From an optimization exercise on the open Yosys and OpenROAD flow, aimed at small area, a short achievable clock period and few clock cycles per item; shortcuts taken in it are not production practice.
RTL that was checked went through simulation tests only; none was proved equivalent to the original.
Some runs may be left out. An edit can pass the tests and still lose a function that they never use.
Function not checked in runs 2 to 5, 11 to 14 and 16: the RTL went through the layout flow alone.

`flow/design.v`:
```
module mux #(parameter ADDR_WIDTH = 16) (
    output reg  [ADDR_WIDTH -1 :0] out,
    input  wire [ADDR_WIDTH -1 :0] a,
    input  wire [ADDR_WIDTH -1 :0] b,
    input  wire                    sel
);
always @(*) begin
    if (sel) begin
        out = a;
    end
    else begin
        out = b;
    end
end
endmodule
module demux #(parameter ADDR_WIDTH = 16) (
    output reg  [ADDR_WIDTH -1 :0] out1,
    output reg  [ADDR_WIDTH -1 :0] out2,
    input  wire [ADDR_WIDTH -1 :0] in,
    input  wire                    sel
);
always @(*) begin
    out1 = 'd0;
    out2 = 'd0;
    if (sel) begin
        out1 = in;
    end
    else begin
        out2 = in;
    end
end
endmodule
module RoundSaturate #(parameter    IN_WORD_LENGTH    = 9,  IN_INT_LENGTH    = 0, IN_FLOAT_LENGTH    = 8, 
                                    OUT_WORD_LENGTH   = 8, OUT_INT_LENGTH   = 0, OUT_FLOAT_LENGTH   = 7) (
    output reg  signed [OUT_WORD_LENGTH-1:0] i_round_saturated,
    output reg  signed [OUT_WORD_LENGTH-1:0] q_round_saturated,
    input  wire signed [IN_WORD_LENGTH -1:0] i_in,
    input  wire signed [IN_WORD_LENGTH -1:0] q_in
);
wire round_half_up_i;
wire round_half_up_q;
reg saturate_i;
reg saturate_q;
generate
    if (OUT_INT_LENGTH) begin
        assign round_half_up_i    = i_in[IN_FLOAT_LENGTH - OUT_FLOAT_LENGTH -1] && (~i_in[IN_FLOAT_LENGTH + OUT_INT_LENGTH -1 : IN_FLOAT_LENGTH - OUT_FLOAT_LENGTH ]);
        assign round_half_up_q    = q_in[IN_FLOAT_LENGTH - OUT_FLOAT_LENGTH -1] && (~q_in[IN_FLOAT_LENGTH + OUT_INT_LENGTH -1 : IN_FLOAT_LENGTH - OUT_FLOAT_LENGTH ]);
    end
    else begin
        assign round_half_up_i    = i_in[IN_FLOAT_LENGTH - OUT_FLOAT_LENGTH -1] && (~i_in[IN_FLOAT_LENGTH -1 : IN_FLOAT_LENGTH - OUT_FLOAT_LENGTH]); 
        assign round_half_up_q    = q_in[IN_FLOAT_LENGTH - OUT_FLOAT_LENGTH -1] && (~q_in[IN_FLOAT_LENGTH -1 : IN_FLOAT_LENGTH - OUT_FLOAT_LENGTH]);
    end
endgenerate
generate
        if (IN_INT_LENGTH>0 && OUT_INT_LENGTH >0) begin
            always @(*) begin                   
                i_round_saturated = round_half_up_i + {i_in[IN_WORD_LENGTH -1] ,    i_in[IN_FLOAT_LENGTH + OUT_INT_LENGTH -1 : IN_FLOAT_LENGTH ] ,   i_in[ IN_FLOAT_LENGTH -1 : IN_FLOAT_LENGTH - OUT_FLOAT_LENGTH ]};
                q_round_saturated = round_half_up_q + {q_in[IN_WORD_LENGTH -1] ,    q_in[IN_FLOAT_LENGTH + OUT_INT_LENGTH -1 : IN_FLOAT_LENGTH ] ,   q_in[ IN_FLOAT_LENGTH -1 : IN_FLOAT_LENGTH - OUT_FLOAT_LENGTH ]};
                if (i_in[IN_WORD_LENGTH -1]) begin
                    if (!(i_in[IN_FLOAT_LENGTH + IN_INT_LENGTH -1 : IN_FLOAT_LENGTH] == 'd0 || i_in[IN_INT_LENGTH  + IN_FLOAT_LENGTH -1 : IN_FLOAT_LENGTH + OUT_INT_LENGTH] == { ( IN_INT_LENGTH - OUT_INT_LENGTH ) {1'b1} }  )) begin
                        i_round_saturated = {i_in[IN_WORD_LENGTH -1] , { (OUT_WORD_LENGTH -1) {1'b0}} } ;
                    end
                end
                else begin
                    if (i_in[IN_INT_LENGTH  + IN_FLOAT_LENGTH -1 : IN_FLOAT_LENGTH + OUT_INT_LENGTH] ) begin
                       i_round_saturated [OUT_WORD_LENGTH -2:0] = { (OUT_WORD_LENGTH -1) {1'b1}} ;
                    end
                end
                if (q_in[IN_WORD_LENGTH -1]) begin
                    if ((!(q_in[IN_FLOAT_LENGTH + IN_INT_LENGTH -1 : IN_FLOAT_LENGTH] == 'd0 || q_in[IN_INT_LENGTH  + IN_FLOAT_LENGTH -1 : IN_FLOAT_LENGTH + OUT_INT_LENGTH] == { ( IN_INT_LENGTH - OUT_INT_LENGTH ) {1'b1} }  ))) begin
                        q_round_saturated = {q_in[IN_WORD_LENGTH -1] , { (OUT_WORD_LENGTH -1) {1'b0}} } ;
                    end
                end
                else begin
                    if (q_in[IN_INT_LENGTH + IN_FLOAT_LENGTH -1 : IN_FLOAT_LENGTH + OUT_INT_LENGTH]) begin
                       q_round_saturated [OUT_WORD_LENGTH -2:0] = { (OUT_WORD_LENGTH -1) {1'b1}};
                    end
                end 
                if (i_in == { (IN_WORD_LENGTH -1) {1'b1}}) begin
                    i_round_saturated = { (OUT_WORD_LENGTH -1) {1'b0}} ;
                end
                if (q_in == { (IN_WORD_LENGTH -1) {1'b1}}) begin
                    q_round_saturated = { (OUT_WORD_LENGTH -1) {1'b0}};
                end
            end
        end
        else if ((IN_INT_LENGTH>0) && (OUT_INT_LENGTH == 0)) begin
            always @(*) begin
                i_round_saturated = round_half_up_i + {i_in[IN_WORD_LENGTH -1] ,   i_in[ IN_FLOAT_LENGTH -1 : IN_FLOAT_LENGTH - OUT_FLOAT_LENGTH ]};
                q_round_saturated = round_half_up_q + {q_in[IN_WORD_LENGTH -1] ,   q_in[ IN_FLOAT_LENGTH -1 : IN_FLOAT_LENGTH - OUT_FLOAT_LENGTH ]};
                if (i_in[IN_WORD_LENGTH -1]) begin
                    if (!(&i_in[IN_FLOAT_LENGTH + IN_INT_LENGTH -1 : IN_FLOAT_LENGTH])) begin
                        i_round_saturated = {i_in[IN_WORD_LENGTH -1] , { (OUT_WORD_LENGTH -1) {1'b0}} };
                    end
                    if (&i_in[IN_FLOAT_LENGTH + IN_INT_LENGTH -1 : IN_FLOAT_LENGTH - OUT_FLOAT_LENGTH -1]) begin
                        i_round_saturated = { (OUT_WORD_LENGTH -1) {1'b0}};
                    end
                end
                else begin
                    if (i_in[IN_INT_LENGTH  + IN_FLOAT_LENGTH -1 : IN_FLOAT_LENGTH ]) begin
                       i_round_saturated [OUT_WORD_LENGTH -2:0] = { (OUT_WORD_LENGTH -1) {1'b1}}; 
                    end
                    if (&i_in[IN_FLOAT_LENGTH + IN_INT_LENGTH -1 : IN_FLOAT_LENGTH - OUT_FLOAT_LENGTH]) begin
                        i_round_saturated = { (OUT_WORD_LENGTH -1) {1'b1}};
                    end
                end
                if (q_in[IN_WORD_LENGTH -1]) begin
                    if (!(&q_in[IN_FLOAT_LENGTH + IN_INT_LENGTH -1 : IN_FLOAT_LENGTH])) begin
                        q_round_saturated = {q_in[IN_WORD_LENGTH -1] , { (OUT_WORD_LENGTH -1) {1'b0}} };
                    end
                    if (&q_in[IN_FLOAT_LENGTH + IN_INT_LENGTH -1 : IN_FLOAT_LENGTH - OUT_FLOAT_LENGTH -1]) begin
                        q_round_saturated = {(OUT_WORD_LENGTH -1){1'b0}};
                    end
                end
                else begin
                    if (q_in[IN_INT_LENGTH + IN_FLOAT_LENGTH -1 : IN_FLOAT_LENGTH]) begin
                       q_round_saturated [OUT_WORD_LENGTH -2:0] = { (OUT_WORD_LENGTH -1) {1'b1}};
                    end
                    if (&q_in[IN_FLOAT_LENGTH + IN_INT_LENGTH -1 : IN_FLOAT_LENGTH - OUT_FLOAT_LENGTH]) begin
                        q_round_saturated = {(OUT_WORD_LENGTH -1){1'b1}};
                    end
                end  
            end
        end
        else begin
            always @(*) begin
                i_round_saturated =   round_half_up_i +  {i_in[IN_WORD_LENGTH -1] ,i_in[ IN_FLOAT_LENGTH -1 : IN_FLOAT_LENGTH - OUT_FLOAT_LENGTH ]};
                q_round_saturated =   round_half_up_q +  {q_in[IN_WORD_LENGTH -1] ,q_in[ IN_FLOAT_LENGTH -1 : IN_FLOAT_LENGTH - OUT_FLOAT_LENGTH ]};
                if (&i_in[1+ IN_FLOAT_LENGTH -1 : IN_FLOAT_LENGTH - OUT_FLOAT_LENGTH -1]) begin
                    i_round_saturated = { (OUT_WORD_LENGTH -1) {1'b0}};
                end
                if (&q_in[1+ IN_FLOAT_LENGTH -1 : IN_FLOAT_LENGTH - OUT_FLOAT_LENGTH -1]) begin
                    q_round_saturated = { (OUT_WORD_LENGTH -1) {1'b0}};
                end
            end
        end
endgenerate
endmodule
module cmplx_mul #(parameter    IN1_WORD_LENGTH = 16, IN1_INT_LENGTH = 0, IN1_FLOAT_LENGTH = 15,         
                                IN2_WORD_LENGTH = 5,  IN2_INT_LENGTH = 0, IN2_FLOAT_LENGTH = 4,         
                                OUT_WORD_LENGTH = 12, OUT_INT_LENGTH = 0, OUT_FLOAT_LENGTH = 11 ) (     
    output wire signed [OUT_WORD_LENGTH-1:0]    out_i,
    output wire signed [OUT_WORD_LENGTH-1:0]    out_q,
    input  wire signed [IN1_WORD_LENGTH-1:0]    in1_i,
    input  wire signed [IN1_WORD_LENGTH-1:0]    in1_q,
    input  wire signed [IN2_WORD_LENGTH-1:0]    in2_i,
    input  wire signed [IN2_WORD_LENGTH-1:0]    in2_q
);
reg signed [1 + IN1_INT_LENGTH + IN2_INT_LENGTH + 2 + IN1_FLOAT_LENGTH + IN2_FLOAT_LENGTH -1:0] mul_i;
reg signed [1 + IN1_INT_LENGTH + IN2_INT_LENGTH + 2 + IN1_FLOAT_LENGTH + IN2_FLOAT_LENGTH -1:0] mul_q;
reg signed [IN2_WORD_LENGTH-1 +1 :0]    temp1;  
reg signed [IN1_WORD_LENGTH-1 +1 :0]    temp2;  
reg signed [IN1_WORD_LENGTH-1 +1 :0]    temp3;  
reg signed [1 + IN1_INT_LENGTH + IN2_INT_LENGTH + 1 + IN1_FLOAT_LENGTH + IN2_FLOAT_LENGTH -1:0]    temp11;  
reg signed [1 + IN1_INT_LENGTH + IN2_INT_LENGTH + 1 + IN1_FLOAT_LENGTH + IN2_FLOAT_LENGTH -1:0]    temp22; 
reg signed [1 + IN1_INT_LENGTH + IN2_INT_LENGTH + 1 + IN1_FLOAT_LENGTH + IN2_FLOAT_LENGTH -1:0]    temp33; 
always @(*) begin
        temp1 = in2_i + in2_q;
        temp2 = in1_i + in1_q;
        temp3 = in1_q - in1_i;
        temp11 = temp1 * in1_i;
        temp22 = temp2 * in2_q;
        temp33 = temp3 * in2_i;
        mul_i = temp11 - temp22;
        mul_q = temp11 + temp33;
end
RoundSaturate #(    .IN_WORD_LENGTH(1 + IN1_INT_LENGTH + IN2_INT_LENGTH + 2 + IN1_FLOAT_LENGTH + IN2_FLOAT_LENGTH) ,
                    .IN_INT_LENGTH(IN1_INT_LENGTH + IN2_INT_LENGTH + 2),
                    .IN_FLOAT_LENGTH(IN1_FLOAT_LENGTH + IN2_FLOAT_LENGTH),
                    .OUT_WORD_LENGTH(OUT_WORD_LENGTH), 
                    .OUT_INT_LENGTH(OUT_INT_LENGTH), 
                    .OUT_FLOAT_LENGTH(OUT_FLOAT_LENGTH) ) U0_RoundSaturate (
    .i_in(mul_i),
    .q_in(mul_q),
    .i_round_saturated(out_i),
    .q_round_saturated(out_q)
);
endmodule
module radix2 #(parameter   SAMPLE_WORD_LENGTH  = 8, SAMPLE_INT_LENGTH  = 0, SAMPLE_FLOAT_LENGTH  = 7, 
                            TWIDDLE_WORD_LENGTH = 8, TWIDDLE_INT_LENGTH = 0, TWIDDLE_FLOAT_LENGTH = 7) (
    output reg  signed [SAMPLE_WORD_LENGTH -1 :0] out1_i_reg,
    output reg  signed [SAMPLE_WORD_LENGTH -1 :0] out1_q_reg,
    output reg  signed [SAMPLE_WORD_LENGTH -1 :0] out2_i_reg,
    output reg  signed [SAMPLE_WORD_LENGTH -1 :0] out2_q_reg,
    input  wire signed [SAMPLE_WORD_LENGTH -1 :0] in1_i,
    input  wire signed [SAMPLE_WORD_LENGTH -1 :0] in1_q,
    input  wire signed [SAMPLE_WORD_LENGTH -1 :0] in2_i,
    input  wire signed [SAMPLE_WORD_LENGTH -1 :0] in2_q,
    input  wire signed [TWIDDLE_WORD_LENGTH-1 :0] twiddle1_i,
    input  wire signed [TWIDDLE_WORD_LENGTH-1 :0] twiddle1_q,
    input  wire signed [TWIDDLE_WORD_LENGTH-1 :0] twiddle2_i,
    input  wire signed [TWIDDLE_WORD_LENGTH-1 :0] twiddle2_q,
    input  wire                                   ff_en,
    input  wire                                   rst,
    input  wire                                   clk
);
reg  signed [SAMPLE_WORD_LENGTH+1 -1 :0] adder_i_out1,adder_q_out1,adder_i_out2,adder_q_out2;
wire signed [SAMPLE_WORD_LENGTH   -1 :0] out1_i,out1_q,out2_i,out2_q;
always @(posedge clk or negedge rst) begin
    if (!rst) begin
        out1_i_reg <= 'd0;
        out1_q_reg <= 'd0;
        out2_i_reg <= 'd0;
        out2_q_reg <= 'd0;
    end
    else begin
        if (ff_en) begin
            out1_i_reg <= out1_i;
            out1_q_reg <= out1_q;
            out2_i_reg <= out2_i;
            out2_q_reg <= out2_q;
        end
    end
end
always @(*) begin
    adder_i_out1  = in1_i + in2_i;
    adder_q_out1  = in1_q + in2_q;
    adder_i_out2  = in1_i - in2_i;
    adder_q_out2  = in1_q - in2_q;
end
cmplx_mul #(    .IN1_WORD_LENGTH(SAMPLE_WORD_LENGTH+1) , .IN1_INT_LENGTH(SAMPLE_INT_LENGTH+1) , .IN1_FLOAT_LENGTH(SAMPLE_FLOAT_LENGTH ) ,
                .IN2_WORD_LENGTH(TWIDDLE_WORD_LENGTH ) , .IN2_INT_LENGTH(TWIDDLE_INT_LENGTH ) , .IN2_FLOAT_LENGTH(TWIDDLE_FLOAT_LENGTH) ,
                .OUT_WORD_LENGTH(SAMPLE_WORD_LENGTH  ) , .OUT_INT_LENGTH(SAMPLE_INT_LENGTH  ) , .OUT_FLOAT_LENGTH(SAMPLE_FLOAT_LENGTH ) ) 
U1 (
    .out_i (out1_i),
    .out_q (out1_q),
    .in1_i (adder_i_out1),
    .in1_q (adder_q_out1),
    .in2_i (twiddle1_i),
    .in2_q (twiddle1_q)
);
cmplx_mul #(    .IN1_WORD_LENGTH(SAMPLE_WORD_LENGTH+1) , .IN1_INT_LENGTH(SAMPLE_INT_LENGTH+1) , .IN1_FLOAT_LENGTH(SAMPLE_FLOAT_LENGTH ) ,
                .IN2_WORD_LENGTH(TWIDDLE_WORD_LENGTH ) , .IN2_INT_LENGTH(TWIDDLE_INT_LENGTH ) , .IN2_FLOAT_LENGTH(TWIDDLE_FLOAT_LENGTH) ,
                .OUT_WORD_LENGTH(SAMPLE_WORD_LENGTH  ) , .OUT_INT_LENGTH(SAMPLE_INT_LENGTH  ) , .OUT_FLOAT_LENGTH(SAMPLE_FLOAT_LENGTH ) ) 
U2 (                    
    .out_i (out2_i),
    .out_q (out2_q),
    .in1_i (adder_i_out2),
    .in1_q (adder_q_out2),
    .in2_i (twiddle2_i),
    .in2_q (twiddle2_q)
);
endmodule
module fifo #(parameter WORD_LENGTH  = 8, FIFO_DEPTH = 8) (
    output reg  signed [WORD_LENGTH         -1 : 0] data_out,
    output wire                                     empty,
    output wire                                     full,
    output wire        [$clog2(FIFO_DEPTH)  -1 : 0] r_ptr_reg,
    output wire        [$clog2(FIFO_DEPTH)  -1 : 0] w_ptr_reg,
    input  wire signed [WORD_LENGTH         -1 : 0] data_in,
    input  wire                                     w_en,
    input  wire                                     r_en,
    input  wire                                     fft_done,
    input  wire                                     rst,
    input  wire                                     clk
);
localparam PTR_WIDTH = $clog2(FIFO_DEPTH)+1;
reg signed  [WORD_LENGTH -1 : 0] fifo [FIFO_DEPTH -1 : 0];
reg         [PTR_WIDTH   -1 : 0] w_ptr,w_ptr_temp;
reg         [PTR_WIDTH   -1 : 0] r_ptr,r_ptr_temp;
wire                             write;
wire                             read;
always @(posedge clk or negedge rst) begin
    if (!rst) begin
        data_out  <= 'd0;
        w_ptr_temp <= 'd0;
        r_ptr_temp <= 'd0;
    end
    else begin
        w_ptr_temp <= w_ptr;
        r_ptr_temp <= r_ptr;
        if (write) begin
            fifo[w_ptr_temp[PTR_WIDTH-2:0]] <= data_in;
        end
        if (read) begin
            data_out <= fifo[r_ptr_temp[PTR_WIDTH-2:0]];
        end
    end
end
always @(*) begin
    w_ptr = w_ptr_temp;
    r_ptr = r_ptr_temp;
    if (write) begin
        w_ptr = w_ptr_temp + 1'b1;
    end
    if (fft_done) begin
        r_ptr = 'd0;
    end else if (read) begin
        r_ptr = r_ptr_temp + 1'b1;
    end
end
assign full  = (w_ptr_temp[PTR_WIDTH-2:0] == r_ptr_temp[PTR_WIDTH-2:0]) &&  (w_ptr_temp[PTR_WIDTH-1] ^ r_ptr_temp[PTR_WIDTH-1]);
assign empty = (r_ptr_temp == w_ptr_temp);
assign write = w_en && !full;
assign read  = r_en && !empty;
assign w_ptr_reg = w_ptr_temp[$clog2(FIFO_DEPTH)-1 : 0];
assign r_ptr_reg = r_ptr_temp[$clog2(FIFO_DEPTH)-1 : 0];
endmodule
module twiddles #(parameter TWIDDLE_WORD_LENGTH = 8, TWIDDLE_INT_LENGTH = 0, TWIDDLE_FLOAT_LENGTH = 7) (
    output reg  signed  [TWIDDLE_WORD_LENGTH -1 : 0] twiddle_i_reg,
    output reg  signed  [TWIDDLE_WORD_LENGTH -1 : 0] twiddle_q_reg,
    input  wire         [3                   -1 : 0] address,
    input  wire         clk,
    input  wire         rst
);
reg signed [TWIDDLE_WORD_LENGTH -1 : 0] twiddle_i;
reg signed [TWIDDLE_WORD_LENGTH -1 : 0] twiddle_q;
always @(posedge clk or negedge rst) begin
    if (!rst) begin
        twiddle_i_reg <= 'd0;
        twiddle_q_reg <= 'd0;
    end
    else begin
        twiddle_i_reg <= twiddle_i;
        twiddle_q_reg <= twiddle_q;
    end
end
always @(*) begin
    case (address)
        'd0 :   begin 
                    twiddle_i = 8'b01111111; 
                    twiddle_q = 8'b00000000; 
                end
        'd1 :   begin
                    twiddle_i = 8'b01110110;  
                    twiddle_q = 8'b11001111;  
                end
        'd2 :   begin
                    twiddle_i = 8'b01011011;
                    twiddle_q = 8'b10100101;
                end 
        'd3 :   begin
                    twiddle_i = 8'b00110001;  
                    twiddle_q = 8'b10001010;  
                end
        'd4 :   begin
                    twiddle_i = 8'b00000000; 
                    twiddle_q = 8'b10000000; 
                end 
        'd5 :   begin
                    twiddle_i = 8'b11001111; 
                    twiddle_q = 8'b10001010; 
                end 
        'd6 :   begin
                    twiddle_i = 8'b10100101; 
                    twiddle_q = 8'b10100101; 
                end 
        'd7 :   begin
                    twiddle_i = 8'b10001010; 
                    twiddle_q = 8'b11001111; 
                end   
    endcase
end
endmodule
module ctrl #( parameter FIFO_DEPTH = 8) (
    output reg   [3                  -1:0]  twiddle_addr,
    output reg   [5                  -1:0]  counter_r,
    output reg                              fifo1_w_en,
    output reg                              fifo2_w_en,
    output reg                              twiddle_sel,
    output reg                              fifo1_r_en,
    output reg                              fifo2_r_en,
    output wire                             stage_num,
    output wire                             fft_done,
    output wire                             stage4,
    output wire                             idle,
    input  wire  [$clog2(FIFO_DEPTH)  -1:0] r_ptr1,
    input  wire  [$clog2(FIFO_DEPTH)  -1:0] r_ptr2,
    input  wire  [$clog2(FIFO_DEPTH)  -1:0] w_ptr1,
    input  wire  [$clog2(FIFO_DEPTH)  -1:0] w_ptr2,
    input  wire                             fft_strt,
    input  wire                             fifo1_full,
    input  wire                             fifo2_full,
    input  wire                             fifo1_empty,
    input  wire                             fifo2_empty,
    input  wire                             rst,
    input  wire                             clk
);
reg [3 -1 : 0] current_state,next_state;
reg [5 -1 : 0] counter;
reg [2 -1 : 0] stg2_counter,stg2_counter_r;
reg stage1_done, stage2_done, stage3_done, stage4_done ;
localparam  IDLE   = 3'b000,
            STAGE1 = 3'b001,
            STAGE2 = 3'b010,
            STAGE3 = 3'b011,
            STAGE4 = 3'b100;
always @(posedge clk or negedge rst) begin
    if (!rst) begin
        current_state  <= 'd0;
        counter_r      <= 'd0;
        stg2_counter_r <= 'd0;
    end
    else begin
        current_state  <= next_state;
        counter_r      <= counter;
        stg2_counter_r <= stg2_counter;
    end
end
always @(*) begin
    case (current_state)
        IDLE :      begin
                        if (fft_strt) begin
                            next_state = STAGE1;
                            counter = counter_r + 'd1;
                        end
                        else begin
                            next_state = IDLE;
                            counter    = 'd0;
                        end
                        stg2_counter   =  'd0;
                        twiddle_sel    = 1'b1;
                        twiddle_addr   =  'd0;
                        fifo1_w_en     =  'd0;
                        fifo2_w_en     =  'd0;
                        fifo1_r_en     =  'd0;
                        fifo2_r_en     =  'd0;
                        stage1_done    = 1'b0;
                        stage2_done    = 1'b0;
                        stage3_done    = 1'b0;
                        stage4_done    = 1'b0;
                    end
        STAGE1:     begin
                        stage1_done  = (w_ptr2 == 'd8);
                        stage2_done  = 1'b0;
                        stage3_done  = 1'b0;
                        stage4_done  = 1'b0;
                        twiddle_sel  = 1'b0;
                        stg2_counter =  'd0;
                        if (stage1_done) begin
                            next_state = STAGE2;
                            counter    = 'd31;
                        end
                        else begin
                            next_state = STAGE1;
                            counter    = counter_r + 1'b1;
                        end
                        if (counter_r[1:0] == 'd2) begin
                            twiddle_addr = 'd4;
                        end
                        else begin
                            twiddle_addr = 'd0;
                        end
                        fifo1_w_en  =  counter_r[1] && (w_ptr1 != 'd8);
                        fifo2_w_en  = ~counter_r[1] && (counter_r != 'd1);
                        fifo1_r_en  =  'd0;
                        fifo2_r_en  =  'd0; 
                    end
        STAGE2:     begin
                        stage1_done = 1'b0;
                        stage2_done = (r_ptr2 == 'd9) ;
                        stage3_done = 1'b0;
                        stage4_done = 1'b0;
                        if (stage2_done) begin
                            next_state = STAGE3;
                            counter    = 'd0;
                            stg2_counter = 'd0;
                        end
                        else begin
                            next_state = STAGE2;
                            counter    = counter_r + 1'b1;
                            if (stg2_counter_r < 'd3) begin  
                                stg2_counter = stg2_counter_r + 1'b1;
                            end
                            else begin
                                stg2_counter = stg2_counter_r;
                            end
                        end
                        case (counter_r[2:0])
                            'd3:  twiddle_addr = 'd0;
                            'd4:  twiddle_addr = 'd4;
                            'd5:  twiddle_addr = 'd2;
                            'd6:  twiddle_addr = 'd6; 
                            default: twiddle_addr = 'd0;
                        endcase
                        if (counter_r[2:0] > 'd5 ) begin
                            twiddle_sel  = ~counter_r[0];
                        end
                        else begin
                            twiddle_sel  = !(|counter_r[2:0]);
                        end
                        fifo1_w_en   = (counter_r[2:0] > 'd1) && (counter_r[2:0] < 'd6); 
                        fifo2_w_en   = ((counter_r[2:0] > 'd5) || (counter_r[2:0] < 'd2)) && (stg2_counter_r > 'd2);  
                        fifo1_r_en   =  counter_r[0];
                        fifo2_r_en   = ~counter_r[0];
                    end
        STAGE3:     begin
                        stage1_done  = 1'b0;
                        stage2_done  = 1'b0;
                        stage3_done  = (w_ptr2 == 'd7);
                        stage4_done  = 1'b0;
                        if (stage3_done) begin
                            next_state = STAGE4;
                            counter = 'd0;
                        end
                        else begin
                            next_state = STAGE3;
                            counter = counter_r + 'd1;
                        end
                        case (counter_r)
                            'd06:    twiddle_addr = 'd4;
                            'd07:    twiddle_addr = 'd2;
                            'd08:    twiddle_addr = 'd6;
                            'd09:    twiddle_addr = 'd1;
                            'd10:    twiddle_addr = 'd5;
                            'd11:    twiddle_addr = 'd3;
                            'd12:    twiddle_addr = 'd7;
                            default: twiddle_addr = 'd0;
                        endcase
                        stg2_counter =  'd0;
                        if (counter_r > 'd5) begin
                            twiddle_sel  = ~counter_r[0];
                        end 
                        else begin
                            twiddle_sel  = !(|counter_r);
                        end
                        fifo1_w_en   =  (counter_r < 'd8); 
                        fifo2_w_en   =  (counter_r > 'd7) && (counter_r < 'd16);
                        fifo1_r_en   =  counter_r[0];
                        fifo2_r_en   = ~counter_r[0];
                    end
        STAGE4:     begin
                        stage1_done  = 1'b0;
                        stage2_done  = 1'b0;
                        stage3_done  = 1'b0;
                        stage4_done  = (w_ptr2 == 'd0);
                        if (stage4_done) begin
                            next_state  = IDLE;
                            counter     = 'd0;
                        end
                        else begin
                            next_state  = STAGE4;
                            counter     = counter_r + 'd1;
                        end
                        twiddle_addr = 'd0;
                        twiddle_sel  = 'd0;
                        stg2_counter = 'd0;
                        fifo1_w_en   =  (counter_r < 'd8); 
                        fifo2_w_en   =  (counter_r > 'd7) && (counter_r < 'd16);
                        fifo1_r_en   =  counter_r[0];
                        fifo2_r_en   = ~counter_r[0];
                    end
        default:    begin
                        stage1_done  = 1'b0;
                        stage2_done  = 1'b0;
                        stage3_done  = 1'b0;
                        stage4_done  = 1'b0;
                        next_state   = IDLE;
                        counter      = 'd0;
                        twiddle_addr = 'd0;
                        twiddle_sel  = 'd0;
                        stg2_counter = 'd0;
                        fifo1_w_en   = 1'b0; 
                        fifo2_w_en   = 1'b0;
                        fifo1_r_en   = 1'b0;
                        fifo2_r_en   = 1'b0;
        end
    endcase
end
assign stage_num = (current_state[1] | current_state[2]);  
assign fft_done  = stage4_done;
assign stage4    = (current_state == STAGE4);
assign idle      = (current_state == IDLE);
endmodule
module fft #(parameter SAMPLE_WORD_LENGTH  = 8, SAMPLE_INT_LENGTH  = 0, SAMPLE_FLOAT_LENGTH  = 7, FIFO_DEPTH = 16) (
    output wire signed [SAMPLE_WORD_LENGTH -1 : 0]  fifo1_dout_i,
    output wire signed [SAMPLE_WORD_LENGTH -1 : 0]  fifo1_dout_q,
    output wire signed [SAMPLE_WORD_LENGTH -1 : 0]  fifo2_dout_i,
    output wire signed [SAMPLE_WORD_LENGTH -1 : 0]  fifo2_dout_q,
    input  wire signed [SAMPLE_WORD_LENGTH -1 : 0]  din_i,
    input  wire signed [SAMPLE_WORD_LENGTH -1 : 0]  din_q,
    input  wire                                     strt_pulse,
    input  wire                                     valid_in,
    input  wire                                     rst,
    input  wire                                     clk,
    output wire                                     idle,
    output wire                                     res_valid,
    output wire signed [SAMPLE_WORD_LENGTH -1 : 0]  res_i,
    output wire signed [SAMPLE_WORD_LENGTH -1 : 0]  res_q
);
localparam  TWIDDLE_WORD_LENGTH  = 8, 
            TWIDDLE_INT_LENGTH   = 0, 
            TWIDDLE_FLOAT_LENGTH = 7,
            PTR_WIDTH            = $clog2(FIFO_DEPTH);
wire in_sel;
wire signed [SAMPLE_WORD_LENGTH -1 :0] out1_i_reg;
wire signed [SAMPLE_WORD_LENGTH -1 :0] out1_q_reg;
wire signed [SAMPLE_WORD_LENGTH -1 :0] out2_i_reg;
wire signed [SAMPLE_WORD_LENGTH -1 :0] out2_q_reg;
wire signed [SAMPLE_WORD_LENGTH -1 :0] in1_i;
wire signed [SAMPLE_WORD_LENGTH -1 :0] in1_q;
wire signed [SAMPLE_WORD_LENGTH -1 :0] in2_i;
wire signed [SAMPLE_WORD_LENGTH -1 :0] in2_q;
wire signed [SAMPLE_WORD_LENGTH -1 :0] fifo1_din_i;
wire signed [SAMPLE_WORD_LENGTH -1 :0] fifo1_din_q;
wire signed [SAMPLE_WORD_LENGTH -1 :0] fifo2_din_i;
wire signed [SAMPLE_WORD_LENGTH -1 :0] fifo2_din_q;
reg  signed [SAMPLE_WORD_LENGTH -1 :0] din_i_r;
reg  signed [SAMPLE_WORD_LENGTH -1 :0] din_q_r;
wire signed [TWIDDLE_WORD_LENGTH-1 :0] twiddle1_i;
wire signed [TWIDDLE_WORD_LENGTH-1 :0] twiddle1_q;
wire signed [TWIDDLE_WORD_LENGTH-1 :0] twiddle2_i;
wire signed [TWIDDLE_WORD_LENGTH-1 :0] twiddle2_q;
wire signed [SAMPLE_WORD_LENGTH -1 :0] in_i,in_fb_i;
wire signed [SAMPLE_WORD_LENGTH -1 :0] in_q,in_fb_q;
reg valid_in_r,valid_in_r_r,valid_in_r_r_r,strt_pulse_r;
wire [5                  -1 : 0] counter;
wire [SAMPLE_WORD_LENGTH -1 : 0] temp_i, temp_q;
wire [PTR_WIDTH          -1 : 0] r_ptr1,r_ptr2,w_ptr1,w_ptr2;
mux #(.ADDR_WIDTH(SAMPLE_WORD_LENGTH)) mux_U3 (
    .out(in_fb_i),
    .a  (fifo2_dout_i),
    .b  (fifo1_dout_i),
    .sel(counter[0])
);
mux #(.ADDR_WIDTH(SAMPLE_WORD_LENGTH)) mux_U4 (
    .out(in_fb_q),
    .a  (fifo2_dout_q),
    .b  (fifo1_dout_q),
    .sel(counter[0])
);
wire stage_num;
mux #(.ADDR_WIDTH(SAMPLE_WORD_LENGTH)) mux_U5 (
    .out(in_i),
    .a  (in_fb_i),
    .b  (din_i_r),
    .sel(stage_num)
);
mux #(.ADDR_WIDTH(SAMPLE_WORD_LENGTH)) mux_U6 (
    .out(in_q),
    .a  (in_fb_q),
    .b  (din_q_r),
    .sel(stage_num)
);
demux #(.ADDR_WIDTH(SAMPLE_WORD_LENGTH)) demux_U0 (
    .out1(in2_i ),
    .out2(in1_i ),
    .in  (in_i ),
    .sel (counter[0])
);
demux #(.ADDR_WIDTH(SAMPLE_WORD_LENGTH)) demux_U1 (
    .out1(in2_q ),
    .out2(in1_q ),
    .in  (in_q  ),
    .sel (counter[0])
);
reg signed [TWIDDLE_WORD_LENGTH -1 : 0] twiddle1_i_r,twiddle1_q_r;
reg signed [SAMPLE_WORD_LENGTH  -1 : 0] in1_i_r,in1_q_r;
radix2 #(   .SAMPLE_WORD_LENGTH (SAMPLE_WORD_LENGTH), .SAMPLE_INT_LENGTH (SAMPLE_INT_LENGTH), .SAMPLE_FLOAT_LENGTH (SAMPLE_FLOAT_LENGTH),
            .TWIDDLE_WORD_LENGTH(TWIDDLE_WORD_LENGTH), .TWIDDLE_INT_LENGTH(TWIDDLE_INT_LENGTH), .TWIDDLE_FLOAT_LENGTH(TWIDDLE_FLOAT_LENGTH)) radix2_U0 (
    .out1_i_reg(out1_i_reg),
    .out1_q_reg(out1_q_reg),
    .out2_i_reg(out2_i_reg),
    .out2_q_reg(out2_q_reg),
    .in1_i     (in1_i_r),
    .in1_q     (in1_q_r),
    .in2_i     (in2_i),
    .in2_q     (in2_q),
    .twiddle1_i(twiddle1_i_r),
    .twiddle1_q(twiddle1_q_r),
    .twiddle2_i(twiddle2_i),
    .twiddle2_q(twiddle2_q),
    .ff_en     (counter[0]),
    .rst       (rst),
    .clk       (clk)
);
mux #(.ADDR_WIDTH(SAMPLE_WORD_LENGTH)) mux_U0 (
    .out(temp_i),
    .a  (out2_i_reg),
    .b  (out1_i_reg),
    .sel(counter[0])
);
mux #(.ADDR_WIDTH(SAMPLE_WORD_LENGTH)) mux_U1 (
    .out(temp_q),
    .a  (out2_q_reg ),
    .b  (out1_q_reg ),
    .sel(counter[0])
);
wire [SAMPLE_WORD_LENGTH*2 -1 : 0] fifo1_dout,fifo2_dout;
wire fifo1_full,fifo2_full,fifo1_w_en,fifo2_w_en,fifo1_r_en,fifo2_r_en,fifo1_empty,fifo2_empty;
demux #(.ADDR_WIDTH(SAMPLE_WORD_LENGTH)) demux_U2 (
    .out1(fifo1_din_i),
    .out2(fifo2_din_i),
    .in  (temp_i ),
    .sel (fifo1_w_en)
);
demux #(.ADDR_WIDTH(SAMPLE_WORD_LENGTH)) demux_U3 (
    .out1(fifo1_din_q),
    .out2(fifo2_din_q),
    .in  (temp_q ),
    .sel (fifo1_w_en)
);
wire fft_done;
fifo #(.WORD_LENGTH(2 * SAMPLE_WORD_LENGTH), .FIFO_DEPTH(FIFO_DEPTH)) fifo_U0 (
    .data_out  (fifo1_dout),
    .empty     (fifo1_empty),
    .full      (fifo1_full),
    .r_ptr_reg (r_ptr1),
    .w_ptr_reg (w_ptr1),
    .data_in   ({fifo1_din_i,fifo1_din_q}),
    .w_en      (fifo1_w_en && valid_in_r_r_r),
    .r_en      (fifo1_r_en),
    .fft_done  (fft_done),
    .rst       (rst),
    .clk       (clk)
); 
fifo #(.WORD_LENGTH(2 * SAMPLE_WORD_LENGTH), .FIFO_DEPTH(FIFO_DEPTH)) fifo_U1 (
    .data_out  (fifo2_dout),
    .empty     (fifo2_empty),
    .full      (fifo2_full),
    .r_ptr_reg (r_ptr2),
    .w_ptr_reg (w_ptr2),
    .data_in   ({fifo2_din_i,fifo2_din_q}),
    .w_en      (fifo2_w_en && valid_in_r_r_r),
    .r_en      (fifo2_r_en),
    .fft_done  (fft_done),
    .rst       (rst),
    .clk       (clk)
);
wire [TWIDDLE_WORD_LENGTH -1 : 0] twiddle_i_reg,twiddle_q_reg;
wire [3                   -1 : 0] address;
twiddles #(.TWIDDLE_WORD_LENGTH(TWIDDLE_WORD_LENGTH), .TWIDDLE_INT_LENGTH(TWIDDLE_INT_LENGTH), .TWIDDLE_FLOAT_LENGTH(TWIDDLE_FLOAT_LENGTH) ) twiddles_U0 (
    .twiddle_i_reg (twiddle_i_reg),
    .twiddle_q_reg (twiddle_q_reg),
    .address       (address),
    .clk           (clk),
    .rst           (rst)
);
wire            twiddle_sel;
wire            stage4;
ctrl #(.FIFO_DEPTH (FIFO_DEPTH)) ctrl_U0 (
    .twiddle_addr  (address),
    .counter_r     (counter),
    .fifo1_w_en    (fifo1_w_en),
    .fifo2_w_en    (fifo2_w_en),
    .r_ptr1        (r_ptr1),
    .r_ptr2        (r_ptr2),
    .w_ptr1        (w_ptr1),
    .w_ptr2        (w_ptr2),
    .twiddle_sel   (twiddle_sel),
    .fifo1_r_en    (fifo1_r_en),
    .fifo2_r_en    (fifo2_r_en),
    .stage_num     (stage_num),
    .stage4        (stage4),
    .idle          (idle),
    .fft_done      (fft_done),
    .fft_strt   (strt_pulse_r),
    .fifo1_full    (fifo1_full),
    .fifo2_full    (fifo2_full),
    .fifo1_empty   (fifo1_empty),
    .fifo2_empty   (fifo2_empty),
    .rst           (rst),
    .clk           (clk)
);
demux #(.ADDR_WIDTH(TWIDDLE_WORD_LENGTH)) demux_U4 (
    .out1(twiddle1_i ),
    .out2(twiddle2_i ),
    .in  (twiddle_i_reg),
    .sel (twiddle_sel)
);
demux #(.ADDR_WIDTH(TWIDDLE_WORD_LENGTH)) demux_U5 (
    .out1(twiddle1_q ),
    .out2(twiddle2_q ),
    .in  (twiddle_q_reg),
    .sel (twiddle_sel)
);
always @(posedge clk or negedge rst) begin
    if (!rst) begin
        twiddle1_i_r    <= 'd0;
        twiddle1_q_r    <= 'd0;
        in1_i_r         <= 'd0;
        in1_q_r         <= 'd0;
        din_i_r         <= 'd0;
        din_q_r         <= 'd0;
        valid_in_r      <= 'd0;
        valid_in_r_r    <= 'd0;
        valid_in_r_r_r  <= 'd0;
        strt_pulse_r    <= 'd0;
    end
    else begin
        if (twiddle_sel) begin
            twiddle1_i_r <= twiddle1_i;
            twiddle1_q_r <= twiddle1_q;
        end
        in1_i_r        <= in1_i;
        in1_q_r        <= in1_q;
        din_i_r        <= din_i;
        din_q_r        <= din_q;
        valid_in_r     <= valid_in;
        valid_in_r_r   <= valid_in_r;
        valid_in_r_r_r <= valid_in_r_r;
        strt_pulse_r   <= strt_pulse;
    end
end
assign fifo1_dout_i = $signed(fifo1_dout[2*SAMPLE_WORD_LENGTH -1 : SAMPLE_WORD_LENGTH]);
assign fifo1_dout_q = $signed(fifo1_dout[  SAMPLE_WORD_LENGTH -1 : 0                 ]);
assign fifo2_dout_i = $signed(fifo2_dout[2*SAMPLE_WORD_LENGTH -1 : SAMPLE_WORD_LENGTH]);
assign fifo2_dout_q = $signed(fifo2_dout[  SAMPLE_WORD_LENGTH -1 : 0                 ]);
assign res_valid = stage4 && valid_in_r_r_r && ((fifo1_w_en && !fifo1_full) || (fifo2_w_en && !fifo2_full));
assign res_i     = temp_i;
assign res_q     = temp_q;
endmodule
module fft16 (
    input  wire              clk,
    input  wire              rst_n,
    input  wire              start,
    input  wire signed [8:0] din_i,
    input  wire signed [8:0] din_q,
    output wire              ready,
    output wire              dout_valid,
    output wire signed [8:0] dout_i,
    output wire signed [8:0] dout_q
);
wire signed [8:0] fifo1_dout_i, fifo1_dout_q, fifo2_dout_i, fifo2_dout_q;
fft #(.SAMPLE_WORD_LENGTH(9), .SAMPLE_INT_LENGTH(0), .SAMPLE_FLOAT_LENGTH(8), .FIFO_DEPTH(16)) u_fft (
    .fifo1_dout_i (fifo1_dout_i),
    .fifo1_dout_q (fifo1_dout_q),
    .fifo2_dout_i (fifo2_dout_i),
    .fifo2_dout_q (fifo2_dout_q),
    .din_i        (din_i),
    .din_q        (din_q),
    .strt_pulse   (start),
    .valid_in     (1'b1),
    .rst          (rst_n),
    .clk          (clk),
    .idle         (ready),
    .res_valid    (dout_valid),
    .res_i        (dout_i),
    .res_q        (dout_q)
);
endmodule
```
`flow/constraint.sdc`:
```
create_clock -name core_clock -period 10.0 [get_ports {clk}]
set_input_delay 2.0000 -clock core_clock [delete_from_list [all_inputs] [get_ports {clk}]]
set_output_delay 2.0000 -clock core_clock [all_outputs]
set_load 0.01 [all_outputs]
```
`flow/config.mk`:
```
export PLATFORM = sky130hd
export DESIGN_NAME = fft16
export DESIGN_NICKNAME = fft16
export VERILOG_FILES = /design/flow/design.v
export SDC_FILE = /design/flow/constraint.sdc
export NUM_CORES = 4
export LEC_CHECK = 0
export CAP_MARGIN = 20
export CORE_MARGIN = 2
export CORE_UTILIZATION = 40
export SLEW_MARGIN = 20
```
`flow/run.sh`:
```
#!/bin/bash
# synth_recipe.tcl (not shown) runs the flow's synth.tcl, then flattens the netlist and writes it again
# the make line also repeats each setting of config.mk as NAME=value (left out here)
make -C /OpenROAD-flow-scripts/flow DESIGN_CONFIG=/design/flow/config.mk WORK_HOME=/design/flow/orfs CLKGATE_MAP_FILE= SYNTH_SCRIPT=/design/flow/synth_recipe.tcl finish
```
==> summary.txt, run 1 <==
status complete, no violations; CP bufs+invs 7; initial antenna violation count 8; Max Fclk 102 MHz; multi-input gates 3264; HP Class reg2reg; Setup WS post-layout 0.218 ns; Worst-Margin Slew 1.12 ns; Setup CP Type reg2reg; Area contributors post-synth edfxtp_1, fa_1, ha_1; number of synthesized flops with an enable pin 576; YS warnings 11; CLK BUF 101; Post-Layout Inst Area 63400 µm²; post-DP HPWL 115000 µm; data arrival time of the worst path 10.33 ns; Setup crit end kind flop; DRT Pass-1 Iters 6; Non-CTS buffers 626; CORE AREA 131000 µm²; hold slack 0.355 ns
Testbench counts for the RTL of run 1, summed over its fixed seeds: cycles 27,640, frames 384.
-- run 1: layer usage --
layer,vias up,share of wire (%)
li1,17600,-
met1,19400,44
met2,1260,46
met3,230,7.0
met4,4,3.3
met5,-,0.017
-- run 1: worst reg2reg max path, delay by kind of cell (launching register included) --
kind,cells,cell delay [ns]
XOR/XNOR,5,0.85
multiplexers,1,0.23
AND/OR/NAND/NOR,11,2.25
buffers and inverters,7,0.83
AO/OA/AOI/OAI,12,1.79
adder cells (fa/ha/maj),9,3.30
flip-flops,1,0.43
-- run 1: cells by family after synthesis --
group           share of synthesized area [%]
mux                                     0.771
compound gates                           11.5
buf+inv                                  5.81
simple gates                             11.4
xor+xnor                                 4.91
fa+ha+maj                                24.9
other cells                           0.00709
flops                                    40.6
-- run 1: Yosys cell counts, types with 17 or more instances --
cell type / count
dfrtp_1: 168
and3_1: 34
nand3_1: 64
a221oi_1: 68
ha_1: 394
nor2b_1: 47
edfxtp_1: 576
xor2_1: 90
nand2_1: 374
nor3_1: 32
or2_2: 19
a21o_1: 37
a22oi_1: 126
nand2b_1: 59
o21a_1: 21
fa_1: 410
clkbuf_1: 135
o21ai_0: 145
a22o_1: 69
o221ai_1: 19
xnor2_1: 197
and2_0: 17
a21oi_1: 170
o22ai_1: 20
nor2_1: 368
o21bai_1: 34
inv_1: 659
mux2i_1: 25
nand4_1: 54
and2_1: 132
-- run 1: metrics by stage --
step                utilization, %
finish                        48.3
global route                  48.3
CTS                           47.3
detailed placement            45.3
global placement              45.3
floorplan                        -
-- run 1: path summary, 6_finish.rpt --
kind                                           startpoint  cells past startpoint                             to  slack (ns)
setup reg to reg           u_fft.ctrl_U0.current_state[2]                     45  u_fft.radix2_U0.out1_q_reg[7]        0.22
hold / removal                           u_fft.valid_in_r                      0             u_fft.valid_in_r_r        0.36
min in group asynchronous                           rst_n                      1  u_fft.radix2_U0.out1_i_reg[4]        1.37
hold reg to reg                          u_fft.valid_in_r                      0             u_fft.valid_in_r_r        0.36
setup / recovery           u_fft.ctrl_U0.current_state[2]                     45  u_fft.radix2_U0.out1_q_reg[7]        0.22
max in group asynchronous                           rst_n                      2     u_fft.ctrl_U0.counter_r[0]        7.42
-- run 1: repair_timing --
action,CTS,global route
resized for setup,31,216
pin swaps,2,111
setup endpoints to repair,12,36
hold buffers,0,0
setup buffers,1,32
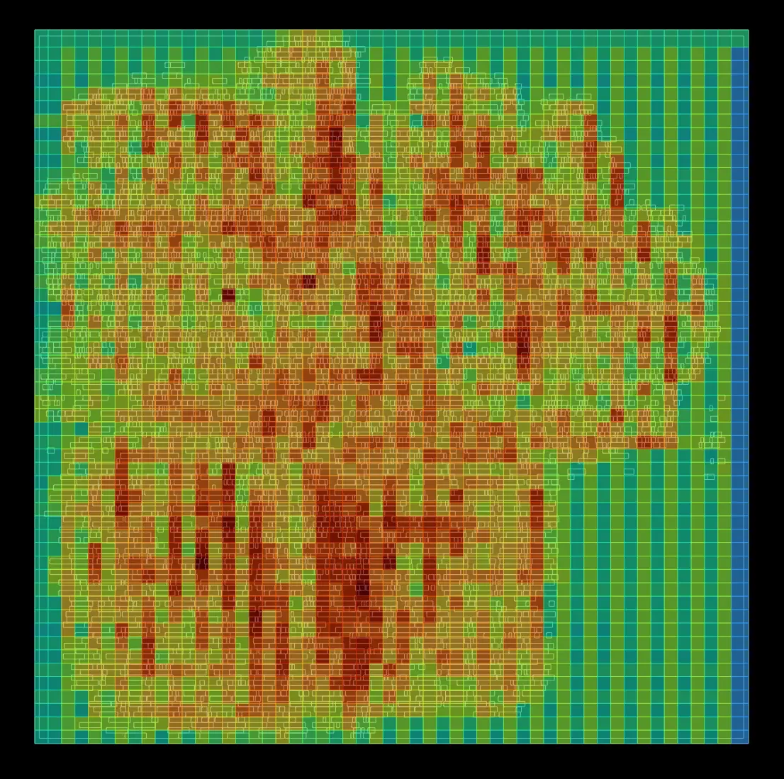
(run_1/congestion_map.png)
Final Core Density: 48.3%
met2 Usage GRT: 36.3%
met3 Track Usage GR: 3.03%
per-cell routed wire length: 21.8 µm

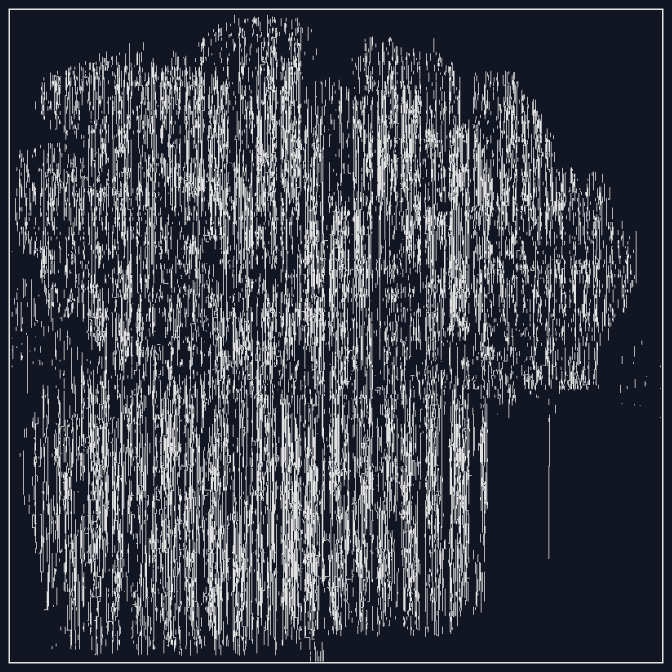
(run_1/m2.png)
nets with wire on the layer = 5213
share of all routed wire = 46%
wire length on this layer = 71.7 mm
main direction = vertical
longest straight run = 104 µm

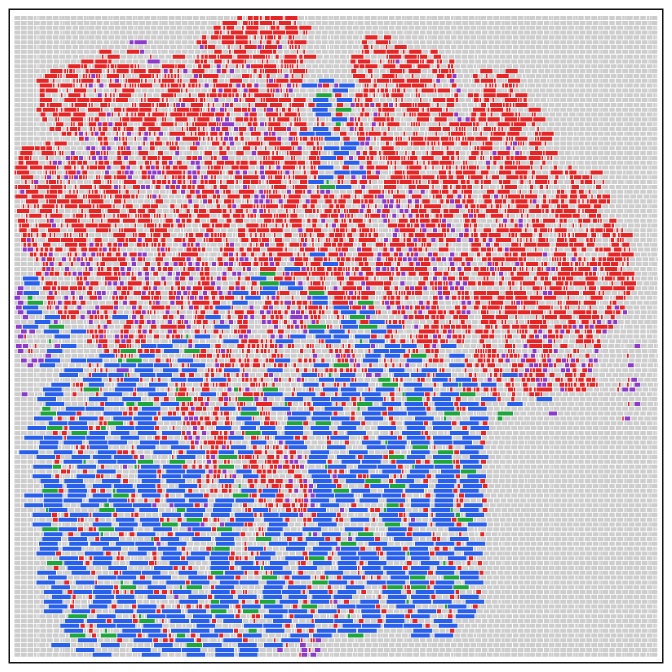
(run_1/class_map.png)
Fill, decap, tap and diode cells in gray.
blue -> registers  # cells 744
purple -> remaining buffers and delay cells  # cells 626
green -> clock drivers and dummy loads  # cells 140
red -> remaining logic cells  # cells 3924
sequential cell area share: 33.9%
row count: 133

==> run_1/gates.png <==
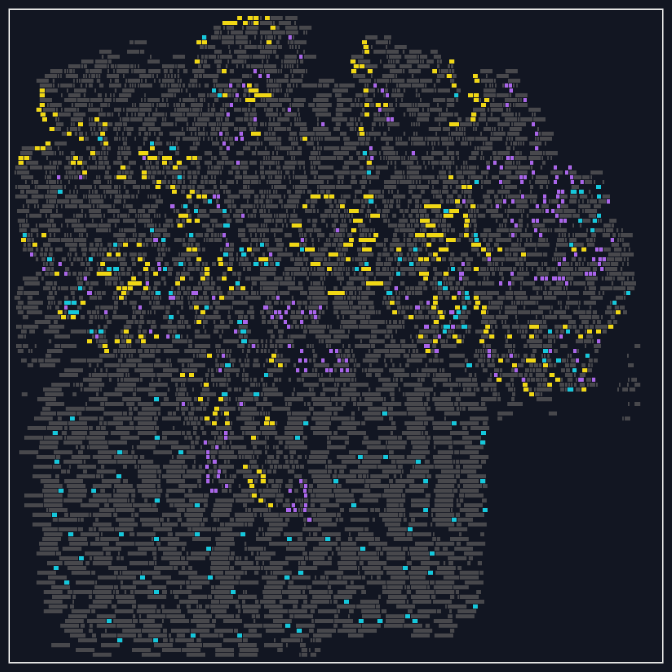

## Run 2: files that changed since run 1, shown whole
==> flow/design.v <==
module fft_rs #(parameter W = 20) (
    input  wire signed [W-1:0] p,
    output wire signed [8:0]   y
);
wire signed [W-1:0] t = (p + 64) >>> 7;
assign y = (t > 255) ? 9'sd255 : (t < -256) ? -9'sd256 : t[8:0];
endmodule
module fft_tw04 (
    input  wire              n4,
    input  wire signed [9:0] u,
    input  wire signed [9:0] v,
    output wire signed [8:0] y_i,
    output wire signed [8:0] y_q
);
wire signed [19:0] pu = u * 127;
wire signed [19:0] pv = v * 127;
wire signed [19:0] ri = n4 ? (v * 128) : pu;
wire signed [19:0] rq = n4 ? -(u * 128) : pv;
fft_rs #(.W(20)) r_i (.p(ri), .y(y_i));
fft_rs #(.W(20)) r_q (.p(rq), .y(y_q));
endmodule
module fft_tw2 (
    input  wire              clk,
    input  wire        [2:0] n,
    input  wire signed [9:0] u,
    input  wire signed [9:0] v,
    output reg  signed [8:0] y_i,
    output reg  signed [8:0] y_q
);
wire signed [19:0] pi, pq;
assign pi = (n == 3'd0) ? u * 127 :
            (n == 3'd2) ? (u + v) * 91 :
            (n == 3'd4) ? v * 128 :
                          (v - u) * 91;
assign pq = (n == 3'd0) ? v * 127 :
            (n == 3'd2) ? (v - u) * 91 :
            (n == 3'd4) ? -(u * 128) :
                          -((u + v) * 91);
reg signed [19:0] pi_r, pq_r;
always @(posedge clk) begin
    pi_r <= pi;
    pq_r <= pq;
end
wire signed [8:0] ri, rq;
fft_rs #(.W(20)) r_i (.p(pi_r), .y(ri));
fft_rs #(.W(20)) r_q (.p(pq_r), .y(rq));
always @(posedge clk) begin
    y_i <= ri;
    y_q <= rq;
end
endmodule
module fft_tw3 (
    input  wire              clk,
    input  wire        [2:0] n,
    input  wire signed [9:0] u,
    input  wire signed [9:0] v,
    output reg  signed [8:0] y_i,
    output reg  signed [8:0] y_q
);
reg signed [19:0] ti, tq;
always @(*) begin
    case (n[1:0])
        2'd0: begin ti = u * 127;          tq = v * 127;          end
        2'd1: begin ti = u * 118 + v * 49; tq = v * 118 - u * 49; end
        2'd2: begin ti = (u + v) * 91;     tq = (v - u) * 91;     end
        default: begin ti = u * 49 + v * 118; tq = v * 49 - u * 118; end
    endcase
end
wire signed [19:0] pi = (n == 3'd4) ? v * 128 : n[2] ? tq : ti;
wire signed [19:0] pq = (n == 3'd4) ? -(u * 128) : n[2] ? -ti : tq;
reg signed [19:0] pi_r, pq_r;
always @(posedge clk) begin
    pi_r <= pi;
    pq_r <= pq;
end
wire signed [8:0] ri, rq;
fft_rs #(.W(20)) r_i (.p(pi_r), .y(ri));
fft_rs #(.W(20)) r_q (.p(pq_r), .y(rq));
always @(posedge clk) begin
    y_i <= ri;
    y_q <= rq;
end
endmodule
module fft16 (
    input  wire              clk,
    input  wire              rst_n,
    input  wire              start,
    input  wire signed [8:0] din_i,
    input  wire signed [8:0] din_q,
    output wire              ready,
    output wire              dout_valid,
    output wire signed [8:0] dout_i,
    output wire signed [8:0] dout_q
);
localparam R1 = 2, R2 = 3, R3 = 3, R4 = 2;        
localparam OFF_Y1 = 1 + R1;                        
localparam OFF_S2 = OFF_Y1 + 7;                    
localparam OFF_Y2 = OFF_S2 + 2 + R2;               
localparam OFF_S3 = OFF_Y2 + 2;                    
localparam OFF_Y3 = OFF_S3 + 2 + R3;               
localparam OFF_Y4 = OFF_Y3 + 1 + R4;               
localparam Q  = OFF_Y4 / 16;
localparam SM = OFF_Y4 % 16;
reg  [3:0] cnt;
reg        ready_r;
reg        dv_r;
reg  [Q+1:0] hist;                                  
wire       acc    = start & ready_r;
wire [3:0] cnt_n  = cnt + 4'd1;
wire [Q+1:0] hist_n = (cnt == 4'd15) ? {hist[Q:0], acc} : hist;
wire       dv_n   = (cnt_n >= SM) ? hist_n[Q] : hist_n[Q+1];
always @(posedge clk or negedge rst_n) begin
    if (!rst_n) begin
        cnt     <= 4'd0;
        ready_r <= 1'b0;
        dv_r    <= 1'b0;
        hist    <= {(Q+2){1'b0}};
    end else begin
        cnt     <= cnt_n;
        ready_r <= (cnt == 4'd14);
        dv_r    <= dv_n;
        hist    <= hist_n;
    end
end
assign ready      = ready_r;
assign dout_valid = dv_r;
wire [3:0] ph1  = cnt;
wire [3:0] phw1 = cnt - OFF_Y1;
wire [3:0] ph2  = cnt - OFF_S2;
wire [3:0] phw2 = cnt - OFF_Y2;
wire [3:0] ph3  = cnt - OFF_S3;
wire [3:0] ph4  = cnt - OFF_Y3;
reg signed [8:0] x0_i, x0_q;
always @(posedge clk) begin
    x0_i <= din_i;
    x0_q <= din_q;
end
wire signed [9:0] b1_i, b1_q;
fft_sdf #(.D(1)) u_s1 (.clk(clk), .c(ph1[0]), .x_i(x0_i), .x_q(x0_q), .y_i(b1_i), .y_q(b1_q));
wire [3:0] p1 = ph1 - 4'd1;                        
reg signed [9:0] o1_i, o1_q;
reg              o1_n4;
always @(posedge clk) begin
    o1_i  <= b1_i;
    o1_q  <= b1_q;
    o1_n4 <= p1[0] & p1[1];
end
wire signed [8:0] y1_i_c, y1_q_c;
fft_tw04 u_tw1 (.n4(o1_n4), .u(o1_i), .v(o1_q), .y_i(y1_i_c), .y_q(y1_q_c));
reg signed [8:0] y1_i, y1_q;
always @(posedge clk) begin
    y1_i <= y1_i_c;
    y1_q <= y1_q_c;
end
wire [17:0] w1;
fft_swap #(.L(7)) u_w1 (.clk(clk), .xc(phw1[3] & ~phw1[0]), .d({y1_i, y1_q}), .q(w1));
wire signed [9:0] b2_i, b2_q;
fft_sdf #(.D(2)) u_s2 (.clk(clk), .c(ph2[1]), .x_i(w1[17:9]), .x_q(w1[8:0]), .y_i(b2_i), .y_q(b2_q));
wire [3:0] t2 = ph2 - 4'd2;
wire [2:0] n2 = t2[2] ? {t2[1], t2[3], 1'b0} : 3'd0;    
reg signed [9:0] o2_i, o2_q;
reg        [2:0] o2_n;
always @(posedge clk) begin
    o2_i <= b2_i;
    o2_q <= b2_q;
    o2_n <= n2;
end
wire signed [8:0] y2_i, y2_q;
fft_tw2 u_tw2 (.clk(clk), .n(o2_n), .u(o2_i), .v(o2_q), .y_i(y2_i), .y_q(y2_q));
wire [17:0] w2;
fft_swap #(.L(2)) u_w2 (.clk(clk), .xc(phw2[2] & ~phw2[1]), .d({y2_i, y2_q}), .q(w2));
wire signed [9:0] b3_i, b3_q;
fft_sdf #(.D(2)) u_s3 (.clk(clk), .c(ph3[1]), .x_i(w2[17:9]), .x_q(w2[8:0]), .y_i(b3_i), .y_q(b3_q));
wire [3:0] t3 = ph3 - 4'd2;
wire [2:0] n3 = t3[0] ? {t3[1], t3[2], t3[3]} : 3'd0;   
reg signed [9:0] o3_i, o3_q;
reg        [2:0] o3_n;
always @(posedge clk) begin
    o3_i <= b3_i;
    o3_q <= b3_q;
    o3_n <= n3;
end
wire signed [8:0] y3_i, y3_q;
fft_tw3 u_tw3 (.clk(clk), .n(o3_n), .u(o3_i), .v(o3_q), .y_i(y3_i), .y_q(y3_q));
wire signed [9:0] b4_i, b4_q;
fft_sdf #(.D(1)) u_s4 (.clk(clk), .c(ph4[0]), .x_i(y3_i), .x_q(y3_q), .y_i(b4_i), .y_q(b4_q));
reg signed [9:0] o4_i, o4_q;
always @(posedge clk) begin
    o4_i <= b4_i;
    o4_q <= b4_q;
end
wire signed [8:0] y4_i_c, y4_q_c;
fft_tw04 u_tw4 (.n4(1'b0), .u(o4_i), .v(o4_q), .y_i(y4_i_c), .y_q(y4_q_c));
reg signed [8:0] y4_i, y4_q;
always @(posedge clk) begin
    y4_i <= y4_i_c;
    y4_q <= y4_q_c;
end
assign dout_i = y4_i;
assign dout_q = y4_q;
endmodule
module fft_sdf #(parameter D = 1) (
    input  wire              clk,
    input  wire              c,
    input  wire signed [8:0] x_i,
    input  wire signed [8:0] x_q,
    output wire signed [9:0] y_i,
    output wire signed [9:0] y_q
);
reg [19:0] f [0:D-1];
wire signed [9:0] a_i = f[D-1][19:10];
wire signed [9:0] a_q = f[D-1][9:0];
wire signed [9:0] s_i = a_i + x_i;
wire signed [9:0] s_q = a_q + x_q;
wire signed [9:0] d_i = a_i - x_i;
wire signed [9:0] d_q = a_q - x_q;
wire signed [9:0] xe_i = x_i;
wire signed [9:0] xe_q = x_q;
integer k;
always @(posedge clk) begin
    f[0] <= c ? {d_i, d_q} : {xe_i, xe_q};
    for (k = 1; k < D; k = k + 1)
        f[k] <= f[k-1];
end
assign y_i = c ? s_i : a_i;
assign y_q = c ? s_q : a_q;
endmodule
module fft_swap #(parameter L = 1) (
    input  wire        clk,
    input  wire        xc,
    input  wire [17:0] d,
    output wire [17:0] q
);
reg [17:0] m [0:L-1];
integer k;
always @(posedge clk) begin
    m[0] <= xc ? m[L-1] : d;
    for (k = 1; k < L; k = k + 1)
        m[k] <= m[k-1];
end
assign q = xc ? d : m[L-1];
endmodule
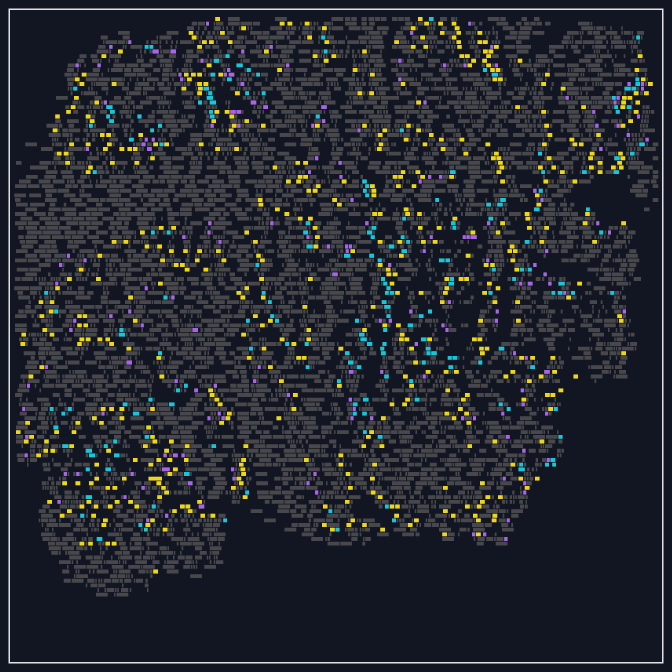
(run_2/gates.png)
purple -> and/or cells  # cells 177, most used or2_2, where spread over the die
yellow -> xor and xnor cells  # cells 541, most used xnor2_1, where spread over the die
cyan -> non-inverting ao/oa cells  # cells 201, most used a21o_1

==> run 2 against run 1 <==
Compared with the run above:
- critical path depth shrank 23
- non-clock buffer count is 548 lower
- maximum frequency is 17% higher
- clock skew increased by 0.014 ns
- setup slack improved by 1.4 ns
- cell area shrank 2.6%
- critical endpoint is now u_tw3.pq_r[19]
- largest cell class unchanged
==> summary.txt, run 2 <==
status complete, no violations (unchanged); Area contributors post-synth ha_1, fa_1, dfxtp_1 (was edfxtp_1, fa_1, ha_1); most frequent cell after synthesis inv_1 (unchanged); data arrival time of the worst path 8.86 ns (was 10.33 ns); CORE AREA 142000 µm² (was 131000 µm²); post-DP HPWL 110000 µm (was 115000 µm); Worst-Margin Slew 1.08 ns (was 1.12 ns); Cell variety after synth 100 (was 107); min-delay src u_w1.m[0][1] (was u_fft.valid_in_r); Critical Path, Cell by Cell inv_1 -> ha_1 -> a211oi_1 -> nor2_1 -> xnor2_1 -> ha_1 -> ha_1 -> fa_1 -> inv_1 -> fa_1 -> inv_1 -> ha_1 -> a2111o_1 -> a211oi_1 -> nor3_1 -> o31ai_1 -> a32oi_1 -> or2_2 -> or4_4 -> nor4b_2 -> xor2_1 -> o221ai_1; Cell Area, Synth 57100 µm² (was 52900 µm²); YS warnings 11 (unchanged); Worst Hold Path Cells 0 (unchanged); Post-CTS Setup Inserts 0 (was 1); Post-CTS Hold Fix Bufs 0 (unchanged); DRC 0 (unchanged); Setup crit end kind flop (unchanged); FF-to-FF Start o3_i[7] (was u_fft.ctrl_U0.current_state[2]); Hold Path Sink u_w1.m[1][1] (was u_fft.valid_in_r_r); Starting Density 40.3% (about the same); commonest cells in the netlist inv_1, ha_1, fa_1 (was inv_1, edfxtp_1, fa_1); HP Class reg2reg (unchanged); Synth Flop Type dfxtp_1 (was edfxtp_1); global-route wire length before repair 222000 µm (was 236000 µm); per-cell routed wire length 16.2 µm (was 21.8 µm); number of synthesized flops with an enable pin 0 (was 576); FF-to-FF setup slack 1.65 ns (was 0.22 ns); leading cell type in the layout, fill and taps excluded inv_1 (unchanged); CP bufs+invs 3 (was 7); R2R cell count 22 (was 45); initial antenna violation count 0 (was 8); Ports 41 (unchanged); final worst path period share 83.5% (was 97.8%); post-cts resize count 0 (was 31); Setup CP Type reg2reg (unchanged); most frequent cells in the layout inv_1, ha_1, fa_1, dfxtp_1, xnor2_1 (was inv_1, buf_4, edfxtp_1, fa_1, nand2_1); crit start category flop (unchanged); Synth Area per Inst 9.03 µm² (was 11.0 µm²); Vias 41400 (was 38600); row count 138 (was 133); worst reg2reg path endpoint u_tw3.pq_r[19] (was u_fft.radix2_U0.out1_q_reg[7]); DRT Pass-1 Iters 7 (was 6)
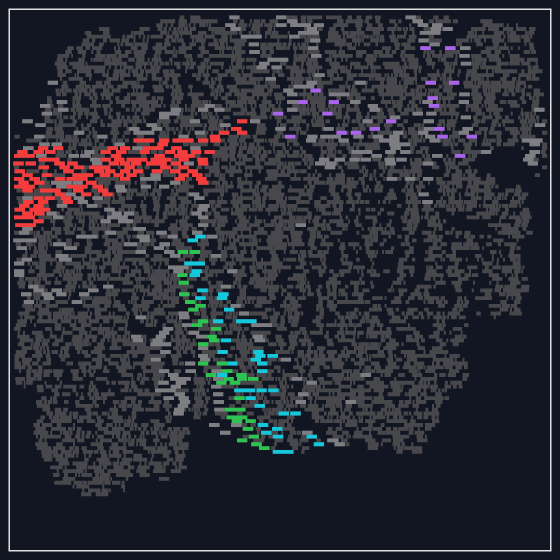
(run_2/ff_map.png)
Other sequential cells in the stronger gray, the rest of the logic in the fainter gray.
cyan -> u_s3.f  # placed flops 40
green -> u_w2.m  # placed flops 36
red -> u_w1.m  # placed flops 126
purple -> u_s4.f  # placed flops 20
not colored = 301
Final Core Density: 43.6%
sequential cell area share: 17.0%
register area: 10500 µm²

-- run 2: cell count changes in the layout (fill, tap and decap cells not counted), sizes merged, moves of 112 or more --
cell | before | now
o21ai | 147 | 284
buf | 586 | 38
inv | 667 | 1180
xnor2 | 197 | 386
nand2 | 374 | 262
edfxtp | 576 | 0
ha | 394 | 882
dfxtp | 0 | 514
a22oi | 127 | 9
and2 | 149 | 22
a21oi | 173 | 359
dfrtp | 168 | 9
-- run 2: metal layers --
layer / GRT usage [%] / up-vias / routed length [µm]
met5: 0 / - / 0
met4: 4.82 / 0 / 3380
met3: 1.73 / 143 / 4160
met2: 31.6 / 598 / 63000
met1: 25.4 / 19900 / 63700
li1: - / 20800 / -
-- run 2: layout make-up --
cell class	count	area [µm²]
Clock inverter	36	495
Multi-Input combinational cell	4488	41700
Tap cell	1890	2360
Clock buffer	69	1550
Sequential cell	523	10500
Timing Repair Buffer	78	686
Inverter	1179	4430
Fill cell	13700	80000
-- run 2: per-stage QoR --
| step | area [µm²] | cells | utilization (%) | setup WS [ns] |
|---|---|---|---|---|
| floorplan | 57100 | 6328 | - | 1.80 |
| global placement | 59700 | 8158 | 42.1 | 1.84 |
| detailed placement | 59700 | 8158 | 42.1 | 1.74 |
| CTS | 61700 | 8263 | 43.6 | 1.63 |
| global route | 61700 | 8263 | 43.6 | 1.14 |
| finish | 61700 | 8263 | 43.6 | 1.65 |
-- run 2: worst max-delay path by stage --
stage          startpoint  cells past startpoint        endpoint
4_1_cts           o3_i[7]                     22  u_tw3.pq_r[19]
6_report          o3_i[7]                     22  u_tw3.pq_r[19]
3_5_place_dp      o3_i[7]                     22  u_tw3.pq_r[19]
3_3_place_gp      o3_i[7]                     22  u_tw3.pq_r[19]
5_1_grt           o3_i[1]                     30  u_tw3.pq_r[19]
2_1_floorplan     o3_i[9]                     23  u_tw3.pq_r[19]
-- run 2: cell families (layout without fill, tap and decap cells) --
family / Yosys count / count (layout) / synth area share [%]
mux: 175 / 175 / 3.75
flops: 523 / 523 / 18.4
fa+ha+maj: 1403 / 1403 / 37.5
xor+xnor: 541 / 541 / 8.32
simple gates: 1197 / 1197 / 10.2
compound gates: 1172 / 1172 / 13.2
buf+inv: 1317 / 1362 / 8.66
==> run_2/cts.png <==
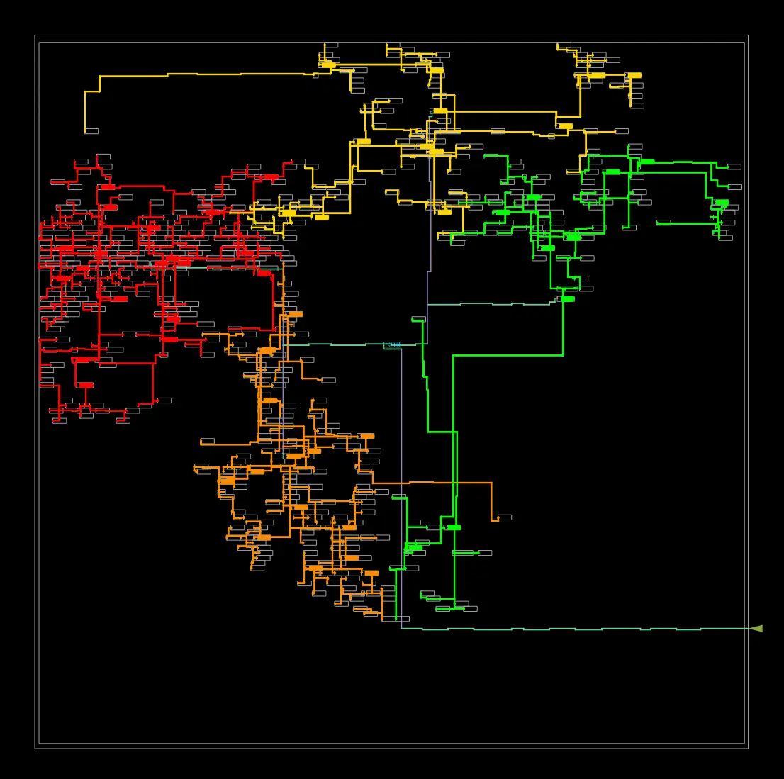

--- run 3 (changed files replaced; the others as in run 2) ---
==> flow/design.v <==
module fft_sat #(parameter W = 10) (
    input  wire signed [W-1:0] x,
    output wire signed [8:0]   y
);
wire hi = ~x[W-1] & (|x[W-2:8]);
wire lo =  x[W-1] & ~(&x[W-2:8]);
assign y = hi ? 9'sd255 : lo ? -9'sd256 : x[8:0];
endmodule
module fft_t0 (
    input  wire signed [9:0] x,
    output wire signed [8:0] y
);
wire              g  = x[6] & (|x[5:0]);
wire signed [3:0] dl = -$signed({x[9], x[9:7]}) - $signed({3'b000, g});    
wire        [4:0] lo = {1'b0, x[3:0]} + {1'b0, dl};                        
wire        [4:0] up = x[8:4];
wire        [4:0] upi = up + 5'd1;
wire        [4:0] upd = up - 5'd1;
wire        [4:0] upr = (lo[4] == dl[3]) ? up : (lo[4] ? upi : upd);
wire hi = ~x[9] & x[8] & (|x[7:0]);             
wire lw =  x[9] & ~x[8] & ~(&x[7:1]);           
assign y = hi ? 9'sd255 : lw ? -9'sd256 : {upr, lo[3:0]};
endmodule
module fft_satneg (
    input  wire signed [9:0] x,
    output wire signed [8:0] y
);
wire [8:0] nx = ~x[8:0] + 9'd1;
wire hi =  x[9] & (~x[8] | ~(|x[7:0]));         
wire lw = ~x[9] & x[8] & (|x[7:0]);              
assign y = hi ? 9'sd255 : lw ? -9'sd256 : nx;
endmodule
module fft_tw04 (
    input  wire              n4,
    input  wire signed [9:0] u,
    input  wire signed [9:0] v,
    output wire signed [8:0] y_i,
    output wire signed [8:0] y_q
);
wire signed [8:0] a_i, a_q, b_i, b_q;
fft_t0 t_i (.x(u), .y(a_i));
fft_t0 t_q (.x(v), .y(a_q));
fft_sat #(.W(10)) s_i (.x(v), .y(b_i));
fft_satneg        s_q (.x(u), .y(b_q));
assign y_i = n4 ? b_i : a_i;
assign y_q = n4 ? b_q : a_q;
endmodule
module fft_p2 (
    input  wire signed [10:0] w,
    input  wire        [1:0]  k,
    input  wire               ng,
    output wire signed [8:0]  y
);
wire signed [18:0] we = w;
wire        [7:0]  kc = k[1] ? 8'd155 : k[0] ? 8'd192 : 8'd191;
wire signed [18:0] p  = (k[1] ? (we <<< 6) : (we <<< 7))
                      + (k[1] ? (we <<< 5) : 19'sd0)
                      - (k[1] ? (we <<< 2) : 19'sd0)
                      - (k[0] ? 19'sd0 : we)
                      + $signed({11'd0, ng ? kc : 8'd64});
fft_sat #(.W(12)) s (.x(p[18:7]), .y(y));
endmodule
module fft_tw2 (
    input  wire              clk,
    input  wire        [2:0] n,
    input  wire signed [9:0] u,
    input  wire signed [9:0] v,
    output reg  signed [8:0] y_i,
    output reg  signed [8:0] y_q
);
wire signed [10:0] s = u + v;
wire signed [10:0] d = v - u;
wire signed [10:0] wi = n[1] ? (n[2] ? d : s) : (n[2] ? v : u);
wire signed [10:0] wq = n[1] ? (n[2] ? s : d) : (n[2] ? u : v);
reg signed [10:0] wi_r, wq_r;
reg        [1:0]  k_r;
reg               ng_r;
always @(posedge clk) begin
    wi_r <= wi;
    wq_r <= n[2] ? ~wq : wq;
    k_r  <= n[1] ? 2'd2 : {1'b0, n[2]};
    ng_r <= n[2];
end
wire signed [8:0] p_i, p_q;
fft_p2 m_i (.w(wi_r), .k(k_r), .ng(1'b0), .y(p_i));
fft_p2 m_q (.w(wq_r), .k(k_r), .ng(ng_r), .y(p_q));
always @(posedge clk) begin
    y_i <= p_i;
    y_q <= p_q;
end
endmodule
module fft_p3 (
    input  wire signed [10:0] t,
    input  wire signed [16:0] e,
    input  wire        [1:0]  k,       
    input  wire               ng,
    output wire signed [8:0]  y
);
wire signed [18:0] te = t;
wire signed [18:0] ee = e;
reg         [7:0]  kc;
always @(*) begin
    case (k)
        2'd0: kc = ng ? 8'd191 : 8'd64;
        2'd1: kc = ng ? 8'd192 : 8'd64;
        2'd2: kc = ng ? 8'd155 : 8'd64;
        default: kc = ng ? 8'd114 : 8'd64;
    endcase
end
wire signed [18:0] p = (k[1] ? (te <<< 6) : (te <<< 7))
                     + (k == 2'd2 ? (te <<< 5) : k == 2'd3 ? -(te <<< 4) : 19'sd0)
                     + (k == 2'd2 ? -(te <<< 2) : k == 2'd3 ? te : 19'sd0)
                     + (k == 2'd3 ? ee : k == 2'd1 ? 19'sd0 : -te)
                     + $signed({11'd0, kc});
fft_sat #(.W(12)) s (.x(p[18:7]), .y(y));
endmodule
module fft_tw3 (
    input  wire              clk,
    input  wire        [2:0] n,
    input  wire signed [9:0] u,
    input  wire signed [9:0] v,
    output reg  signed [8:0] y_i,
    output reg  signed [8:0] y_q
);
wire        k3  = (n[1:0] == 2'd3);
wire        gen = (n[1:0] != 2'd0);
wire        swi = n[2] ^ k3;
wire        ngi = n[2] & k3;
wire        ngq = n[2] | k3;
wire signed [9:0]  ai = swi ? v : u;
wire signed [9:0]  aq = swi ? u : v;
wire signed [9:0]  bi = gen ? (swi ? u : v) : 10'sd0;
wire signed [9:0]  bq = gen ? (swi ? v : u) : 10'sd0;
wire signed [10:0] ti = n[2] ? ai - bi : ai + bi;
wire signed [10:0] tq = n[2] ? aq + bq : aq - bq;
wire signed [16:0] ei = (ai <<< 6) + (ai <<< 2) + ai;
wire signed [16:0] eq = (aq <<< 6) + (aq <<< 2) + aq;
reg signed [10:0] ti_r, tq_r;
reg signed [16:0] ei_r, eq_r;
reg        [1:0]  k_r;
reg               ngi_r, ngq_r;
always @(posedge clk) begin
    ti_r  <= ngi ? ~ti : ti;
    tq_r  <= ngq ? ~tq : tq;
    ei_r  <= ngi ? ~ei : ei;
    eq_r  <= ngq ? ~eq : eq;
    k_r   <= gen ? {1'b1, n[0]} : {1'b0, n[2]};
    ngi_r <= ngi;
    ngq_r <= ngq;
end
wire signed [8:0] p_i, p_q;
fft_p3 m_i (.t(ti_r), .e(ei_r), .k(k_r), .ng(ngi_r), .y(p_i));
fft_p3 m_q (.t(tq_r), .e(eq_r), .k(k_r), .ng(ngq_r), .y(p_q));
always @(posedge clk) begin
    y_i <= p_i;
    y_q <= p_q;
end
endmodule
module fft16 (
    input  wire              clk,
    input  wire              rst_n,
    input  wire              start,
    input  wire signed [8:0] din_i,
    input  wire signed [8:0] din_q,
    output wire              ready,
    output wire              dout_valid,
    output wire signed [8:0] dout_i,
    output wire signed [8:0] dout_q
);
localparam R1 = 2, R2 = 3, R3 = 3, R4 = 2;        
localparam OFF_Y1 = 1 + R1;                        
localparam OFF_S2 = OFF_Y1 + 7;                    
localparam OFF_Y2 = OFF_S2 + 2 + R2;               
localparam OFF_S3 = OFF_Y2 + 2;                    
localparam OFF_Y3 = OFF_S3 + 2 + R3;               
localparam OFF_Y4 = OFF_Y3 + 1 + R4;               
localparam Q  = OFF_Y4 / 16;
localparam SM = OFF_Y4 % 16;
reg  [3:0] cnt;
reg        ready_r;
reg        dv_r;
reg  [Q+1:0] hist;                                  
wire       acc    = start & ready_r;
wire [3:0] cnt_n  = cnt + 4'd1;
wire [Q+1:0] hist_n = (cnt == 4'd15) ? {hist[Q:0], acc} : hist;
wire       dv_n   = (cnt_n >= SM) ? hist_n[Q] : hist_n[Q+1];
always @(posedge clk or negedge rst_n) begin
    if (!rst_n) begin
        cnt     <= 4'd0;
        ready_r <= 1'b0;
        dv_r    <= 1'b0;
        hist    <= {(Q+2){1'b0}};
    end else begin
        cnt     <= cnt_n;
        ready_r <= (cnt == 4'd14);
        dv_r    <= dv_n;
        hist    <= hist_n;
    end
end
assign ready      = ready_r;
assign dout_valid = dv_r;
wire [3:0] ph1  = cnt;
wire [3:0] phw1 = cnt - OFF_Y1;
wire [3:0] ph2  = cnt - OFF_S2;
wire [3:0] phw2 = cnt - OFF_Y2;
wire [3:0] ph3  = cnt - OFF_S3;
wire [3:0] ph4  = cnt - OFF_Y3;
reg signed [8:0] x0_i, x0_q;
always @(posedge clk) begin
    x0_i <= din_i;
    x0_q <= din_q;
end
wire signed [9:0] b1_i, b1_q;
fft_sdf #(.D(1)) u_s1 (.clk(clk), .c(ph1[0]), .x_i(x0_i), .x_q(x0_q), .y_i(b1_i), .y_q(b1_q));
wire [3:0] p1 = ph1 - 4'd1;                        
reg signed [9:0] o1_i, o1_q;
reg              o1_n4;
always @(posedge clk) begin
    o1_i  <= b1_i;
    o1_q  <= b1_q;
    o1_n4 <= p1[0] & p1[1];
end
wire signed [8:0] y1_i_c, y1_q_c;
fft_tw04 u_tw1 (.n4(o1_n4), .u(o1_i), .v(o1_q), .y_i(y1_i_c), .y_q(y1_q_c));
reg signed [8:0] y1_i, y1_q;
always @(posedge clk) begin
    y1_i <= y1_i_c;
    y1_q <= y1_q_c;
end
wire [17:0] w1;
fft_swap #(.L(7)) u_w1 (.clk(clk), .xc(phw1[3] & ~phw1[0]), .d({y1_i, y1_q}), .q(w1));
wire signed [9:0] b2_i, b2_q;
fft_sdf #(.D(2)) u_s2 (.clk(clk), .c(ph2[1]), .x_i(w1[17:9]), .x_q(w1[8:0]), .y_i(b2_i), .y_q(b2_q));
wire [3:0] t2 = ph2 - 4'd2;
wire [2:0] n2 = t2[2] ? {t2[1], t2[3], 1'b0} : 3'd0;    
reg signed [9:0] o2_i, o2_q;
reg        [2:0] o2_n;
always @(posedge clk) begin
    o2_i <= b2_i;
    o2_q <= b2_q;
    o2_n <= n2;
end
wire signed [8:0] y2_i, y2_q;
fft_tw2 u_tw2 (.clk(clk), .n(o2_n), .u(o2_i), .v(o2_q), .y_i(y2_i), .y_q(y2_q));
wire [17:0] w2;
fft_swap #(.L(2)) u_w2 (.clk(clk), .xc(phw2[2] & ~phw2[1]), .d({y2_i, y2_q}), .q(w2));
wire signed [9:0] b3_i, b3_q;
fft_sdf #(.D(2)) u_s3 (.clk(clk), .c(ph3[1]), .x_i(w2[17:9]), .x_q(w2[8:0]), .y_i(b3_i), .y_q(b3_q));
wire [3:0] t3 = ph3 - 4'd2;
wire [2:0] n3 = t3[0] ? {t3[1], t3[2], t3[3]} : 3'd0;   
reg signed [9:0] o3_i, o3_q;
reg        [2:0] o3_n;
always @(posedge clk) begin
    o3_i <= b3_i;
    o3_q <= b3_q;
    o3_n <= n3;
end
wire signed [8:0] y3_i, y3_q;
fft_tw3 u_tw3 (.clk(clk), .n(o3_n), .u(o3_i), .v(o3_q), .y_i(y3_i), .y_q(y3_q));
wire signed [9:0] b4_i, b4_q;
fft_sdf #(.D(1)) u_s4 (.clk(clk), .c(ph4[0]), .x_i(y3_i), .x_q(y3_q), .y_i(b4_i), .y_q(b4_q));
reg signed [9:0] o4_i, o4_q;
always @(posedge clk) begin
    o4_i <= b4_i;
    o4_q <= b4_q;
end
wire signed [8:0] y4_i_c, y4_q_c;
fft_tw04 u_tw4 (.n4(1'b0), .u(o4_i), .v(o4_q), .y_i(y4_i_c), .y_q(y4_q_c));
reg signed [8:0] y4_i, y4_q;
always @(posedge clk) begin
    y4_i <= y4_i_c;
    y4_q <= y4_q_c;
end
assign dout_i = y4_i;
assign dout_q = y4_q;
endmodule
module fft_sdf #(parameter D = 1) (
    input  wire              clk,
    input  wire              c,
    input  wire signed [8:0] x_i,
    input  wire signed [8:0] x_q,
    output wire signed [9:0] y_i,
    output wire signed [9:0] y_q
);
reg [19:0] f [0:D-1];
wire signed [9:0] a_i = f[D-1][19:10];
wire signed [9:0] a_q = f[D-1][9:0];
wire signed [9:0] s_i = a_i + x_i;
wire signed [9:0] s_q = a_q + x_q;
wire signed [9:0] d_i = a_i - x_i;
wire signed [9:0] d_q = a_q - x_q;
wire signed [9:0] xe_i = x_i;
wire signed [9:0] xe_q = x_q;
integer k;
always @(posedge clk) begin
    f[0] <= c ? {d_i, d_q} : {xe_i, xe_q};
    for (k = 1; k < D; k = k + 1)
        f[k] <= f[k-1];
end
assign y_i = c ? s_i : a_i;
assign y_q = c ? s_q : a_q;
endmodule
module fft_swap #(parameter L = 1) (
    input  wire        clk,
    input  wire        xc,
    input  wire [17:0] d,
    output wire [17:0] q
);
reg [17:0] m [0:L-1];
integer k;
always @(posedge clk) begin
    m[0] <= xc ? m[L-1] : d;
    for (k = 1; k < L; k = k + 1)
        m[k] <= m[k-1];
end
assign q = xc ? d : m[L-1];
endmodule
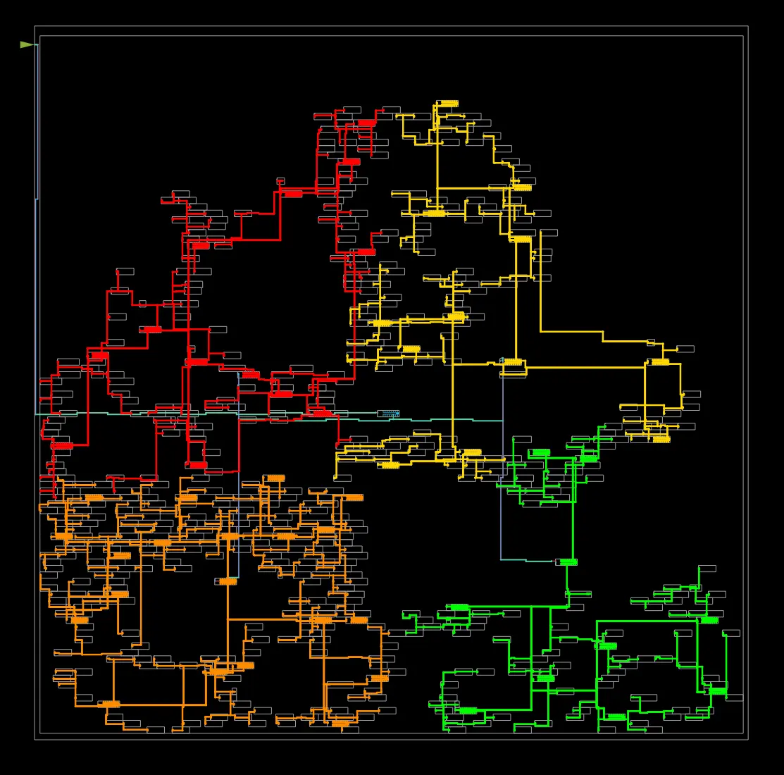
(run_3/cts.png)
Num CTS Buffers: 56
CTS H-tree depth: 2
seq_cells: 552
clk root buf: clkbuf_16

==> run 3 against run 2 <==
Compared with the run above:
- final cell count fell by 39%
- worst hold slack lost 0.0090 ns
- die area fell by 38%
- sequential share of layout area rose by 12 points
- non-clock buffer count decreased by 22
==> summary.txt, run 3 <==
status complete, no violations (unchanged); post-cts resize count 0 (unchanged); Post-CTS Setup Inserts 0 (unchanged); multi-input logic area 22100 µm² (was 41700 µm²); Setup WS post-layout 3.36 ns (was 1.65 ns); Synth Area per Inst 9.21 µm² (was 9.03 µm²); most frequent cells in the layout dfxtp_1, inv_1, ha_1, a21oi_1, o21ai_0 (was inv_1, ha_1, fa_1, dfxtp_1, xnor2_1); post-DP HPWL 53200 µm (was 110000 µm); Place WS 3.37 ns (was 1.74 ns); per-cell routed wire length 14.0 µm (was 16.2 µm); Synth Flop Type dfxtp_1 (unchanged); commonest cells in the netlist dfxtp_1, ha_1, inv_1 (was inv_1, ha_1, fa_1); final worst path period share 66.4% (was 83.5%); DRC 0 (unchanged); CP bufs+invs 5 (was 3); most frequent cell after synthesis dfxtp_1 (was inv_1); Vias 24800 (was 41400); Setup crit end kind flop (unchanged); fillcell total 8493 (was 13700); register area 11100 µm² (was 10500 µm²); Critical Path, Cell by Cell buf_4 -> clkinv_1 -> nor2_2 -> buf_4 -> nor2b_1 -> fa_1 -> inv_1 -> fa_1 -> fa_1 -> inv_1 -> ha_1 -> nor2_1 -> o21ai_0 -> o221ai_1 -> o211ai_1 -> a21o_1 -> o32a_1 -> o211ai_1 -> a21bo_2 (was inv_1 -> ha_1 -> a211oi_1 -> nor2_1 -> xnor2_1 -> ha_1 -> ha_1 -> fa_1 -> inv_1 -> fa_1 -> inv_1 -> ha_1 -> a2111o_1 -> a211oi_1 -> nor3_1 -> o31ai_1 -> a32oi_1 -> or2_2 -> or4_4 -> nor4b_2 -> xor2_1 -> o221ai_1); Synth Area in Adders 23.7% (was 37.5%); Ports 41 (unchanged); Placement Cell Area 36800 µm² (was 59700 µm²); leading cell type in the layout, fill and taps excluded dfxtp_1 (was inv_1); HP Class reg2reg (unchanged); data arrival time of the worst path 7.14 ns (was 8.86 ns); initial antenna violation count 0 (unchanged); Post-CTS Hold Fix Bufs 0 (unchanged); Starting Density 40.4% (was 40.3%); crit start category flop (unchanged); YS warnings 12 (was 11); Max Fclk 151 MHz (was 120 MHz); global-route wire length before repair 120000 µm (was 222000 µm); post-synthesis simple-gate area fraction 11.2% (was 10.2%); number of synthesized flops with an enable pin 0 (unchanged)
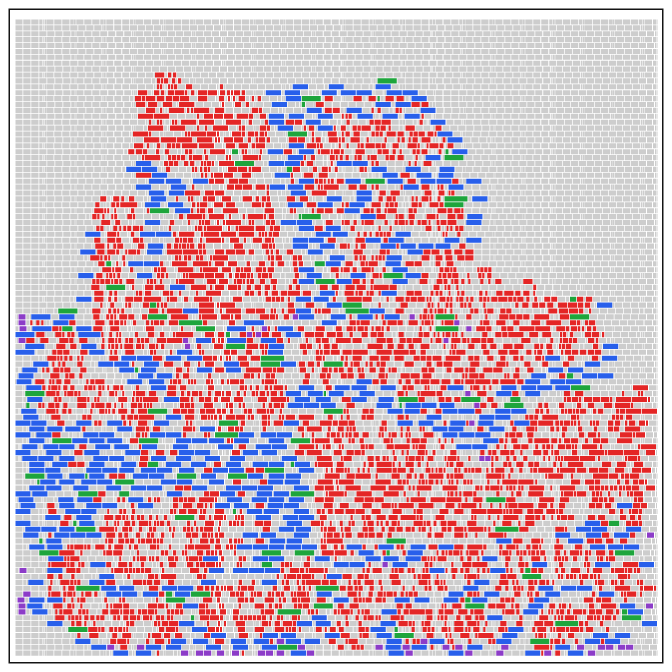
(run_3/class_map.png)
Fill, decap, tap and diode cells in gray.
red -> remaining logic cells  # cells 3162
blue -> registers  # cells 552
green -> clock drivers and dummy loads  # cells 103
purple -> remaining buffers and delay cells  # cells 56

run 3: changes by cell type after synthesis, moves of 51 or more:
| cell | delta |
|---|---|
| xor2_1 | -64 |
| or2_2 | -53 |
| nand3_1 | -51 |
| xnor2_1 | -142 |
| inv_1 | -764 |
| a21oi_1 | -88 |
| ha_1 | -474 |
| fa_1 | -359 |
| nor2_1 | -132 |
run 3: cell type report:
class / instances / area share (%)
clock buffer: 69 / 3.92
multi-input combinational: 2748 / 57.1
antenna: 1 / 0.00645
timing repair buffer: 56 / 1.34
inverter: 414 / 4.01
clock inverter: 34 / 1.30
sequential: 552 / 28.6
tap: 1155 / 3.73
run 3: worst reg2reg max path: cells and delay by family, from the launching register on:
family | cells | cell delay, ns
and+or+nand+nor | 3 | 0.54
AOI/OAI and AO/OA | 7 | 2.04
DFF | 1 | 0.31
buffers and inverters | 5 | 1.84
adders and majority gates | 4 | 1.80
run 3: worst paths after layout:
check	from	end	slack, ns	cells after the start
min reg2reg	u_w1.m[3][7]	u_w1.m[4][7]	0.31	0
max	u_tw3.k_r[1]	u_tw3.y_i[7]	3.36	19
min in group asynchronous	rst_n	hist[0]	1.71	1
min	u_w1.m[3][7]	u_w1.m[4][7]	0.31	0
max in group asynchronous	rst_n	cnt[0]	7.88	1
max reg2reg	u_tw3.k_r[1]	u_tw3.y_i[7]	3.36	19
run 3: logic make-up (layout without fill, tap and decap cells):
kind of cell	after synthesis	after routing
compound gates	835	835
simple gates	833	833
fa+ha+maj	570	570
flops	552	552
buf+inv	521	573
xor+xnor	337	337
mux	173	173
other cells	0	1
run 3: routing by layer:
metal	routed length, µm	track usage, %	part of all wire, %
met5	0	0	0
met4	1710	4.55	2.4
met3	2060	1.82	2.9
met2	32200	26.2	46
met1	34500	21.5	49
run 3: stage by stage:
step / util [%] / cells
final: 44.6 / 5029
after global placement: 42.2 / 4925
after detailed placement: 42.2 / 4925
after floorplan: - / 3821
after CTS: 44.6 / 5028
after global routing: 44.6 / 5028
==> run_3/m2.png <==
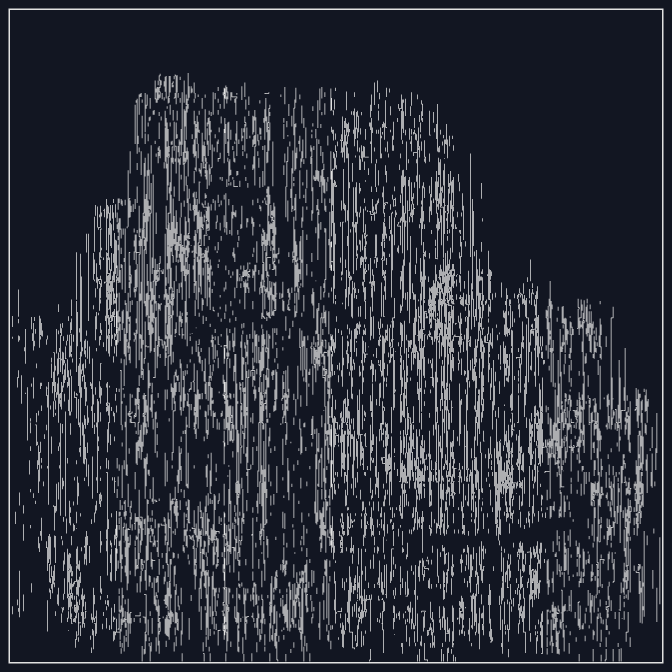

--- run 4 (changed files replaced; the others as in run 3) ---
==> flow/design.v <==
module fft_sat #(parameter W = 10) (
    input  wire signed [W-1:0] x,
    output wire signed [8:0]   y
);
wire hi = ~x[W-1] & (|x[W-2:8]);
wire lo =  x[W-1] & ~(&x[W-2:8]);
assign y = hi ? 9'sd255 : lo ? -9'sd256 : x[8:0];
endmodule
module fft_t0 (
    input  wire signed [9:0] x,
    output wire signed [8:0] y
);
wire       g  = x[6] & (|x[5:0]);
wire [9:0] hn = {{7{~x[9]}}, ~x[9:7]};
wire [9:0] z  = x + hn + {9'd0, ~g};
wire hi = ~x[9] & x[8] & (|x[7:0]);             
wire lw =  x[9] & ~x[8] & ~(&x[7:1]);           
assign y = hi ? 9'sd255 : lw ? -9'sd256 : z[8:0];
endmodule
module fft_satneg (
    input  wire signed [9:0] x,
    output wire signed [8:0] y
);
wire [8:0] nx = ~x[8:0] + 9'd1;
wire hi =  x[9] & (~x[8] | ~(|x[7:0]));         
wire lw = ~x[9] & x[8] & (|x[7:0]);              
assign y = hi ? 9'sd255 : lw ? -9'sd256 : nx;
endmodule
module fft_sdf #(parameter D = 1) (
    input  wire              clk,
    input  wire              c,
    input  wire signed [8:0] x_i,
    input  wire signed [8:0] x_q,
    output wire signed [9:0] y_i,
    output wire signed [9:0] y_q
);
reg [19:0] f [0:D-1];
wire signed [9:0] a_i = f[D-1][19:10];
wire signed [9:0] a_q = f[D-1][9:0];
wire signed [9:0] s_i = a_i + x_i;
wire signed [9:0] s_q = a_q + x_q;
wire signed [9:0] d_i = a_i - x_i;
wire signed [9:0] d_q = a_q - x_q;
wire signed [9:0] xe_i = x_i;
wire signed [9:0] xe_q = x_q;
integer k;
always @(posedge clk) begin
    f[0] <= c ? {d_i, d_q} : {xe_i, xe_q};
    for (k = 1; k < D; k = k + 1)
        f[k] <= f[k-1];
end
assign y_i = c ? s_i : a_i;
assign y_q = c ? s_q : a_q;
endmodule
module fft_swap #(parameter L = 1) (
    input  wire        clk,
    input  wire        xc,
    input  wire [17:0] d,
    output wire [17:0] q
);
reg [17:0] m [0:L-1];
integer k;
always @(posedge clk) begin
    m[0] <= xc ? m[L-1] : d;
    for (k = 1; k < L; k = k + 1)
        m[k] <= m[k-1];
end
assign q = xc ? d : m[L-1];
endmodule
module fft_tw04 (
    input  wire              n4,
    input  wire signed [9:0] u,
    input  wire signed [9:0] v,
    output wire signed [8:0] y_i,
    output wire signed [8:0] y_q
);
wire signed [8:0] a_i, a_q, b_i, b_q;
fft_t0 t_i (.x(u), .y(a_i));
fft_t0 t_q (.x(v), .y(a_q));
fft_sat #(.W(10)) s_i (.x(v), .y(b_i));
fft_satneg        s_q (.x(u), .y(b_q));
assign y_i = n4 ? b_i : a_i;
assign y_q = n4 ? b_q : a_q;
endmodule
module fft_mpart (
    input  wire              clk,
    input  wire signed [10:0] t,
    input  wire signed [9:0]  a,
    input  wire        [1:0]  k,
    input  wire               ng,
    output reg  signed [8:0]  y
);
wire signed [18:0] te = t;
wire signed [18:0] ae = a;
wire kf = (k == 2'd3);
wire kg = (k == 2'd2);
wire k0 = (k == 2'd0);
wire [18:0] s1 = k[1] ? (te <<< 6) : (te <<< 7);
wire [18:0] s2 = kf ? ~(te <<< 4) : kg ? (te <<< 5) : k0 ? ~te : 19'd0;
wire [18:0] s3 = kf ? te : kg ? ~(te <<< 2) : 19'd0;
wire [18:0] s4 = kf ? (ae <<< 6) : kg ? ~te : 19'd0;
wire [18:0] s5 = kf ? (ae <<< 2) : 19'd0;
wire [18:0] s6 = kf ? ae : 19'd0;
reg  [7:0]  kc;                        
always @(*) begin
    case (k)
        2'd0:    kc = ng ? 8'd192 : 8'd65;
        2'd1:    kc = ng ? 8'd192 : 8'd64;
        2'd2:    kc = ng ? 8'd157 : 8'd66;
        default: kc = ng ? 8'd183 : 8'd65;
    endcase
end
wire [9:0]  lo = s1[6:0] + s2[6:0] + s3[6:0] + s4[6:0] + s5[6:0] + s6[6:0] + kc[6:0];
wire [11:0] ha = s1[18:7] + s2[18:7] + s3[18:7];
wire [11:0] hb = s4[18:7] + s5[18:7] + s6[18:7] + {11'd0, kc[7]};
reg  [11:0] ha_r, hb_r;
reg  [2:0]  lc_r;
always @(posedge clk) begin
    ha_r <= ha;
    hb_r <= hb;
    lc_r <= lo[9:7];
end
wire [11:0] ph = ha_r + hb_r + {9'd0, lc_r};
wire signed [8:0] ys;
fft_sat #(.W(12)) s (.x(ph), .y(ys));
always @(posedge clk) y <= ys;
endmodule
module fft_tw2 (
    input  wire              clk,
    input  wire signed [9:0] u,
    input  wire signed [9:0] v,
    input  wire        [1:0] sel,      
    input  wire              ngq,
    input  wire        [1:0] k,
    output wire signed [8:0] y_i,
    output wire signed [8:0] y_q
);
wire signed [10:0] s = u + v;
wire signed [10:0] d = v - u;
reg  signed [10:0] wi, wq;
always @(*) begin
    case (sel)
        2'd0:    begin wi = u; wq = v; end
        2'd1:    begin wi = v; wq = u; end
        2'd2:    begin wi = s; wq = d; end
        default: begin wi = d; wq = s; end
    endcase
end
reg signed [10:0] wi_r, wq_r;
reg        [1:0]  k_r;
reg               ng_r;
always @(posedge clk) begin
    wi_r <= wi;
    wq_r <= ngq ? ~wq : wq;
    k_r  <= k;
    ng_r <= ngq;
end
fft_mpart m_i (.clk(clk), .t(wi_r), .a(10'sd0), .k(k_r), .ng(1'b0), .y(y_i));
fft_mpart m_q (.clk(clk), .t(wq_r), .a(10'sd0), .k(k_r), .ng(ng_r), .y(y_q));
endmodule
module fft_tw3 (
    input  wire              clk,
    input  wire signed [9:0] u,
    input  wire signed [9:0] v,
    input  wire              swi,      
    input  wire              gen,      
    input  wire              sgi,      
    input  wire              ngi,
    input  wire              ngq,
    input  wire        [1:0] k,
    output wire signed [8:0] y_i,
    output wire signed [8:0] y_q
);
wire signed [9:0]  ai = swi ? v : u;
wire signed [9:0]  aq = swi ? u : v;
wire signed [9:0]  bi = gen ? aq : 10'sd0;
wire signed [9:0]  bq = gen ? ai : 10'sd0;
wire signed [10:0] ti = sgi ? ai - bi : ai + bi;
wire signed [10:0] tq = sgi ? aq + bq : aq - bq;
reg signed [10:0] ti_r, tq_r;
reg signed [9:0]  ai_r, aq_r;
reg        [1:0]  k_r;
reg               ngi_r, ngq_r;
always @(posedge clk) begin
    ti_r  <= ngi ? ~ti : ti;
    tq_r  <= ngq ? ~tq : tq;
    ai_r  <= ngi ? ~ai : ai;
    aq_r  <= ngq ? ~aq : aq;
    k_r   <= k;
    ngi_r <= ngi;
    ngq_r <= ngq;
end
fft_mpart m_i (.clk(clk), .t(ti_r), .a(ai_r), .k(k_r), .ng(ngi_r), .y(y_i));
fft_mpart m_q (.clk(clk), .t(tq_r), .a(aq_r), .k(k_r), .ng(ngq_r), .y(y_q));
endmodule
module fft16 (
    input  wire              clk,
    input  wire              rst_n,
    input  wire              start,
    input  wire signed [8:0] din_i,
    input  wire signed [8:0] din_q,
    output wire              ready,
    output wire              dout_valid,
    output wire signed [8:0] dout_i,
    output wire signed [8:0] dout_q
);
localparam OFF_M1 = 1;             
localparam OFF_W1 = 3;             
localparam OFF_S2 = 10;            
localparam OFF_M2 = 12;            
localparam OFF_W2 = 16;            
localparam OFF_S3 = 18;            
localparam OFF_M3 = 20;            
localparam OFF_S4 = 24;            
localparam OFF_Y4 = 27;            
localparam Q  = OFF_Y4 / 16;
localparam SM = OFF_Y4 % 16;
reg  [3:0] cnt;
reg        ready_r;
reg        dv_r;
reg  [Q+1:0] hist;                 
wire       acc    = start & ready_r;
wire [3:0] cnt_n  = cnt + 4'd1;
wire [Q+1:0] hist_n = (cnt == 4'd15) ? {hist[Q:0], acc} : hist;
wire       dv_n   = (cnt_n >= SM) ? hist_n[Q] : hist_n[Q+1];
always @(posedge clk or negedge rst_n) begin
    if (!rst_n) begin
        cnt     <= 4'd0;
        ready_r <= 1'b0;
        dv_r    <= 1'b0;
        hist    <= {(Q+2){1'b0}};
    end else begin
        cnt     <= cnt_n;
        ready_r <= (cnt == 4'd14);
        dv_r    <= dv_n;
        hist    <= hist_n;
    end
end
assign ready      = ready_r;
assign dout_valid = dv_r;
wire [3:0] nw1 = cnt_n - OFF_W1;
wire [3:0] ns2 = cnt_n - OFF_S2;
wire [3:0] nw2 = cnt_n - OFF_W2;
wire [3:0] ns3 = cnt_n - OFF_S3;
wire [3:0] ns4 = cnt_n - OFF_S4;
wire [3:0] m1  = cnt - OFF_M1;     
wire [3:0] m2  = cnt - OFF_M2;
wire [3:0] m3  = cnt - OFF_M3;
reg c1, xc1, c2, xc2, c3, c4;
always @(posedge clk) begin
    c1  <= cnt_n[0];
    xc1 <= nw1[3] & ~nw1[0];
    c2  <= ns2[1];
    xc2 <= nw2[2] & ~nw2[1];
    c3  <= ns3[1];
    c4  <= ns4[0];
end
reg signed [8:0] x0_i, x0_q;
always @(posedge clk) begin
    x0_i <= din_i;
    x0_q <= din_q;
end
wire signed [9:0] b1_i, b1_q;
fft_sdf #(.D(1)) u_s1 (.clk(clk), .c(c1), .x_i(x0_i), .x_q(x0_q), .y_i(b1_i), .y_q(b1_q));
reg signed [9:0] o1_i, o1_q;
reg              o1_n4;
always @(posedge clk) begin
    o1_i  <= b1_i;
    o1_q  <= b1_q;
    o1_n4 <= m1[0] & m1[1];
end
wire signed [8:0] y1_i_c, y1_q_c;
fft_tw04 u_tw1 (.n4(o1_n4), .u(o1_i), .v(o1_q), .y_i(y1_i_c), .y_q(y1_q_c));
reg signed [8:0] y1_i, y1_q;
always @(posedge clk) begin
    y1_i <= y1_i_c;
    y1_q <= y1_q_c;
end
wire [17:0] w1;
fft_swap #(.L(7)) u_w1 (.clk(clk), .xc(xc1), .d({y1_i, y1_q}), .q(w1));
wire signed [9:0] b2_i, b2_q;
fft_sdf #(.D(2)) u_s2 (.clk(clk), .c(c2), .x_i(w1[17:9]), .x_q(w1[8:0]), .y_i(b2_i), .y_q(b2_q));
wire       p2_2 = m2[2], p2_1 = m2[1], p2_0 = m2[3];
reg signed [9:0] o2_i, o2_q;
reg        [1:0] o2_sel, o2_k;
reg              o2_ngq;
always @(posedge clk) begin
    o2_i   <= b2_i;
    o2_q   <= b2_q;
    o2_sel <= p2_2 ? {p2_0, p2_1} : 2'd0;
    o2_ngq <= p2_2 & p2_1;
    o2_k   <= p2_2 ? (p2_0 ? 2'd2 : {1'b0, p2_1}) : 2'd0;
end
wire signed [8:0] y2_i, y2_q;
fft_tw2 u_tw2 (.clk(clk), .u(o2_i), .v(o2_q), .sel(o2_sel), .ngq(o2_ngq), .k(o2_k), .y_i(y2_i), .y_q(y2_q));
wire [17:0] w2;
fft_swap #(.L(2)) u_w2 (.clk(clk), .xc(xc2), .d({y2_i, y2_q}), .q(w2));
wire signed [9:0] b3_i, b3_q;
fft_sdf #(.D(2)) u_s3 (.clk(clk), .c(c3), .x_i(w2[17:9]), .x_q(w2[8:0]), .y_i(b3_i), .y_q(b3_q));
wire [2:0] n3  = m3[0] ? {m3[1], m3[2], m3[3]} : 3'd0;
wire       k3  = (n3[1:0] == 2'd3);
wire       g3  = (n3[1:0] != 2'd0);
reg signed [9:0] o3_i, o3_q;
reg              o3_swi, o3_gen, o3_sgi, o3_ngi, o3_ngq;
reg        [1:0] o3_k;
always @(posedge clk) begin
    o3_i   <= b3_i;
    o3_q   <= b3_q;
    o3_swi <= n3[2] ^ k3;
    o3_gen <= g3;
    o3_sgi <= n3[2];
    o3_ngi <= n3[2] & k3;
    o3_ngq <= n3[2] | k3;
    o3_k   <= g3 ? {1'b1, n3[0]} : {1'b0, n3[2]};
end
wire signed [8:0] y3_i, y3_q;
fft_tw3 u_tw3 (.clk(clk), .u(o3_i), .v(o3_q), .swi(o3_swi), .gen(o3_gen), .sgi(o3_sgi),
               .ngi(o3_ngi), .ngq(o3_ngq), .k(o3_k), .y_i(y3_i), .y_q(y3_q));
wire signed [9:0] b4_i, b4_q;
fft_sdf #(.D(1)) u_s4 (.clk(clk), .c(c4), .x_i(y3_i), .x_q(y3_q), .y_i(b4_i), .y_q(b4_q));
reg signed [9:0] o4_i, o4_q;
always @(posedge clk) begin
    o4_i <= b4_i;
    o4_q <= b4_q;
end
wire signed [8:0] y4_i_c, y4_q_c;
fft_t0 u_t4i (.x(o4_i), .y(y4_i_c));
fft_t0 u_t4q (.x(o4_q), .y(y4_q_c));
reg signed [8:0] y4_i, y4_q;
always @(posedge clk) begin
    y4_i <= y4_i_c;
    y4_q <= y4_q_c;
end
assign dout_i = y4_i;
assign dout_q = y4_q;
endmodule
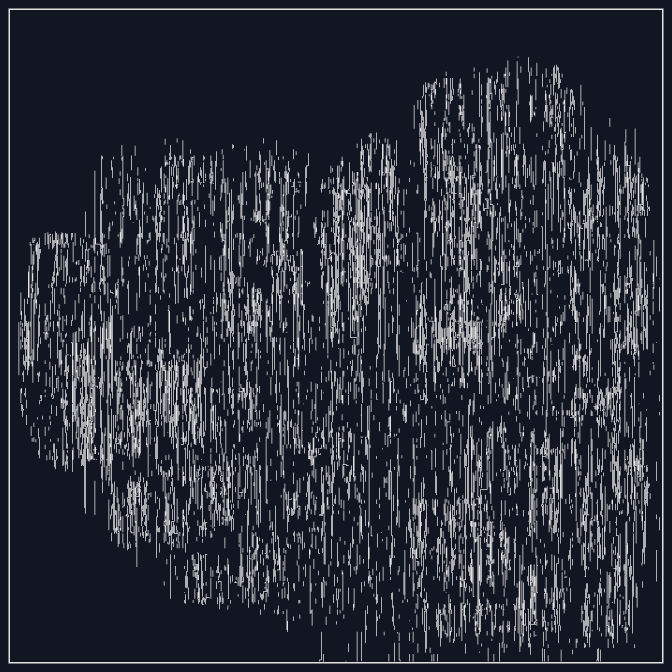
(run_4/m2.png)
main direction = vertical
nets with wire on the layer = 3908
longest straight run = 81.8 µm
share of all routed wire = 44%
drt total wl: 81000 µm
met2 Usage GRT: 25.8%

==> run 4 against run 3 <==
Compared with the run above:
- final cell count rose by 12%
- die area is 13% higher
- core utilization barely moved
- first-iteration DRC count grew 8.9%
- critical path depth is 2 lower
- clock skew down 0.014 ns
- worst hold slack improved by 0.0056 ns
- non-clock buffer count decreased by 1
- setup slack improved by 1.3 ns
- largest cell class unchanged
==> summary.txt, run 4 <==
Worst-Margin Slew 1.07 ns (was 0.962 ns); status complete, no violations (unchanged); row count 115 (was 108); HP Class reg2reg (unchanged); Post-Layout Inst Area 44000 µm² (was 38800 µm²); routed length on met2 36000 µm (was 32200 µm); Post-CTS Setup Inserts 0 (unchanged); final worst path period share 53.8% (was 66.4%); Metal-1 WL 40500 µm (was 34500 µm); commonest cells in the netlist dfxtp_1, ha_1, inv_1 (unchanged); DRT Pass-1 Iters 5 (unchanged); global-route wire length before repair 137000 µm (was 120000 µm); Setup CP Type reg2reg (unchanged); Setup crit end kind flop (unchanged); post-DP HPWL 61000 µm (was 53200 µm); CP bufs+invs 2 (was 5); Placement Cell Area 41500 µm² (was 36800 µm²); number of synthesized flops with an enable pin 0 (unchanged); Cell variety after synth 101 (was 87); R2R cell count 17 (was 19); Max Fclk 186 MHz (was 151 MHz); DRC 0 (unchanged); CORE AREA 98700 µm² (was 87000 µm²); YS warnings 12 (unchanged); Stages on worst setup path 17 (was 19); Cell Area, Synth 40000 µm² (was 35200 µm²); post-cts resize count 0 (unchanged); most frequent cell after synthesis dfxtp_1 (unchanged); Place WS 4.67 ns (was 3.37 ns); most frequent cells in the layout dfxtp_1, ha_1, inv_1, nor2_1, a21oi_1 (was dfxtp_1, inv_1, ha_1, a21oi_1, o21ai_0); leading cell type in the layout, fill and taps excluded dfxtp_1 (unchanged); Highest Signal Layer met4 (unchanged); Post-CTS Hold Fix Bufs 0 (unchanged); data arrival time of the worst path 5.92 ns (was 7.14 ns); Num CTS Buffers 70 (was 56); Ports 41 (unchanged); Area contributors post-synth dfxtp_1, ha_1, fa_1 (unchanged)
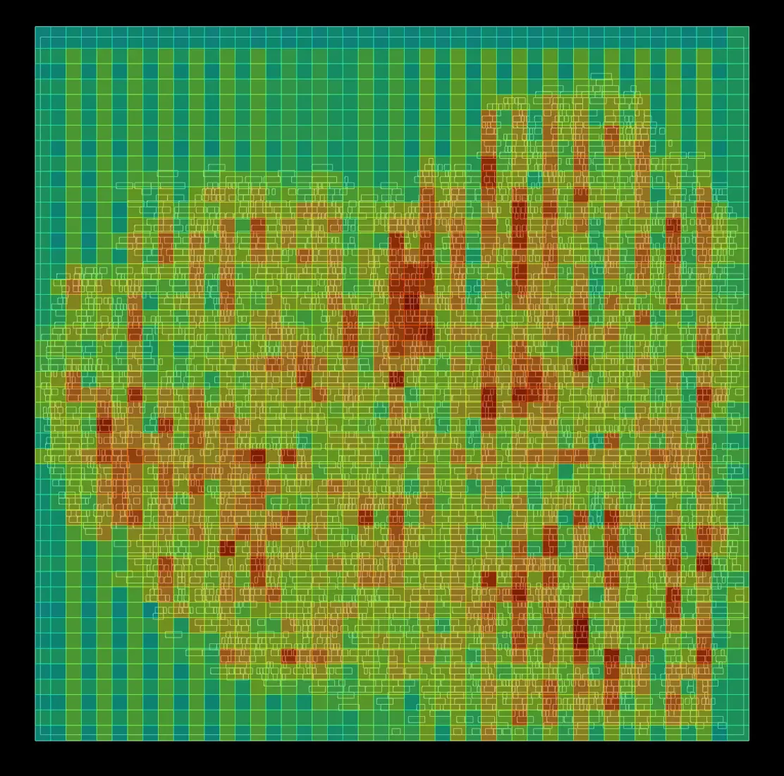
(run_4/congestion_map.png)
per-cell routed wire length: 14.4 µm
met3 Track Usage GR: 2.37%
met1 GRT Util: 22.0%
Final Core Density: 44.6%
Most Used Layer, Global Route: met2

[run 4: cell types whose count changed in the layout (fill, tap and decap cells not counted), moves of 17 or more]
cell	delta
o21ai_0	-91
nor2b_1	+17
o21a_1	+33
ha_1	+25
nand2_1	+40
a21oi_1	+45
nor3_1	+25
nor2_1	+73
dfxtp_1	+88
o21ai_1	+17
[run 4: cells by family (layout without fill, tap and decap cells)]
logic type / after synthesis / count (layout) / share of synthesized area (%)
XOR/XNOR: 329 / 329 / 7.20
multiplexers: 172 / 172 / 4.81
buffers and inverters: 571 / 583 / 5.45
flip-flops: 643 / 643 / 32.3
AO/OA/AOI/OAI: 949 / 949 / 15.1
AND/OR/NAND/NOR: 1081 / 1081 / 13.2
adder cells (fa/ha/maj): 602 / 602 / 22.0
[run 4: stage by stage]
| stage | hold WS [ns] | cells |
|---|---|---|
| detailed placement | 0.312 | 5518 |
| finish | 0.313 | 5646 |
| global placement | 0.310 | 5518 |
| global route | 0.327 | 5646 |
| CTS | 0.308 | 5646 |
| floorplan | 0.310 | 4347 |
[run 4: path summary, 6_finish.rpt]
check / startpoint / endpoint / slack, ns
max: u_tw3.k_r[0] / u_tw3.m_i.lc_r[2] / 4.62
min: u_s2.f[0][6] / u_s2.f[1][6] / 0.31
max reg2reg: u_tw3.k_r[0] / u_tw3.m_i.lc_r[2] / 4.62
min reg2reg: u_s2.f[0][6] / u_s2.f[1][6] / 0.31
max in group asynchronous: rst_n / hist[2] / 7.87
min in group asynchronous: rst_n / hist[1] / 1.73
[run 4: area by class of cell]
cell class,instances,area (µm²)
Timing Repair Buffer,55,513
Fill cell,9609,54700
Multi-Input combinational cell,3133,24900
Sequential cell,643,12900
Clock buffer,92,1940
Clock inverter,36,608
Inverter,400,1500
Tap cell,1287,1610
==> run_4/gates.png <==
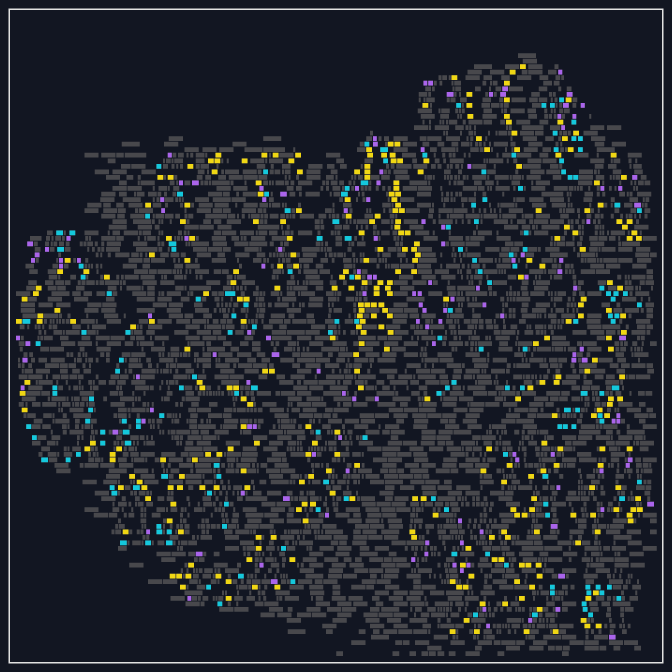

==> run 5, diff against run 4 <==
--- a/flow/design.v
+++ b/flow/design.v
@@ -82,7 +82,17 @@
 assign y_i = n4 ? b_i : a_i;
 assign y_q = n4 ? b_q : a_q;
 endmodule
-module fft_mpart (
+module fft_csa #(parameter W = 19) (
+    input  wire [W-1:0] x,
+    input  wire [W-1:0] y,
+    input  wire [W-1:0] z,
+    output wire [W-1:0] s,
+    output wire [W-1:0] c
+);
+assign s = x ^ y ^ z;
+assign c = {(x[W-2:0] & y[W-2:0]) | (x[W-2:0] & z[W-2:0]) | (y[W-2:0] & z[W-2:0]), 1'b0};
+endmodule
+module fft_mpart #(parameter HAS_F = 1) (
     input  wire              clk,
     input  wire signed [10:0] t,
     input  wire signed [9:0]  a,
@@ -92,35 +102,44 @@
 );
 wire signed [18:0] te = t;
 wire signed [18:0] ae = a;
-wire kf = (k == 2'd3);
-wire kg = (k == 2'd2);
+wire kf = HAS_F ? (k == 2'd3) : 1'b0;
+wire kg = HAS_F ? (k == 2'd2) : k[1];
 wire k0 = (k == 2'd0);
-wire [18:0] s1 = k[1] ? (te <<< 6) : (te <<< 7);
+wire k1 = HAS_F ? (k == 2'd1) : (k[0] & ~k[1]);
+wire [18:0] s1 = (kf | kg) ? (te <<< 6) : (te <<< 7);
 wire [18:0] s2 = kf ? ~(te <<< 4) : kg ? (te <<< 5) : k0 ? ~te : 19'd0;
 wire [18:0] s3 = kf ? te : kg ? ~(te <<< 2) : 19'd0;
 wire [18:0] s4 = kf ? (ae <<< 6) : kg ? ~te : 19'd0;
-wire [18:0] s5 = kf ? (ae <<< 2) : 19'd0;
-wire [18:0] s6 = kf ? ae : 19'd0;
-reg  [7:0]  kc;                        
-always @(*) begin
-    case (k)
-        2'd0:    kc = ng ? 8'd192 : 8'd65;
-        2'd1:    kc = ng ? 8'd192 : 8'd64;
-        2'd2:    kc = ng ? 8'd157 : 8'd66;
-        default: kc = ng ? 8'd183 : 8'd65;
-    endcase
-end
-wire [9:0]  lo = s1[6:0] + s2[6:0] + s3[6:0] + s4[6:0] + s5[6:0] + s6[6:0] + kc[6:0];
-wire [11:0] ha = s1[18:7] + s2[18:7] + s3[18:7];
-wire [11:0] hb = s4[18:7] + s5[18:7] + s6[18:7] + {11'd0, kc[7]};
-reg  [11:0] ha_r, hb_r;
-reg  [2:0]  lc_r;
+wire [7:0]  kc = k0 ? (ng ? 8'd192 : 8'd65) :
+                 k1 ? (ng ? 8'd192 : 8'd64) :
+                 kg ? (ng ? 8'd157 : 8'd66) :
+                      (ng ? 8'd183 : 8'd65);
+wire [18:0] r1, r2;
+generate if (HAS_F) begin : g_f
+    wire [18:0] s5 = kf ? (ae <<< 2) : 19'd0;
+    wire [18:0] s6 = kf ? ae : 19'd0;
+    wire [18:0] a1, b1, a2, b2, a3, b3;
+    fft_csa c1 (.x(s1), .y(s2), .z(s3), .s(a1), .c(b1));
+    fft_csa c2 (.x(s4), .y(s5), .z(s6), .s(a2), .c(b2));
+    fft_csa c3 (.x(a1), .y(b1), .z(a2), .s(a3), .c(b3));
+    wire [18:0] a4, b4;
+    fft_csa c4 (.x(a3), .y(b3), .z(b2), .s(a4), .c(b4));
+    fft_csa c5 (.x(a4), .y(b4), .z({11'd0, kc}), .s(r1), .c(r2));
+end else begin : g_nf
+    wire [18:0] a1, b1, a2, b2;
+    fft_csa c1 (.x(s1), .y(s2), .z(s3), .s(a1), .c(b1));
+    fft_csa c2 (.x(a1), .y(b1), .z(s4), .s(a2), .c(b2));
+    fft_csa c3 (.x(a2), .y(b2), .z({11'd0, kc}), .s(r1), .c(r2));
+end endgenerate
+wire [7:0]  lo = {1'b0, r1[6:0]} + {1'b0, r2[6:0]};
+reg  [11:0] h1_r, h2_r;
+reg         lc_r;
 always @(posedge clk) begin
-    ha_r <= ha;
-    hb_r <= hb;
-    lc_r <= lo[9:7];
+    h1_r <= r1[18:7];
+    h2_r <= r2[18:7];
+    lc_r <= lo[7];
 end
-wire [11:0] ph = ha_r + hb_r + {9'd0, lc_r};
+wire [11:0] ph = h1_r + h2_r + {11'd0, lc_r};
 wire signed [8:0] ys;
 fft_sat #(.W(12)) s (.x(ph), .y(ys));
 always @(posedge clk) y <= ys;
@@ -155,8 +174,8 @@
     k_r  <= k;
     ng_r <= ngq;
 end
-fft_mpart m_i (.clk(clk), .t(wi_r), .a(10'sd0), .k(k_r), .ng(1'b0), .y(y_i));
-fft_mpart m_q (.clk(clk), .t(wq_r), .a(10'sd0), .k(k_r), .ng(ng_r), .y(y_q));
+fft_mpart #(.HAS_F(0)) m_i (.clk(clk), .t(wi_r), .a(10'sd0), .k(k_r), .ng(1'b0), .y(y_i));
+fft_mpart #(.HAS_F(0)) m_q (.clk(clk), .t(wq_r), .a(10'sd0), .k(k_r), .ng(ng_r), .y(y_q));
 endmodule
 module fft_tw3 (
     input  wire              clk,
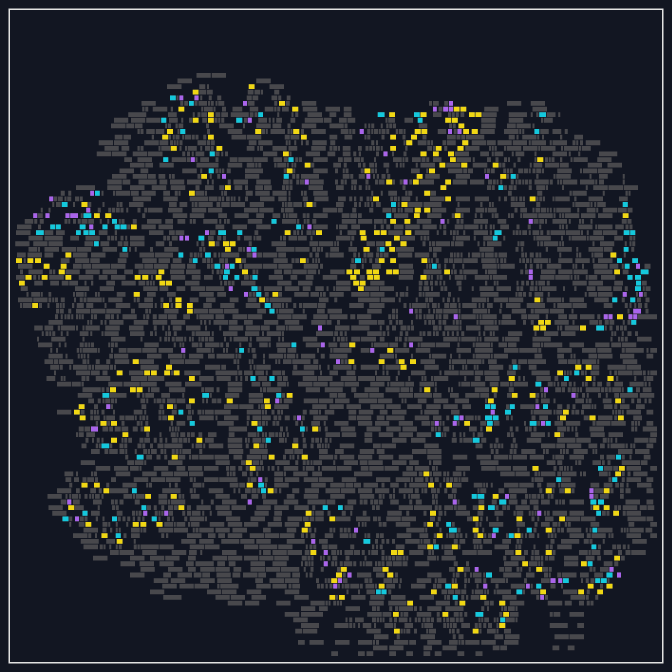
(run_5/gates.png)
yellow -> xor and xnor cells  # cells 288, most used xnor2_1, where spread over the die
purple -> and/or cells  # cells 94, most used or3_1, where spread over the die
cyan -> non-inverting ao/oa cells  # cells 153, most used a21o_1

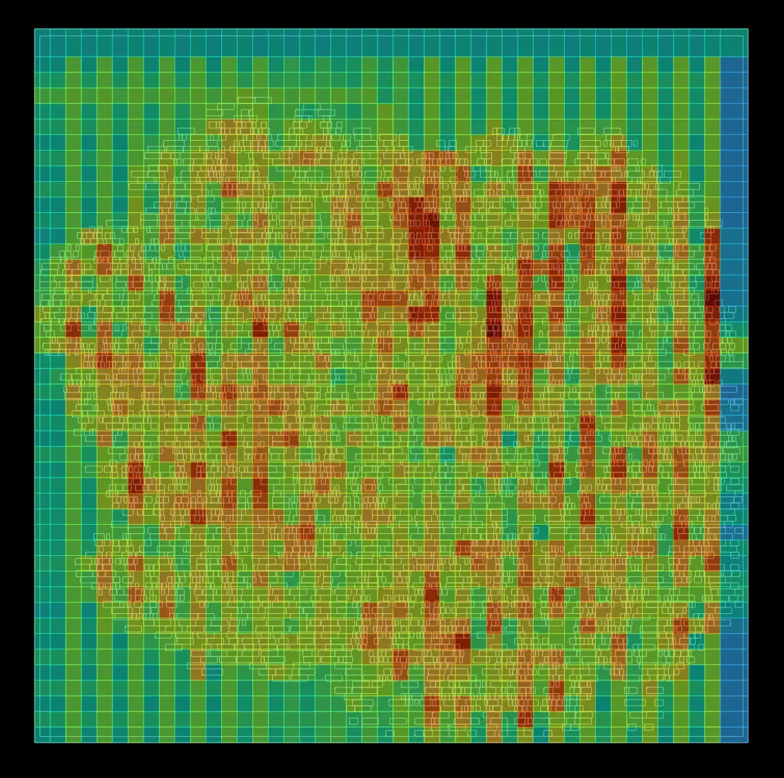
(run_5/congestion_map.png)
per-cell routed wire length: 14.2 µm
Final Core Density: 44.5%

==> run 5 against run 4 <==
Compared with the run above:
- global-route usage grew 0.17 points
- critical path depth increased by 1
- clock skew decreased by 0.027 ns
- clock-buffer cell count is the same
- maximum frequency is 2.4% higher
- die area is 2.7% lower
- flip-flop and latch count rose by 4
==> summary.txt, run 5 <==
status complete, no violations (unchanged); initial antenna violation count 1 (was 0); placed cells 5444 (was 5518); global-route wire length before repair 134000 µm (was 137000 µm); YS warnings 13 (was 12); most frequent cell after synthesis dfxtp_1 (unchanged); Hold Path Sink u_s3.f[1][8] (was u_s2.f[1][6]); min-delay src u_s3.f[0][8] (was u_s2.f[0][6]); Crit Path Max Fanout 68 (was 46); most frequent cells in the layout dfxtp_1, inv_1, ha_1, a21oi_1, nor2_1 (was dfxtp_1, ha_1, inv_1, nor2_1, a21oi_1); Synth Flop Type dfxtp_1 (unchanged); Post-CTS Hold Fix Bufs 0 (unchanged); Max Fclk 190 MHz (was 186 MHz); hold slack 0.304 ns (was 0.313 ns); FF-to-FF setup slack 4.75 ns (was 4.62 ns); Worst Hold Path Cells 0 (unchanged); clk root buf clkbuf_16 (unchanged); CTS max path bufs 3 (unchanged); Setup crit end kind flop (unchanged); Post-CTS Setup Inserts 0 (unchanged); number of synthesized flops with an enable pin 0 (unchanged); DRT Pass-1 Iters 6 (was 5); worst reg2reg path endpoint u_tw3.m_q.lc_r (was u_tw3.m_i.lc_r[2]); Setup WS post-layout 4.75 ns (was 4.62 ns); data arrival time of the worst path 5.75 ns (was 5.92 ns); drt total wl 79400 µm (was 81000 µm); worst setup path startpoint u_tw3.k_r[0] (unchanged); Place WS 4.76 ns (was 4.67 ns); commonest cells in the netlist dfxtp_1, inv_1, ha_1 (was dfxtp_1, ha_1, inv_1); Ports 41 (unchanged); post-cts resize count 0 (unchanged); CORE AREA 96600 µm² (was 98700 µm²); DRC 0 (unchanged); Cell variety after synth 79 (was 101); Finished Layout Cells 5576 (was 5646); final worst path period share 52.5% (was 53.8%); post-DP HPWL 59400 µm (was 61000 µm); Num CTS Buffers 74 (was 70); Vias 28000 (was 28400); Worst-Margin Slew 1.07 ns (about the same); CTS H-tree depth 3 (unchanged); Setup CP Type reg2reg (unchanged); Synth Area per Inst 9.17 µm² (was 9.20 µm²); HP Class reg2reg (unchanged); Area contributors post-synth dfxtp_1, ha_1, fa_1 (unchanged); TNS Setup 0 ns (unchanged); R2R cell count 18 (was 17); row count 114 (was 115); FF-to-FF Start u_tw3.k_r[0] (unchanged); Cell Area, Synth 38900 µm² (was 40000 µm²); crit start category flop (unchanged)
==> run 5: logic make-up (layout without fill, tap and decap cells) <==
logic type / count (synthesis) / count (layout) / synth area share, %
buffers and inverters: 635 / 681 / 6.15
adder cells (fa/ha/maj): 571 / 571 / 22.2
flip-flops: 647 / 647 / 33.4
AO/OA/AOI/OAI: 995 / 995 / 15.7
other: 2 / 12 / 0.0193
AND/OR/NAND/NOR: 952 / 952 / 11.5
multiplexers: 154 / 154 / 4.60
XOR/XNOR: 288 / 288 / 6.48
==> run 5: layout make-up <==
cell class	instances	area, µm²
fill	9302	53600
multi-input combinational	2971	23600
sequential	647	13000
clock buffer	92	2030
inverter	495	1860
tap	1276	1600
timing repair buffer	55	513
clock inverter	39	435
antenna	1	2.50
==> run 5: metal layers <==
layer | GRT usage [%] | up-vias | wire length, µm
li1 | - | 14300 | -
met1 | 22.4 | 13100 | 39300
met2 | 26.0 | 434 | 35700
met3 | 2.24 | 108 | 2600
met4 | 4.60 | 0 | 1830
met5 | 0 | - | 0
==> run 5: how the worst max path moves through the flow <==
| stage | to | slack (ns) | cells after the start |
|---|---|---|---|
| after global routing | u_tw3.m_i.lc_r | 4.48 | 14 |
| final | u_tw3.m_q.lc_r | 4.75 | 18 |
| after CTS | u_tw3.m_q.lc_r | 4.77 | 18 |
| after global placement | u_tw3.m_i.lc_r | 4.80 | 18 |
| after floorplan | u_tw3.m_q.lc_r | 5.75 | 19 |
| after detailed placement | u_tw3.m_q.lc_r | 4.76 | 18 |
==> run 5: worst max-delay path, stage by stage, from the launching register on <==
cell and delay, ns:
dfxtp_2 0.31, buf_4 0.48, clkinv_1 0.65, buf_4 0.42
nand2_1 0.28, o21ai_0 0.13, ha_1 0.31, inv_1 0.05
fa_1 0.49, inv_1 0.05, fa_1 0.47, inv_1 0.05
fa_1 0.49, inv_1 0.04, ha_1 0.28, a41o_1 0.17
a21o_1 0.18, a21oi_1 0.14, o21ai_0 0.10
==> run 5: through the flow <==
step	instance area, µm²	util [%]
5_1_grt	43000	44.5
4_1_cts	43000	44.5
3_3_place_gp	40500	42.0
6_report	43000	44.5
3_5_place_dp	40500	42.0
2_1_floorplan	38900	-
==> run_5/cts.png <==
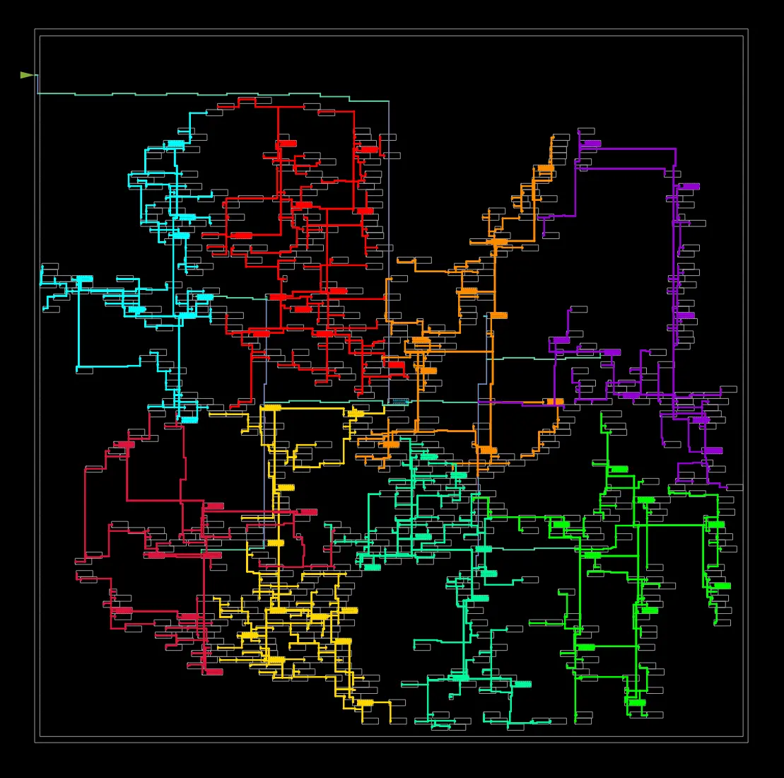

==> run 6, diff against run 5 <==
--- a/flow/design.v
+++ b/flow/design.v
@@ -93,44 +93,31 @@
 assign c = {(x[W-2:0] & y[W-2:0]) | (x[W-2:0] & z[W-2:0]) | (y[W-2:0] & z[W-2:0]), 1'b0};
 endmodule
 module fft_mpart #(parameter HAS_F = 1) (
-    input  wire              clk,
+    input  wire               clk,
     input  wire signed [10:0] t,
-    input  wire signed [9:0]  a,
-    input  wire        [1:0]  k,
+    input  wire signed [16:0] e,
+    input  wire               k0,
+    input  wire               k1,
+    input  wire               kg,
+    input  wire               kf,
     input  wire               ng,
     output reg  signed [8:0]  y
 );
 wire signed [18:0] te = t;
-wire signed [18:0] ae = a;
-wire kf = HAS_F ? (k == 2'd3) : 1'b0;
-wire kg = HAS_F ? (k == 2'd2) : k[1];
-wire k0 = (k == 2'd0);
-wire k1 = HAS_F ? (k == 2'd1) : (k[0] & ~k[1]);
-wire [18:0] s1 = (kf | kg) ? (te <<< 6) : (te <<< 7);
-wire [18:0] s2 = kf ? ~(te <<< 4) : kg ? (te <<< 5) : k0 ? ~te : 19'd0;
-wire [18:0] s3 = kf ? te : kg ? ~(te <<< 2) : 19'd0;
-wire [18:0] s4 = kf ? (ae <<< 6) : kg ? ~te : 19'd0;
+wire signed [18:0] ee = e;
+wire f = HAS_F ? kf : 1'b0;
+wire [18:0] s1 = (f | kg) ? (te <<< 6) : (te <<< 7);
+wire [18:0] s2 = f ? ~(te <<< 4) : kg ? (te <<< 5) : k0 ? ~te : 19'd0;
+wire [18:0] s3 = f ? te : kg ? ~(te <<< 2) : 19'd0;
+wire [18:0] s4 = f ? ee : kg ? ~te : 19'd0;
 wire [7:0]  kc = k0 ? (ng ? 8'd192 : 8'd65) :
                  k1 ? (ng ? 8'd192 : 8'd64) :
                  kg ? (ng ? 8'd157 : 8'd66) :
-                      (ng ? 8'd183 : 8'd65);
-wire [18:0] r1, r2;
-generate if (HAS_F) begin : g_f
-    wire [18:0] s5 = kf ? (ae <<< 2) : 19'd0;
-    wire [18:0] s6 = kf ? ae : 19'd0;
-    wire [18:0] a1, b1, a2, b2, a3, b3;
-    fft_csa c1 (.x(s1), .y(s2), .z(s3), .s(a1), .c(b1));
-    fft_csa c2 (.x(s4), .y(s5), .z(s6), .s(a2), .c(b2));
-    fft_csa c3 (.x(a1), .y(b1), .z(a2), .s(a3), .c(b3));
-    wire [18:0] a4, b4;
-    fft_csa c4 (.x(a3), .y(b3), .z(b2), .s(a4), .c(b4));
-    fft_csa c5 (.x(a4), .y(b4), .z({11'd0, kc}), .s(r1), .c(r2));
-end else begin : g_nf
-    wire [18:0] a1, b1, a2, b2;
-    fft_csa c1 (.x(s1), .y(s2), .z(s3), .s(a1), .c(b1));
-    fft_csa c2 (.x(a1), .y(b1), .z(s4), .s(a2), .c(b2));
-    fft_csa c3 (.x(a2), .y(b2), .z({11'd0, kc}), .s(r1), .c(r2));
-end endgenerate
+                      (ng ? 8'd115 : 8'd65);
+wire [18:0] a1, b1, a2, b2, r1, r2;
+fft_csa c1 (.x(s1), .y(s2), .z(s3), .s(a1), .c(b1));
+fft_csa c2 (.x(a1), .y(b1), .z(s4), .s(a2), .c(b2));
+fft_csa c3 (.x(a2), .y(b2), .z({11'd0, kc}), .s(r1), .c(r2));
 wire [7:0]  lo = {1'b0, r1[6:0]} + {1'b0, r2[6:0]};
 reg  [11:0] h1_r, h2_r;
 reg         lc_r;
@@ -150,7 +137,7 @@
     input  wire signed [9:0] v,
     input  wire        [1:0] sel,      
     input  wire              ngq,
-    input  wire        [1:0] k,
+    input  wire        [1:0] k,        
     output wire signed [8:0] y_i,
     output wire signed [8:0] y_q
 );
@@ -166,51 +153,55 @@
     endcase
 end
 reg signed [10:0] wi_r, wq_r;
-reg        [1:0]  k_r;
-reg               ng_r;
+reg               k0_r, k1_r, kg_r, ng_r;
 always @(posedge clk) begin
     wi_r <= wi;
     wq_r <= ngq ? ~wq : wq;
-    k_r  <= k;
+    k0_r <= (k == 2'd0);
+    k1_r <= (k == 2'd1);
+    kg_r <= k[1];
     ng_r <= ngq;
 end
-fft_mpart #(.HAS_F(0)) m_i (.clk(clk), .t(wi_r), .a(10'sd0), .k(k_r), .ng(1'b0), .y(y_i));
-fft_mpart #(.HAS_F(0)) m_q (.clk(clk), .t(wq_r), .a(10'sd0), .k(k_r), .ng(ng_r), .y(y_q));
+fft_mpart #(.HAS_F(0)) m_i (.clk(clk), .t(wi_r), .e(17'sd0), .k0(k0_r), .k1(k1_r), .kg(kg_r), .kf(1'b0),
+                            .ng(1'b0), .y(y_i));
+fft_mpart #(.HAS_F(0)) m_q (.clk(clk), .t(wq_r), .e(17'sd0), .k0(k0_r), .k1(k1_r), .kg(kg_r), .kf(1'b0),
+                            .ng(ng_r), .y(y_q));
 endmodule
 module fft_tw3 (
     input  wire              clk,
-    input  wire signed [9:0] u,
-    input  wire signed [9:0] v,
-    input  wire              swi,      
+    input  wire signed [9:0] ai,
+    input  wire signed [9:0] aq,
     input  wire              gen,      
     input  wire              sgi,      
     input  wire              ngi,
     input  wire              ngq,
-    input  wire        [1:0] k,
+    input  wire        [1:0] k,        
     output wire signed [8:0] y_i,
     output wire signed [8:0] y_q
 );
-wire signed [9:0]  ai = swi ? v : u;
-wire signed [9:0]  aq = swi ? u : v;
 wire signed [9:0]  bi = gen ? aq : 10'sd0;
 wire signed [9:0]  bq = gen ? ai : 10'sd0;
 wire signed [10:0] ti = sgi ? ai - bi : ai + bi;
 wire signed [10:0] tq = sgi ? aq + bq : aq - bq;
+wire signed [16:0] ei = (ai <<< 6) + (ai <<< 2) + ai;
+wire signed [16:0] eq = (aq <<< 6) + (aq <<< 2) + aq;
 reg signed [10:0] ti_r, tq_r;
-reg signed [9:0]  ai_r, aq_r;
-reg        [1:0]  k_r;
-reg               ngi_r, ngq_r;
+reg signed [16:0] ei_r, eq_r;
+reg               k0_r, k1_r, kg_r, kf_r, ngi_r, ngq_r;
 always @(posedge clk) begin
     ti_r  <= ngi ? ~ti : ti;
     tq_r  <= ngq ? ~tq : tq;
-    ai_r  <= ngi ? ~ai : ai;
-    aq_r  <= ngq ? ~aq : aq;
-    k_r   <= k;
+    ei_r  <= ngi ? ~ei : ei;
+    eq_r  <= ngq ? ~eq : eq;
+    k0_r  <= (k == 2'd0);
+    k1_r  <= (k == 2'd1);
+    kg_r  <= (k == 2'd2);
+    kf_r  <= (k == 2'd3);
     ngi_r <= ngi;
     ngq_r <= ngq;
 end
-fft_mpart m_i (.clk(clk), .t(ti_r), .a(ai_r), .k(k_r), .ng(ngi_r), .y(y_i));
-fft_mpart m_q (.clk(clk), .t(tq_r), .a(aq_r), .k(k_r), .ng(ngq_r), .y(y_q));
+fft_mpart m_i (.clk(clk), .t(ti_r), .e(ei_r), .k0(k0_r), .k1(k1_r), .kg(kg_r), .kf(kf_r), .ng(ngi_r), .y(y_i));
+fft_mpart m_q (.clk(clk), .t(tq_r), .e(eq_r), .k0(k0_r), .k1(k1_r), .kg(kg_r), .kf(kf_r), .ng(ngq_r), .y(y_q));
 endmodule
 module fft16 (
     input  wire              clk,
@@ -319,13 +310,13 @@
 wire [2:0] n3  = m3[0] ? {m3[1], m3[2], m3[3]} : 3'd0;
 wire       k3  = (n3[1:0] == 2'd3);
 wire       g3  = (n3[1:0] != 2'd0);
+wire       sw3 = n3[2] ^ k3;             
 reg signed [9:0] o3_i, o3_q;
-reg              o3_swi, o3_gen, o3_sgi, o3_ngi, o3_ngq;
+reg              o3_gen, o3_sgi, o3_ngi, o3_ngq;
 reg        [1:0] o3_k;
 always @(posedge clk) begin
-    o3_i   <= b3_i;
-    o3_q   <= b3_q;
-    o3_swi <= n3[2] ^ k3;
+    o3_i   <= sw3 ? b3_q : b3_i;
+    o3_q   <= sw3 ? b3_i : b3_q;
     o3_gen <= g3;
     o3_sgi <= n3[2];
     o3_ngi <= n3[2] & k3;
@@ -333,7 +324,7 @@
     o3_k   <= g3 ? {1'b1, n3[0]} : {1'b0, n3[2]};
 end
 wire signed [8:0] y3_i, y3_q;
-fft_tw3 u_tw3 (.clk(clk), .u(o3_i), .v(o3_q), .swi(o3_swi), .gen(o3_gen), .sgi(o3_sgi),
+fft_tw3 u_tw3 (.clk(clk), .ai(o3_i), .aq(o3_q), .gen(o3_gen), .sgi(o3_sgi),
                .ngi(o3_ngi), .ngq(o3_ngq), .k(o3_k), .y_i(y3_i), .y_q(y3_q));
 wire signed [9:0] b4_i, b4_q;
 fft_sdf #(.D(1)) u_s4 (.clk(clk), .c(c4), .x_i(y3_i), .x_q(y3_q), .y_i(b4_i), .y_q(b4_q));
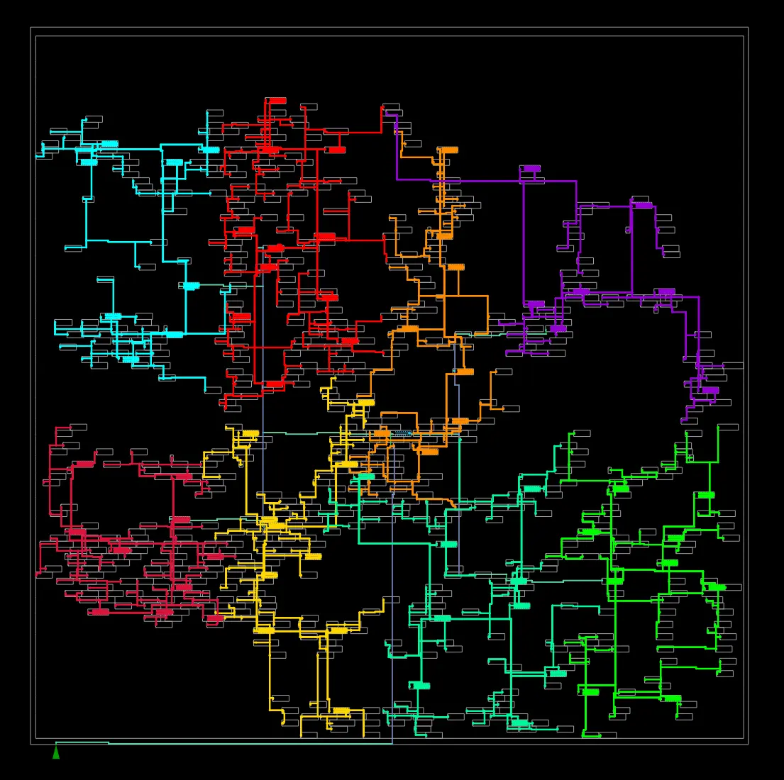
(run_6/cts.png)
CTS H-tree depth: 3
seq_cells: 663
Num CTS Buffers: 73
CTS Sinks: 663

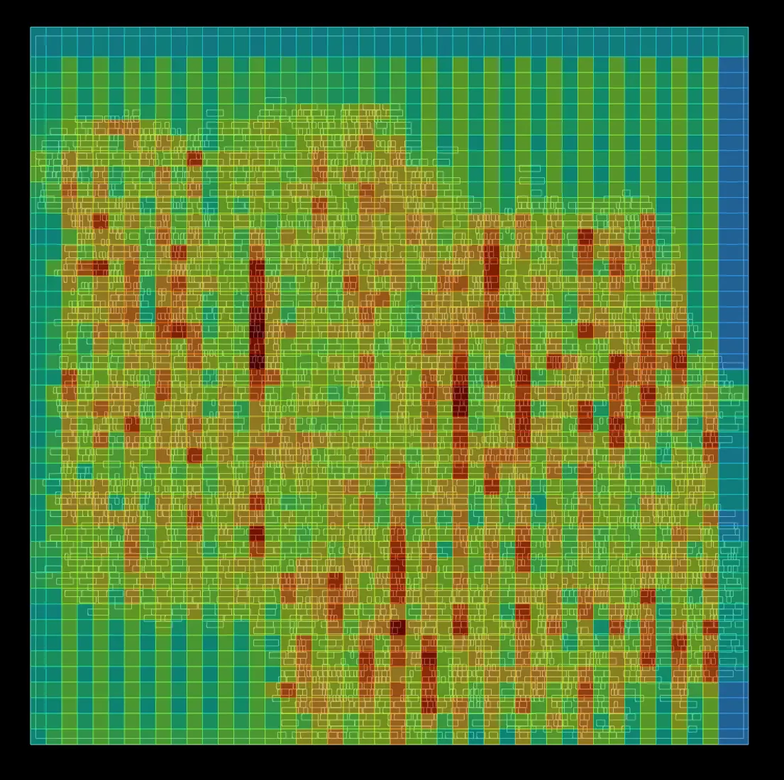
(run_6/congestion_map.png)
GRT Util Overall: 15.8%
Final Core Density: 44.7%
met2 Usage GRT: 26.4%
met1 GRT Util: 21.4%
per-cell routed wire length: 14.2 µm

==> run 6 against run 5 <==
Compared with the run above:
- core utilization increased by 0.21 points
- synthesized area rose by 0.52%
- global-route usage fell by 0.27 points
- routed wire length is 0.68% lower
- register-to-register slack gained 0.97 ns
- clock-buffer cell count up 9
- maximum frequency rose by 23%
- via count shrank 0.92%
==> summary.txt, run 6 <==
Post-CTS Hold Fix Bufs 0 (unchanged); Ports 41 (unchanged); row count 114 (unchanged); status complete, no violations (unchanged); Critical Path Slowest Stage Cell nand2_1 (was clkinv_1); Crit Path Max Fanout 60 (was 68); Area contributors post-synth dfxtp_1, ha_1, fa_1 (unchanged); DRC 0 (unchanged); Setup CP Type reg2reg (unchanged); Placement Cell Area 40700 µm² (was 40500 µm²); drt total wl 78900 µm (was 79400 µm); CORE AREA 96900 µm² (was 96600 µm²); initial antenna violation count 1 (unchanged); Synth Area in Adders 22.0% (was 22.2%); Starting Density 40.4% (was 40.3%); CP bufs+invs 4 (was 7); TNS Setup 0 ns (unchanged); number of synthesized flops with an enable pin 0 (unchanged); Vias 27700 (was 28000); post-DP HPWL 59200 µm (was 59400 µm); data arrival time of the worst path 4.78 ns (was 5.75 ns); global-route wire length before repair 132000 µm (was 134000 µm); Post-Layout Inst Area 43300 µm² (was 43000 µm²); HP Class reg2reg (unchanged); final worst path period share 42.9% (was 52.5%); Max Fclk 233 MHz (was 190 MHz); YS warnings 13 (unchanged); # diodes 0 (was 1); max incr delay on CP 0.74 ns (was 0.65 ns); commonest cells in the netlist dfxtp_1, inv_1, ha_1 (unchanged); leading cell type in the layout, fill and taps excluded dfxtp_1 (unchanged); post-synthesis simple-gate area fraction 11.0% (was 11.5%); post-synthesis xor/xnor area fraction 7.14% (was 6.48%); most frequent cells in the layout dfxtp_1, inv_1, ha_1, a21oi_1, nor2_1 (unchanged)
Testbench counts for the RTL of run 6, summed over its fixed seeds: cycles 6,368, frames 384.
[run 6: changes by cell type after synthesis, moves of 22 or more]
cell | before | now
o21bai_1 | 35 | 57
inv_1 | 491 | 438
fa_1 | 197 | 172
ha_1 | 374 | 414
nor2_1 | 345 | 321
o21ai_0 | 240 | 182
o21ai_1 | 14 | 78
[run 6: layout make-up]
class	instances	area, µm²
multi-input cells	2964	23600
flip-flops and latches	663	13300
inverters	450	1690
clock inverters	32	498
repair buffers	52	490
clock buffers	101	2100
well taps	1276	1600
fillers	9287	53500
[run 6: worst paths after layout]
kind | startpoint | slack, ns | to | depth (start not counted)
worst max-delay path | u_tw2.kg_r | 5.71 | u_tw2.m_q.lc_r | 12
min in group asynchronous | rst_n | 1.77 | cnt[0] | 1
worst min-delay path | u_w1.m[4][0] | 0.31 | u_w1.m[5][0] | 0
worst max register to register | u_tw2.kg_r | 5.71 | u_tw2.m_q.lc_r | 12
worst min register to register | u_w1.m[4][0] | 0.31 | u_w1.m[5][0] | 0
max in group asynchronous | rst_n | 7.82 | cnt[3] | 1
[run 6: cells by family after synthesis]
group                      Yosys count
AOI/OAI and AO/OA                  984
and+or+nand+nor                    917
DFF                                663
adders and majority gates          586
buffers and inverters              584
xor gates and xnor gates           317
muxes                              154
other                                2
[run 6: worst reg2reg max path: cells and delay by family, from the launching register on]
kind,cells,cell delay (ns)
AO/OA/AOI/OAI,3,0.46
flip-flops,1,0.31
AND/OR/NAND/NOR,1,0.74
buffers and inverters,4,0.84
adder cells (fa/ha/maj),4,1.84
[run 6: per-stage QoR]
step	hold slack (ns)	utilization, %
2_1_floorplan	0.310	-
3_3_place_gp	0.310	42.1
3_5_place_dp	0.312	42.1
4_1_cts	0.308	44.7
5_1_grt	0.329	44.7
6_report	0.307	44.7
[run 6: layer usage]
metal / GRT usage [%] / share of wire (%) / vias to the layer above
li1: - / - / 14300
met2: 26.4 / 46 / 336
met1: 21.4 / 49 / 13000
met4: 4.67 / 2.5 / 0
met5: 0 / 0 / -
met3: 2.07 / 2.9 / 118
==> run_6/class_map.png <==
Fill, decap, tap and diode cells in gray.
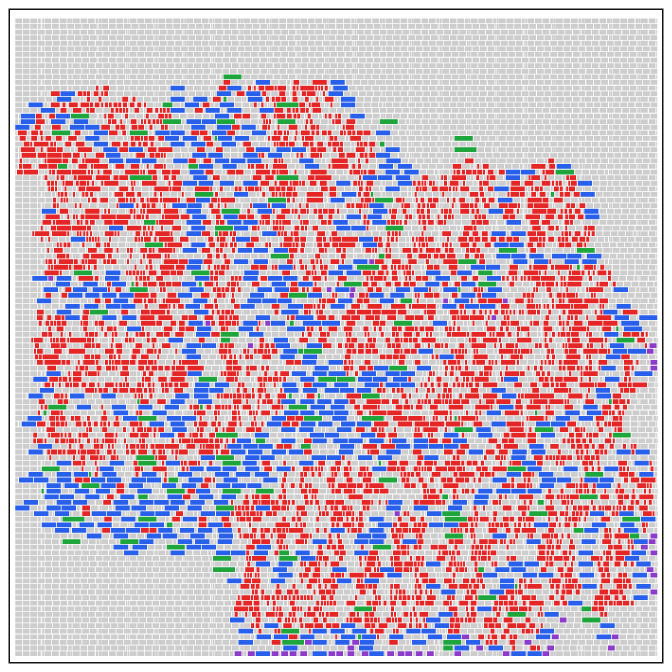

==> run 7, diff against run 6 <==
==> flow/flow/run.sh (new file) <==
#!/bin/bash
# The standard layout (standard.sh, unchanged synthesis and steps),
# with the port buffers made of sky130_fd_sc_hd__buf_2 cells instead of the
# delay-buffer cells buffer_ports picks by default.
export BUFFER_PORTS_ARGS="-buffer_cell sky130_fd_sc_hd__buf_2"
bash standard.sh > standard.log 2>&1
==> flow/standard.sh (new file) <==
#!/bin/bash
# synth_recipe.tcl (not shown) runs the flow's synth.tcl, then flattens the netlist and writes it again
# the make line also repeats each setting of config.mk as NAME=value (left out here)
make -C /OpenROAD-flow-scripts/flow DESIGN_CONFIG=/design/flow/config.mk WORK_HOME=/design/flow/orfs CLKGATE_MAP_FILE= SYNTH_SCRIPT=/design/flow/synth_recipe.tcl "${@:-finish}"
removed: flow/run.sh
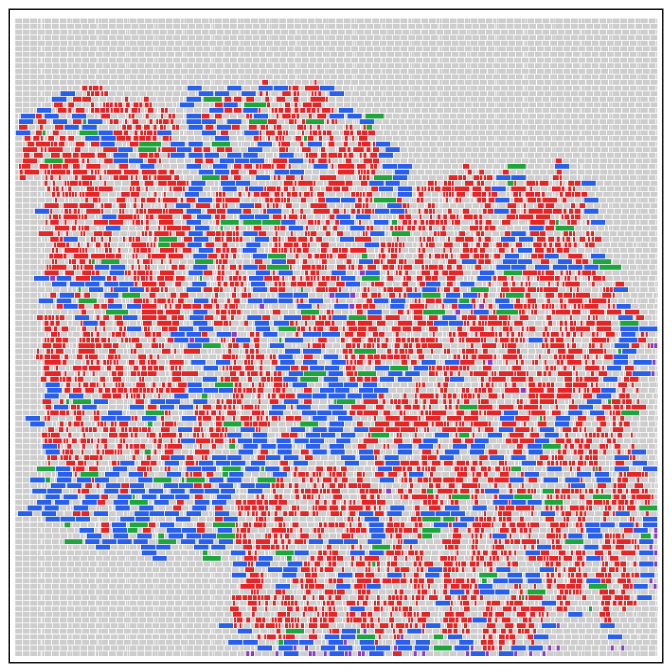
(run_7/class_map.png)
Fill, decap, tap and diode cells in gray.
green -> clock drivers and dummy loads  # cells 135
red -> remaining logic cells  # cells 3414
purple -> remaining buffers and delay cells  # cells 53
blue -> registers  # cells 663
CORE AREA: 96900 µm²
sequential cell area share: 30.9%
Final Core Density: 44.5%
Post-Layout Inst Area: 43100 µm²
row count: 114

==> run 7 against run 6 <==
Compared with the run above:
- first-iteration DRC count is essentially flat
- critical path type unchanged
- routed wire length is 0.81% lower
- die area unchanged
- maximum frequency up 1.5%
- highest routed layer unchanged
- via count fell by 0.89%
- largest cell class unchanged
==> summary.txt, run 7 <==
CTS H-tree depth 3 (unchanged); Critical Path End u_tw2.m_q.lc_r (unchanged); Finished Layout Cells 5542 (was 5538); commonest cells in the netlist dfxtp_1, inv_1, ha_1 (unchanged); post-cts resize count 0 (unchanged); TNS Setup 0 ns (unchanged); worst setup path startpoint u_tw2.kg_r (unchanged); HP Class reg2reg (unchanged); most used cell, CP fa_1 (unchanged); Setup CP Type reg2reg (unchanged); Ports 41 (unchanged); GRT Util Overall 16.0% (was 15.8%); Max Fclk 237 MHz (was 233 MHz); FF-to-FF Start u_tw2.kg_r (unchanged); drt total wl 78200 µm (was 78900 µm); crit start category flop (unchanged); global-route wire length before repair 134000 µm (was 132000 µm); Num CTS Buffers 74 (was 73); DRC 0 (unchanged); R2R cell count 12 (unchanged); Synth Flop Type dfxtp_1 (unchanged); Post-CTS Setup Inserts 0 (unchanged); Worst path top cell family by delay adder cells (unchanged); most frequent cell after synthesis dfxtp_1 (unchanged); leading cell type in the layout, fill and taps excluded dfxtp_1 (unchanged); post-DP HPWL 58600 µm (was 59200 µm); status complete, no violations (unchanged); Vias 27500 (was 27700); Worst-Margin Slew 1.05 ns (was 0.986 ns); number of synthesized flops with an enable pin 0 (unchanged); Cell Area, Synth 39100 µm² (unchanged); FF-to-FF setup slack 5.78 ns (was 5.71 ns); Synth Area per Inst 9.30 µm² (unchanged); Setup crit end kind flop (unchanged); YS warnings 13 (unchanged); max incr delay on CP 0.72 ns (was 0.74 ns); worst reg2reg path endpoint u_tw2.m_q.lc_r (unchanged); DRT Pass-1 Iters 5 (unchanged); clk root buf clkbuf_16 (unchanged); Post-CTS Hold Fix Bufs 0 (unchanged); final worst path period share 42.2% (was 42.9%); initial antenna violation count 0 (was 1); most frequent cells in the layout dfxtp_1, inv_1, ha_1, a21oi_1, nor2_1 (unchanged); data arrival time of the worst path 4.74 ns (was 4.78 ns); Crit Path Max Fanout 60 (unchanged); CP bufs+invs 4 (unchanged)
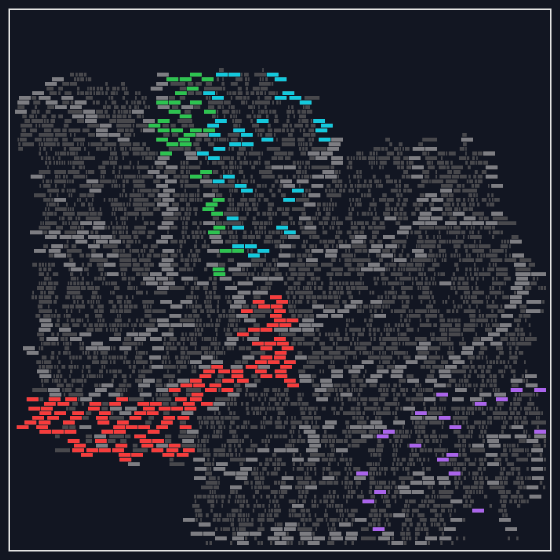
(run_7/ff_map.png)
Other sequential cells in the stronger gray, the rest of the logic in the fainter gray.
red -> u_w1.m  # placed flops 126
purple -> u_s4.f  # placed flops 20, where lower right
green -> u_w2.m  # placed flops 36
cyan -> u_s3.f  # placed flops 40, where top center
register area: 13300 µm²

-- run 7: changes by cell type in the layout (fill, tap and decap cells not counted), sizes merged --
cell / previous run / this run
bufinv: 11 / 9
clkbuf: 101 / 92
clkinvlp: 2 / 7
clkdlybuf4s50: 40 / 0
buf: 12 / 53
inv: 454 / 453
diode: 0 / 1
clkinv: 15 / 24
-- run 7: stage by stage --
| stage | hold slack [ns] | setup slack, ns | area, µm² | utilization [%] |
|---|---|---|---|---|
| 3_3_place_gp | 0.310 | 5.81 | 40500 | 41.9 |
| 6_report | 0.313 | 5.78 | 43100 | 44.5 |
| 2_1_floorplan | 0.310 | 6.43 | 39100 | - |
| 3_5_place_dp | 0.312 | 5.77 | 40500 | 41.9 |
| 4_1_cts | 0.317 | 5.76 | 43100 | 44.5 |
| 5_1_grt | 0.324 | 5.39 | 43100 | 44.5 |
-- run 7: per-layer routing --
metal / vias up / track usage (%) / share of wire (%)
li1: 14300 / - / -
met1: 12800 / 22.1 / 50
met2: 262 / 26.5 / 46
met3: 95 / 2.07 / 2.6
met4: 0 / 3.90 / 1.9
met5: - / 0 / 0
-- run 7: cells by family after synthesis --
| family | share of synthesized area, % |
|---|---|
| adders and majority gates | 22.0 |
| buffers and inverters | 5.61 |
| and+or+nand+nor | 11.0 |
| AOI/OAI and AO/OA | 15.5 |
| muxes | 4.65 |
| other | 0.0192 |
| xor gates and xnor gates | 7.14 |
| DFF | 34.0 |
-- run 7: layout make-up --
type,count,area (µm²)
tap,1276,1600
multi-input combinational,2964,23600
fill,9350,53700
timing repair buffer,53,298
inverter,450,1690
clock buffer,92,1990
clock inverter,43,579
sequential,663,13300
antenna,1,2.50
-- run 7: how the worst min path moves through the flow --
stage                     to  slack [ns]          start
3_5_place_dp    u_w1.m[1][8]        0.31   u_w1.m[0][8]
2_1_floorplan   u_s2.f[1][0]        0.31   u_s2.f[0][0]
3_3_place_gp    u_w2.m[1][6]        0.31   u_w2.m[0][6]
5_1_grt        u_w1.m[5][16]        0.32  u_w1.m[4][16]
4_1_cts         u_w1.m[1][1]        0.32   u_w1.m[0][1]
6_report        u_w1.m[1][1]        0.31   u_w1.m[0][1]
==> run_7/gates.png <==
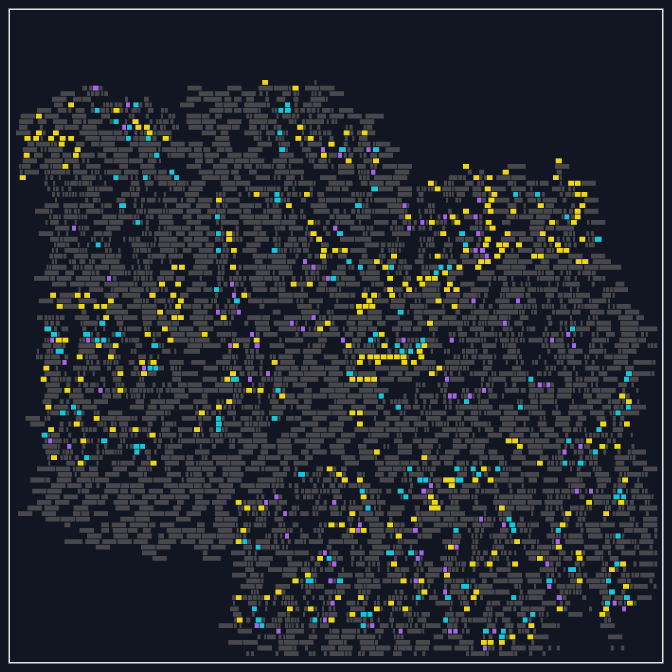

==> run 8, diff against run 7 <==
==> flow/flow/run.sh (replaced) <==
#!/bin/bash
# The standard layout (standard.sh: unchanged synthesis and steps),
# with the port buffers made of sky130_fd_sc_hd__buf_2 cells instead of the
# delay-buffer cells buffer_ports picks by default, and timing repair asked
# to leave a setup margin of 6.9 ns (the clock period stays 10 ns).
export BUFFER_PORTS_ARGS="-buffer_cell sky130_fd_sc_hd__buf_2"
export SETUP_SLACK_MARGIN=6.9
bash standard.sh > standard.log 2>&1
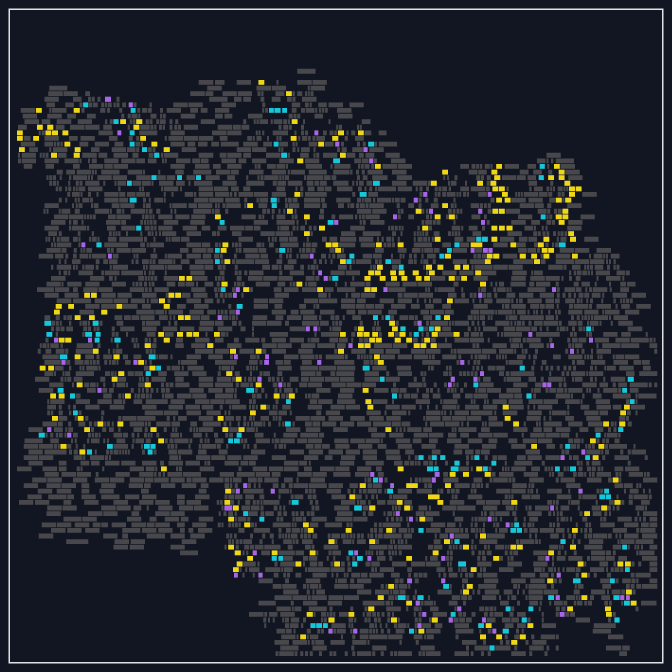
(run_8/gates.png)
yellow -> xor and xnor cells  # cells 317, most used xnor2_1, where spread over the die
cyan -> non-inverting ao/oa cells  # cells 148, most used a21o_1, where spread over the die
purple -> and/or cells  # cells 99, most used or3_1
leading cell type in the layout, fill and taps excluded: dfxtp_1
fraction of area in multi-input gates: 54.2%
Finished Layout Cells: 5586

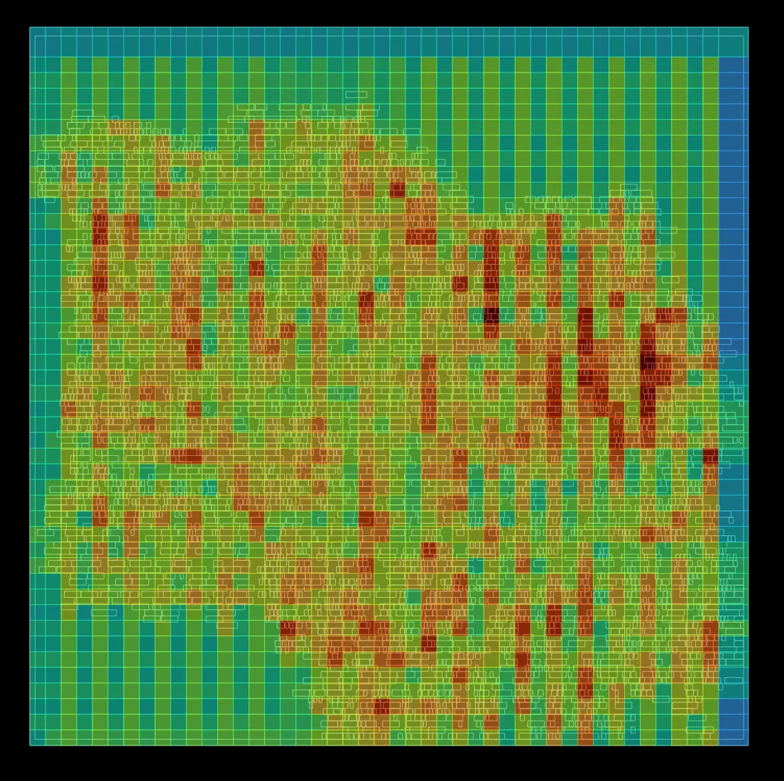
(run_8/congestion_map.png)
GRT Util Overall: 16.2%
per-cell routed wire length: 14.5 µm
met1 GRT Util: 22.0%
met3 Track Usage GR: 2.21%
met2 Usage GRT: 26.6%

==> run 8 against run 7 <==
Compared with the run above:
- clock skew up 0.0091 ns
- clock-buffer cell count is 8 higher
- critical path depth rose by 4
- critical path type unchanged
- highest routed layer unchanged
- first-iteration DRC count up 19%
- maximum frequency rose by 29%
- sequential share of layout area is 0.59 points lower
- routed wire length increased by 3.5%
==> summary.txt, run 8 <==
final worst path period share 32.7% (was 42.2%); Ports 41 (unchanged); clk root buf clkbuf_16 (unchanged); crit start category flop (unchanged); Vias 28000 (was 27500); Critical Path Slowest Stage Cell fa_1 (was nand2_1); Post-CTS Hold Fix Bufs 0 (unchanged); DRT Pass-1 Iters 5 (unchanged); Setup crit end kind flop (unchanged); Max Fclk 306 MHz (was 237 MHz); most used cell, CP o21ai_1 (was fa_1); CP bufs+invs 4 (unchanged); TNS Setup 0 ns (unchanged); Crit Path Max Fanout 11 (was 60); Worst-Margin Slew 0.978 ns (was 1.05 ns); Synth Flop Type dfxtp_1 (unchanged); commonest cells in the netlist dfxtp_1, inv_1, ha_1 (unchanged); HP Class reg2reg (unchanged); most frequent cell after synthesis dfxtp_1 (unchanged); most frequent cells in the layout dfxtp_1, inv_1, ha_1, a21oi_1, nor2_1 (unchanged); CTS max path bufs 3 (unchanged); Cell variety after synth 85 (unchanged); YS warnings 13 (unchanged); Area contributors post-synth dfxtp_1, ha_1, fa_1 (unchanged); DRC 0 (unchanged); status complete, no violations (unchanged); Worst path top cell family by delay adder cells (unchanged); drt total wl 80900 µm (was 78200 µm); Cell Area, Synth 39100 µm² (unchanged); global-route wire length before repair 135000 µm (was 134000 µm); Setup CP Type reg2reg (unchanged); initial antenna violation count 0 (unchanged); number of synthesized flops with an enable pin 0 (unchanged)
-- run 8: cell counts after synthesis --
Identical to the previous run, type by type.
-- run 8: final timing paths --
kind | depth (start not counted) | startpoint | slack (ns) | to
worst max-delay path | 16 | u_tw3.kf_r | 6.73 | u_tw3.m_q.lc_r
worst min-delay path | 0 | u_w1.m[5][1] | 0.30 | u_w1.m[6][1]
worst max register to register | 16 | u_tw3.kf_r | 6.73 | u_tw3.m_q.lc_r
worst min register to register | 0 | u_w1.m[5][1] | 0.30 | u_w1.m[6][1]
max in group asynchronous | 1 | rst_n | 8.47 | cnt[2]
min in group asynchronous | 1 | rst_n | 1.28 | cnt[3]
-- run 8: cell families after synthesis --
| group | synth area share, % |
|---|---|
| compound gates | 15.5 |
| simple gates | 11.0 |
| flops | 34.0 |
| fa+ha+maj | 22.0 |
| buf+inv | 5.61 |
| xor+xnor | 7.14 |
| mux | 4.65 |
| other cells | 0.0192 |
-- run 8: final cells by class --
| class | count | area [µm²] |
|---|---|---|
| clock buffer | 100 | 2100 |
| clock inverter | 34 | 502 |
| fill | 9300 | 52700 |
| inverter | 450 | 1700 |
| multi-input combinational | 2967 | 23900 |
| sequential | 663 | 13400 |
| tap | 1276 | 1600 |
| timing repair buffer | 96 | 942 |
-- run 8: metal layers --
metal	track usage, %	vias to the layer above	share of wire [%]
met3	2.21	136	3.1
met2	26.6	391	46
met1	22.0	13100	48
met4	5.33	0	2.8
li1	-	14400	-
met5	0	-	0
-- run 8: stage by stage --
step	instances	setup slack, ns	instance area [µm²]	util, %
2_1_floorplan	4211	6.74	39200	-
3_3_place_gp	5404	5.31	40500	41.8
3_5_place_dp	5404	5.41	40500	41.8
4_1_cts	5565	6.80	43700	45.1
5_1_grt	5586	6.60	44100	45.6
6_report	5586	6.73	44100	45.6
-- run 8: timing repair --
| item | CTS | global route |
|---|---|---|
| resized for setup | 64 | 72 |
| buffers inserted | 18 | 21 |
| endpoints found under the setup margin | 134 | 69 |
| pin swaps | 13 | 11 |
| gates cloned | 9 | 0 |
==> run_8/class_map.png <==
Fill, decap, tap and diode cells in gray.
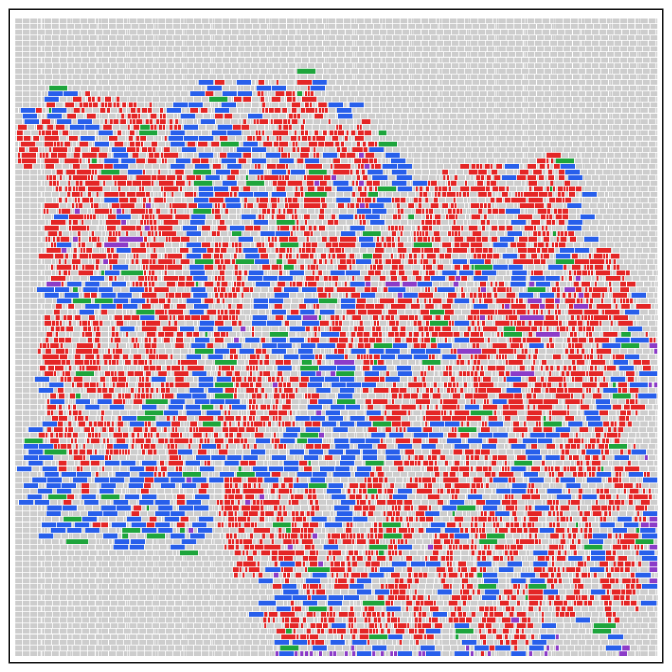

==> run 9, diff against run 8 <==
--- a/flow/config.mk
+++ b/flow/config.mk
@@ -8,4 +8,7 @@
 export CAP_MARGIN = 20
 export CORE_MARGIN = 2
 export CORE_UTILIZATION = 40
+export CTS_BUF_LIST = sky130_fd_sc_hd__clkbuf_8
+export CTS_CLUSTER_DIAMETER = 60
+export CTS_CLUSTER_SIZE = 16
 export SLEW_MARGIN = 20
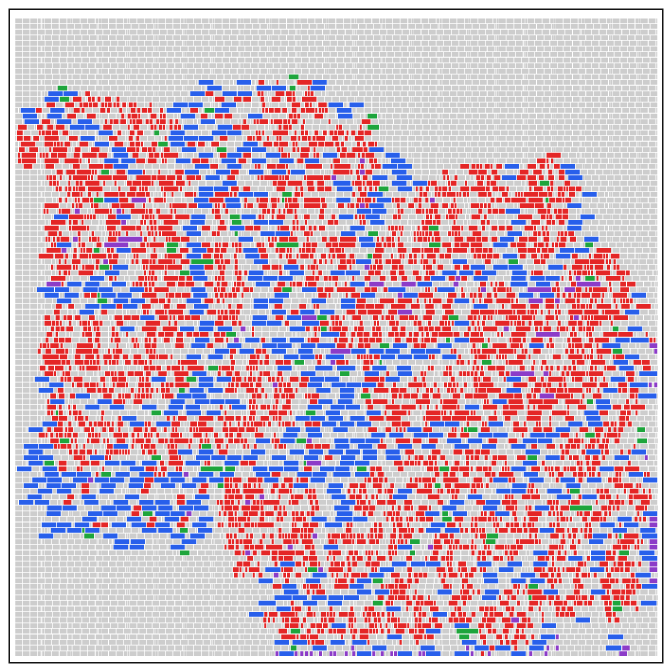
(run_9/class_map.png)
Fill, decap, tap and diode cells in gray.
green -> clock drivers and dummy loads  # cells 103
red -> remaining logic cells  # cells 3417
purple -> remaining buffers and delay cells  # cells 94
blue -> registers  # cells 663

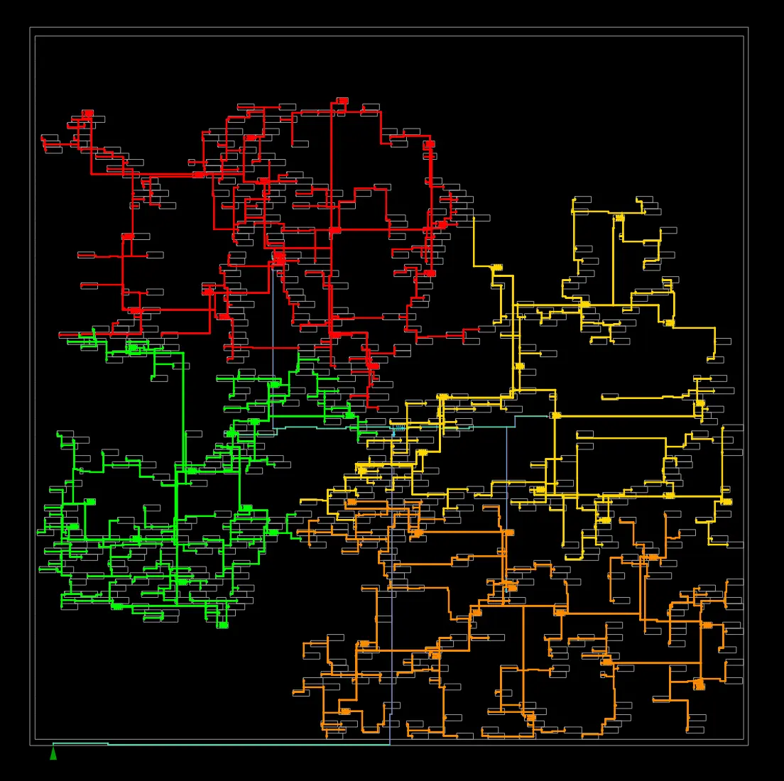
(run_9/cts.png)
clk root buf: clkbuf_8
CTS H-tree depth: 2
Num CTS Buffers: 60

==> run 9 against run 8 <==
Compared with the run above:
- synthesized cell count unchanged
- via count down 0.61%
- synthesized area unchanged
- setup slack better by 0.019 ns
- maximum frequency up 0.59%
- core utilization down 1.3 points
- worst hold slack worse by 0.0073 ns
- die area unchanged
- flip-flop and latch count unchanged
==> summary.txt, run 9 <==
status complete, no violations (unchanged); Post-CTS Hold Fix Bufs 0 (unchanged); FF-to-FF Start u_tw3.kf_r (unchanged); Final Core Density 44.3% (was 45.6%); row count 114 (unchanged); Setup crit end kind flop (unchanged); min-delay src u_w1.m[2][17] (was u_w1.m[5][1]); wire length on met3 2720 µm (was 2510 µm); GRT Util Overall 16.0% (was 16.2%); Synth Flop Type dfxtp_1 (unchanged); drt total wl 80200 µm (was 80900 µm); most frequent cell after synthesis dfxtp_1 (unchanged); initial antenna violation count 1 (was 0); FF-to-FF setup slack 6.75 ns (was 6.73 ns); Cell Area, Synth 39100 µm² (unchanged); Finished Layout Cells 5554 (was 5586); Worst-Margin Slew 1.08 ns (was 0.978 ns); Crit Path Max Fanout 22 (was 11); Hold Path Sink u_w1.m[3][17] (was u_w1.m[6][1]); hold slack 0.294 ns (was 0.302 ns); met2 Usage GRT 26.8% (was 26.6%); placed cells 5404 (unchanged); DRT Pass-1 Iters 5 (unchanged); Worst Hold Path Cells 0 (unchanged); Cell variety after synth 85 (unchanged); worst reg2reg path endpoint u_tw3.m_q.lc_r (unchanged); YS warnings 13 (unchanged); Metal-1 WL 38900 µm (was 39200 µm); Max Fclk 308 MHz (was 306 MHz); Synth Area per Inst 9.30 µm² (unchanged); CTS max path bufs 3 (unchanged); post-DP HPWL 58900 µm (unchanged); Setup CP Type reg2reg (unchanged); Most Used Layer, Global Route met2 (unchanged); number of synthesized flops with an enable pin 0 (unchanged); CORE AREA 96900 µm² (unchanged); leading cell type in the layout, fill and taps excluded dfxtp_1 (unchanged); per-cell routed wire length 14.4 µm (was 14.5 µm); met1 GRT Util 21.9% (was 22.0%); Area contributors post-synth dfxtp_1, ha_1, fa_1 (unchanged); HP Class reg2reg (unchanged); global-route wire length before repair 134000 µm (was 135000 µm); TNS Setup 0 ns (unchanged); Placement Cell Area 40500 µm² (unchanged); data arrival time of the worst path 3.89 ns (was 3.81 ns); R2R cell count 16 (unchanged); Vias 27800 (was 28000)
==> run 9: cell counts after synthesis <==
Identical to the previous run, type by type.
==> run 9: how the worst max path moves through the flow <==
stage               start             end  slack [ns]
6_report       u_tw3.kf_r  u_tw3.m_q.lc_r        6.75
5_1_grt        u_tw3.kf_r  u_tw3.m_q.lc_r        6.58
4_1_cts           ready_r           ready        6.67
3_5_place_dp   u_tw3.kf_r  u_tw3.m_q.lc_r        5.41
3_3_place_gp   u_tw3.kf_r  u_tw3.m_q.lc_r        5.31
2_1_floorplan  u_tw3.kf_r  u_tw3.m_q.lc_r        6.74
==> run 9: timing repair <==
item	CTS	global route
setup endpoints to repair	148	73
resized for setup	61	75
cloned	9	0
setup buffers	20	17
pin swaps	11	9
==> run 9: area by class of cell <==
cell class / count / area (µm²)
diodes: 1 / 2.50
clock buffers: 63 / 867
clock inverters: 40 / 443
fillers: 9448 / 54000
inverters: 450 / 1700
multi-input cells: 2967 / 23900
flip-flops and latches: 663 / 13400
well taps: 1276 / 1600
repair buffers: 94 / 965
==> run 9: cells by family (layout without fill, tap and decap cells) <==
kind of cell / Yosys count / count (layout) / share of synthesized area, %
simple gates: 917 / 920 / 11.0
flops: 663 / 663 / 34.0
fa+ha+maj: 586 / 586 / 22.0
mux: 154 / 154 / 4.65
other cells: 2 / 7 / 0.0192
xor+xnor: 317 / 317 / 7.14
buf+inv: 584 / 647 / 5.61
compound gates: 984 / 984 / 15.5
==> run 9: worst max-delay path, cell delays in order (launching register included) <==
cell,delay (ns)
dfxtp_4,0.37
buf_12,0.13
nand2b_4,0.16
buf_12,0.16
o21ai_1,0.12
ha_1,0.26
fa_1,0.48
inv_1,0.05
fa_1,0.49
inv_1,0.04
ha_1,0.26
nand2_1,0.06
a2111oi_2,0.20
o21ai_1,0.09
nand2b_1,0.08
a21oi_1,0.06
o21ai_0,0.15
==> run_9/gates.png <==
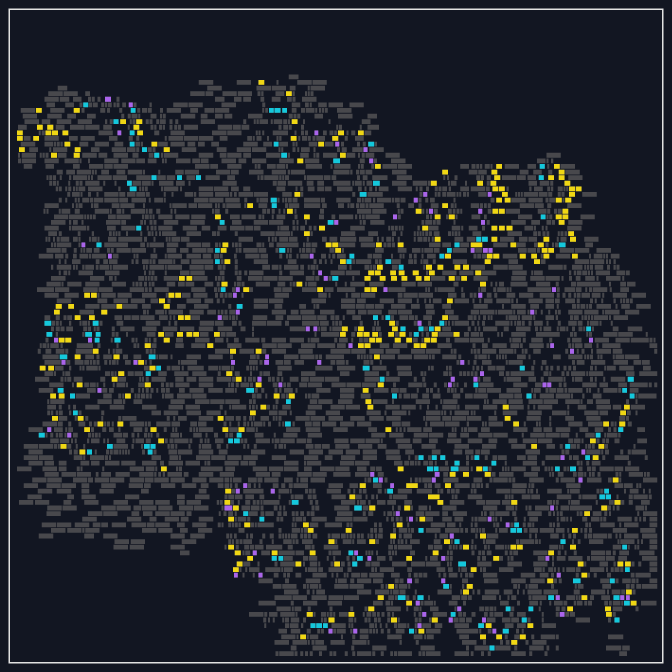

==> run 10, diff against run 9 <==
==> flow/flow/run.sh (replaced) <==
#!/bin/bash
# The standard layout (standard.sh: unchanged synthesis and steps),
# with the port buffers made of sky130_fd_sc_hd__buf_2 cells instead of the
# delay-buffer cells buffer_ports picks by default, and timing repair asked
# to leave a setup margin of 7.2 ns (the clock period stays 10 ns).
export BUFFER_PORTS_ARGS="-buffer_cell sky130_fd_sc_hd__buf_2"
export SETUP_SLACK_MARGIN=7.2
bash standard.sh > standard.log 2>&1
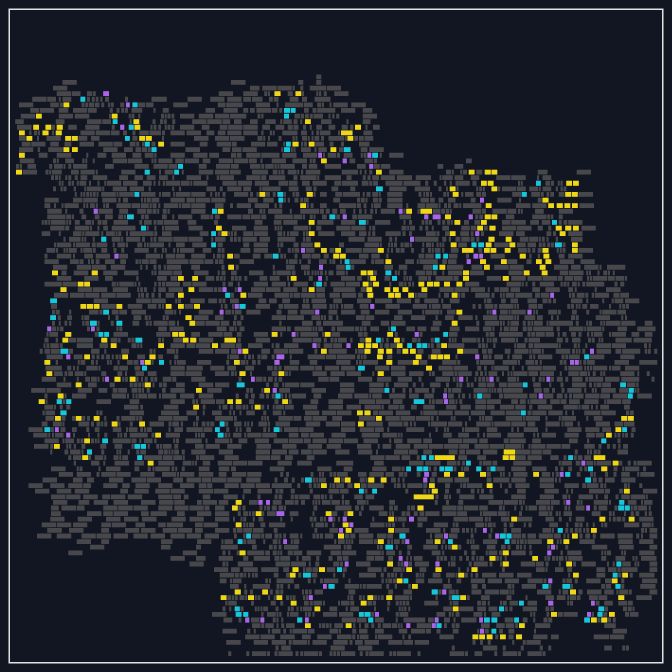
(run_10/gates.png)
purple -> and/or cells  # cells 99, most used or3_1
cyan -> non-inverting ao/oa cells  # cells 148, most used a21o_1, where spread over the die
yellow -> xor and xnor cells  # cells 317, most used xnor2_1, where spread over the die
fraction of area in multi-input gates: 55.7%
Finished Layout Cells: 5652

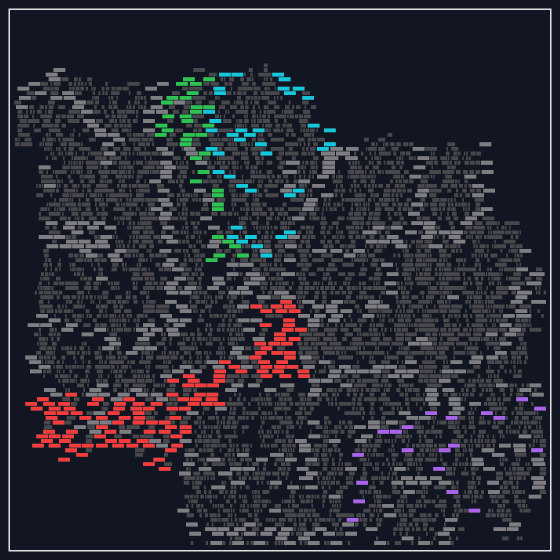
(run_10/ff_map.png)
Other sequential cells in the stronger gray, the rest of the logic in the fainter gray.
red -> u_w1.m  # placed flops 126
cyan -> u_s3.f  # placed flops 40, where top center
purple -> u_s4.f  # placed flops 20, where lower right
green -> u_w2.m  # placed flops 36
not colored = 441

==> run 10 against run 9 <==
Compared with the run above:
- still clean
- via count grew 2.1%
- worst hold slack gained 0.016 ns
- final cell count grew 1.8%
- clock skew shrank 0.013 ns
- critical path type is now reg2out
==> summary.txt, run 10 <==
status complete, no violations (unchanged); DRT Pass-1 Iters 5 (unchanged); Cell variety after synth 85 (unchanged); Post-CTS Hold Fix Bufs 0 (unchanged); post-DP HPWL 58900 µm (about the same); Cell Area, Synth 39100 µm² (unchanged); data arrival time of the worst path 1.19 ns (was 3.89 ns); HP Class reg2reg (unchanged); Critical Path Slowest Stage Cell dfrtp_1 (was fa_1); crit start category flop (unchanged); Area contributors post-synth dfxtp_1, ha_1, fa_1 (unchanged); Setup crit end kind primary output (was flop); CTS max path bufs 3 (unchanged); Placement Cell Area 40600 µm² (was 40500 µm²); Synth Flop Type dfxtp_1 (unchanged); CTS Sinks 663 (unchanged); commonest cells in the netlist dfxtp_1, inv_1, ha_1 (unchanged); Worst path top cell family by delay flip-flops (was adder cells); global-route wire length before repair 138000 µm (was 134000 µm); number of synthesized flops with an enable pin 0 (unchanged); CTS H-tree depth 3 (was 2); Worst-Margin Slew 0.988 ns (was 1.08 ns); TNS Setup 0 ns (unchanged); Num CTS Buffers 66 (was 60); Highest Signal Layer met4 (unchanged); most frequent cells in the layout dfxtp_1, inv_1, ha_1, a21oi_1, nor2_1 (unchanged); Max Fclk 313 MHz (was 308 MHz); Synth Area per Inst 9.30 µm² (unchanged); Setup CP Type reg2out (was reg2reg); Metal-1 WL 39700 µm (was 38900 µm); routed length on met2 39600 µm (was 37000 µm); CORE AREA 96900 µm² (unchanged); final worst path period share 31.9% (was 32.5%); FF-to-FF setup slack 6.85 ns (was 6.75 ns); CP bufs+invs 1 (was 4)
==> run 10: cell type report <==
cell class	instances	area, µm²
tap	1276	1600
clock buffer	68	936
antenna	2	5.00
sequential	663	13400
timing repair inverter	1	5.00
inverter	450	1730
fill	9192	51900
timing repair buffer	176	1730
multi-input combinational	2969	25100
clock inverter	47	475
==> run 10: metrics by stage <==
stage                     util, %  std cells  setup WS (ns)  hold WS, ns
after floorplan                 -       4211           6.76        0.310
after global placement       41.9       5403           5.83        0.310
after detailed placement     41.9       5403           5.86        0.312
after CTS                    44.8       5592           6.74        0.310
after global routing         46.4       5651           6.67        0.306
final                        46.4       5652           6.81        0.310
==> run 10: logic make-up (layout without fill, tap and decap cells) <==
| kind of cell | count (synthesis) | after routing | synth area share [%] |
|---|---|---|---|
| AOI/OAI and AO/OA | 984 | 984 | 15.5 |
| muxes | 154 | 154 | 4.65 |
| adders and majority gates | 586 | 586 | 22.0 |
| xor gates and xnor gates | 317 | 317 | 7.14 |
| and+or+nand+nor | 917 | 922 | 11.0 |
| buffers and inverters | 584 | 742 | 5.61 |
| DFF | 663 | 663 | 34.0 |
| other | 2 | 8 | 0.0192 |
==> run 10: final timing paths <==
path	start	end	cells after the start
hold reg to reg	u_w1.m[5][2]	u_w1.m[6][2]	0
min in group asynchronous	rst_n	cnt[2]	1
hold / removal	u_w1.m[5][2]	u_w1.m[6][2]	0
max in group asynchronous	rst_n	dv_r	1
setup / recovery	ready_r	ready	1
setup reg to reg	u_tw3.kf_r	u_tw3.m_i.lc_r	13
==> run 10: worst register-to-register path: stages (launching register included) <==
cell,delay (ns)
dfxtp_4,0.38
buf_12,0.14
nand2b_4,0.16
buf_6,0.14
buf_4,0.13
nor2_2,0.08
a21oi_1,0.06
fa_1,0.49
fa_1,0.49
inv_1,0.05
fa_1,0.43
ha_1,0.30
a21oi_1,0.12
o21ai_1,0.07
==> run 10: timing repair <==
item,in CTS,in global routing
cloned,15,0
setup buffers,59,58
gates resized for setup,159,275
endpoints found under the hold margin,0,0
setup endpoints to repair,179,151
pin swaps,66,133
==> run 10: layer usage <==
metal / track usage, % / vias up
li1: - / 14500
met4: 4.57 / 0
met5: 0 / -
met1: 22.3 / 13500
met3: 2.10 / 115
met2: 28.0 / 343
==> run_10/cts.png <==
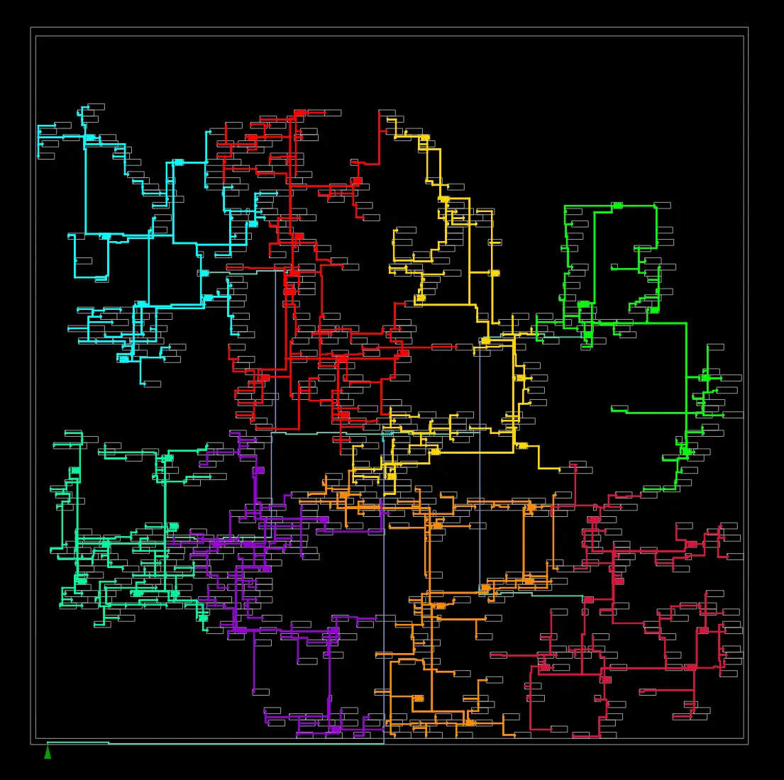

==> run 11, diff against run 10 <==
--- a/flow/design.v
+++ b/flow/design.v
@@ -37,10 +37,12 @@
 reg [19:0] f [0:D-1];
 wire signed [9:0] a_i = f[D-1][19:10];
 wire signed [9:0] a_q = f[D-1][9:0];
-wire signed [9:0] s_i = a_i + x_i;
-wire signed [9:0] s_q = a_q + x_q;
-wire signed [9:0] d_i = a_i - x_i;
-wire signed [9:0] d_q = a_q - x_q;
+wire signed [8:0] h_i = f[D-1][18:10];
+wire signed [8:0] h_q = f[D-1][8:0];
+wire signed [9:0] s_i = h_i + x_i;
+wire signed [9:0] s_q = h_q + x_q;
+wire signed [9:0] d_i = h_i - x_i;
+wire signed [9:0] d_q = h_q - x_q;
 wire signed [9:0] xe_i = x_i;
 wire signed [9:0] xe_q = x_q;
 integer k;
@@ -106,27 +108,28 @@
 wire signed [18:0] te = t;
 wire signed [18:0] ee = e;
 wire f = HAS_F ? kf : 1'b0;
-wire [18:0] s1 = (f | kg) ? (te <<< 6) : (te <<< 7);
-wire [18:0] s2 = f ? ~(te <<< 4) : kg ? (te <<< 5) : k0 ? ~te : 19'd0;
-wire [18:0] s3 = f ? te : kg ? ~(te <<< 2) : 19'd0;
-wire [18:0] s4 = f ? ee : kg ? ~te : 19'd0;
 wire [7:0]  kc = k0 ? (ng ? 8'd192 : 8'd65) :
                  k1 ? (ng ? 8'd192 : 8'd64) :
                  kg ? (ng ? 8'd157 : 8'd66) :
-                      (ng ? 8'd115 : 8'd65);
-wire [18:0] a1, b1, a2, b2, r1, r2;
+                      (ng ? 8'd183 : 8'd65);
+wire [18:0] s1 = ((f | kg) ? (te <<< 6) : (te <<< 7)) | {13'd0, kc[5:0]};
+wire [18:0] s2 = f ? ~(te <<< 4) : kg ? (te <<< 5) : k0 ? ~te : 19'd0;
+wire [18:0] s3 = f ? te : kg ? ~(te <<< 2) : 19'd0;
+wire [18:0] s4 = f ? ee : kg ? ~te : 19'd0;
+wire [18:0] a1, b1, r1, r2;
 fft_csa c1 (.x(s1), .y(s2), .z(s3), .s(a1), .c(b1));
-fft_csa c2 (.x(a1), .y(b1), .z(s4), .s(a2), .c(b2));
-fft_csa c3 (.x(a2), .y(b2), .z({11'd0, kc}), .s(r1), .c(r2));
-wire [7:0]  lo = {1'b0, r1[6:0]} + {1'b0, r2[6:0]};
+fft_csa c2 (.x(a1), .y(b1), .z(s4), .s(r1), .c(r2));
+wire [8:0]  lo = {2'b0, r1[6:0]} + {2'b0, r2[6:0]} + {2'b0, kc[6], 6'd0};
 reg  [11:0] h1_r, h2_r;
-reg         lc_r;
+reg  [1:0]  lc_r;
+reg         k7_r;
 always @(posedge clk) begin
     h1_r <= r1[18:7];
     h2_r <= r2[18:7];
-    lc_r <= lo[7];
+    lc_r <= lo[8:7];
+    k7_r <= kc[7];
 end
-wire [11:0] ph = h1_r + h2_r + {11'd0, lc_r};
+wire [11:0] ph = h1_r + h2_r + ({10'd0, lc_r} + {11'd0, k7_r});
 wire signed [8:0] ys;
 fft_sat #(.W(12)) s (.x(ph), .y(ys));
 always @(posedge clk) y <= ys;
@@ -183,16 +186,18 @@
 wire signed [9:0]  bq = gen ? ai : 10'sd0;
 wire signed [10:0] ti = sgi ? ai - bi : ai + bi;
 wire signed [10:0] tq = sgi ? aq + bq : aq - bq;
-wire signed [16:0] ei = (ai <<< 6) + (ai <<< 2) + ai;
-wire signed [16:0] eq = (aq <<< 6) + (aq <<< 2) + aq;
+wire signed [9:0]  ani = ngi ? ~ai : ai;
+wire signed [9:0]  anq = ngq ? ~aq : aq;
+wire signed [16:0] ei = (ani <<< 6) + (ani <<< 2) + ani;
+wire signed [16:0] eq = (anq <<< 6) + (anq <<< 2) + anq;
 reg signed [10:0] ti_r, tq_r;
 reg signed [16:0] ei_r, eq_r;
 reg               k0_r, k1_r, kg_r, kf_r, ngi_r, ngq_r;
 always @(posedge clk) begin
     ti_r  <= ngi ? ~ti : ti;
     tq_r  <= ngq ? ~tq : tq;
-    ei_r  <= ngi ? ~ei : ei;
-    eq_r  <= ngq ? ~eq : eq;
+    ei_r  <= ei;
+    eq_r  <= eq;
     k0_r  <= (k == 2'd0);
     k1_r  <= (k == 2'd1);
     kg_r  <= (k == 2'd2);
==> flow/flow/run.sh (replaced) <==
#!/bin/bash
# The standard layout (standard.sh: unchanged synthesis and steps),
# with the port buffers made of sky130_fd_sc_hd__buf_2 cells instead of the
# delay-buffer cells buffer_ports picks by default, and timing repair asked
# to leave a setup margin of 6.9 ns (the clock period stays 10 ns).
export BUFFER_PORTS_ARGS="-buffer_cell sky130_fd_sc_hd__buf_2"
export SETUP_SLACK_MARGIN=6.9
bash standard.sh > standard.log 2>&1
--- a/flow/config.mk
+++ b/flow/config.mk
@@ -8,7 +8,4 @@
 export CAP_MARGIN = 20
 export CORE_MARGIN = 2
 export CORE_UTILIZATION = 40
-export CTS_BUF_LIST = sky130_fd_sc_hd__clkbuf_8
-export CTS_CLUSTER_DIAMETER = 60
-export CTS_CLUSTER_SIZE = 16
 export SLEW_MARGIN = 20
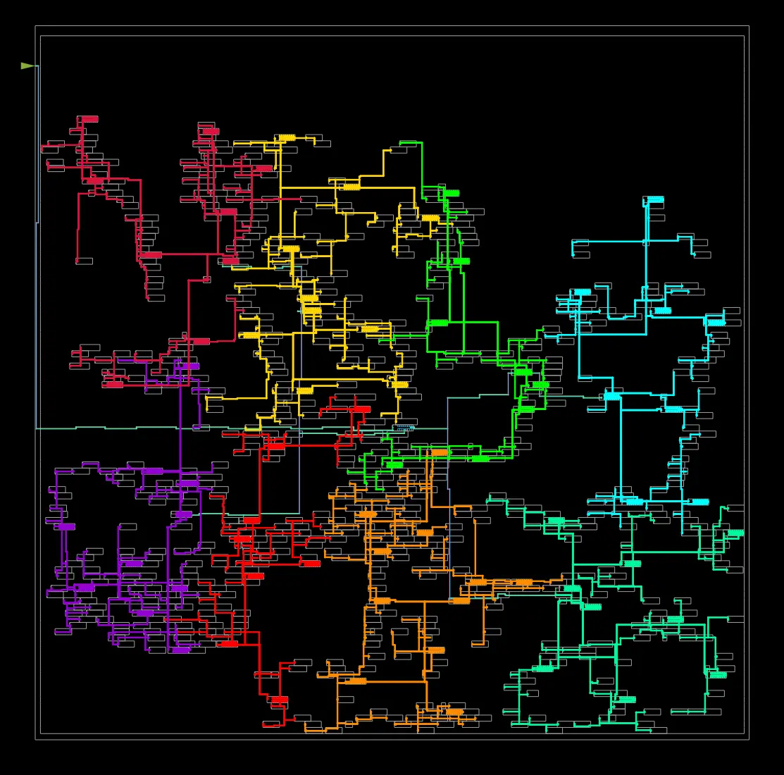
(run_11/cts.png)
seq_cells: 670
CTS Sinks: 670
Num CTS Buffers: 74

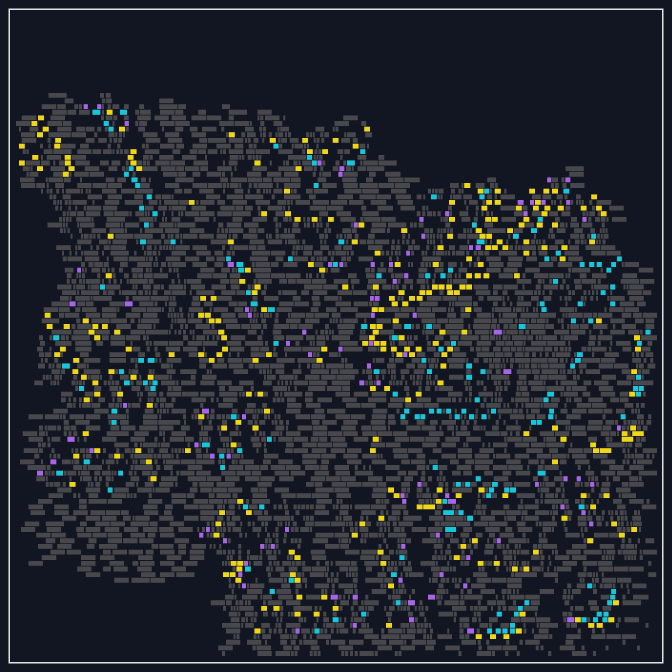
(run_11/gates.png)
yellow -> xor and xnor cells  # cells 288, most used xnor2_1
purple -> and/or cells  # cells 96, most used or3_1
cyan -> non-inverting ao/oa cells  # cells 172, most used a21o_1, where spread over the die
Finished Layout Cells: 5464
fraction of area in multi-input gates: 54.0%

==> run 11 against run 10 <==
Compared with the run above:
- critical path depth increased by 15
- die area fell by 1.4%
- core utilization hardly changed
- synthesized cell count down 3.1%
- flip-flop and latch count up 7
- final cell count fell by 3.3%
- clock skew fell by 0.019 ns
- critical endpoint is now u_tw3.m_q.lc_r[1]
==> summary.txt, run 11 <==
Synth Flop Type dfxtp_1 (unchanged); placed cells 5248 (was 5403); drt total wl 81200 µm (was 83600 µm); post-DP HPWL 57300 µm (was 58900 µm); clk root buf clkbuf_16 (was clkbuf_8); final worst path period share 34.4% (was 31.9%); Setup crit end kind flop (was primary output); leading cell type in the layout, fill and taps excluded dfxtp_1 (unchanged); initial antenna violation count 1 (unchanged); Final Core Density 46.4% (about the same); post-cts resize count 105 (was 159); number of synthesized flops with an enable pin 0 (unchanged); Area contributors post-synth dfxtp_1, ha_1, fa_1 (unchanged); fillcell total 9003 (was 9192); Max Fclk 291 MHz (was 313 MHz); Starting Density 40.5% (was 40.4%); Post-CTS Hold Fix Bufs 0 (unchanged); DRT Pass-1 Iters 5 (unchanged); GRT Util Overall 16.2% (was 16.6%); Vias 27600 (was 28400); TNS Setup 0 ns (unchanged); Die Height 315 µm (was 317 µm); Post-CTS Setup Inserts 39 (was 59); Worst-Margin Slew 0.971 ns (was 0.988 ns); Layout area overhead 14.7% (was 15.0%); Placement Cell Area 40000 µm² (was 40600 µm²); data arrival time of the worst path 3.95 ns (was 1.19 ns); Place WS 5.61 ns (was 5.86 ns); Cell variety after synth 88 (was 85); crit start category flop (unchanged); Ports 41 (unchanged); Setup WS post-layout 6.56 ns (was 6.81 ns); CORE AREA 95300 µm² (was 96900 µm²); hold slack 0.313 ns (was 0.310 ns); CTS max path bufs 3 (unchanged); Post-Layout Inst Area 44200 µm² (was 45000 µm²); row count 113 (was 114); DRC 0 (unchanged); Synth Area per Inst 9.46 µm² (was 9.30 µm²); HP Class reg2reg (unchanged); per-cell routed wire length 14.9 µm (was 14.8 µm); Setup CP Type reg2reg (was reg2out); Cell Area, Synth 38600 µm² (was 39100 µm²); YS warnings 13 (unchanged); most frequent cell after synthesis dfxtp_1 (unchanged); CTS H-tree depth 3 (unchanged); Crit Path Max Fanout 5 (was 2); status complete, no violations (unchanged); most frequent cells in the layout dfxtp_1, inv_1, ha_1, a21oi_1, nor2_1 (unchanged)
[run 11: changes by cell type in the layout (fill, tap and decap cells not counted), moves of 16 or more]
cell and change:
xnor2_1 -34, o21ai_0 +38, buf_4 -31, inv_2 -24, nor2_1 -25, a21o_1 +38, inv_1 -29, mux2_2 +19
clkbuf_16 +82, mux2_4 -21, o21ai_2 -16, o21ai_1 -39, a21oi_1 -21, clkbuf_8 -53
[run 11: layer usage]
metal  global-route usage [%]  share of wire, %  wire length [µm]  vias to the layer above
met5                        0                 0                 0                        -
met4                     4.64               2.3              1860                        0
met3                     2.35               3.3              2710                      133
met2                     26.4                46             37400                      374
met1                     22.2                48             39300                    13000
li1                         -                 -                 -                    14000
[run 11: kinds of logic after synthesis]
kind of cell               count (synthesis)  synth area share, %
AOI/OAI and AO/OA                        956                 15.4
and+or+nand+nor                          891                 11.0
DFF                                      670                 34.9
adders and majority gates                568                 21.7
buffers and inverters                    548                 5.36
xor gates and xnor gates                 288                 6.54
muxes                                    156                 5.06
other                                      1              0.00972
[run 11: worst paths after layout]
path	start	to	slack, ns	depth (start not counted)
min in group asynchronous	rst_n	hist[1]	1.23	1
setup / recovery	u_tw3.kg_r	u_tw3.m_q.lc_r[1]	6.56	16
hold / removal	u_w1.m[3][14]	u_w1.m[4][14]	0.31	0
setup reg to reg	u_tw3.kg_r	u_tw3.m_q.lc_r[1]	6.56	16
max in group asynchronous	rst_n	ready_r	8.56	1
hold reg to reg	u_w1.m[3][14]	u_w1.m[4][14]	0.31	0
[run 11: final cells by class]
type	instances	area [µm²]	area share [%]
diodes	1	2.50	0.00566
clock buffers	98	2160	4.87
clock inverters	38	410	0.928
inverters	399	1510	3.41
multi-input cells	2865	23900	54.0
flip-flops and latches	670	13600	30.6
well taps	1265	1580	3.58
repair buffers	128	1140	2.58
[run 11: worst max-delay path, cell delays in order, from the launching register on]
cell        delay [ns]
dfxtp_4           0.40
clkinvlp_4        0.13
buf_4             0.16
buf_4             0.13
nor2_4            0.11
a21oi_1           0.08
fa_2              0.42
fa_2              0.54
inv_2             0.04
ha_4              0.15
ha_4              0.23
nor2b_4           0.12
a41o_1            0.19
a21o_1            0.17
a21o_1            0.16
a21o_1            0.17
nor2b_1           0.13
==> run_11/ff_map.png <==
Other sequential cells in the stronger gray, the rest of the logic in the fainter gray.
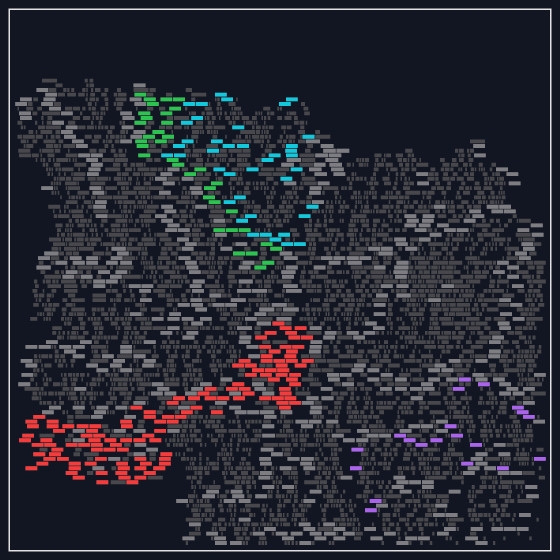

==> run 12, diff against run 11 <==
--- a/flow/config.mk
+++ b/flow/config.mk
@@ -7,5 +7,8 @@
 export LEC_CHECK = 0
 export CAP_MARGIN = 20
 export CORE_MARGIN = 2
-export CORE_UTILIZATION = 40
+export CORE_UTILIZATION = 55
+export CTS_BUF_LIST = sky130_fd_sc_hd__clkbuf_8
+export CTS_CLUSTER_DIAMETER = 60
+export CTS_CLUSTER_SIZE = 16
 export SLEW_MARGIN = 20
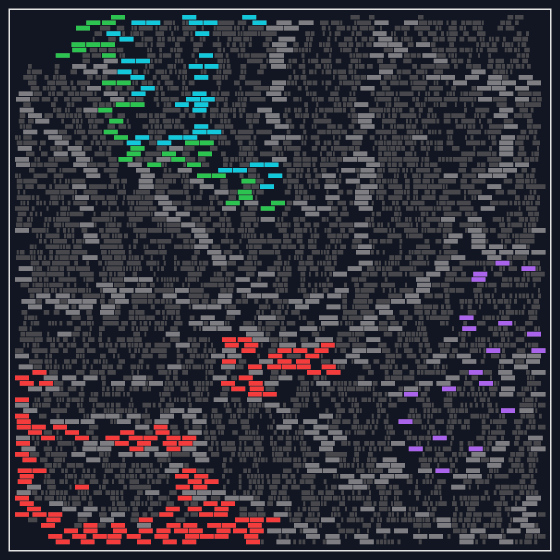
(run_12/ff_map.png)
Other sequential cells in the stronger gray, the rest of the logic in the fainter gray.
green -> u_w2.m  # placed flops 36, where upper left
red -> u_w1.m  # placed flops 126
cyan -> u_s3.f  # placed flops 40
purple -> u_s4.f  # placed flops 20
sequential cell area share: 31.9%
register area: 13600 µm²

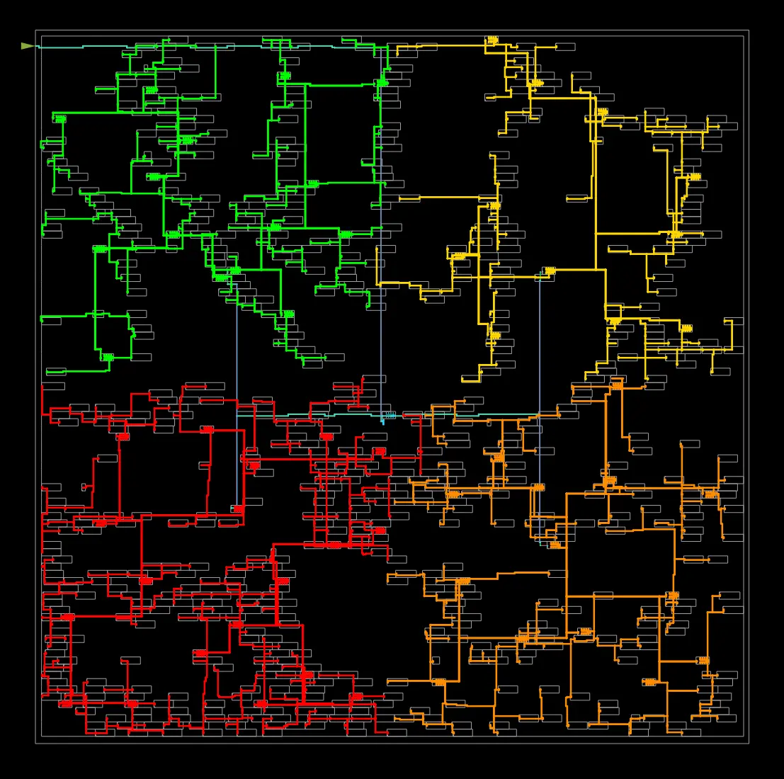
(run_12/cts.png)
Num CTS Buffers: 60

==> run 12 against run 11 <==
Compared with the run above:
- cell area shrank 3.7%
- final cell count is 6.5% lower
- still clean on timing, DRC and antenna
- setup slack gained 0.021 ns
- synthesized cell count unchanged
- highest routed layer unchanged
- via count decreased by 1.3%
==> summary.txt, run 12 <==
number of synthesized flops with an enable pin 0 (unchanged); Post-CTS Hold Fix Bufs 0 (unchanged); Metal-1 WL 38100 µm (was 39300 µm); TNS Setup 0 ns (unchanged); Finished Layout Cells 5110 (was 5464); Setup crit end kind flop (unchanged); Synth Area per Inst 9.46 µm² (unchanged); row count 97 (was 113); CTS Sinks 670 (unchanged); CP bufs+invs 3 (was 4); status complete, no violations (unchanged); Layout area overhead 10.4% (was 14.7%); clk root buf clkbuf_8 (was clkbuf_16); post-DP HPWL 57600 µm (was 57300 µm); Critical Path, Cell by Cell clkinvlp_4 -> nand2_4 -> buf_4 -> buf_4 -> o31ai_2 -> fa_1 -> fa_1 -> ha_1 -> ha_1 -> a21o_1 -> a21o_1 -> a21o_1 -> xnor2_1 (was clkinvlp_4 -> buf_4 -> buf_4 -> nor2_4 -> a21oi_1 -> fa_2 -> fa_2 -> inv_2 -> ha_4 -> ha_4 -> nor2b_4 -> a41o_1 -> a21o_1 -> a21o_1 -> a21o_1 -> nor2b_1); CTS max path bufs 3 (unchanged); multi-input logic area 23900 µm² (about the same); Die Height 269 µm (was 315 µm); Critical Path Slowest Stage Cell fa_1 (was fa_2); Max Fclk 293 MHz (was 291 MHz); placed cells 4925 (was 5248); global-route wire length before repair 129000 µm (was 133000 µm); most frequent cell after synthesis dfxtp_1 (unchanged)
## run 12: layer usage
metal | GRT usage (%) | up-vias
met5 | 0 | -
met4 | 5.45 | 0
met3 | 2.39 | 121
met2 | 36.5 | 393
met1 | 30.2 | 12700
li1 | - | 14000
## run 12: what timing repair did
item                                    CTS  global route
endpoints found under the setup margin   93           106
pin swaps                                47            82
gates cloned                              3             5
setup buffers                            36            36
resized for setup                       106           153
## run 12: logic make-up (layout without fill, tap and decap cells)
| family | Yosys count | after routing | synth area share [%] |
|---|---|---|---|
| muxes | 156 | 156 | 5.06 |
| and+or+nand+nor | 891 | 894 | 11.0 |
| buffers and inverters | 548 | 633 | 5.36 |
| AOI/OAI and AO/OA | 956 | 956 | 15.4 |
| xor gates and xnor gates | 288 | 288 | 6.54 |
| other | 1 | 5 | 0.00972 |
| DFF | 670 | 670 | 34.9 |
| adders and majority gates | 568 | 568 | 21.7 |
## run 12: metrics by stage
step / hold slack [ns]
after floorplan: 0.310
after global placement: 0.310
after detailed placement: 0.312
after CTS: 0.326
after global routing: 0.328
final: 0.322
## run 12: area by class of cell
type / instances / share of cell area, %
Timing Repair Buffer: 131 / 2.79
Inverter: 399 / 3.56
Clock inverter: 41 / 0.923
Antenna cell: 2 / 0.0118
Sequential cell: 670 / 31.9
Clock buffer: 62 / 2.00
Tap cell: 940 / 2.76
Multi-Input combinational cell: 2865 / 56.1
## run 12: worst paths after layout
check	cells past startpoint	from	to
setup reg to reg	13	u_tw3.kg_r	u_tw3.m_i.lc_r[0]
setup / recovery	13	u_tw3.kg_r	u_tw3.m_i.lc_r[0]
hold / removal	0	u_s2.f[0][13]	u_s2.f[1][13]
max in group asynchronous	1	rst_n	ready_r
min in group asynchronous	1	rst_n	cnt[1]
hold reg to reg	0	u_s2.f[0][13]	u_s2.f[1][13]
==> run_12/class_map.png <==
Fill, decap, tap and diode cells in gray.
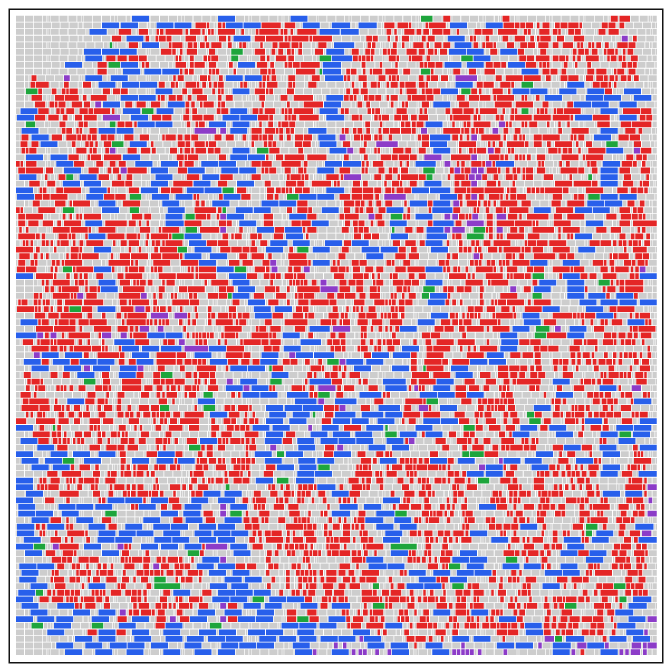

==> run 13, diff against run 12 <==
--- a/flow/design.v
+++ b/flow/design.v
@@ -119,19 +119,20 @@
 wire [18:0] a1, b1, r1, r2;
 fft_csa c1 (.x(s1), .y(s2), .z(s3), .s(a1), .c(b1));
 fft_csa c2 (.x(a1), .y(b1), .z(s4), .s(r1), .c(r2));
-wire [8:0]  lo = {2'b0, r1[6:0]} + {2'b0, r2[6:0]} + {2'b0, kc[6], 6'd0};
-reg  [11:0] h1_r, h2_r;
+wire [7:0]  lo = {1'b0, r1[6:0]} + {1'b0, r2[6:0]};
+wire [1:0]  lc = {1'b0, lo[7]} + {1'b0, kc[6] & lo[6]};    
+reg  [10:0] h1_r, h2_r;
 reg  [1:0]  lc_r;
 reg         k7_r;
 always @(posedge clk) begin
-    h1_r <= r1[18:7];
-    h2_r <= r2[18:7];
-    lc_r <= lo[8:7];
+    h1_r <= r1[17:7];
+    h2_r <= r2[17:7];
+    lc_r <= lc;
     k7_r <= kc[7];
 end
-wire [11:0] ph = h1_r + h2_r + ({10'd0, lc_r} + {11'd0, k7_r});
+wire [10:0] ph = h1_r + h2_r + ({9'd0, lc_r} + {10'd0, k7_r});
 wire signed [8:0] ys;
-fft_sat #(.W(12)) s (.x(ph), .y(ys));
+fft_sat #(.W(11)) s (.x(ph), .y(ys));
 always @(posedge clk) y <= ys;
 endmodule
 module fft_tw2 (
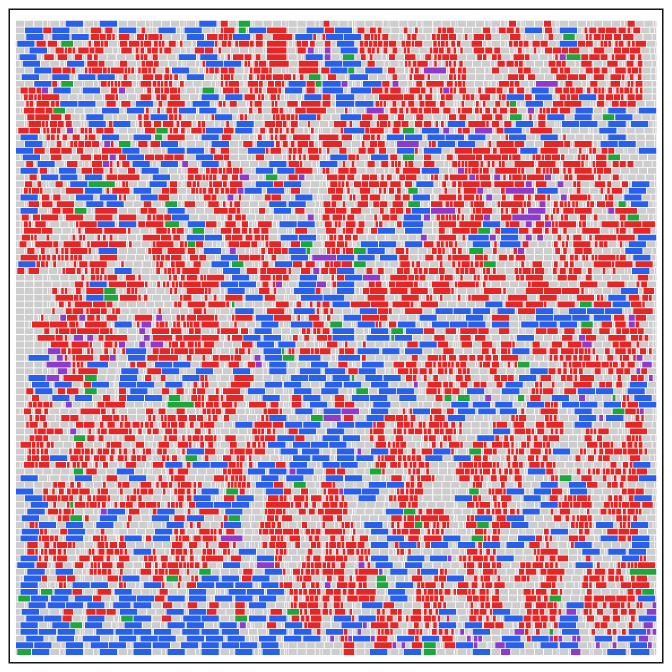
(run_13/class_map.png)
Fill, decap, tap and diode cells in gray.
red -> remaining logic cells  # cells 3187
purple -> remaining buffers and delay cells  # cells 133
green -> clock drivers and dummy loads  # cells 96
blue -> registers  # cells 662

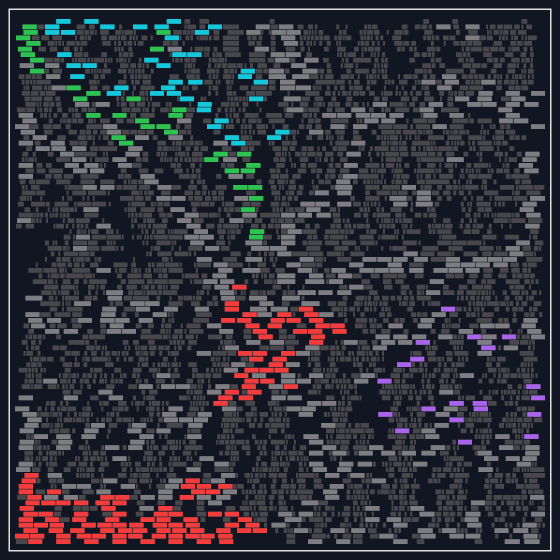
(run_13/ff_map.png)
Other sequential cells in the stronger gray, the rest of the logic in the fainter gray.
red -> u_w1.m  # placed flops 126
green -> u_w2.m  # placed flops 36
cyan -> u_s3.f  # placed flops 40
purple -> u_s4.f  # placed flops 20, where lower right
not colored = 440

==> run 13 against run 12 <==
Compared with the run above:
- register-to-register slack is essentially flat
- clock-buffer cell count grew 4
- flip-flop and latch count shrank 8
- setup slack lost 0.0048 ns
- highest routed layer is now met5
- still clean on timing, DRC and antenna
- via count grew 1.1%
- global-route usage grew 1.3 points
- final cell count shrank 3.1%
- die area shrank 2.6%
==> summary.txt, run 13 <==
Worst-Margin Slew 0.976 ns (was 0.972 ns); Cell Area, Synth 37600 µm² (was 38600 µm²); Max Fclk 292 MHz (was 293 MHz); initial antenna violation count 4 (was 3); TNS Setup 0 ns (unchanged); Finished Layout Cells 4953 (was 5110); Iter 0 DRT Violations 1449 (was 1430); Setup crit end kind flop (unchanged); number of synthesized flops with an enable pin 0 (unchanged); Setup CP Type reg2reg (unchanged); Crit Path Max Fanout 6 (was 8); multi-input logic area 23000 µm² (was 23900 µm²); global-route wire length before repair 135000 µm (was 129000 µm); YS warnings 13 (unchanged); HP Class reg2reg (unchanged); CTS Sinks 662 (was 670); Starting Density 55.7% (was 55.3%); most frequent cell after synthesis dfxtp_1 (unchanged); Setup WS post-layout 6.58 ns (about the same); status complete, no violations (unchanged); Critical Path Slowest Stage Cell fa_1 (unchanged); Placement Cell Area 38500 µm² (was 39600 µm²); CTS max path bufs 3 (unchanged); data arrival time of the worst path 4.08 ns (was 4.01 ns); Post-CTS Hold Fix Bufs 0 (unchanged); leading cell type in the layout, fill and taps excluded dfxtp_1 (unchanged); crit start category flop (unchanged); CP bufs+invs 2 (was 3); post-DP HPWL 59900 µm (was 57600 µm); Worst path top cell family by delay adder cells (unchanged); DRT Pass-1 Iters 5 (unchanged); die area 70400 µm² (was 72300 µm²); Final Core Density 61.4% (was 61.0%); placed cells 4770 (was 4925); Layout area overhead 10.2% (was 10.4%); max incr delay on CP 0.56 ns (was 0.48 ns); Critical Path, Cell by Cell clkinvlp_4 -> nor2_4 -> a22oi_2 -> fa_1 -> inv_2 -> fa_1 -> ha_4 -> a41o_1 -> a21o_1 -> a21oi_2 -> nor2_2 -> a211o_1 -> ha_4 (was clkinvlp_4 -> nand2_4 -> buf_4 -> buf_4 -> o31ai_2 -> fa_1 -> fa_1 -> ha_1 -> ha_1 -> a21o_1 -> a21o_1 -> a21o_1 -> xnor2_1); Place WS 5.73 ns (was 5.72 ns); Post-Layout Inst Area 41400 µm² (was 42600 µm²); Num CTS Buffers 57 (was 60); commonest cells in the netlist dfxtp_1, ha_1, inv_1 (unchanged); Ports 41 (unchanged); skew final 0.0277 ns (was 0.0529 ns); final worst path period share 34.2% (about the same); GRT Util Overall 23.2% (was 21.8%); CTS H-tree depth 2 (unchanged); most frequent cells in the layout dfxtp_1, ha_1, inv_1, nor2_1, a21oi_1 (was dfxtp_1, inv_1, ha_1, a21oi_1, nor2_1); CORE AREA 67400 µm² (was 69800 µm²); hold slack 0.315 ns (was 0.322 ns); Synth Flop Type dfxtp_1 (unchanged); Synth Area per Inst 9.44 µm² (was 9.46 µm²); Mapped Cells 3981 (was 4078); Area contributors post-synth dfxtp_1, ha_1, fa_1 (unchanged); Die Height 265 µm (was 269 µm); per-cell routed wire length 16.8 µm (was 15.6 µm); drt total wl 83000 µm (was 79800 µm)
-- run 13: cell families after synthesis --
kind of cell	Yosys count	synth area share, %
buffers and inverters	508	5.09
AO/OA/AOI/OAI	932	15.6
AND/OR/NAND/NOR	898	11.0
adder cells (fa/ha/maj)	542	21.2
other	2	0.0200
multiplexers	154	4.95
XOR/XNOR	283	6.69
flip-flops	662	35.4
-- run 13: worst paths after layout --
path	slack (ns)	cells after the start	start	endpoint
setup / recovery	6.58	13	u_tw3.kg_r	u_tw3.m_i.lc_r[0]
hold / removal	0.32	0	u_w1.m[0][16]	u_w1.m[1][16]
setup reg to reg	6.58	13	u_tw3.kg_r	u_tw3.m_i.lc_r[0]
hold reg to reg	0.32	0	u_w1.m[0][16]	u_w1.m[1][16]
max in group asynchronous	8.68	1	rst_n	ready_r
min in group asynchronous	1.12	1	rst_n	hist[2]
-- run 13: per-layer routing --
layer	GRT usage (%)	share of wire, %	vias to the layer above
met1	30.4	45	13300
met4	6.20	2.2	2
met2	40.4	49	462
met3	2.77	3.7	133
met5	0	0.016	-
li1	-	-	13600
-- run 13: repair_timing --
| action | CTS | global route |
|---|---|---|
| pin swaps | 38 | 60 |
| gates cloned | 5 | 4 |
| setup buffers | 42 | 34 |
| endpoints found under the setup margin | 108 | 85 |
| resized for setup | 106 | 98 |
-- run 13: cell type report --
class                           count  share of cell area (%)
Multi-Input combinational cell   2815                    55.5
Antenna cell                        2                  0.0121
Sequential cell                   662                    32.3
Clock inverter                     30                   0.801
Tap cell                          873                    2.64
Inverter                          372                    3.41
Clock buffer                       66                    2.19
Timing Repair Buffer              133                    3.06
==> run_13/m2.png <==
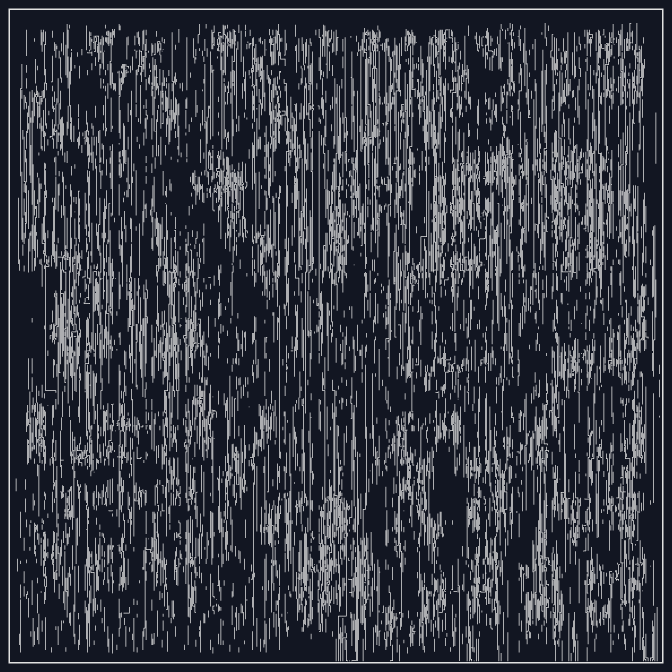

==> run 14, diff against run 13 <==
--- a/flow/design.v
+++ b/flow/design.v
@@ -112,25 +112,23 @@
                  k1 ? (ng ? 8'd192 : 8'd64) :
                  kg ? (ng ? 8'd157 : 8'd66) :
                       (ng ? 8'd183 : 8'd65);
-wire [18:0] s1 = ((f | kg) ? (te <<< 6) : (te <<< 7)) | {13'd0, kc[5:0]};
+wire [18:0] s1 = (f | kg) ? (te <<< 6) : (te <<< 7);
 wire [18:0] s2 = f ? ~(te <<< 4) : kg ? (te <<< 5) : k0 ? ~te : 19'd0;
 wire [18:0] s3 = f ? te : kg ? ~(te <<< 2) : 19'd0;
 wire [18:0] s4 = f ? ee : kg ? ~te : 19'd0;
-wire [18:0] a1, b1, r1, r2;
+wire [18:0] a1, b1, a2, b2, r1, r2;
 fft_csa c1 (.x(s1), .y(s2), .z(s3), .s(a1), .c(b1));
-fft_csa c2 (.x(a1), .y(b1), .z(s4), .s(r1), .c(r2));
+fft_csa c2 (.x(a1), .y(b1), .z(s4), .s(a2), .c(b2));
+fft_csa c3 (.x(a2), .y(b2), .z({11'd0, kc}), .s(r1), .c(r2));
 wire [7:0]  lo = {1'b0, r1[6:0]} + {1'b0, r2[6:0]};
-wire [1:0]  lc = {1'b0, lo[7]} + {1'b0, kc[6] & lo[6]};    
 reg  [10:0] h1_r, h2_r;
-reg  [1:0]  lc_r;
-reg         k7_r;
+reg         lc_r;
 always @(posedge clk) begin
     h1_r <= r1[17:7];
     h2_r <= r2[17:7];
-    lc_r <= lc;
-    k7_r <= kc[7];
+    lc_r <= lo[7];
 end
-wire [10:0] ph = h1_r + h2_r + ({9'd0, lc_r} + {10'd0, k7_r});
+wire [10:0] ph = h1_r + h2_r + {10'd0, lc_r};
 wire signed [8:0] ys;
 fft_sat #(.W(11)) s (.x(ph), .y(ys));
 always @(posedge clk) y <= ys;
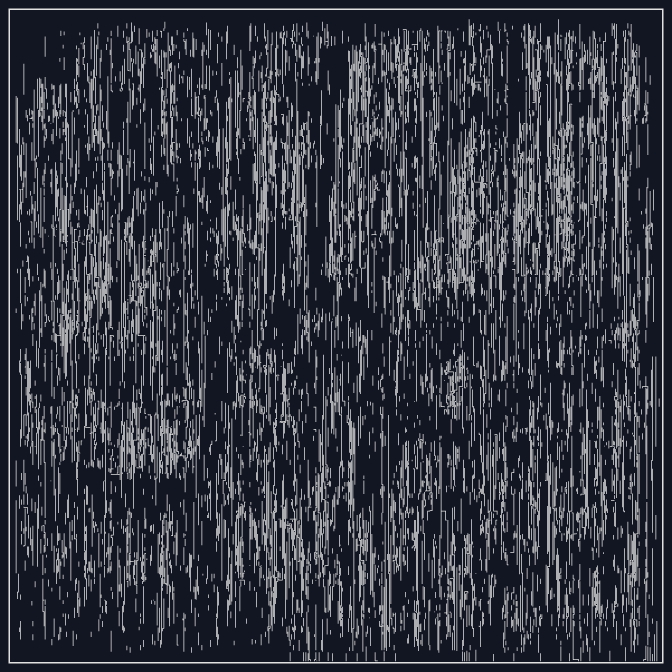
(run_14/m2.png)
wire length on this layer = 38.3 mm
nets with wire on the layer = 3818
share of all routed wire = 47%

==> run 14 against run 13 <==
Compared with the run above:
- cell area increased by 0.52%
- synthesized area is 2.2% higher
- routed wire length fell by 2.3%
- critical path type is now reg2out
- highest routed layer is now met4
==> summary.txt, run 14 <==
status complete, no violations (unchanged); clk root buf clkbuf_8 (unchanged); wire length on met3 2600 µm (was 3090 µm); routed length on met2 38300 µm (was 40400 µm); GRT Util Overall 22.5% (was 23.2%); TNS Setup 0 ns (unchanged); multi-input logic area 23200 µm² (was 23000 µm²); max incr delay on CP 0.46 ns (was 0.56 ns); Synth Area per Inst 9.21 µm² (was 9.44 µm²); commonest cells in the netlist dfxtp_1, inv_1, ha_1 (was dfxtp_1, ha_1, inv_1); Critical Path Slowest Stage Cell dfrtp_2 (was fa_1); number of synthesized flops with an enable pin 0 (unchanged); Mapped Cells 4168 (was 3981); CORE AREA 68800 µm² (was 67400 µm²); CTS Sinks 655 (was 662); data arrival time of the worst path 1.33 ns (was 4.08 ns); Vias 27700 (was 27500); Synth Flop Type dfxtp_1 (unchanged); HP Class reg2reg (unchanged); Area contributors post-synth dfxtp_1, ha_1, fa_1 (unchanged); DRC 0 (unchanged); fillcell total 6184 (was 5720); die area 71900 µm² (was 70400 µm²); Ports 41 (unchanged); Setup CP Type reg2out (was reg2reg); Cell variety after synth 110 (was 86); Critical Path, Cell by Cell buf_6 (was clkinvlp_4 -> nor2_4 -> a22oi_2 -> fa_1 -> inv_2 -> fa_1 -> ha_4 -> a41o_1 -> a21o_1 -> a21oi_2 -> nor2_2 -> a211o_1 -> ha_4); most frequent cell after synthesis dfxtp_1 (unchanged); CTS H-tree depth 2 (unchanged); row count 96 (was 95); Num CTS Buffers 59 (was 57); Metal-1 WL 38700 µm (was 37600 µm); drt total wl 81100 µm (was 83000 µm); Iter 0 DRT Violations 1449 (unchanged); Starting Density 55.8% (was 55.7%)
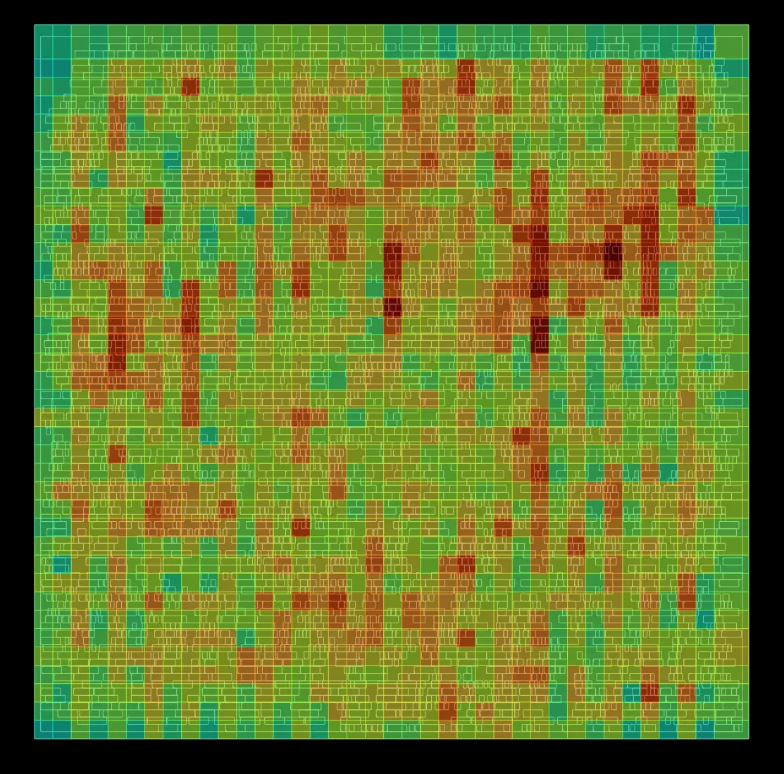
(run_14/congestion_map.png)
met2 Usage GRT: 38.2%
met1 GRT Util: 30.8%
met3 Track Usage GR: 2.49%
per-cell routed wire length: 15.7 µm
Final Core Density: 60.5%

-- run 14: metal layers --
| metal | global-route usage (%) | up-vias |
|---|---|---|
| li1 | - | 14200 |
| met1 | 30.8 | 13100 |
| met2 | 38.2 | 366 |
| met3 | 2.49 | 106 |
| met4 | 5.33 | 0 |
| met5 | 0 | - |
-- run 14: final timing paths --
kind	startpoint	endpoint	slack, ns	cells past startpoint
max	ready_r	ready	6.67	1
min	u_w1.m[1][4]	u_w1.m[2][4]	0.32	0
max reg2reg	u_tw3.kf_r	u_tw3.m_q.lc_r	6.67	14
min reg2reg	u_w1.m[1][4]	u_w1.m[2][4]	0.32	0
max in group asynchronous	rst_n	ready_r	8.66	1
min in group asynchronous	rst_n	hist[0]	1.12	1
-- run 14: cell type report --
type	count	share of cell area (%)
Antenna cell	1	0.00601
Multi-Input combinational cell	2904	55.7
Tap cell	931	2.80
Inverter	459	4.16
Clock inverter	36	0.911
Sequential cell	655	31.8
Clock buffer	64	2.12
Timing Repair Buffer	108	2.46
-- run 14: repair_timing --
item                                   CTS  global route
endpoints found under the hold margin    0             0
setup endpoints to repair              132            64
gates resized for setup                 58            88
gates cloned                            11             2
buffers inserted                        22            23
hold buffers                             0             0
pin swaps                                5            19
-- run 14: stage by stage --
step	hold slack (ns)	area [µm²]	util (%)	setup WS (ns)	cells
global placement	0.310	39300	57.1	5.76	4999
global route	0.319	41600	60.5	6.57	5158
finish	0.319	41600	60.5	6.67	5158
CTS	0.314	41100	59.8	6.59	5132
detailed placement	0.312	39300	57.1	5.77	4999
floorplan	0.310	38500	-	6.60	4173
-- run 14: cell families (layout without fill, tap and decap cells) --
| kind of cell | count (synthesis) | count (layout) | synth area share [%] |
|---|---|---|---|
| buffers and inverters | 619 | 667 | 6.17 |
| AOI/OAI and AO/OA | 1002 | 1002 | 16.6 |
| DFF | 655 | 655 | 34.3 |
| other | 2 | 8 | 0.0196 |
| xor gates and xnor gates | 266 | 266 | 6.09 |
| muxes | 128 | 128 | 3.97 |
| adders and majority gates | 554 | 554 | 21.1 |
| and+or+nand+nor | 942 | 947 | 11.8 |
==> run_14/class_map.png <==
Fill, decap, tap and diode cells in gray.
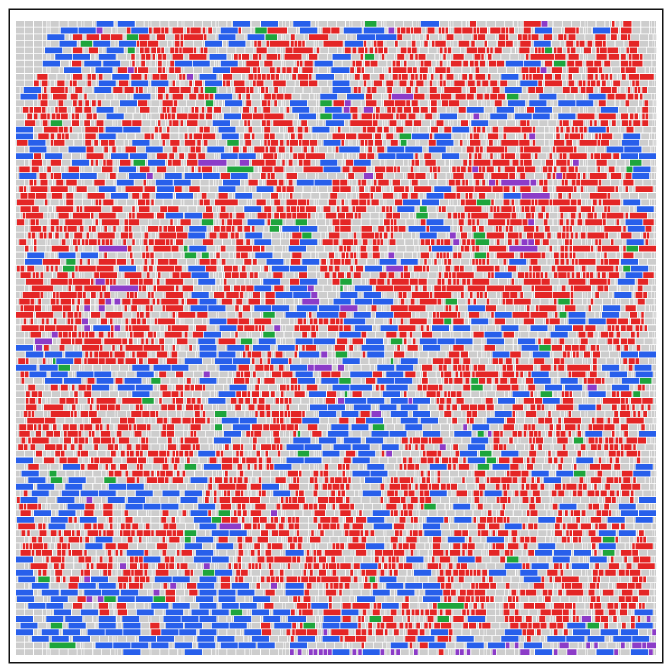

==> run 15, diff against run 14 <==
--- a/flow/design.v
+++ b/flow/design.v
@@ -233,7 +233,7 @@
 reg        ready_r;
 reg        dv_r;
 reg  [Q+1:0] hist;                 
-wire       acc    = start & ready_r;
+wire       acc    = start & (cnt == 4'd15);    
 wire [3:0] cnt_n  = cnt + 4'd1;
 wire [Q+1:0] hist_n = (cnt == 4'd15) ? {hist[Q:0], acc} : hist;
 wire       dv_n   = (cnt_n >= SM) ? hist_n[Q] : hist_n[Q+1];
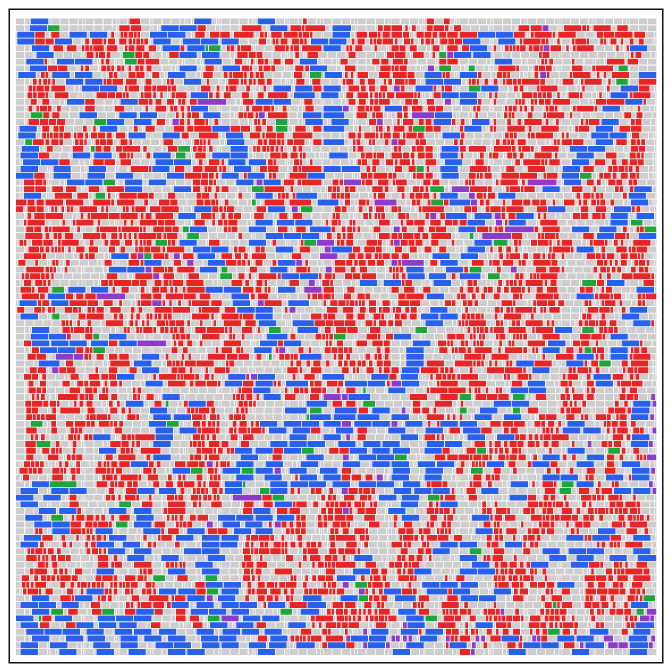
(run_15/class_map.png)
Fill, decap, tap and diode cells in gray.
purple -> remaining buffers and delay cells  # cells 110
blue -> registers  # cells 655
green -> clock drivers and dummy loads  # cells 100
red -> remaining logic cells  # cells 3223

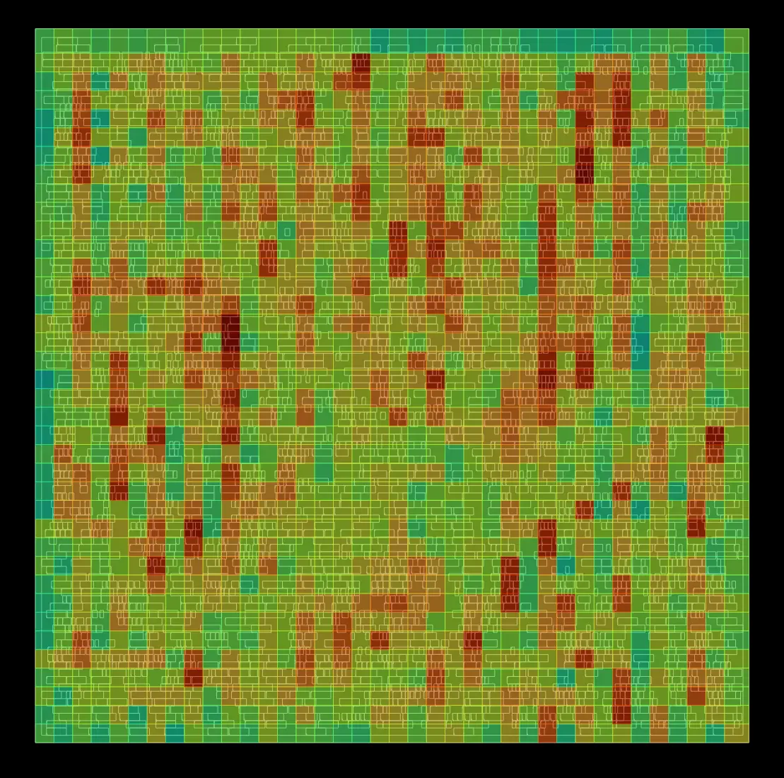
(run_15/congestion_map.png)
met3 Track Usage GR: 2.62%
per-cell routed wire length: 16.1 µm

==> run 15 against run 14 <==
Compared with the run above:
- critical path type is now reg2reg
- clock skew rose by 0.0042 ns
- highest routed layer unchanged
- first-iteration DRC count rose by 2.0%
- die area fell by 2.8%
- still clean on timing, DRC and antenna
- non-clock buffer count rose by 2
==> summary.txt, run 15 <==
clk root buf clkbuf_8 (unchanged); CTS H-tree depth 2 (unchanged); CP bufs+invs 3 (was 1); max incr delay on CP 0.51 ns (was 0.46 ns); number of synthesized flops with an enable pin 0 (unchanged); Placement Cell Area 38200 µm² (was 39300 µm²); post-synthesis simple-gate area fraction 9.84% (was 11.8%); Setup CP Type reg2reg (was reg2out); Max Fclk 300 MHz (about the same); compound-gate portion of the synthesized area 15.0% (was 16.6%); most frequent cell after synthesis dfxtp_1 (unchanged); DRC 0 (unchanged); status complete, no violations (unchanged); crit start category flop (unchanged); Area contributors post-synth dfxtp_1, ha_1, fa_1 (unchanged); Starting Density 55.5% (was 55.8%); drt total wl 80000 µm (was 81100 µm); YS warnings 13 (unchanged); Stages on worst setup path 16 (was 1); fillcell total 5812 (was 6184); CTS Sinks 655 (unchanged); Ports 41 (unchanged); register area 13300 µm² (was 13200 µm²); TNS Setup 0 ns (unchanged)
Testbench counts for the RTL of run 15, summed over its fixed seeds: cycles 6,368, frames 384.
[run 15: cell count changes after synthesis, moves of 24 or more]
cell	previous run	this run
xor2_1	89	113
xnor2_1	176	205
o21bai_1	41	79
o21ai_1	56	7
a21o_1	77	49
o21ai_0	218	245
a21oi_1	313	385
nor2_1	273	239
[run 15: logic make-up after synthesis]
family          Yosys count
buf+inv                 589
fa+ha+maj               555
other cells               2
mux                     148
simple gates            803
xor+xnor                318
compound gates          944
flops                   655
[run 15: worst register-to-register path, cell delays in order, from the launching register on]
cell and delay, ns:
dfxtp_4 0.39, buf_12 0.14, nand2b_4 0.18, o21ai_2 0.06
ha_1 0.31, fa_1 0.48, inv_1 0.06, fa_1 0.51
inv_1 0.04, ha_1 0.28, nand2_1 0.06, nor3_1 0.04
o21a_1 0.17, o21a_1 0.18, o21ai_2 0.10, nand2b_1 0.06
a21o_1 0.17
[run 15: final timing paths]
check	start	endpoint	slack (ns)
hold reg to reg	u_w1.m[4][15]	u_w1.m[5][15]	0.32
max in group asynchronous	rst_n	ready_r	8.68
min in group asynchronous	rst_n	hist[1]	1.11
setup reg to reg	u_tw3.kf_r	u_tw3.m_q.lc_r	6.66
setup / recovery	u_tw3.kf_r	u_tw3.m_q.lc_r	6.66
hold / removal	u_w1.m[4][15]	u_w1.m[5][15]	0.32
[run 15: cell type report]
type / count / area share [%]
Multi-Input combinational cell: 2779 / 54.9
Sequential cell: 655 / 32.6
Inverter: 444 / 4.11
Timing Repair Buffer: 110 / 2.73
Tap cell: 873 / 2.69
Clock buffer: 65 / 2.20
Clock inverter: 35 / 0.782
Antenna cell: 2 / 0.0123
[run 15: metal layers]
| metal | track usage [%] | vias up | share of wire, % |
|---|---|---|---|
| met5 | 0 | - | 0 |
| met3 | 2.62 | 103 | 3.2 |
| met4 | 5.07 | 0 | 1.7 |
| li1 | - | 13400 | - |
| met1 | 30.3 | 12700 | 47 |
| met2 | 39.4 | 390 | 48 |
==> run_15/ff_map.png <==
Other sequential cells in the stronger gray, the rest of the logic in the fainter gray.
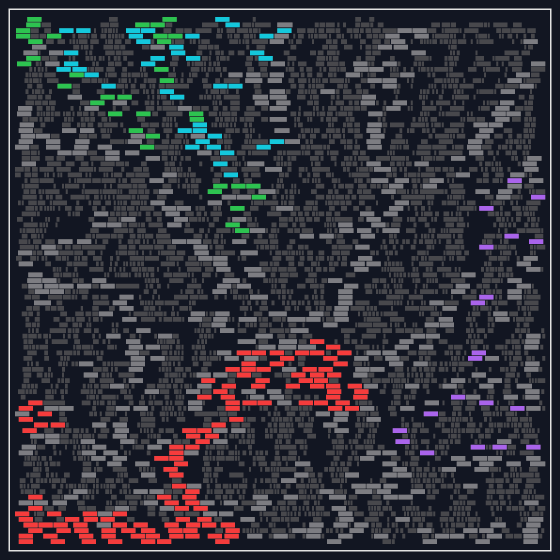

==> run 16, diff against run 15 <==
--- a/flow/design.v
+++ b/flow/design.v
@@ -120,15 +120,20 @@
 fft_csa c1 (.x(s1), .y(s2), .z(s3), .s(a1), .c(b1));
 fft_csa c2 (.x(a1), .y(b1), .z(s4), .s(a2), .c(b2));
 fft_csa c3 (.x(a2), .y(b2), .z({11'd0, kc}), .s(r1), .c(r2));
-wire [7:0]  lo = {1'b0, r1[6:0]} + {1'b0, r2[6:0]};
+wire [4:0]  lo = {1'b0, r1[3:0]} + {1'b0, r2[3:0]};
+wire [2:0]  gg = r1[6:4] & r2[6:4];
+wire [2:0]  pp = r1[6:4] | r2[6:4];
 reg  [10:0] h1_r, h2_r;
-reg         lc_r;
+reg         glo_r, ghi_r, phi_r;
 always @(posedge clk) begin
-    h1_r <= r1[17:7];
-    h2_r <= r2[17:7];
-    lc_r <= lo[7];
+    h1_r  <= r1[17:7];
+    h2_r  <= r2[17:7];
+    glo_r <= lo[4];
+    ghi_r <= gg[2] | (pp[2] & gg[1]) | (pp[2] & pp[1] & gg[0]);
+    phi_r <= &pp;
 end
-wire [10:0] ph = h1_r + h2_r + {10'd0, lc_r};
+wire        lc = ghi_r | (phi_r & glo_r);
+wire [10:0] ph = h1_r + h2_r + {10'd0, lc};
 wire signed [8:0] ys;
 fft_sat #(.W(11)) s (.x(ph), .y(ys));
 always @(posedge clk) y <= ys;
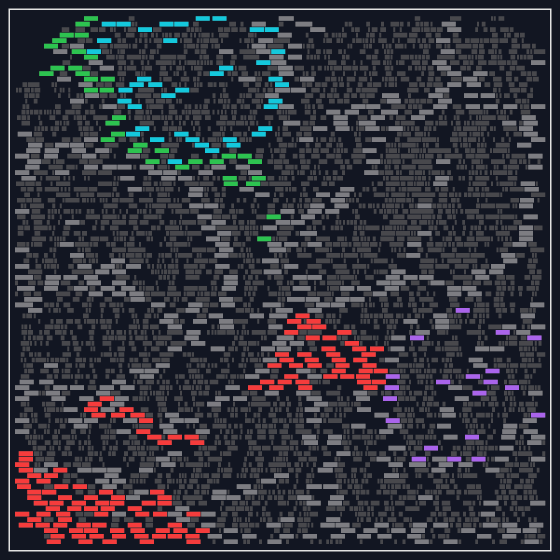
(run_16/ff_map.png)
Other sequential cells in the stronger gray, the rest of the logic in the fainter gray.
purple -> u_s4.f  # placed flops 20
red -> u_w1.m  # placed flops 126
green -> u_w2.m  # placed flops 36, where upper left
cyan -> u_s3.f  # placed flops 40

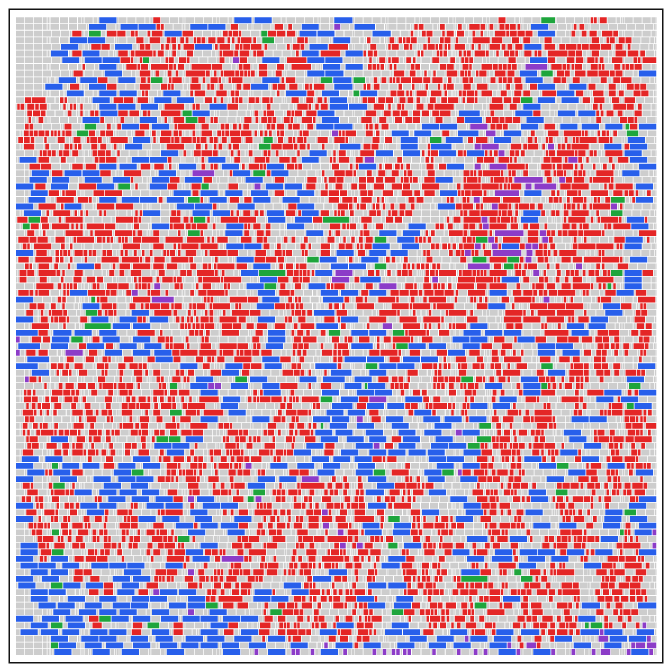
(run_16/class_map.png)
Fill, decap, tap and diode cells in gray.
blue -> registers  # cells 663
green -> clock drivers and dummy loads  # cells 96
red -> remaining logic cells  # cells 3301
purple -> remaining buffers and delay cells  # cells 109
Final Core Density: 60.3%
Post-Layout Inst Area: 41300 µm²
sequential cell area share: 32.5%
row count: 96
CORE AREA: 68500 µm²

==> run 16 against run 15 <==
Compared with the run above:
- still clean on timing, DRC and antenna
- synthesized area increased by 1.8%
- final cell count increased by 1.8%
- die area grew 1.8%
- core utilization fell by 0.22 points
- register-to-register slack better by 0.19 ns
- routed wire length down 0.31%
- setup slack gained 0.11 ns
- via count up 1.5%
- synthesized cell count rose by 2.1%
- critical endpoint is now ready
==> summary.txt, run 16 <==
Synth Flop Type dfxtp_1 (unchanged); Finished Layout Cells 5053 (was 4963); max incr delay on CP 0.39 ns (was 0.51 ns); Setup crit end kind primary output (was flop); Mapped Cells 4100 (was 4014); Placement Cell Area 38900 µm² (was 38200 µm²); data arrival time of the worst path 1.23 ns (was 3.92 ns); leading cell type in the layout, fill and taps excluded dfxtp_1 (unchanged); Critical Path Slowest Stage Cell dfrtp_1 (was fa_1); Worst Hold Path Cells 0 (unchanged); HP Class reg2reg (unchanged); skew final 0.0347 ns (was 0.0464 ns); post-DP HPWL 57700 µm (was 58500 µm); Num CTS Buffers 58 (unchanged); Setup CP Type reg2out (was reg2reg); Iter 0 DRT Violations 1276 (was 1478); status complete, no violations (unchanged); Place WS 5.73 ns (was 5.80 ns); min-delay src u_s2.f[0][13] (was u_w1.m[4][15]); fillcell total 6118 (was 5812); crit start category flop (unchanged); most frequent cells in the layout dfxtp_1, inv_1, ha_1, a21oi_1, nor2_1 (was dfxtp_1, inv_1, ha_1, a21oi_1, nand2_1); Worst path top cell family by delay flip-flops (was adder cells); number of synthesized flops with an enable pin 0 (unchanged); DRC 0 (unchanged); initial antenna violation count 2 (was 3); Critical Path End ready (was u_tw3.m_q.lc_r); CTS H-tree depth 2 (unchanged); Vias 27000 (was 26600); Max Fclk 310 MHz (was 300 MHz); Critical Path, Cell by Cell buf_6 (was buf_12 -> nand2b_4 -> o21ai_2 -> ha_1 -> fa_1 -> inv_1 -> fa_1 -> inv_1 -> ha_1 -> nand2_1 -> nor3_1 -> o21a_1 -> o21a_1 -> o21ai_2 -> nand2b_1 -> a21o_1); CP bufs+invs 1 (was 3); drt total wl 79800 µm (was 80000 µm); worst setup path startpoint ready_r (was u_tw3.kf_r)
==> run 16: timing repair <==
action | 4_1_cts | 5_1_grt
pin swaps | 5 | 32
endpoints found under the hold margin | 0 | 0
setup buffers | 12 | 31
cloned | 6 | 7
gates resized for setup | 72 | 101
endpoints found under the setup margin | 144 | 75
==> run 16: kinds of logic (layout without fill, tap and decap cells) <==
family | after synthesis | in the layout | share of synthesized area (%)
AO/OA/AOI/OAI | 945 | 945 | 15.3
XOR/XNOR | 285 | 285 | 6.58
adder cells (fa/ha/maj) | 546 | 546 | 21.0
buffers and inverters | 574 | 637 | 5.70
flip-flops | 663 | 663 | 35.1
multiplexers | 154 | 154 | 4.67
other | 2 | 7 | 0.0198
AND/OR/NAND/NOR | 931 | 934 | 11.6
==> run 16: worst register-to-register path, cell delays in order, from the launching register on <==
cell        delay, ns
dfxtp_2          0.41
buf_12           0.22
clkinvlp_4       0.21
nand2_8          0.15
o21ai_0          0.12
ha_1             0.30
inv_1            0.05
fa_1             0.50
inv_1            0.06
fa_1             0.50
maj3_1           0.37
a21oi_1          0.12
nor2_1           0.05
==> run 16: layout make-up <==
class / count / area [µm²] / area share [%]
Multi-Input combinational cell: 2869 / 22800 / 55.3
Timing Repair Buffer: 109 / 1080 / 2.62
Clock inverter: 32 / 369 / 0.894
Inverter: 432 / 1630 / 3.95
Antenna cell: 2 / 5.00 / 0.0121
Sequential cell: 663 / 13400 / 32.5
Tap cell: 882 / 1100 / 2.67
Clock buffer: 64 / 881 / 2.13
==> run 16: routing by layer <==
| metal | track usage (%) | up-vias | routed length (µm) |
|---|---|---|---|
| met5 | 0 | - | 13 |
| li1 | - | 13900 | - |
| met4 | 4.81 | 2 | 1190 |
| met2 | 37.4 | 314 | 37600 |
| met1 | 30.5 | 12700 | 38600 |
| met3 | 2.39 | 81 | 2320 |
==> run_16/cts.png <==
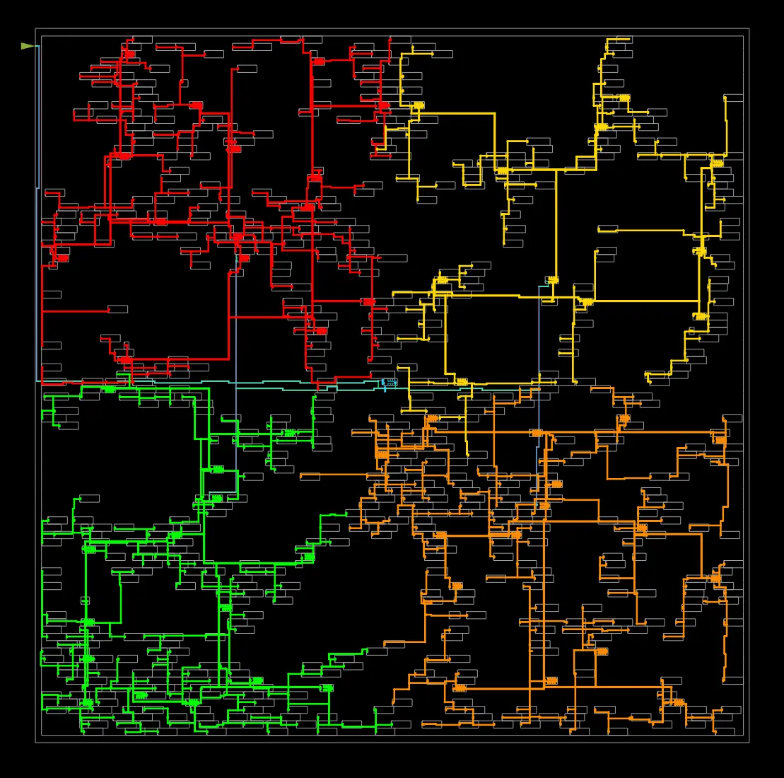

==> run 17, diff against run 16 <==
--- a/flow/design.v
+++ b/flow/design.v
@@ -245,16 +245,16 @@
 always @(posedge clk or negedge rst_n) begin
     if (!rst_n) begin
         cnt     <= 4'd0;
-        ready_r <= 1'b0;
-        dv_r    <= 1'b0;
         hist    <= {(Q+2){1'b0}};
     end else begin
         cnt     <= cnt_n;
-        ready_r <= (cnt == 4'd14);
-        dv_r    <= dv_n;
         hist    <= hist_n;
     end
 end
+always @(posedge clk) begin
+    ready_r <= rst_n & (cnt == 4'd14);
+    dv_r    <= rst_n & dv_n;
+end
 assign ready      = ready_r;
 assign dout_valid = dv_r;
 wire [3:0] nw1 = cnt_n - OFF_W1;
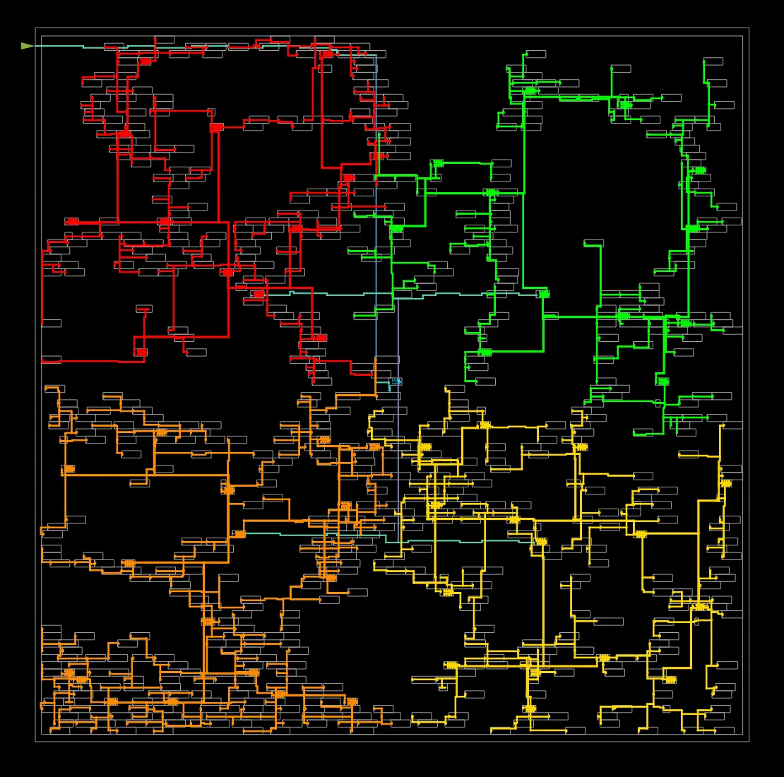
(run_17/cts.png)
Num CTS Buffers: 58
CTS Sinks: 663

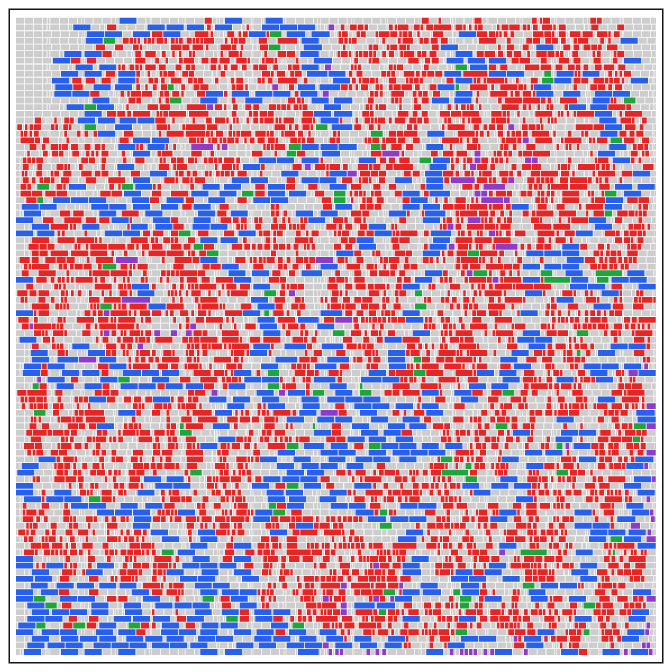
(run_17/class_map.png)
Fill, decap, tap and diode cells in gray.
red -> remaining logic cells  # cells 3315
green -> clock drivers and dummy loads  # cells 98
purple -> remaining buffers and delay cells  # cells 95
blue -> registers  # cells 663
Post-Layout Inst Area: 41100 µm²
sequential cell area share: 32.6%
Final Core Density: 60.0%

==> run 17 against run 16 <==
Compared with the run above:
- maximum frequency grew 0.13%
- synthesized area increased by 0.16%
- via count down 0.72%
- synthesized cell count increased by 0.54%
- first-iteration DRC count increased by 17%
- critical path type unchanged
- highest routed layer is now met4
==> summary.txt, run 17 <==
DRC 0 (unchanged); status complete, no violations (unchanged); crit start category flop (unchanged); most frequent cells in the layout dfxtp_1, inv_1, ha_1, a21oi_1, nor2_1 (unchanged); mux share of post-synthesis cell area 4.64% (was 4.67%); FF-to-FF setup slack 7.02 ns (was 6.85 ns); HP Class reg2reg (unchanged); largest family of logic cells by synthesized area adder cells (unchanged); CP bufs+invs 1 (unchanged); CTS max path bufs 3 (unchanged); CTS H-tree depth 2 (unchanged); most frequent cell after synthesis dfxtp_1 (unchanged); R2R cell count 13 (was 12); Die Height 267 µm (about the same); per-cell routed wire length 15.4 µm (was 15.8 µm); Area contributors post-synth dfxtp_1, ha_1, fa_1 (unchanged); Starting Density 55.5% (was 55.4%); TNS Setup 0 ns (unchanged); Worst-Margin Slew 0.899 ns (was 0.970 ns); Worst path top cell family by delay flip-flops (unchanged); initial antenna violation count 2 (unchanged); post-DP HPWL 57300 µm (was 57700 µm); skew final 0.0446 ns (was 0.0347 ns); Synth Flop Type dfxtp_1 (unchanged); drt total wl 77600 µm (was 79800 µm); Critical Path Slowest Stage Cell dfxtp_4 (was dfrtp_1); post-synthesis xor/xnor area fraction 6.57% (was 6.58%); commonest cells in the netlist dfxtp_1, inv_1, ha_1 (unchanged)
Testbench counts for the RTL of run 17, summed over its fixed seeds: cycles 6,368, frames 384.
==> run 17: cell count changes in the layout (fill, tap and decap cells not counted), sizes merged, moves of 7 or more <==
| cell | change |
|---|---|
| nor2 | +19 |
| nor3 | -11 |
| o21bai | +7 |
| a21oi | +9 |
| buf | -11 |
| clkinv | -8 |
| nand3 | +7 |
| inv | +13 |
| nand2 | -26 |
| or3 | +9 |
==> run 17: layout make-up <==
type	instances	area (µm²)
diodes	1	2.50
clock buffers	65	895
clock inverters	33	365
fillers	6141	27400
inverters	437	1650
multi-input cells	2878	22800
flip-flops and latches	663	13400
well taps	882	1100
repair buffers	95	863
==> run 17: metal layers <==
layer  up-vias  GRT usage [%]  wire length [µm]
met2       337           35.4             35200
li1      13900              -                 -
met3       101           2.70              2360
met1     12500           30.4             38600
met4         0           4.77              1530
met5         -              0                 0
==> run 17: cell families after synthesis <==
group,after synthesis
adders and majority gates,545
muxes,152
and+or+nand+nor,931
buffers and inverters,587
AOI/OAI and AO/OA,957
other,2
xor gates and xnor gates,285
DFF,663
==> run 17: what timing repair did <==
item	4_1_cts	5_1_grt
pin swaps	3	21
resized for setup	61	93
cloned	2	7
setup endpoints to repair	141	68
setup buffers	8	24
==> run 17: worst min path at each step <==
stage,from,endpoint,depth (start not counted),slack [ns]
floorplan,u_s2.f[0][0],u_s2.f[1][0],0,0.31
global placement,u_s3.f[0][0],u_s3.f[1][0],0,0.31
detailed placement,u_w1.m[1][16],u_w1.m[2][16],0,0.31
CTS,u_w1.m[5][7],u_w1.m[6][7],0,0.31
global route,u_w1.m[5][7],u_w1.m[6][7],0,0.32
finish,u_w1.m[5][7],u_w1.m[6][7],0,0.31
==> run 17: metrics by stage <==
stage	setup slack, ns
final	6.78
after CTS	6.71
after detailed placement	5.70
after floorplan	6.90
after global placement	5.79
after global routing	6.71
==> run_17/ff_map.png <==
Other sequential cells in the stronger gray, the rest of the logic in the fainter gray.
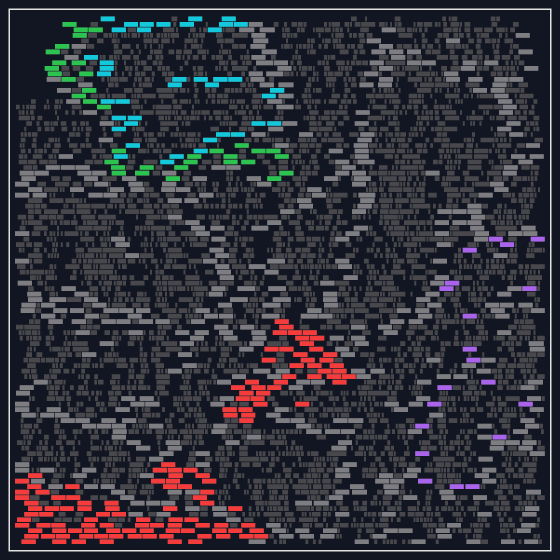

==> run 18, diff against run 17 <==
--- a/flow/config.mk
+++ b/flow/config.mk
@@ -8,7 +8,7 @@
 export CAP_MARGIN = 20
 export CORE_MARGIN = 2
 export CORE_UTILIZATION = 55
-export CTS_BUF_LIST = sky130_fd_sc_hd__clkbuf_8
+export CTS_BUF_LIST = sky130_fd_sc_hd__clkbuf_8 sky130_fd_sc_hd__clkbuf_16
 export CTS_CLUSTER_DIAMETER = 60
 export CTS_CLUSTER_SIZE = 16
 export SLEW_MARGIN = 20
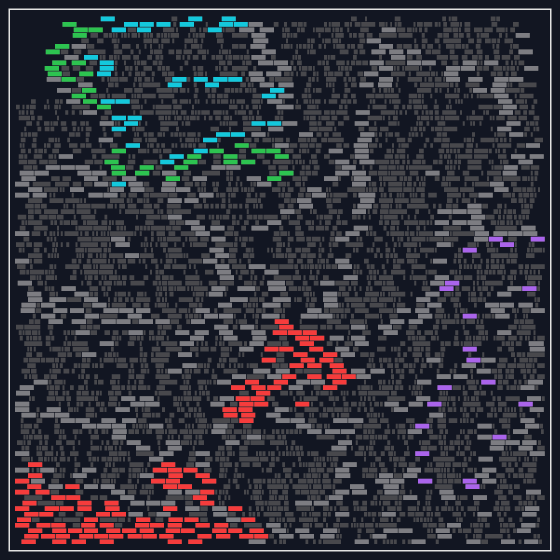
(run_18/ff_map.png)
Other sequential cells in the stronger gray, the rest of the logic in the fainter gray.
green -> u_w2.m  # placed flops 36, where upper left
red -> u_w1.m  # placed flops 126
purple -> u_s4.f  # placed flops 20
cyan -> u_s3.f  # placed flops 40
not colored = 441
register area: 13400 µm²
Final Core Density: 60.8%

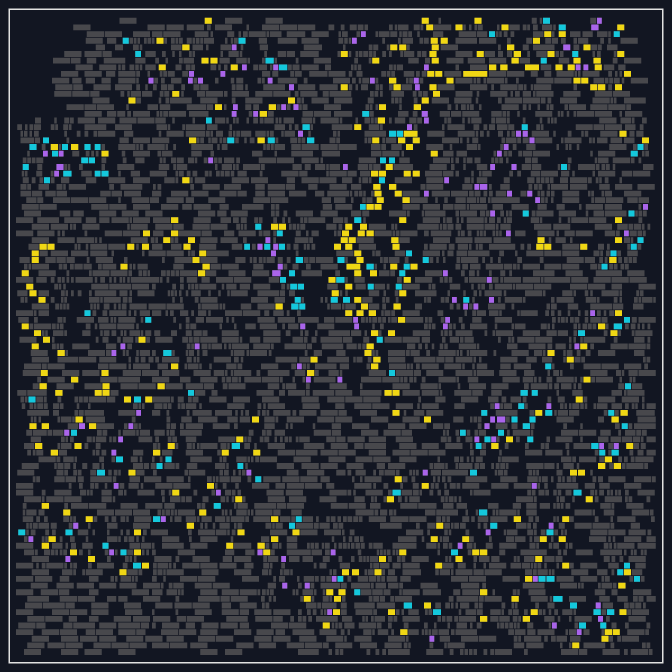
(run_18/gates.png)
purple -> and/or cells  # cells 120, most used or3_1, where spread over the die
cyan -> non-inverting ao/oa cells  # cells 142, most used a21o_1, where spread over the die
yellow -> xor and xnor cells  # cells 285, most used xnor2_1, where spread over the die

==> run 18 against run 17 <==
Compared with the run above:
- clock-buffer cell count unchanged
- setup slack gained 0.088 ns
- via count grew 0.25%
- sequential share of layout area down 0.48 points
- die area unchanged
- worst hold slack improved by 0.0016 ns
- global-route usage grew 0.16 points
- register-to-register slack worse by 0.03 ns
- cell area grew 1.4%
- core utilization is 0.85 points higher
- still clean on timing, DRC and antenna
- largest cell class unchanged
==> summary.txt, run 18 <==
crit start category flop (unchanged); Metal-1 WL 38700 µm (was 38600 µm); leading cell type in the layout, fill and taps excluded dfxtp_1 (unchanged); Vias 26900 (was 26800); R2R cell count 12 (was 13); Critical Path End ready (unchanged); Placement Cell Area 38900 µm² (unchanged); Num CTS Buffers 58 (unchanged); number of synthesized flops with an enable pin 0 (unchanged); YS warnings 13 (unchanged); HP Class reg2reg (unchanged); initial antenna violation count 1 (was 2); max incr delay on CP 0.37 ns (was 0.38 ns); data arrival time of the worst path 1.13 ns (was 1.22 ns); status complete, no violations (unchanged); CORE AREA 68500 µm² (unchanged); skew final 0.0257 ns (was 0.0446 ns); Cell variety after synth 78 (unchanged); Area contributors post-synth dfxtp_1, ha_1, fa_1 (unchanged); commonest cells in the netlist dfxtp_1, inv_1, ha_1 (unchanged); most frequent cells in the layout dfxtp_1, inv_1, ha_1, a21oi_1, nor2_1 (unchanged); DRC 0 (unchanged); Die Height 267 µm (unchanged); Stages on worst setup path 1 (unchanged); TNS Setup 0 ns (unchanged); Post-Layout Inst Area 41600 µm² (was 41100 µm²); Max Fclk 319 MHz (was 310 MHz); worst setup path startpoint ready_r (unchanged); Ports 41 (unchanged); Place WS 5.70 ns (unchanged); Cell Area, Synth 38000 µm² (unchanged); CTS H-tree depth 2 (unchanged); Critical Path Slowest Stage Cell dfxtp_4 (unchanged); CTS max path bufs 3 (unchanged)
run 18: cell type report:
type	count	area [µm²]
clock inverters	33	389
multi-input cells	2879	22800
well taps	882	1100
flip-flops and latches	663	13400
clock buffers	65	1550
fillers	6070	26800
repair buffers	88	772
inverters	437	1650
diodes	1	2.50
run 18: stage by stage:
step	utilization, %	hold slack (ns)
2_1_floorplan	-	0.310
3_5_place_dp	56.8	0.312
4_1_cts	60.1	0.316
6_report	60.8	0.316
3_3_place_gp	56.8	0.310
5_1_grt	60.8	0.321
run 18: metal layers:
layer / track usage [%] / vias up
met5: 0 / -
met4: 5.41 / 0
met3: 2.26 / 107
met2: 35.8 / 323
met1: 30.6 / 12600
li1: - / 13900
run 18: how the worst min path moves through the flow:
stage / endpoint / depth (start not counted) / slack (ns)
after floorplan: u_s2.f[1][0] / 0 / 0.31
after global placement: u_s3.f[1][0] / 0 / 0.31
after detailed placement: u_w1.m[2][16] / 0 / 0.31
after CTS: u_w1.m[6][7] / 0 / 0.32
after global routing: u_w1.m[6][7] / 0 / 0.32
final: u_w1.m[6][7] / 0 / 0.32
run 18: logic make-up (layout without fill, tap and decap cells):
group                    Yosys count  in the layout  share of synthesized area (%)
AO/OA/AOI/OAI                    957            957                           15.4
other                              2              6                         0.0198
flip-flops                       663            663                           35.0
multiplexers                     152            152                           4.64
adder cells (fa/ha/maj)          545            545                           21.0
AND/OR/NAND/NOR                  931            935                           11.6
buffers and inverters            587            623                           5.84
XOR/XNOR                         285            285                           6.57
run 18: timing repair:
action	in CTS	in global routing
endpoints found under the setup margin	137	58
cloned	4	4
setup buffers	7	20
resized for setup	58	84
pin swaps	4	18

==> re-timing with driven ports <==
In the flow no input, the clock included, has a driving cell. The finished layouts below were timed again as built, in two steps. Step 1 sets driving cells, clkbuf_16 on the clock port and buf_2 on the other inputs (assumed; they add their load-dependent delay and slew). Step 2 times the ports against the registers' clock, not the clock port: input delays grow and output delays shrink by t, the midpoint of the rising clock arrivals with the driver on. Slacks: ideal ports / drivers / drivers and shift; pairs: ideal ports / drivers.
| run | t, ns | slack for setup (ns) | cell pins on the clock port's net |
|---|---|---|---|
| run 1 | 0.704 | 0.218 / 0.218 / 0.218 | 1 |
| run 2 | 0.726 | 1.649 / 1.649 / 1.649 | 1 |
| run 3 | 0.696 | 3.363 / 3.363 / 3.363 | 1 |
| run 4 | 0.690 | 4.620 / 4.620 / 4.620 | 1 |
| run 5 | 0.679 | 4.746 / 4.746 / 4.746 | 1 |
| run 6 | 0.675 | 5.714 / 5.714 / 5.714 | 1 |
| run 7 | 0.682 | 5.777 / 5.777 / 5.777 | 1 |
| run 8 | 0.669 | 6.735 / 6.735 / 6.735 | 1 |
| run 9 | 0.768 | 6.754 / 6.699 / 6.754 | 1 |
| run 10 | 0.734 | 6.808 / 6.750 / 6.848 | 1 |
| run 11 | 0.687 | 6.563 / 6.563 / 6.563 | 1 |
| run 12 | 0.782 | 6.584 / 6.584 / 6.584 | 1 |
| run 13 | 0.765 | 6.579 / 6.579 / 6.579 | 1 |
| run 14 | 0.781 | 6.668 / 6.603 / 6.669 | 1 |
| run 15 | 0.764 | 6.662 / 6.662 / 6.662 | 1 |
| run 16 | 0.754 | 6.775 / 6.717 / 6.847 | 1 |
| run 17 | 0.766 | 6.779 / 6.717 / 7.019 | 1 |
| run 18 | 0.691 | 6.867 / 6.804 / 6.990 | 1 |
After both steps setup and hold are still met in every run listed.
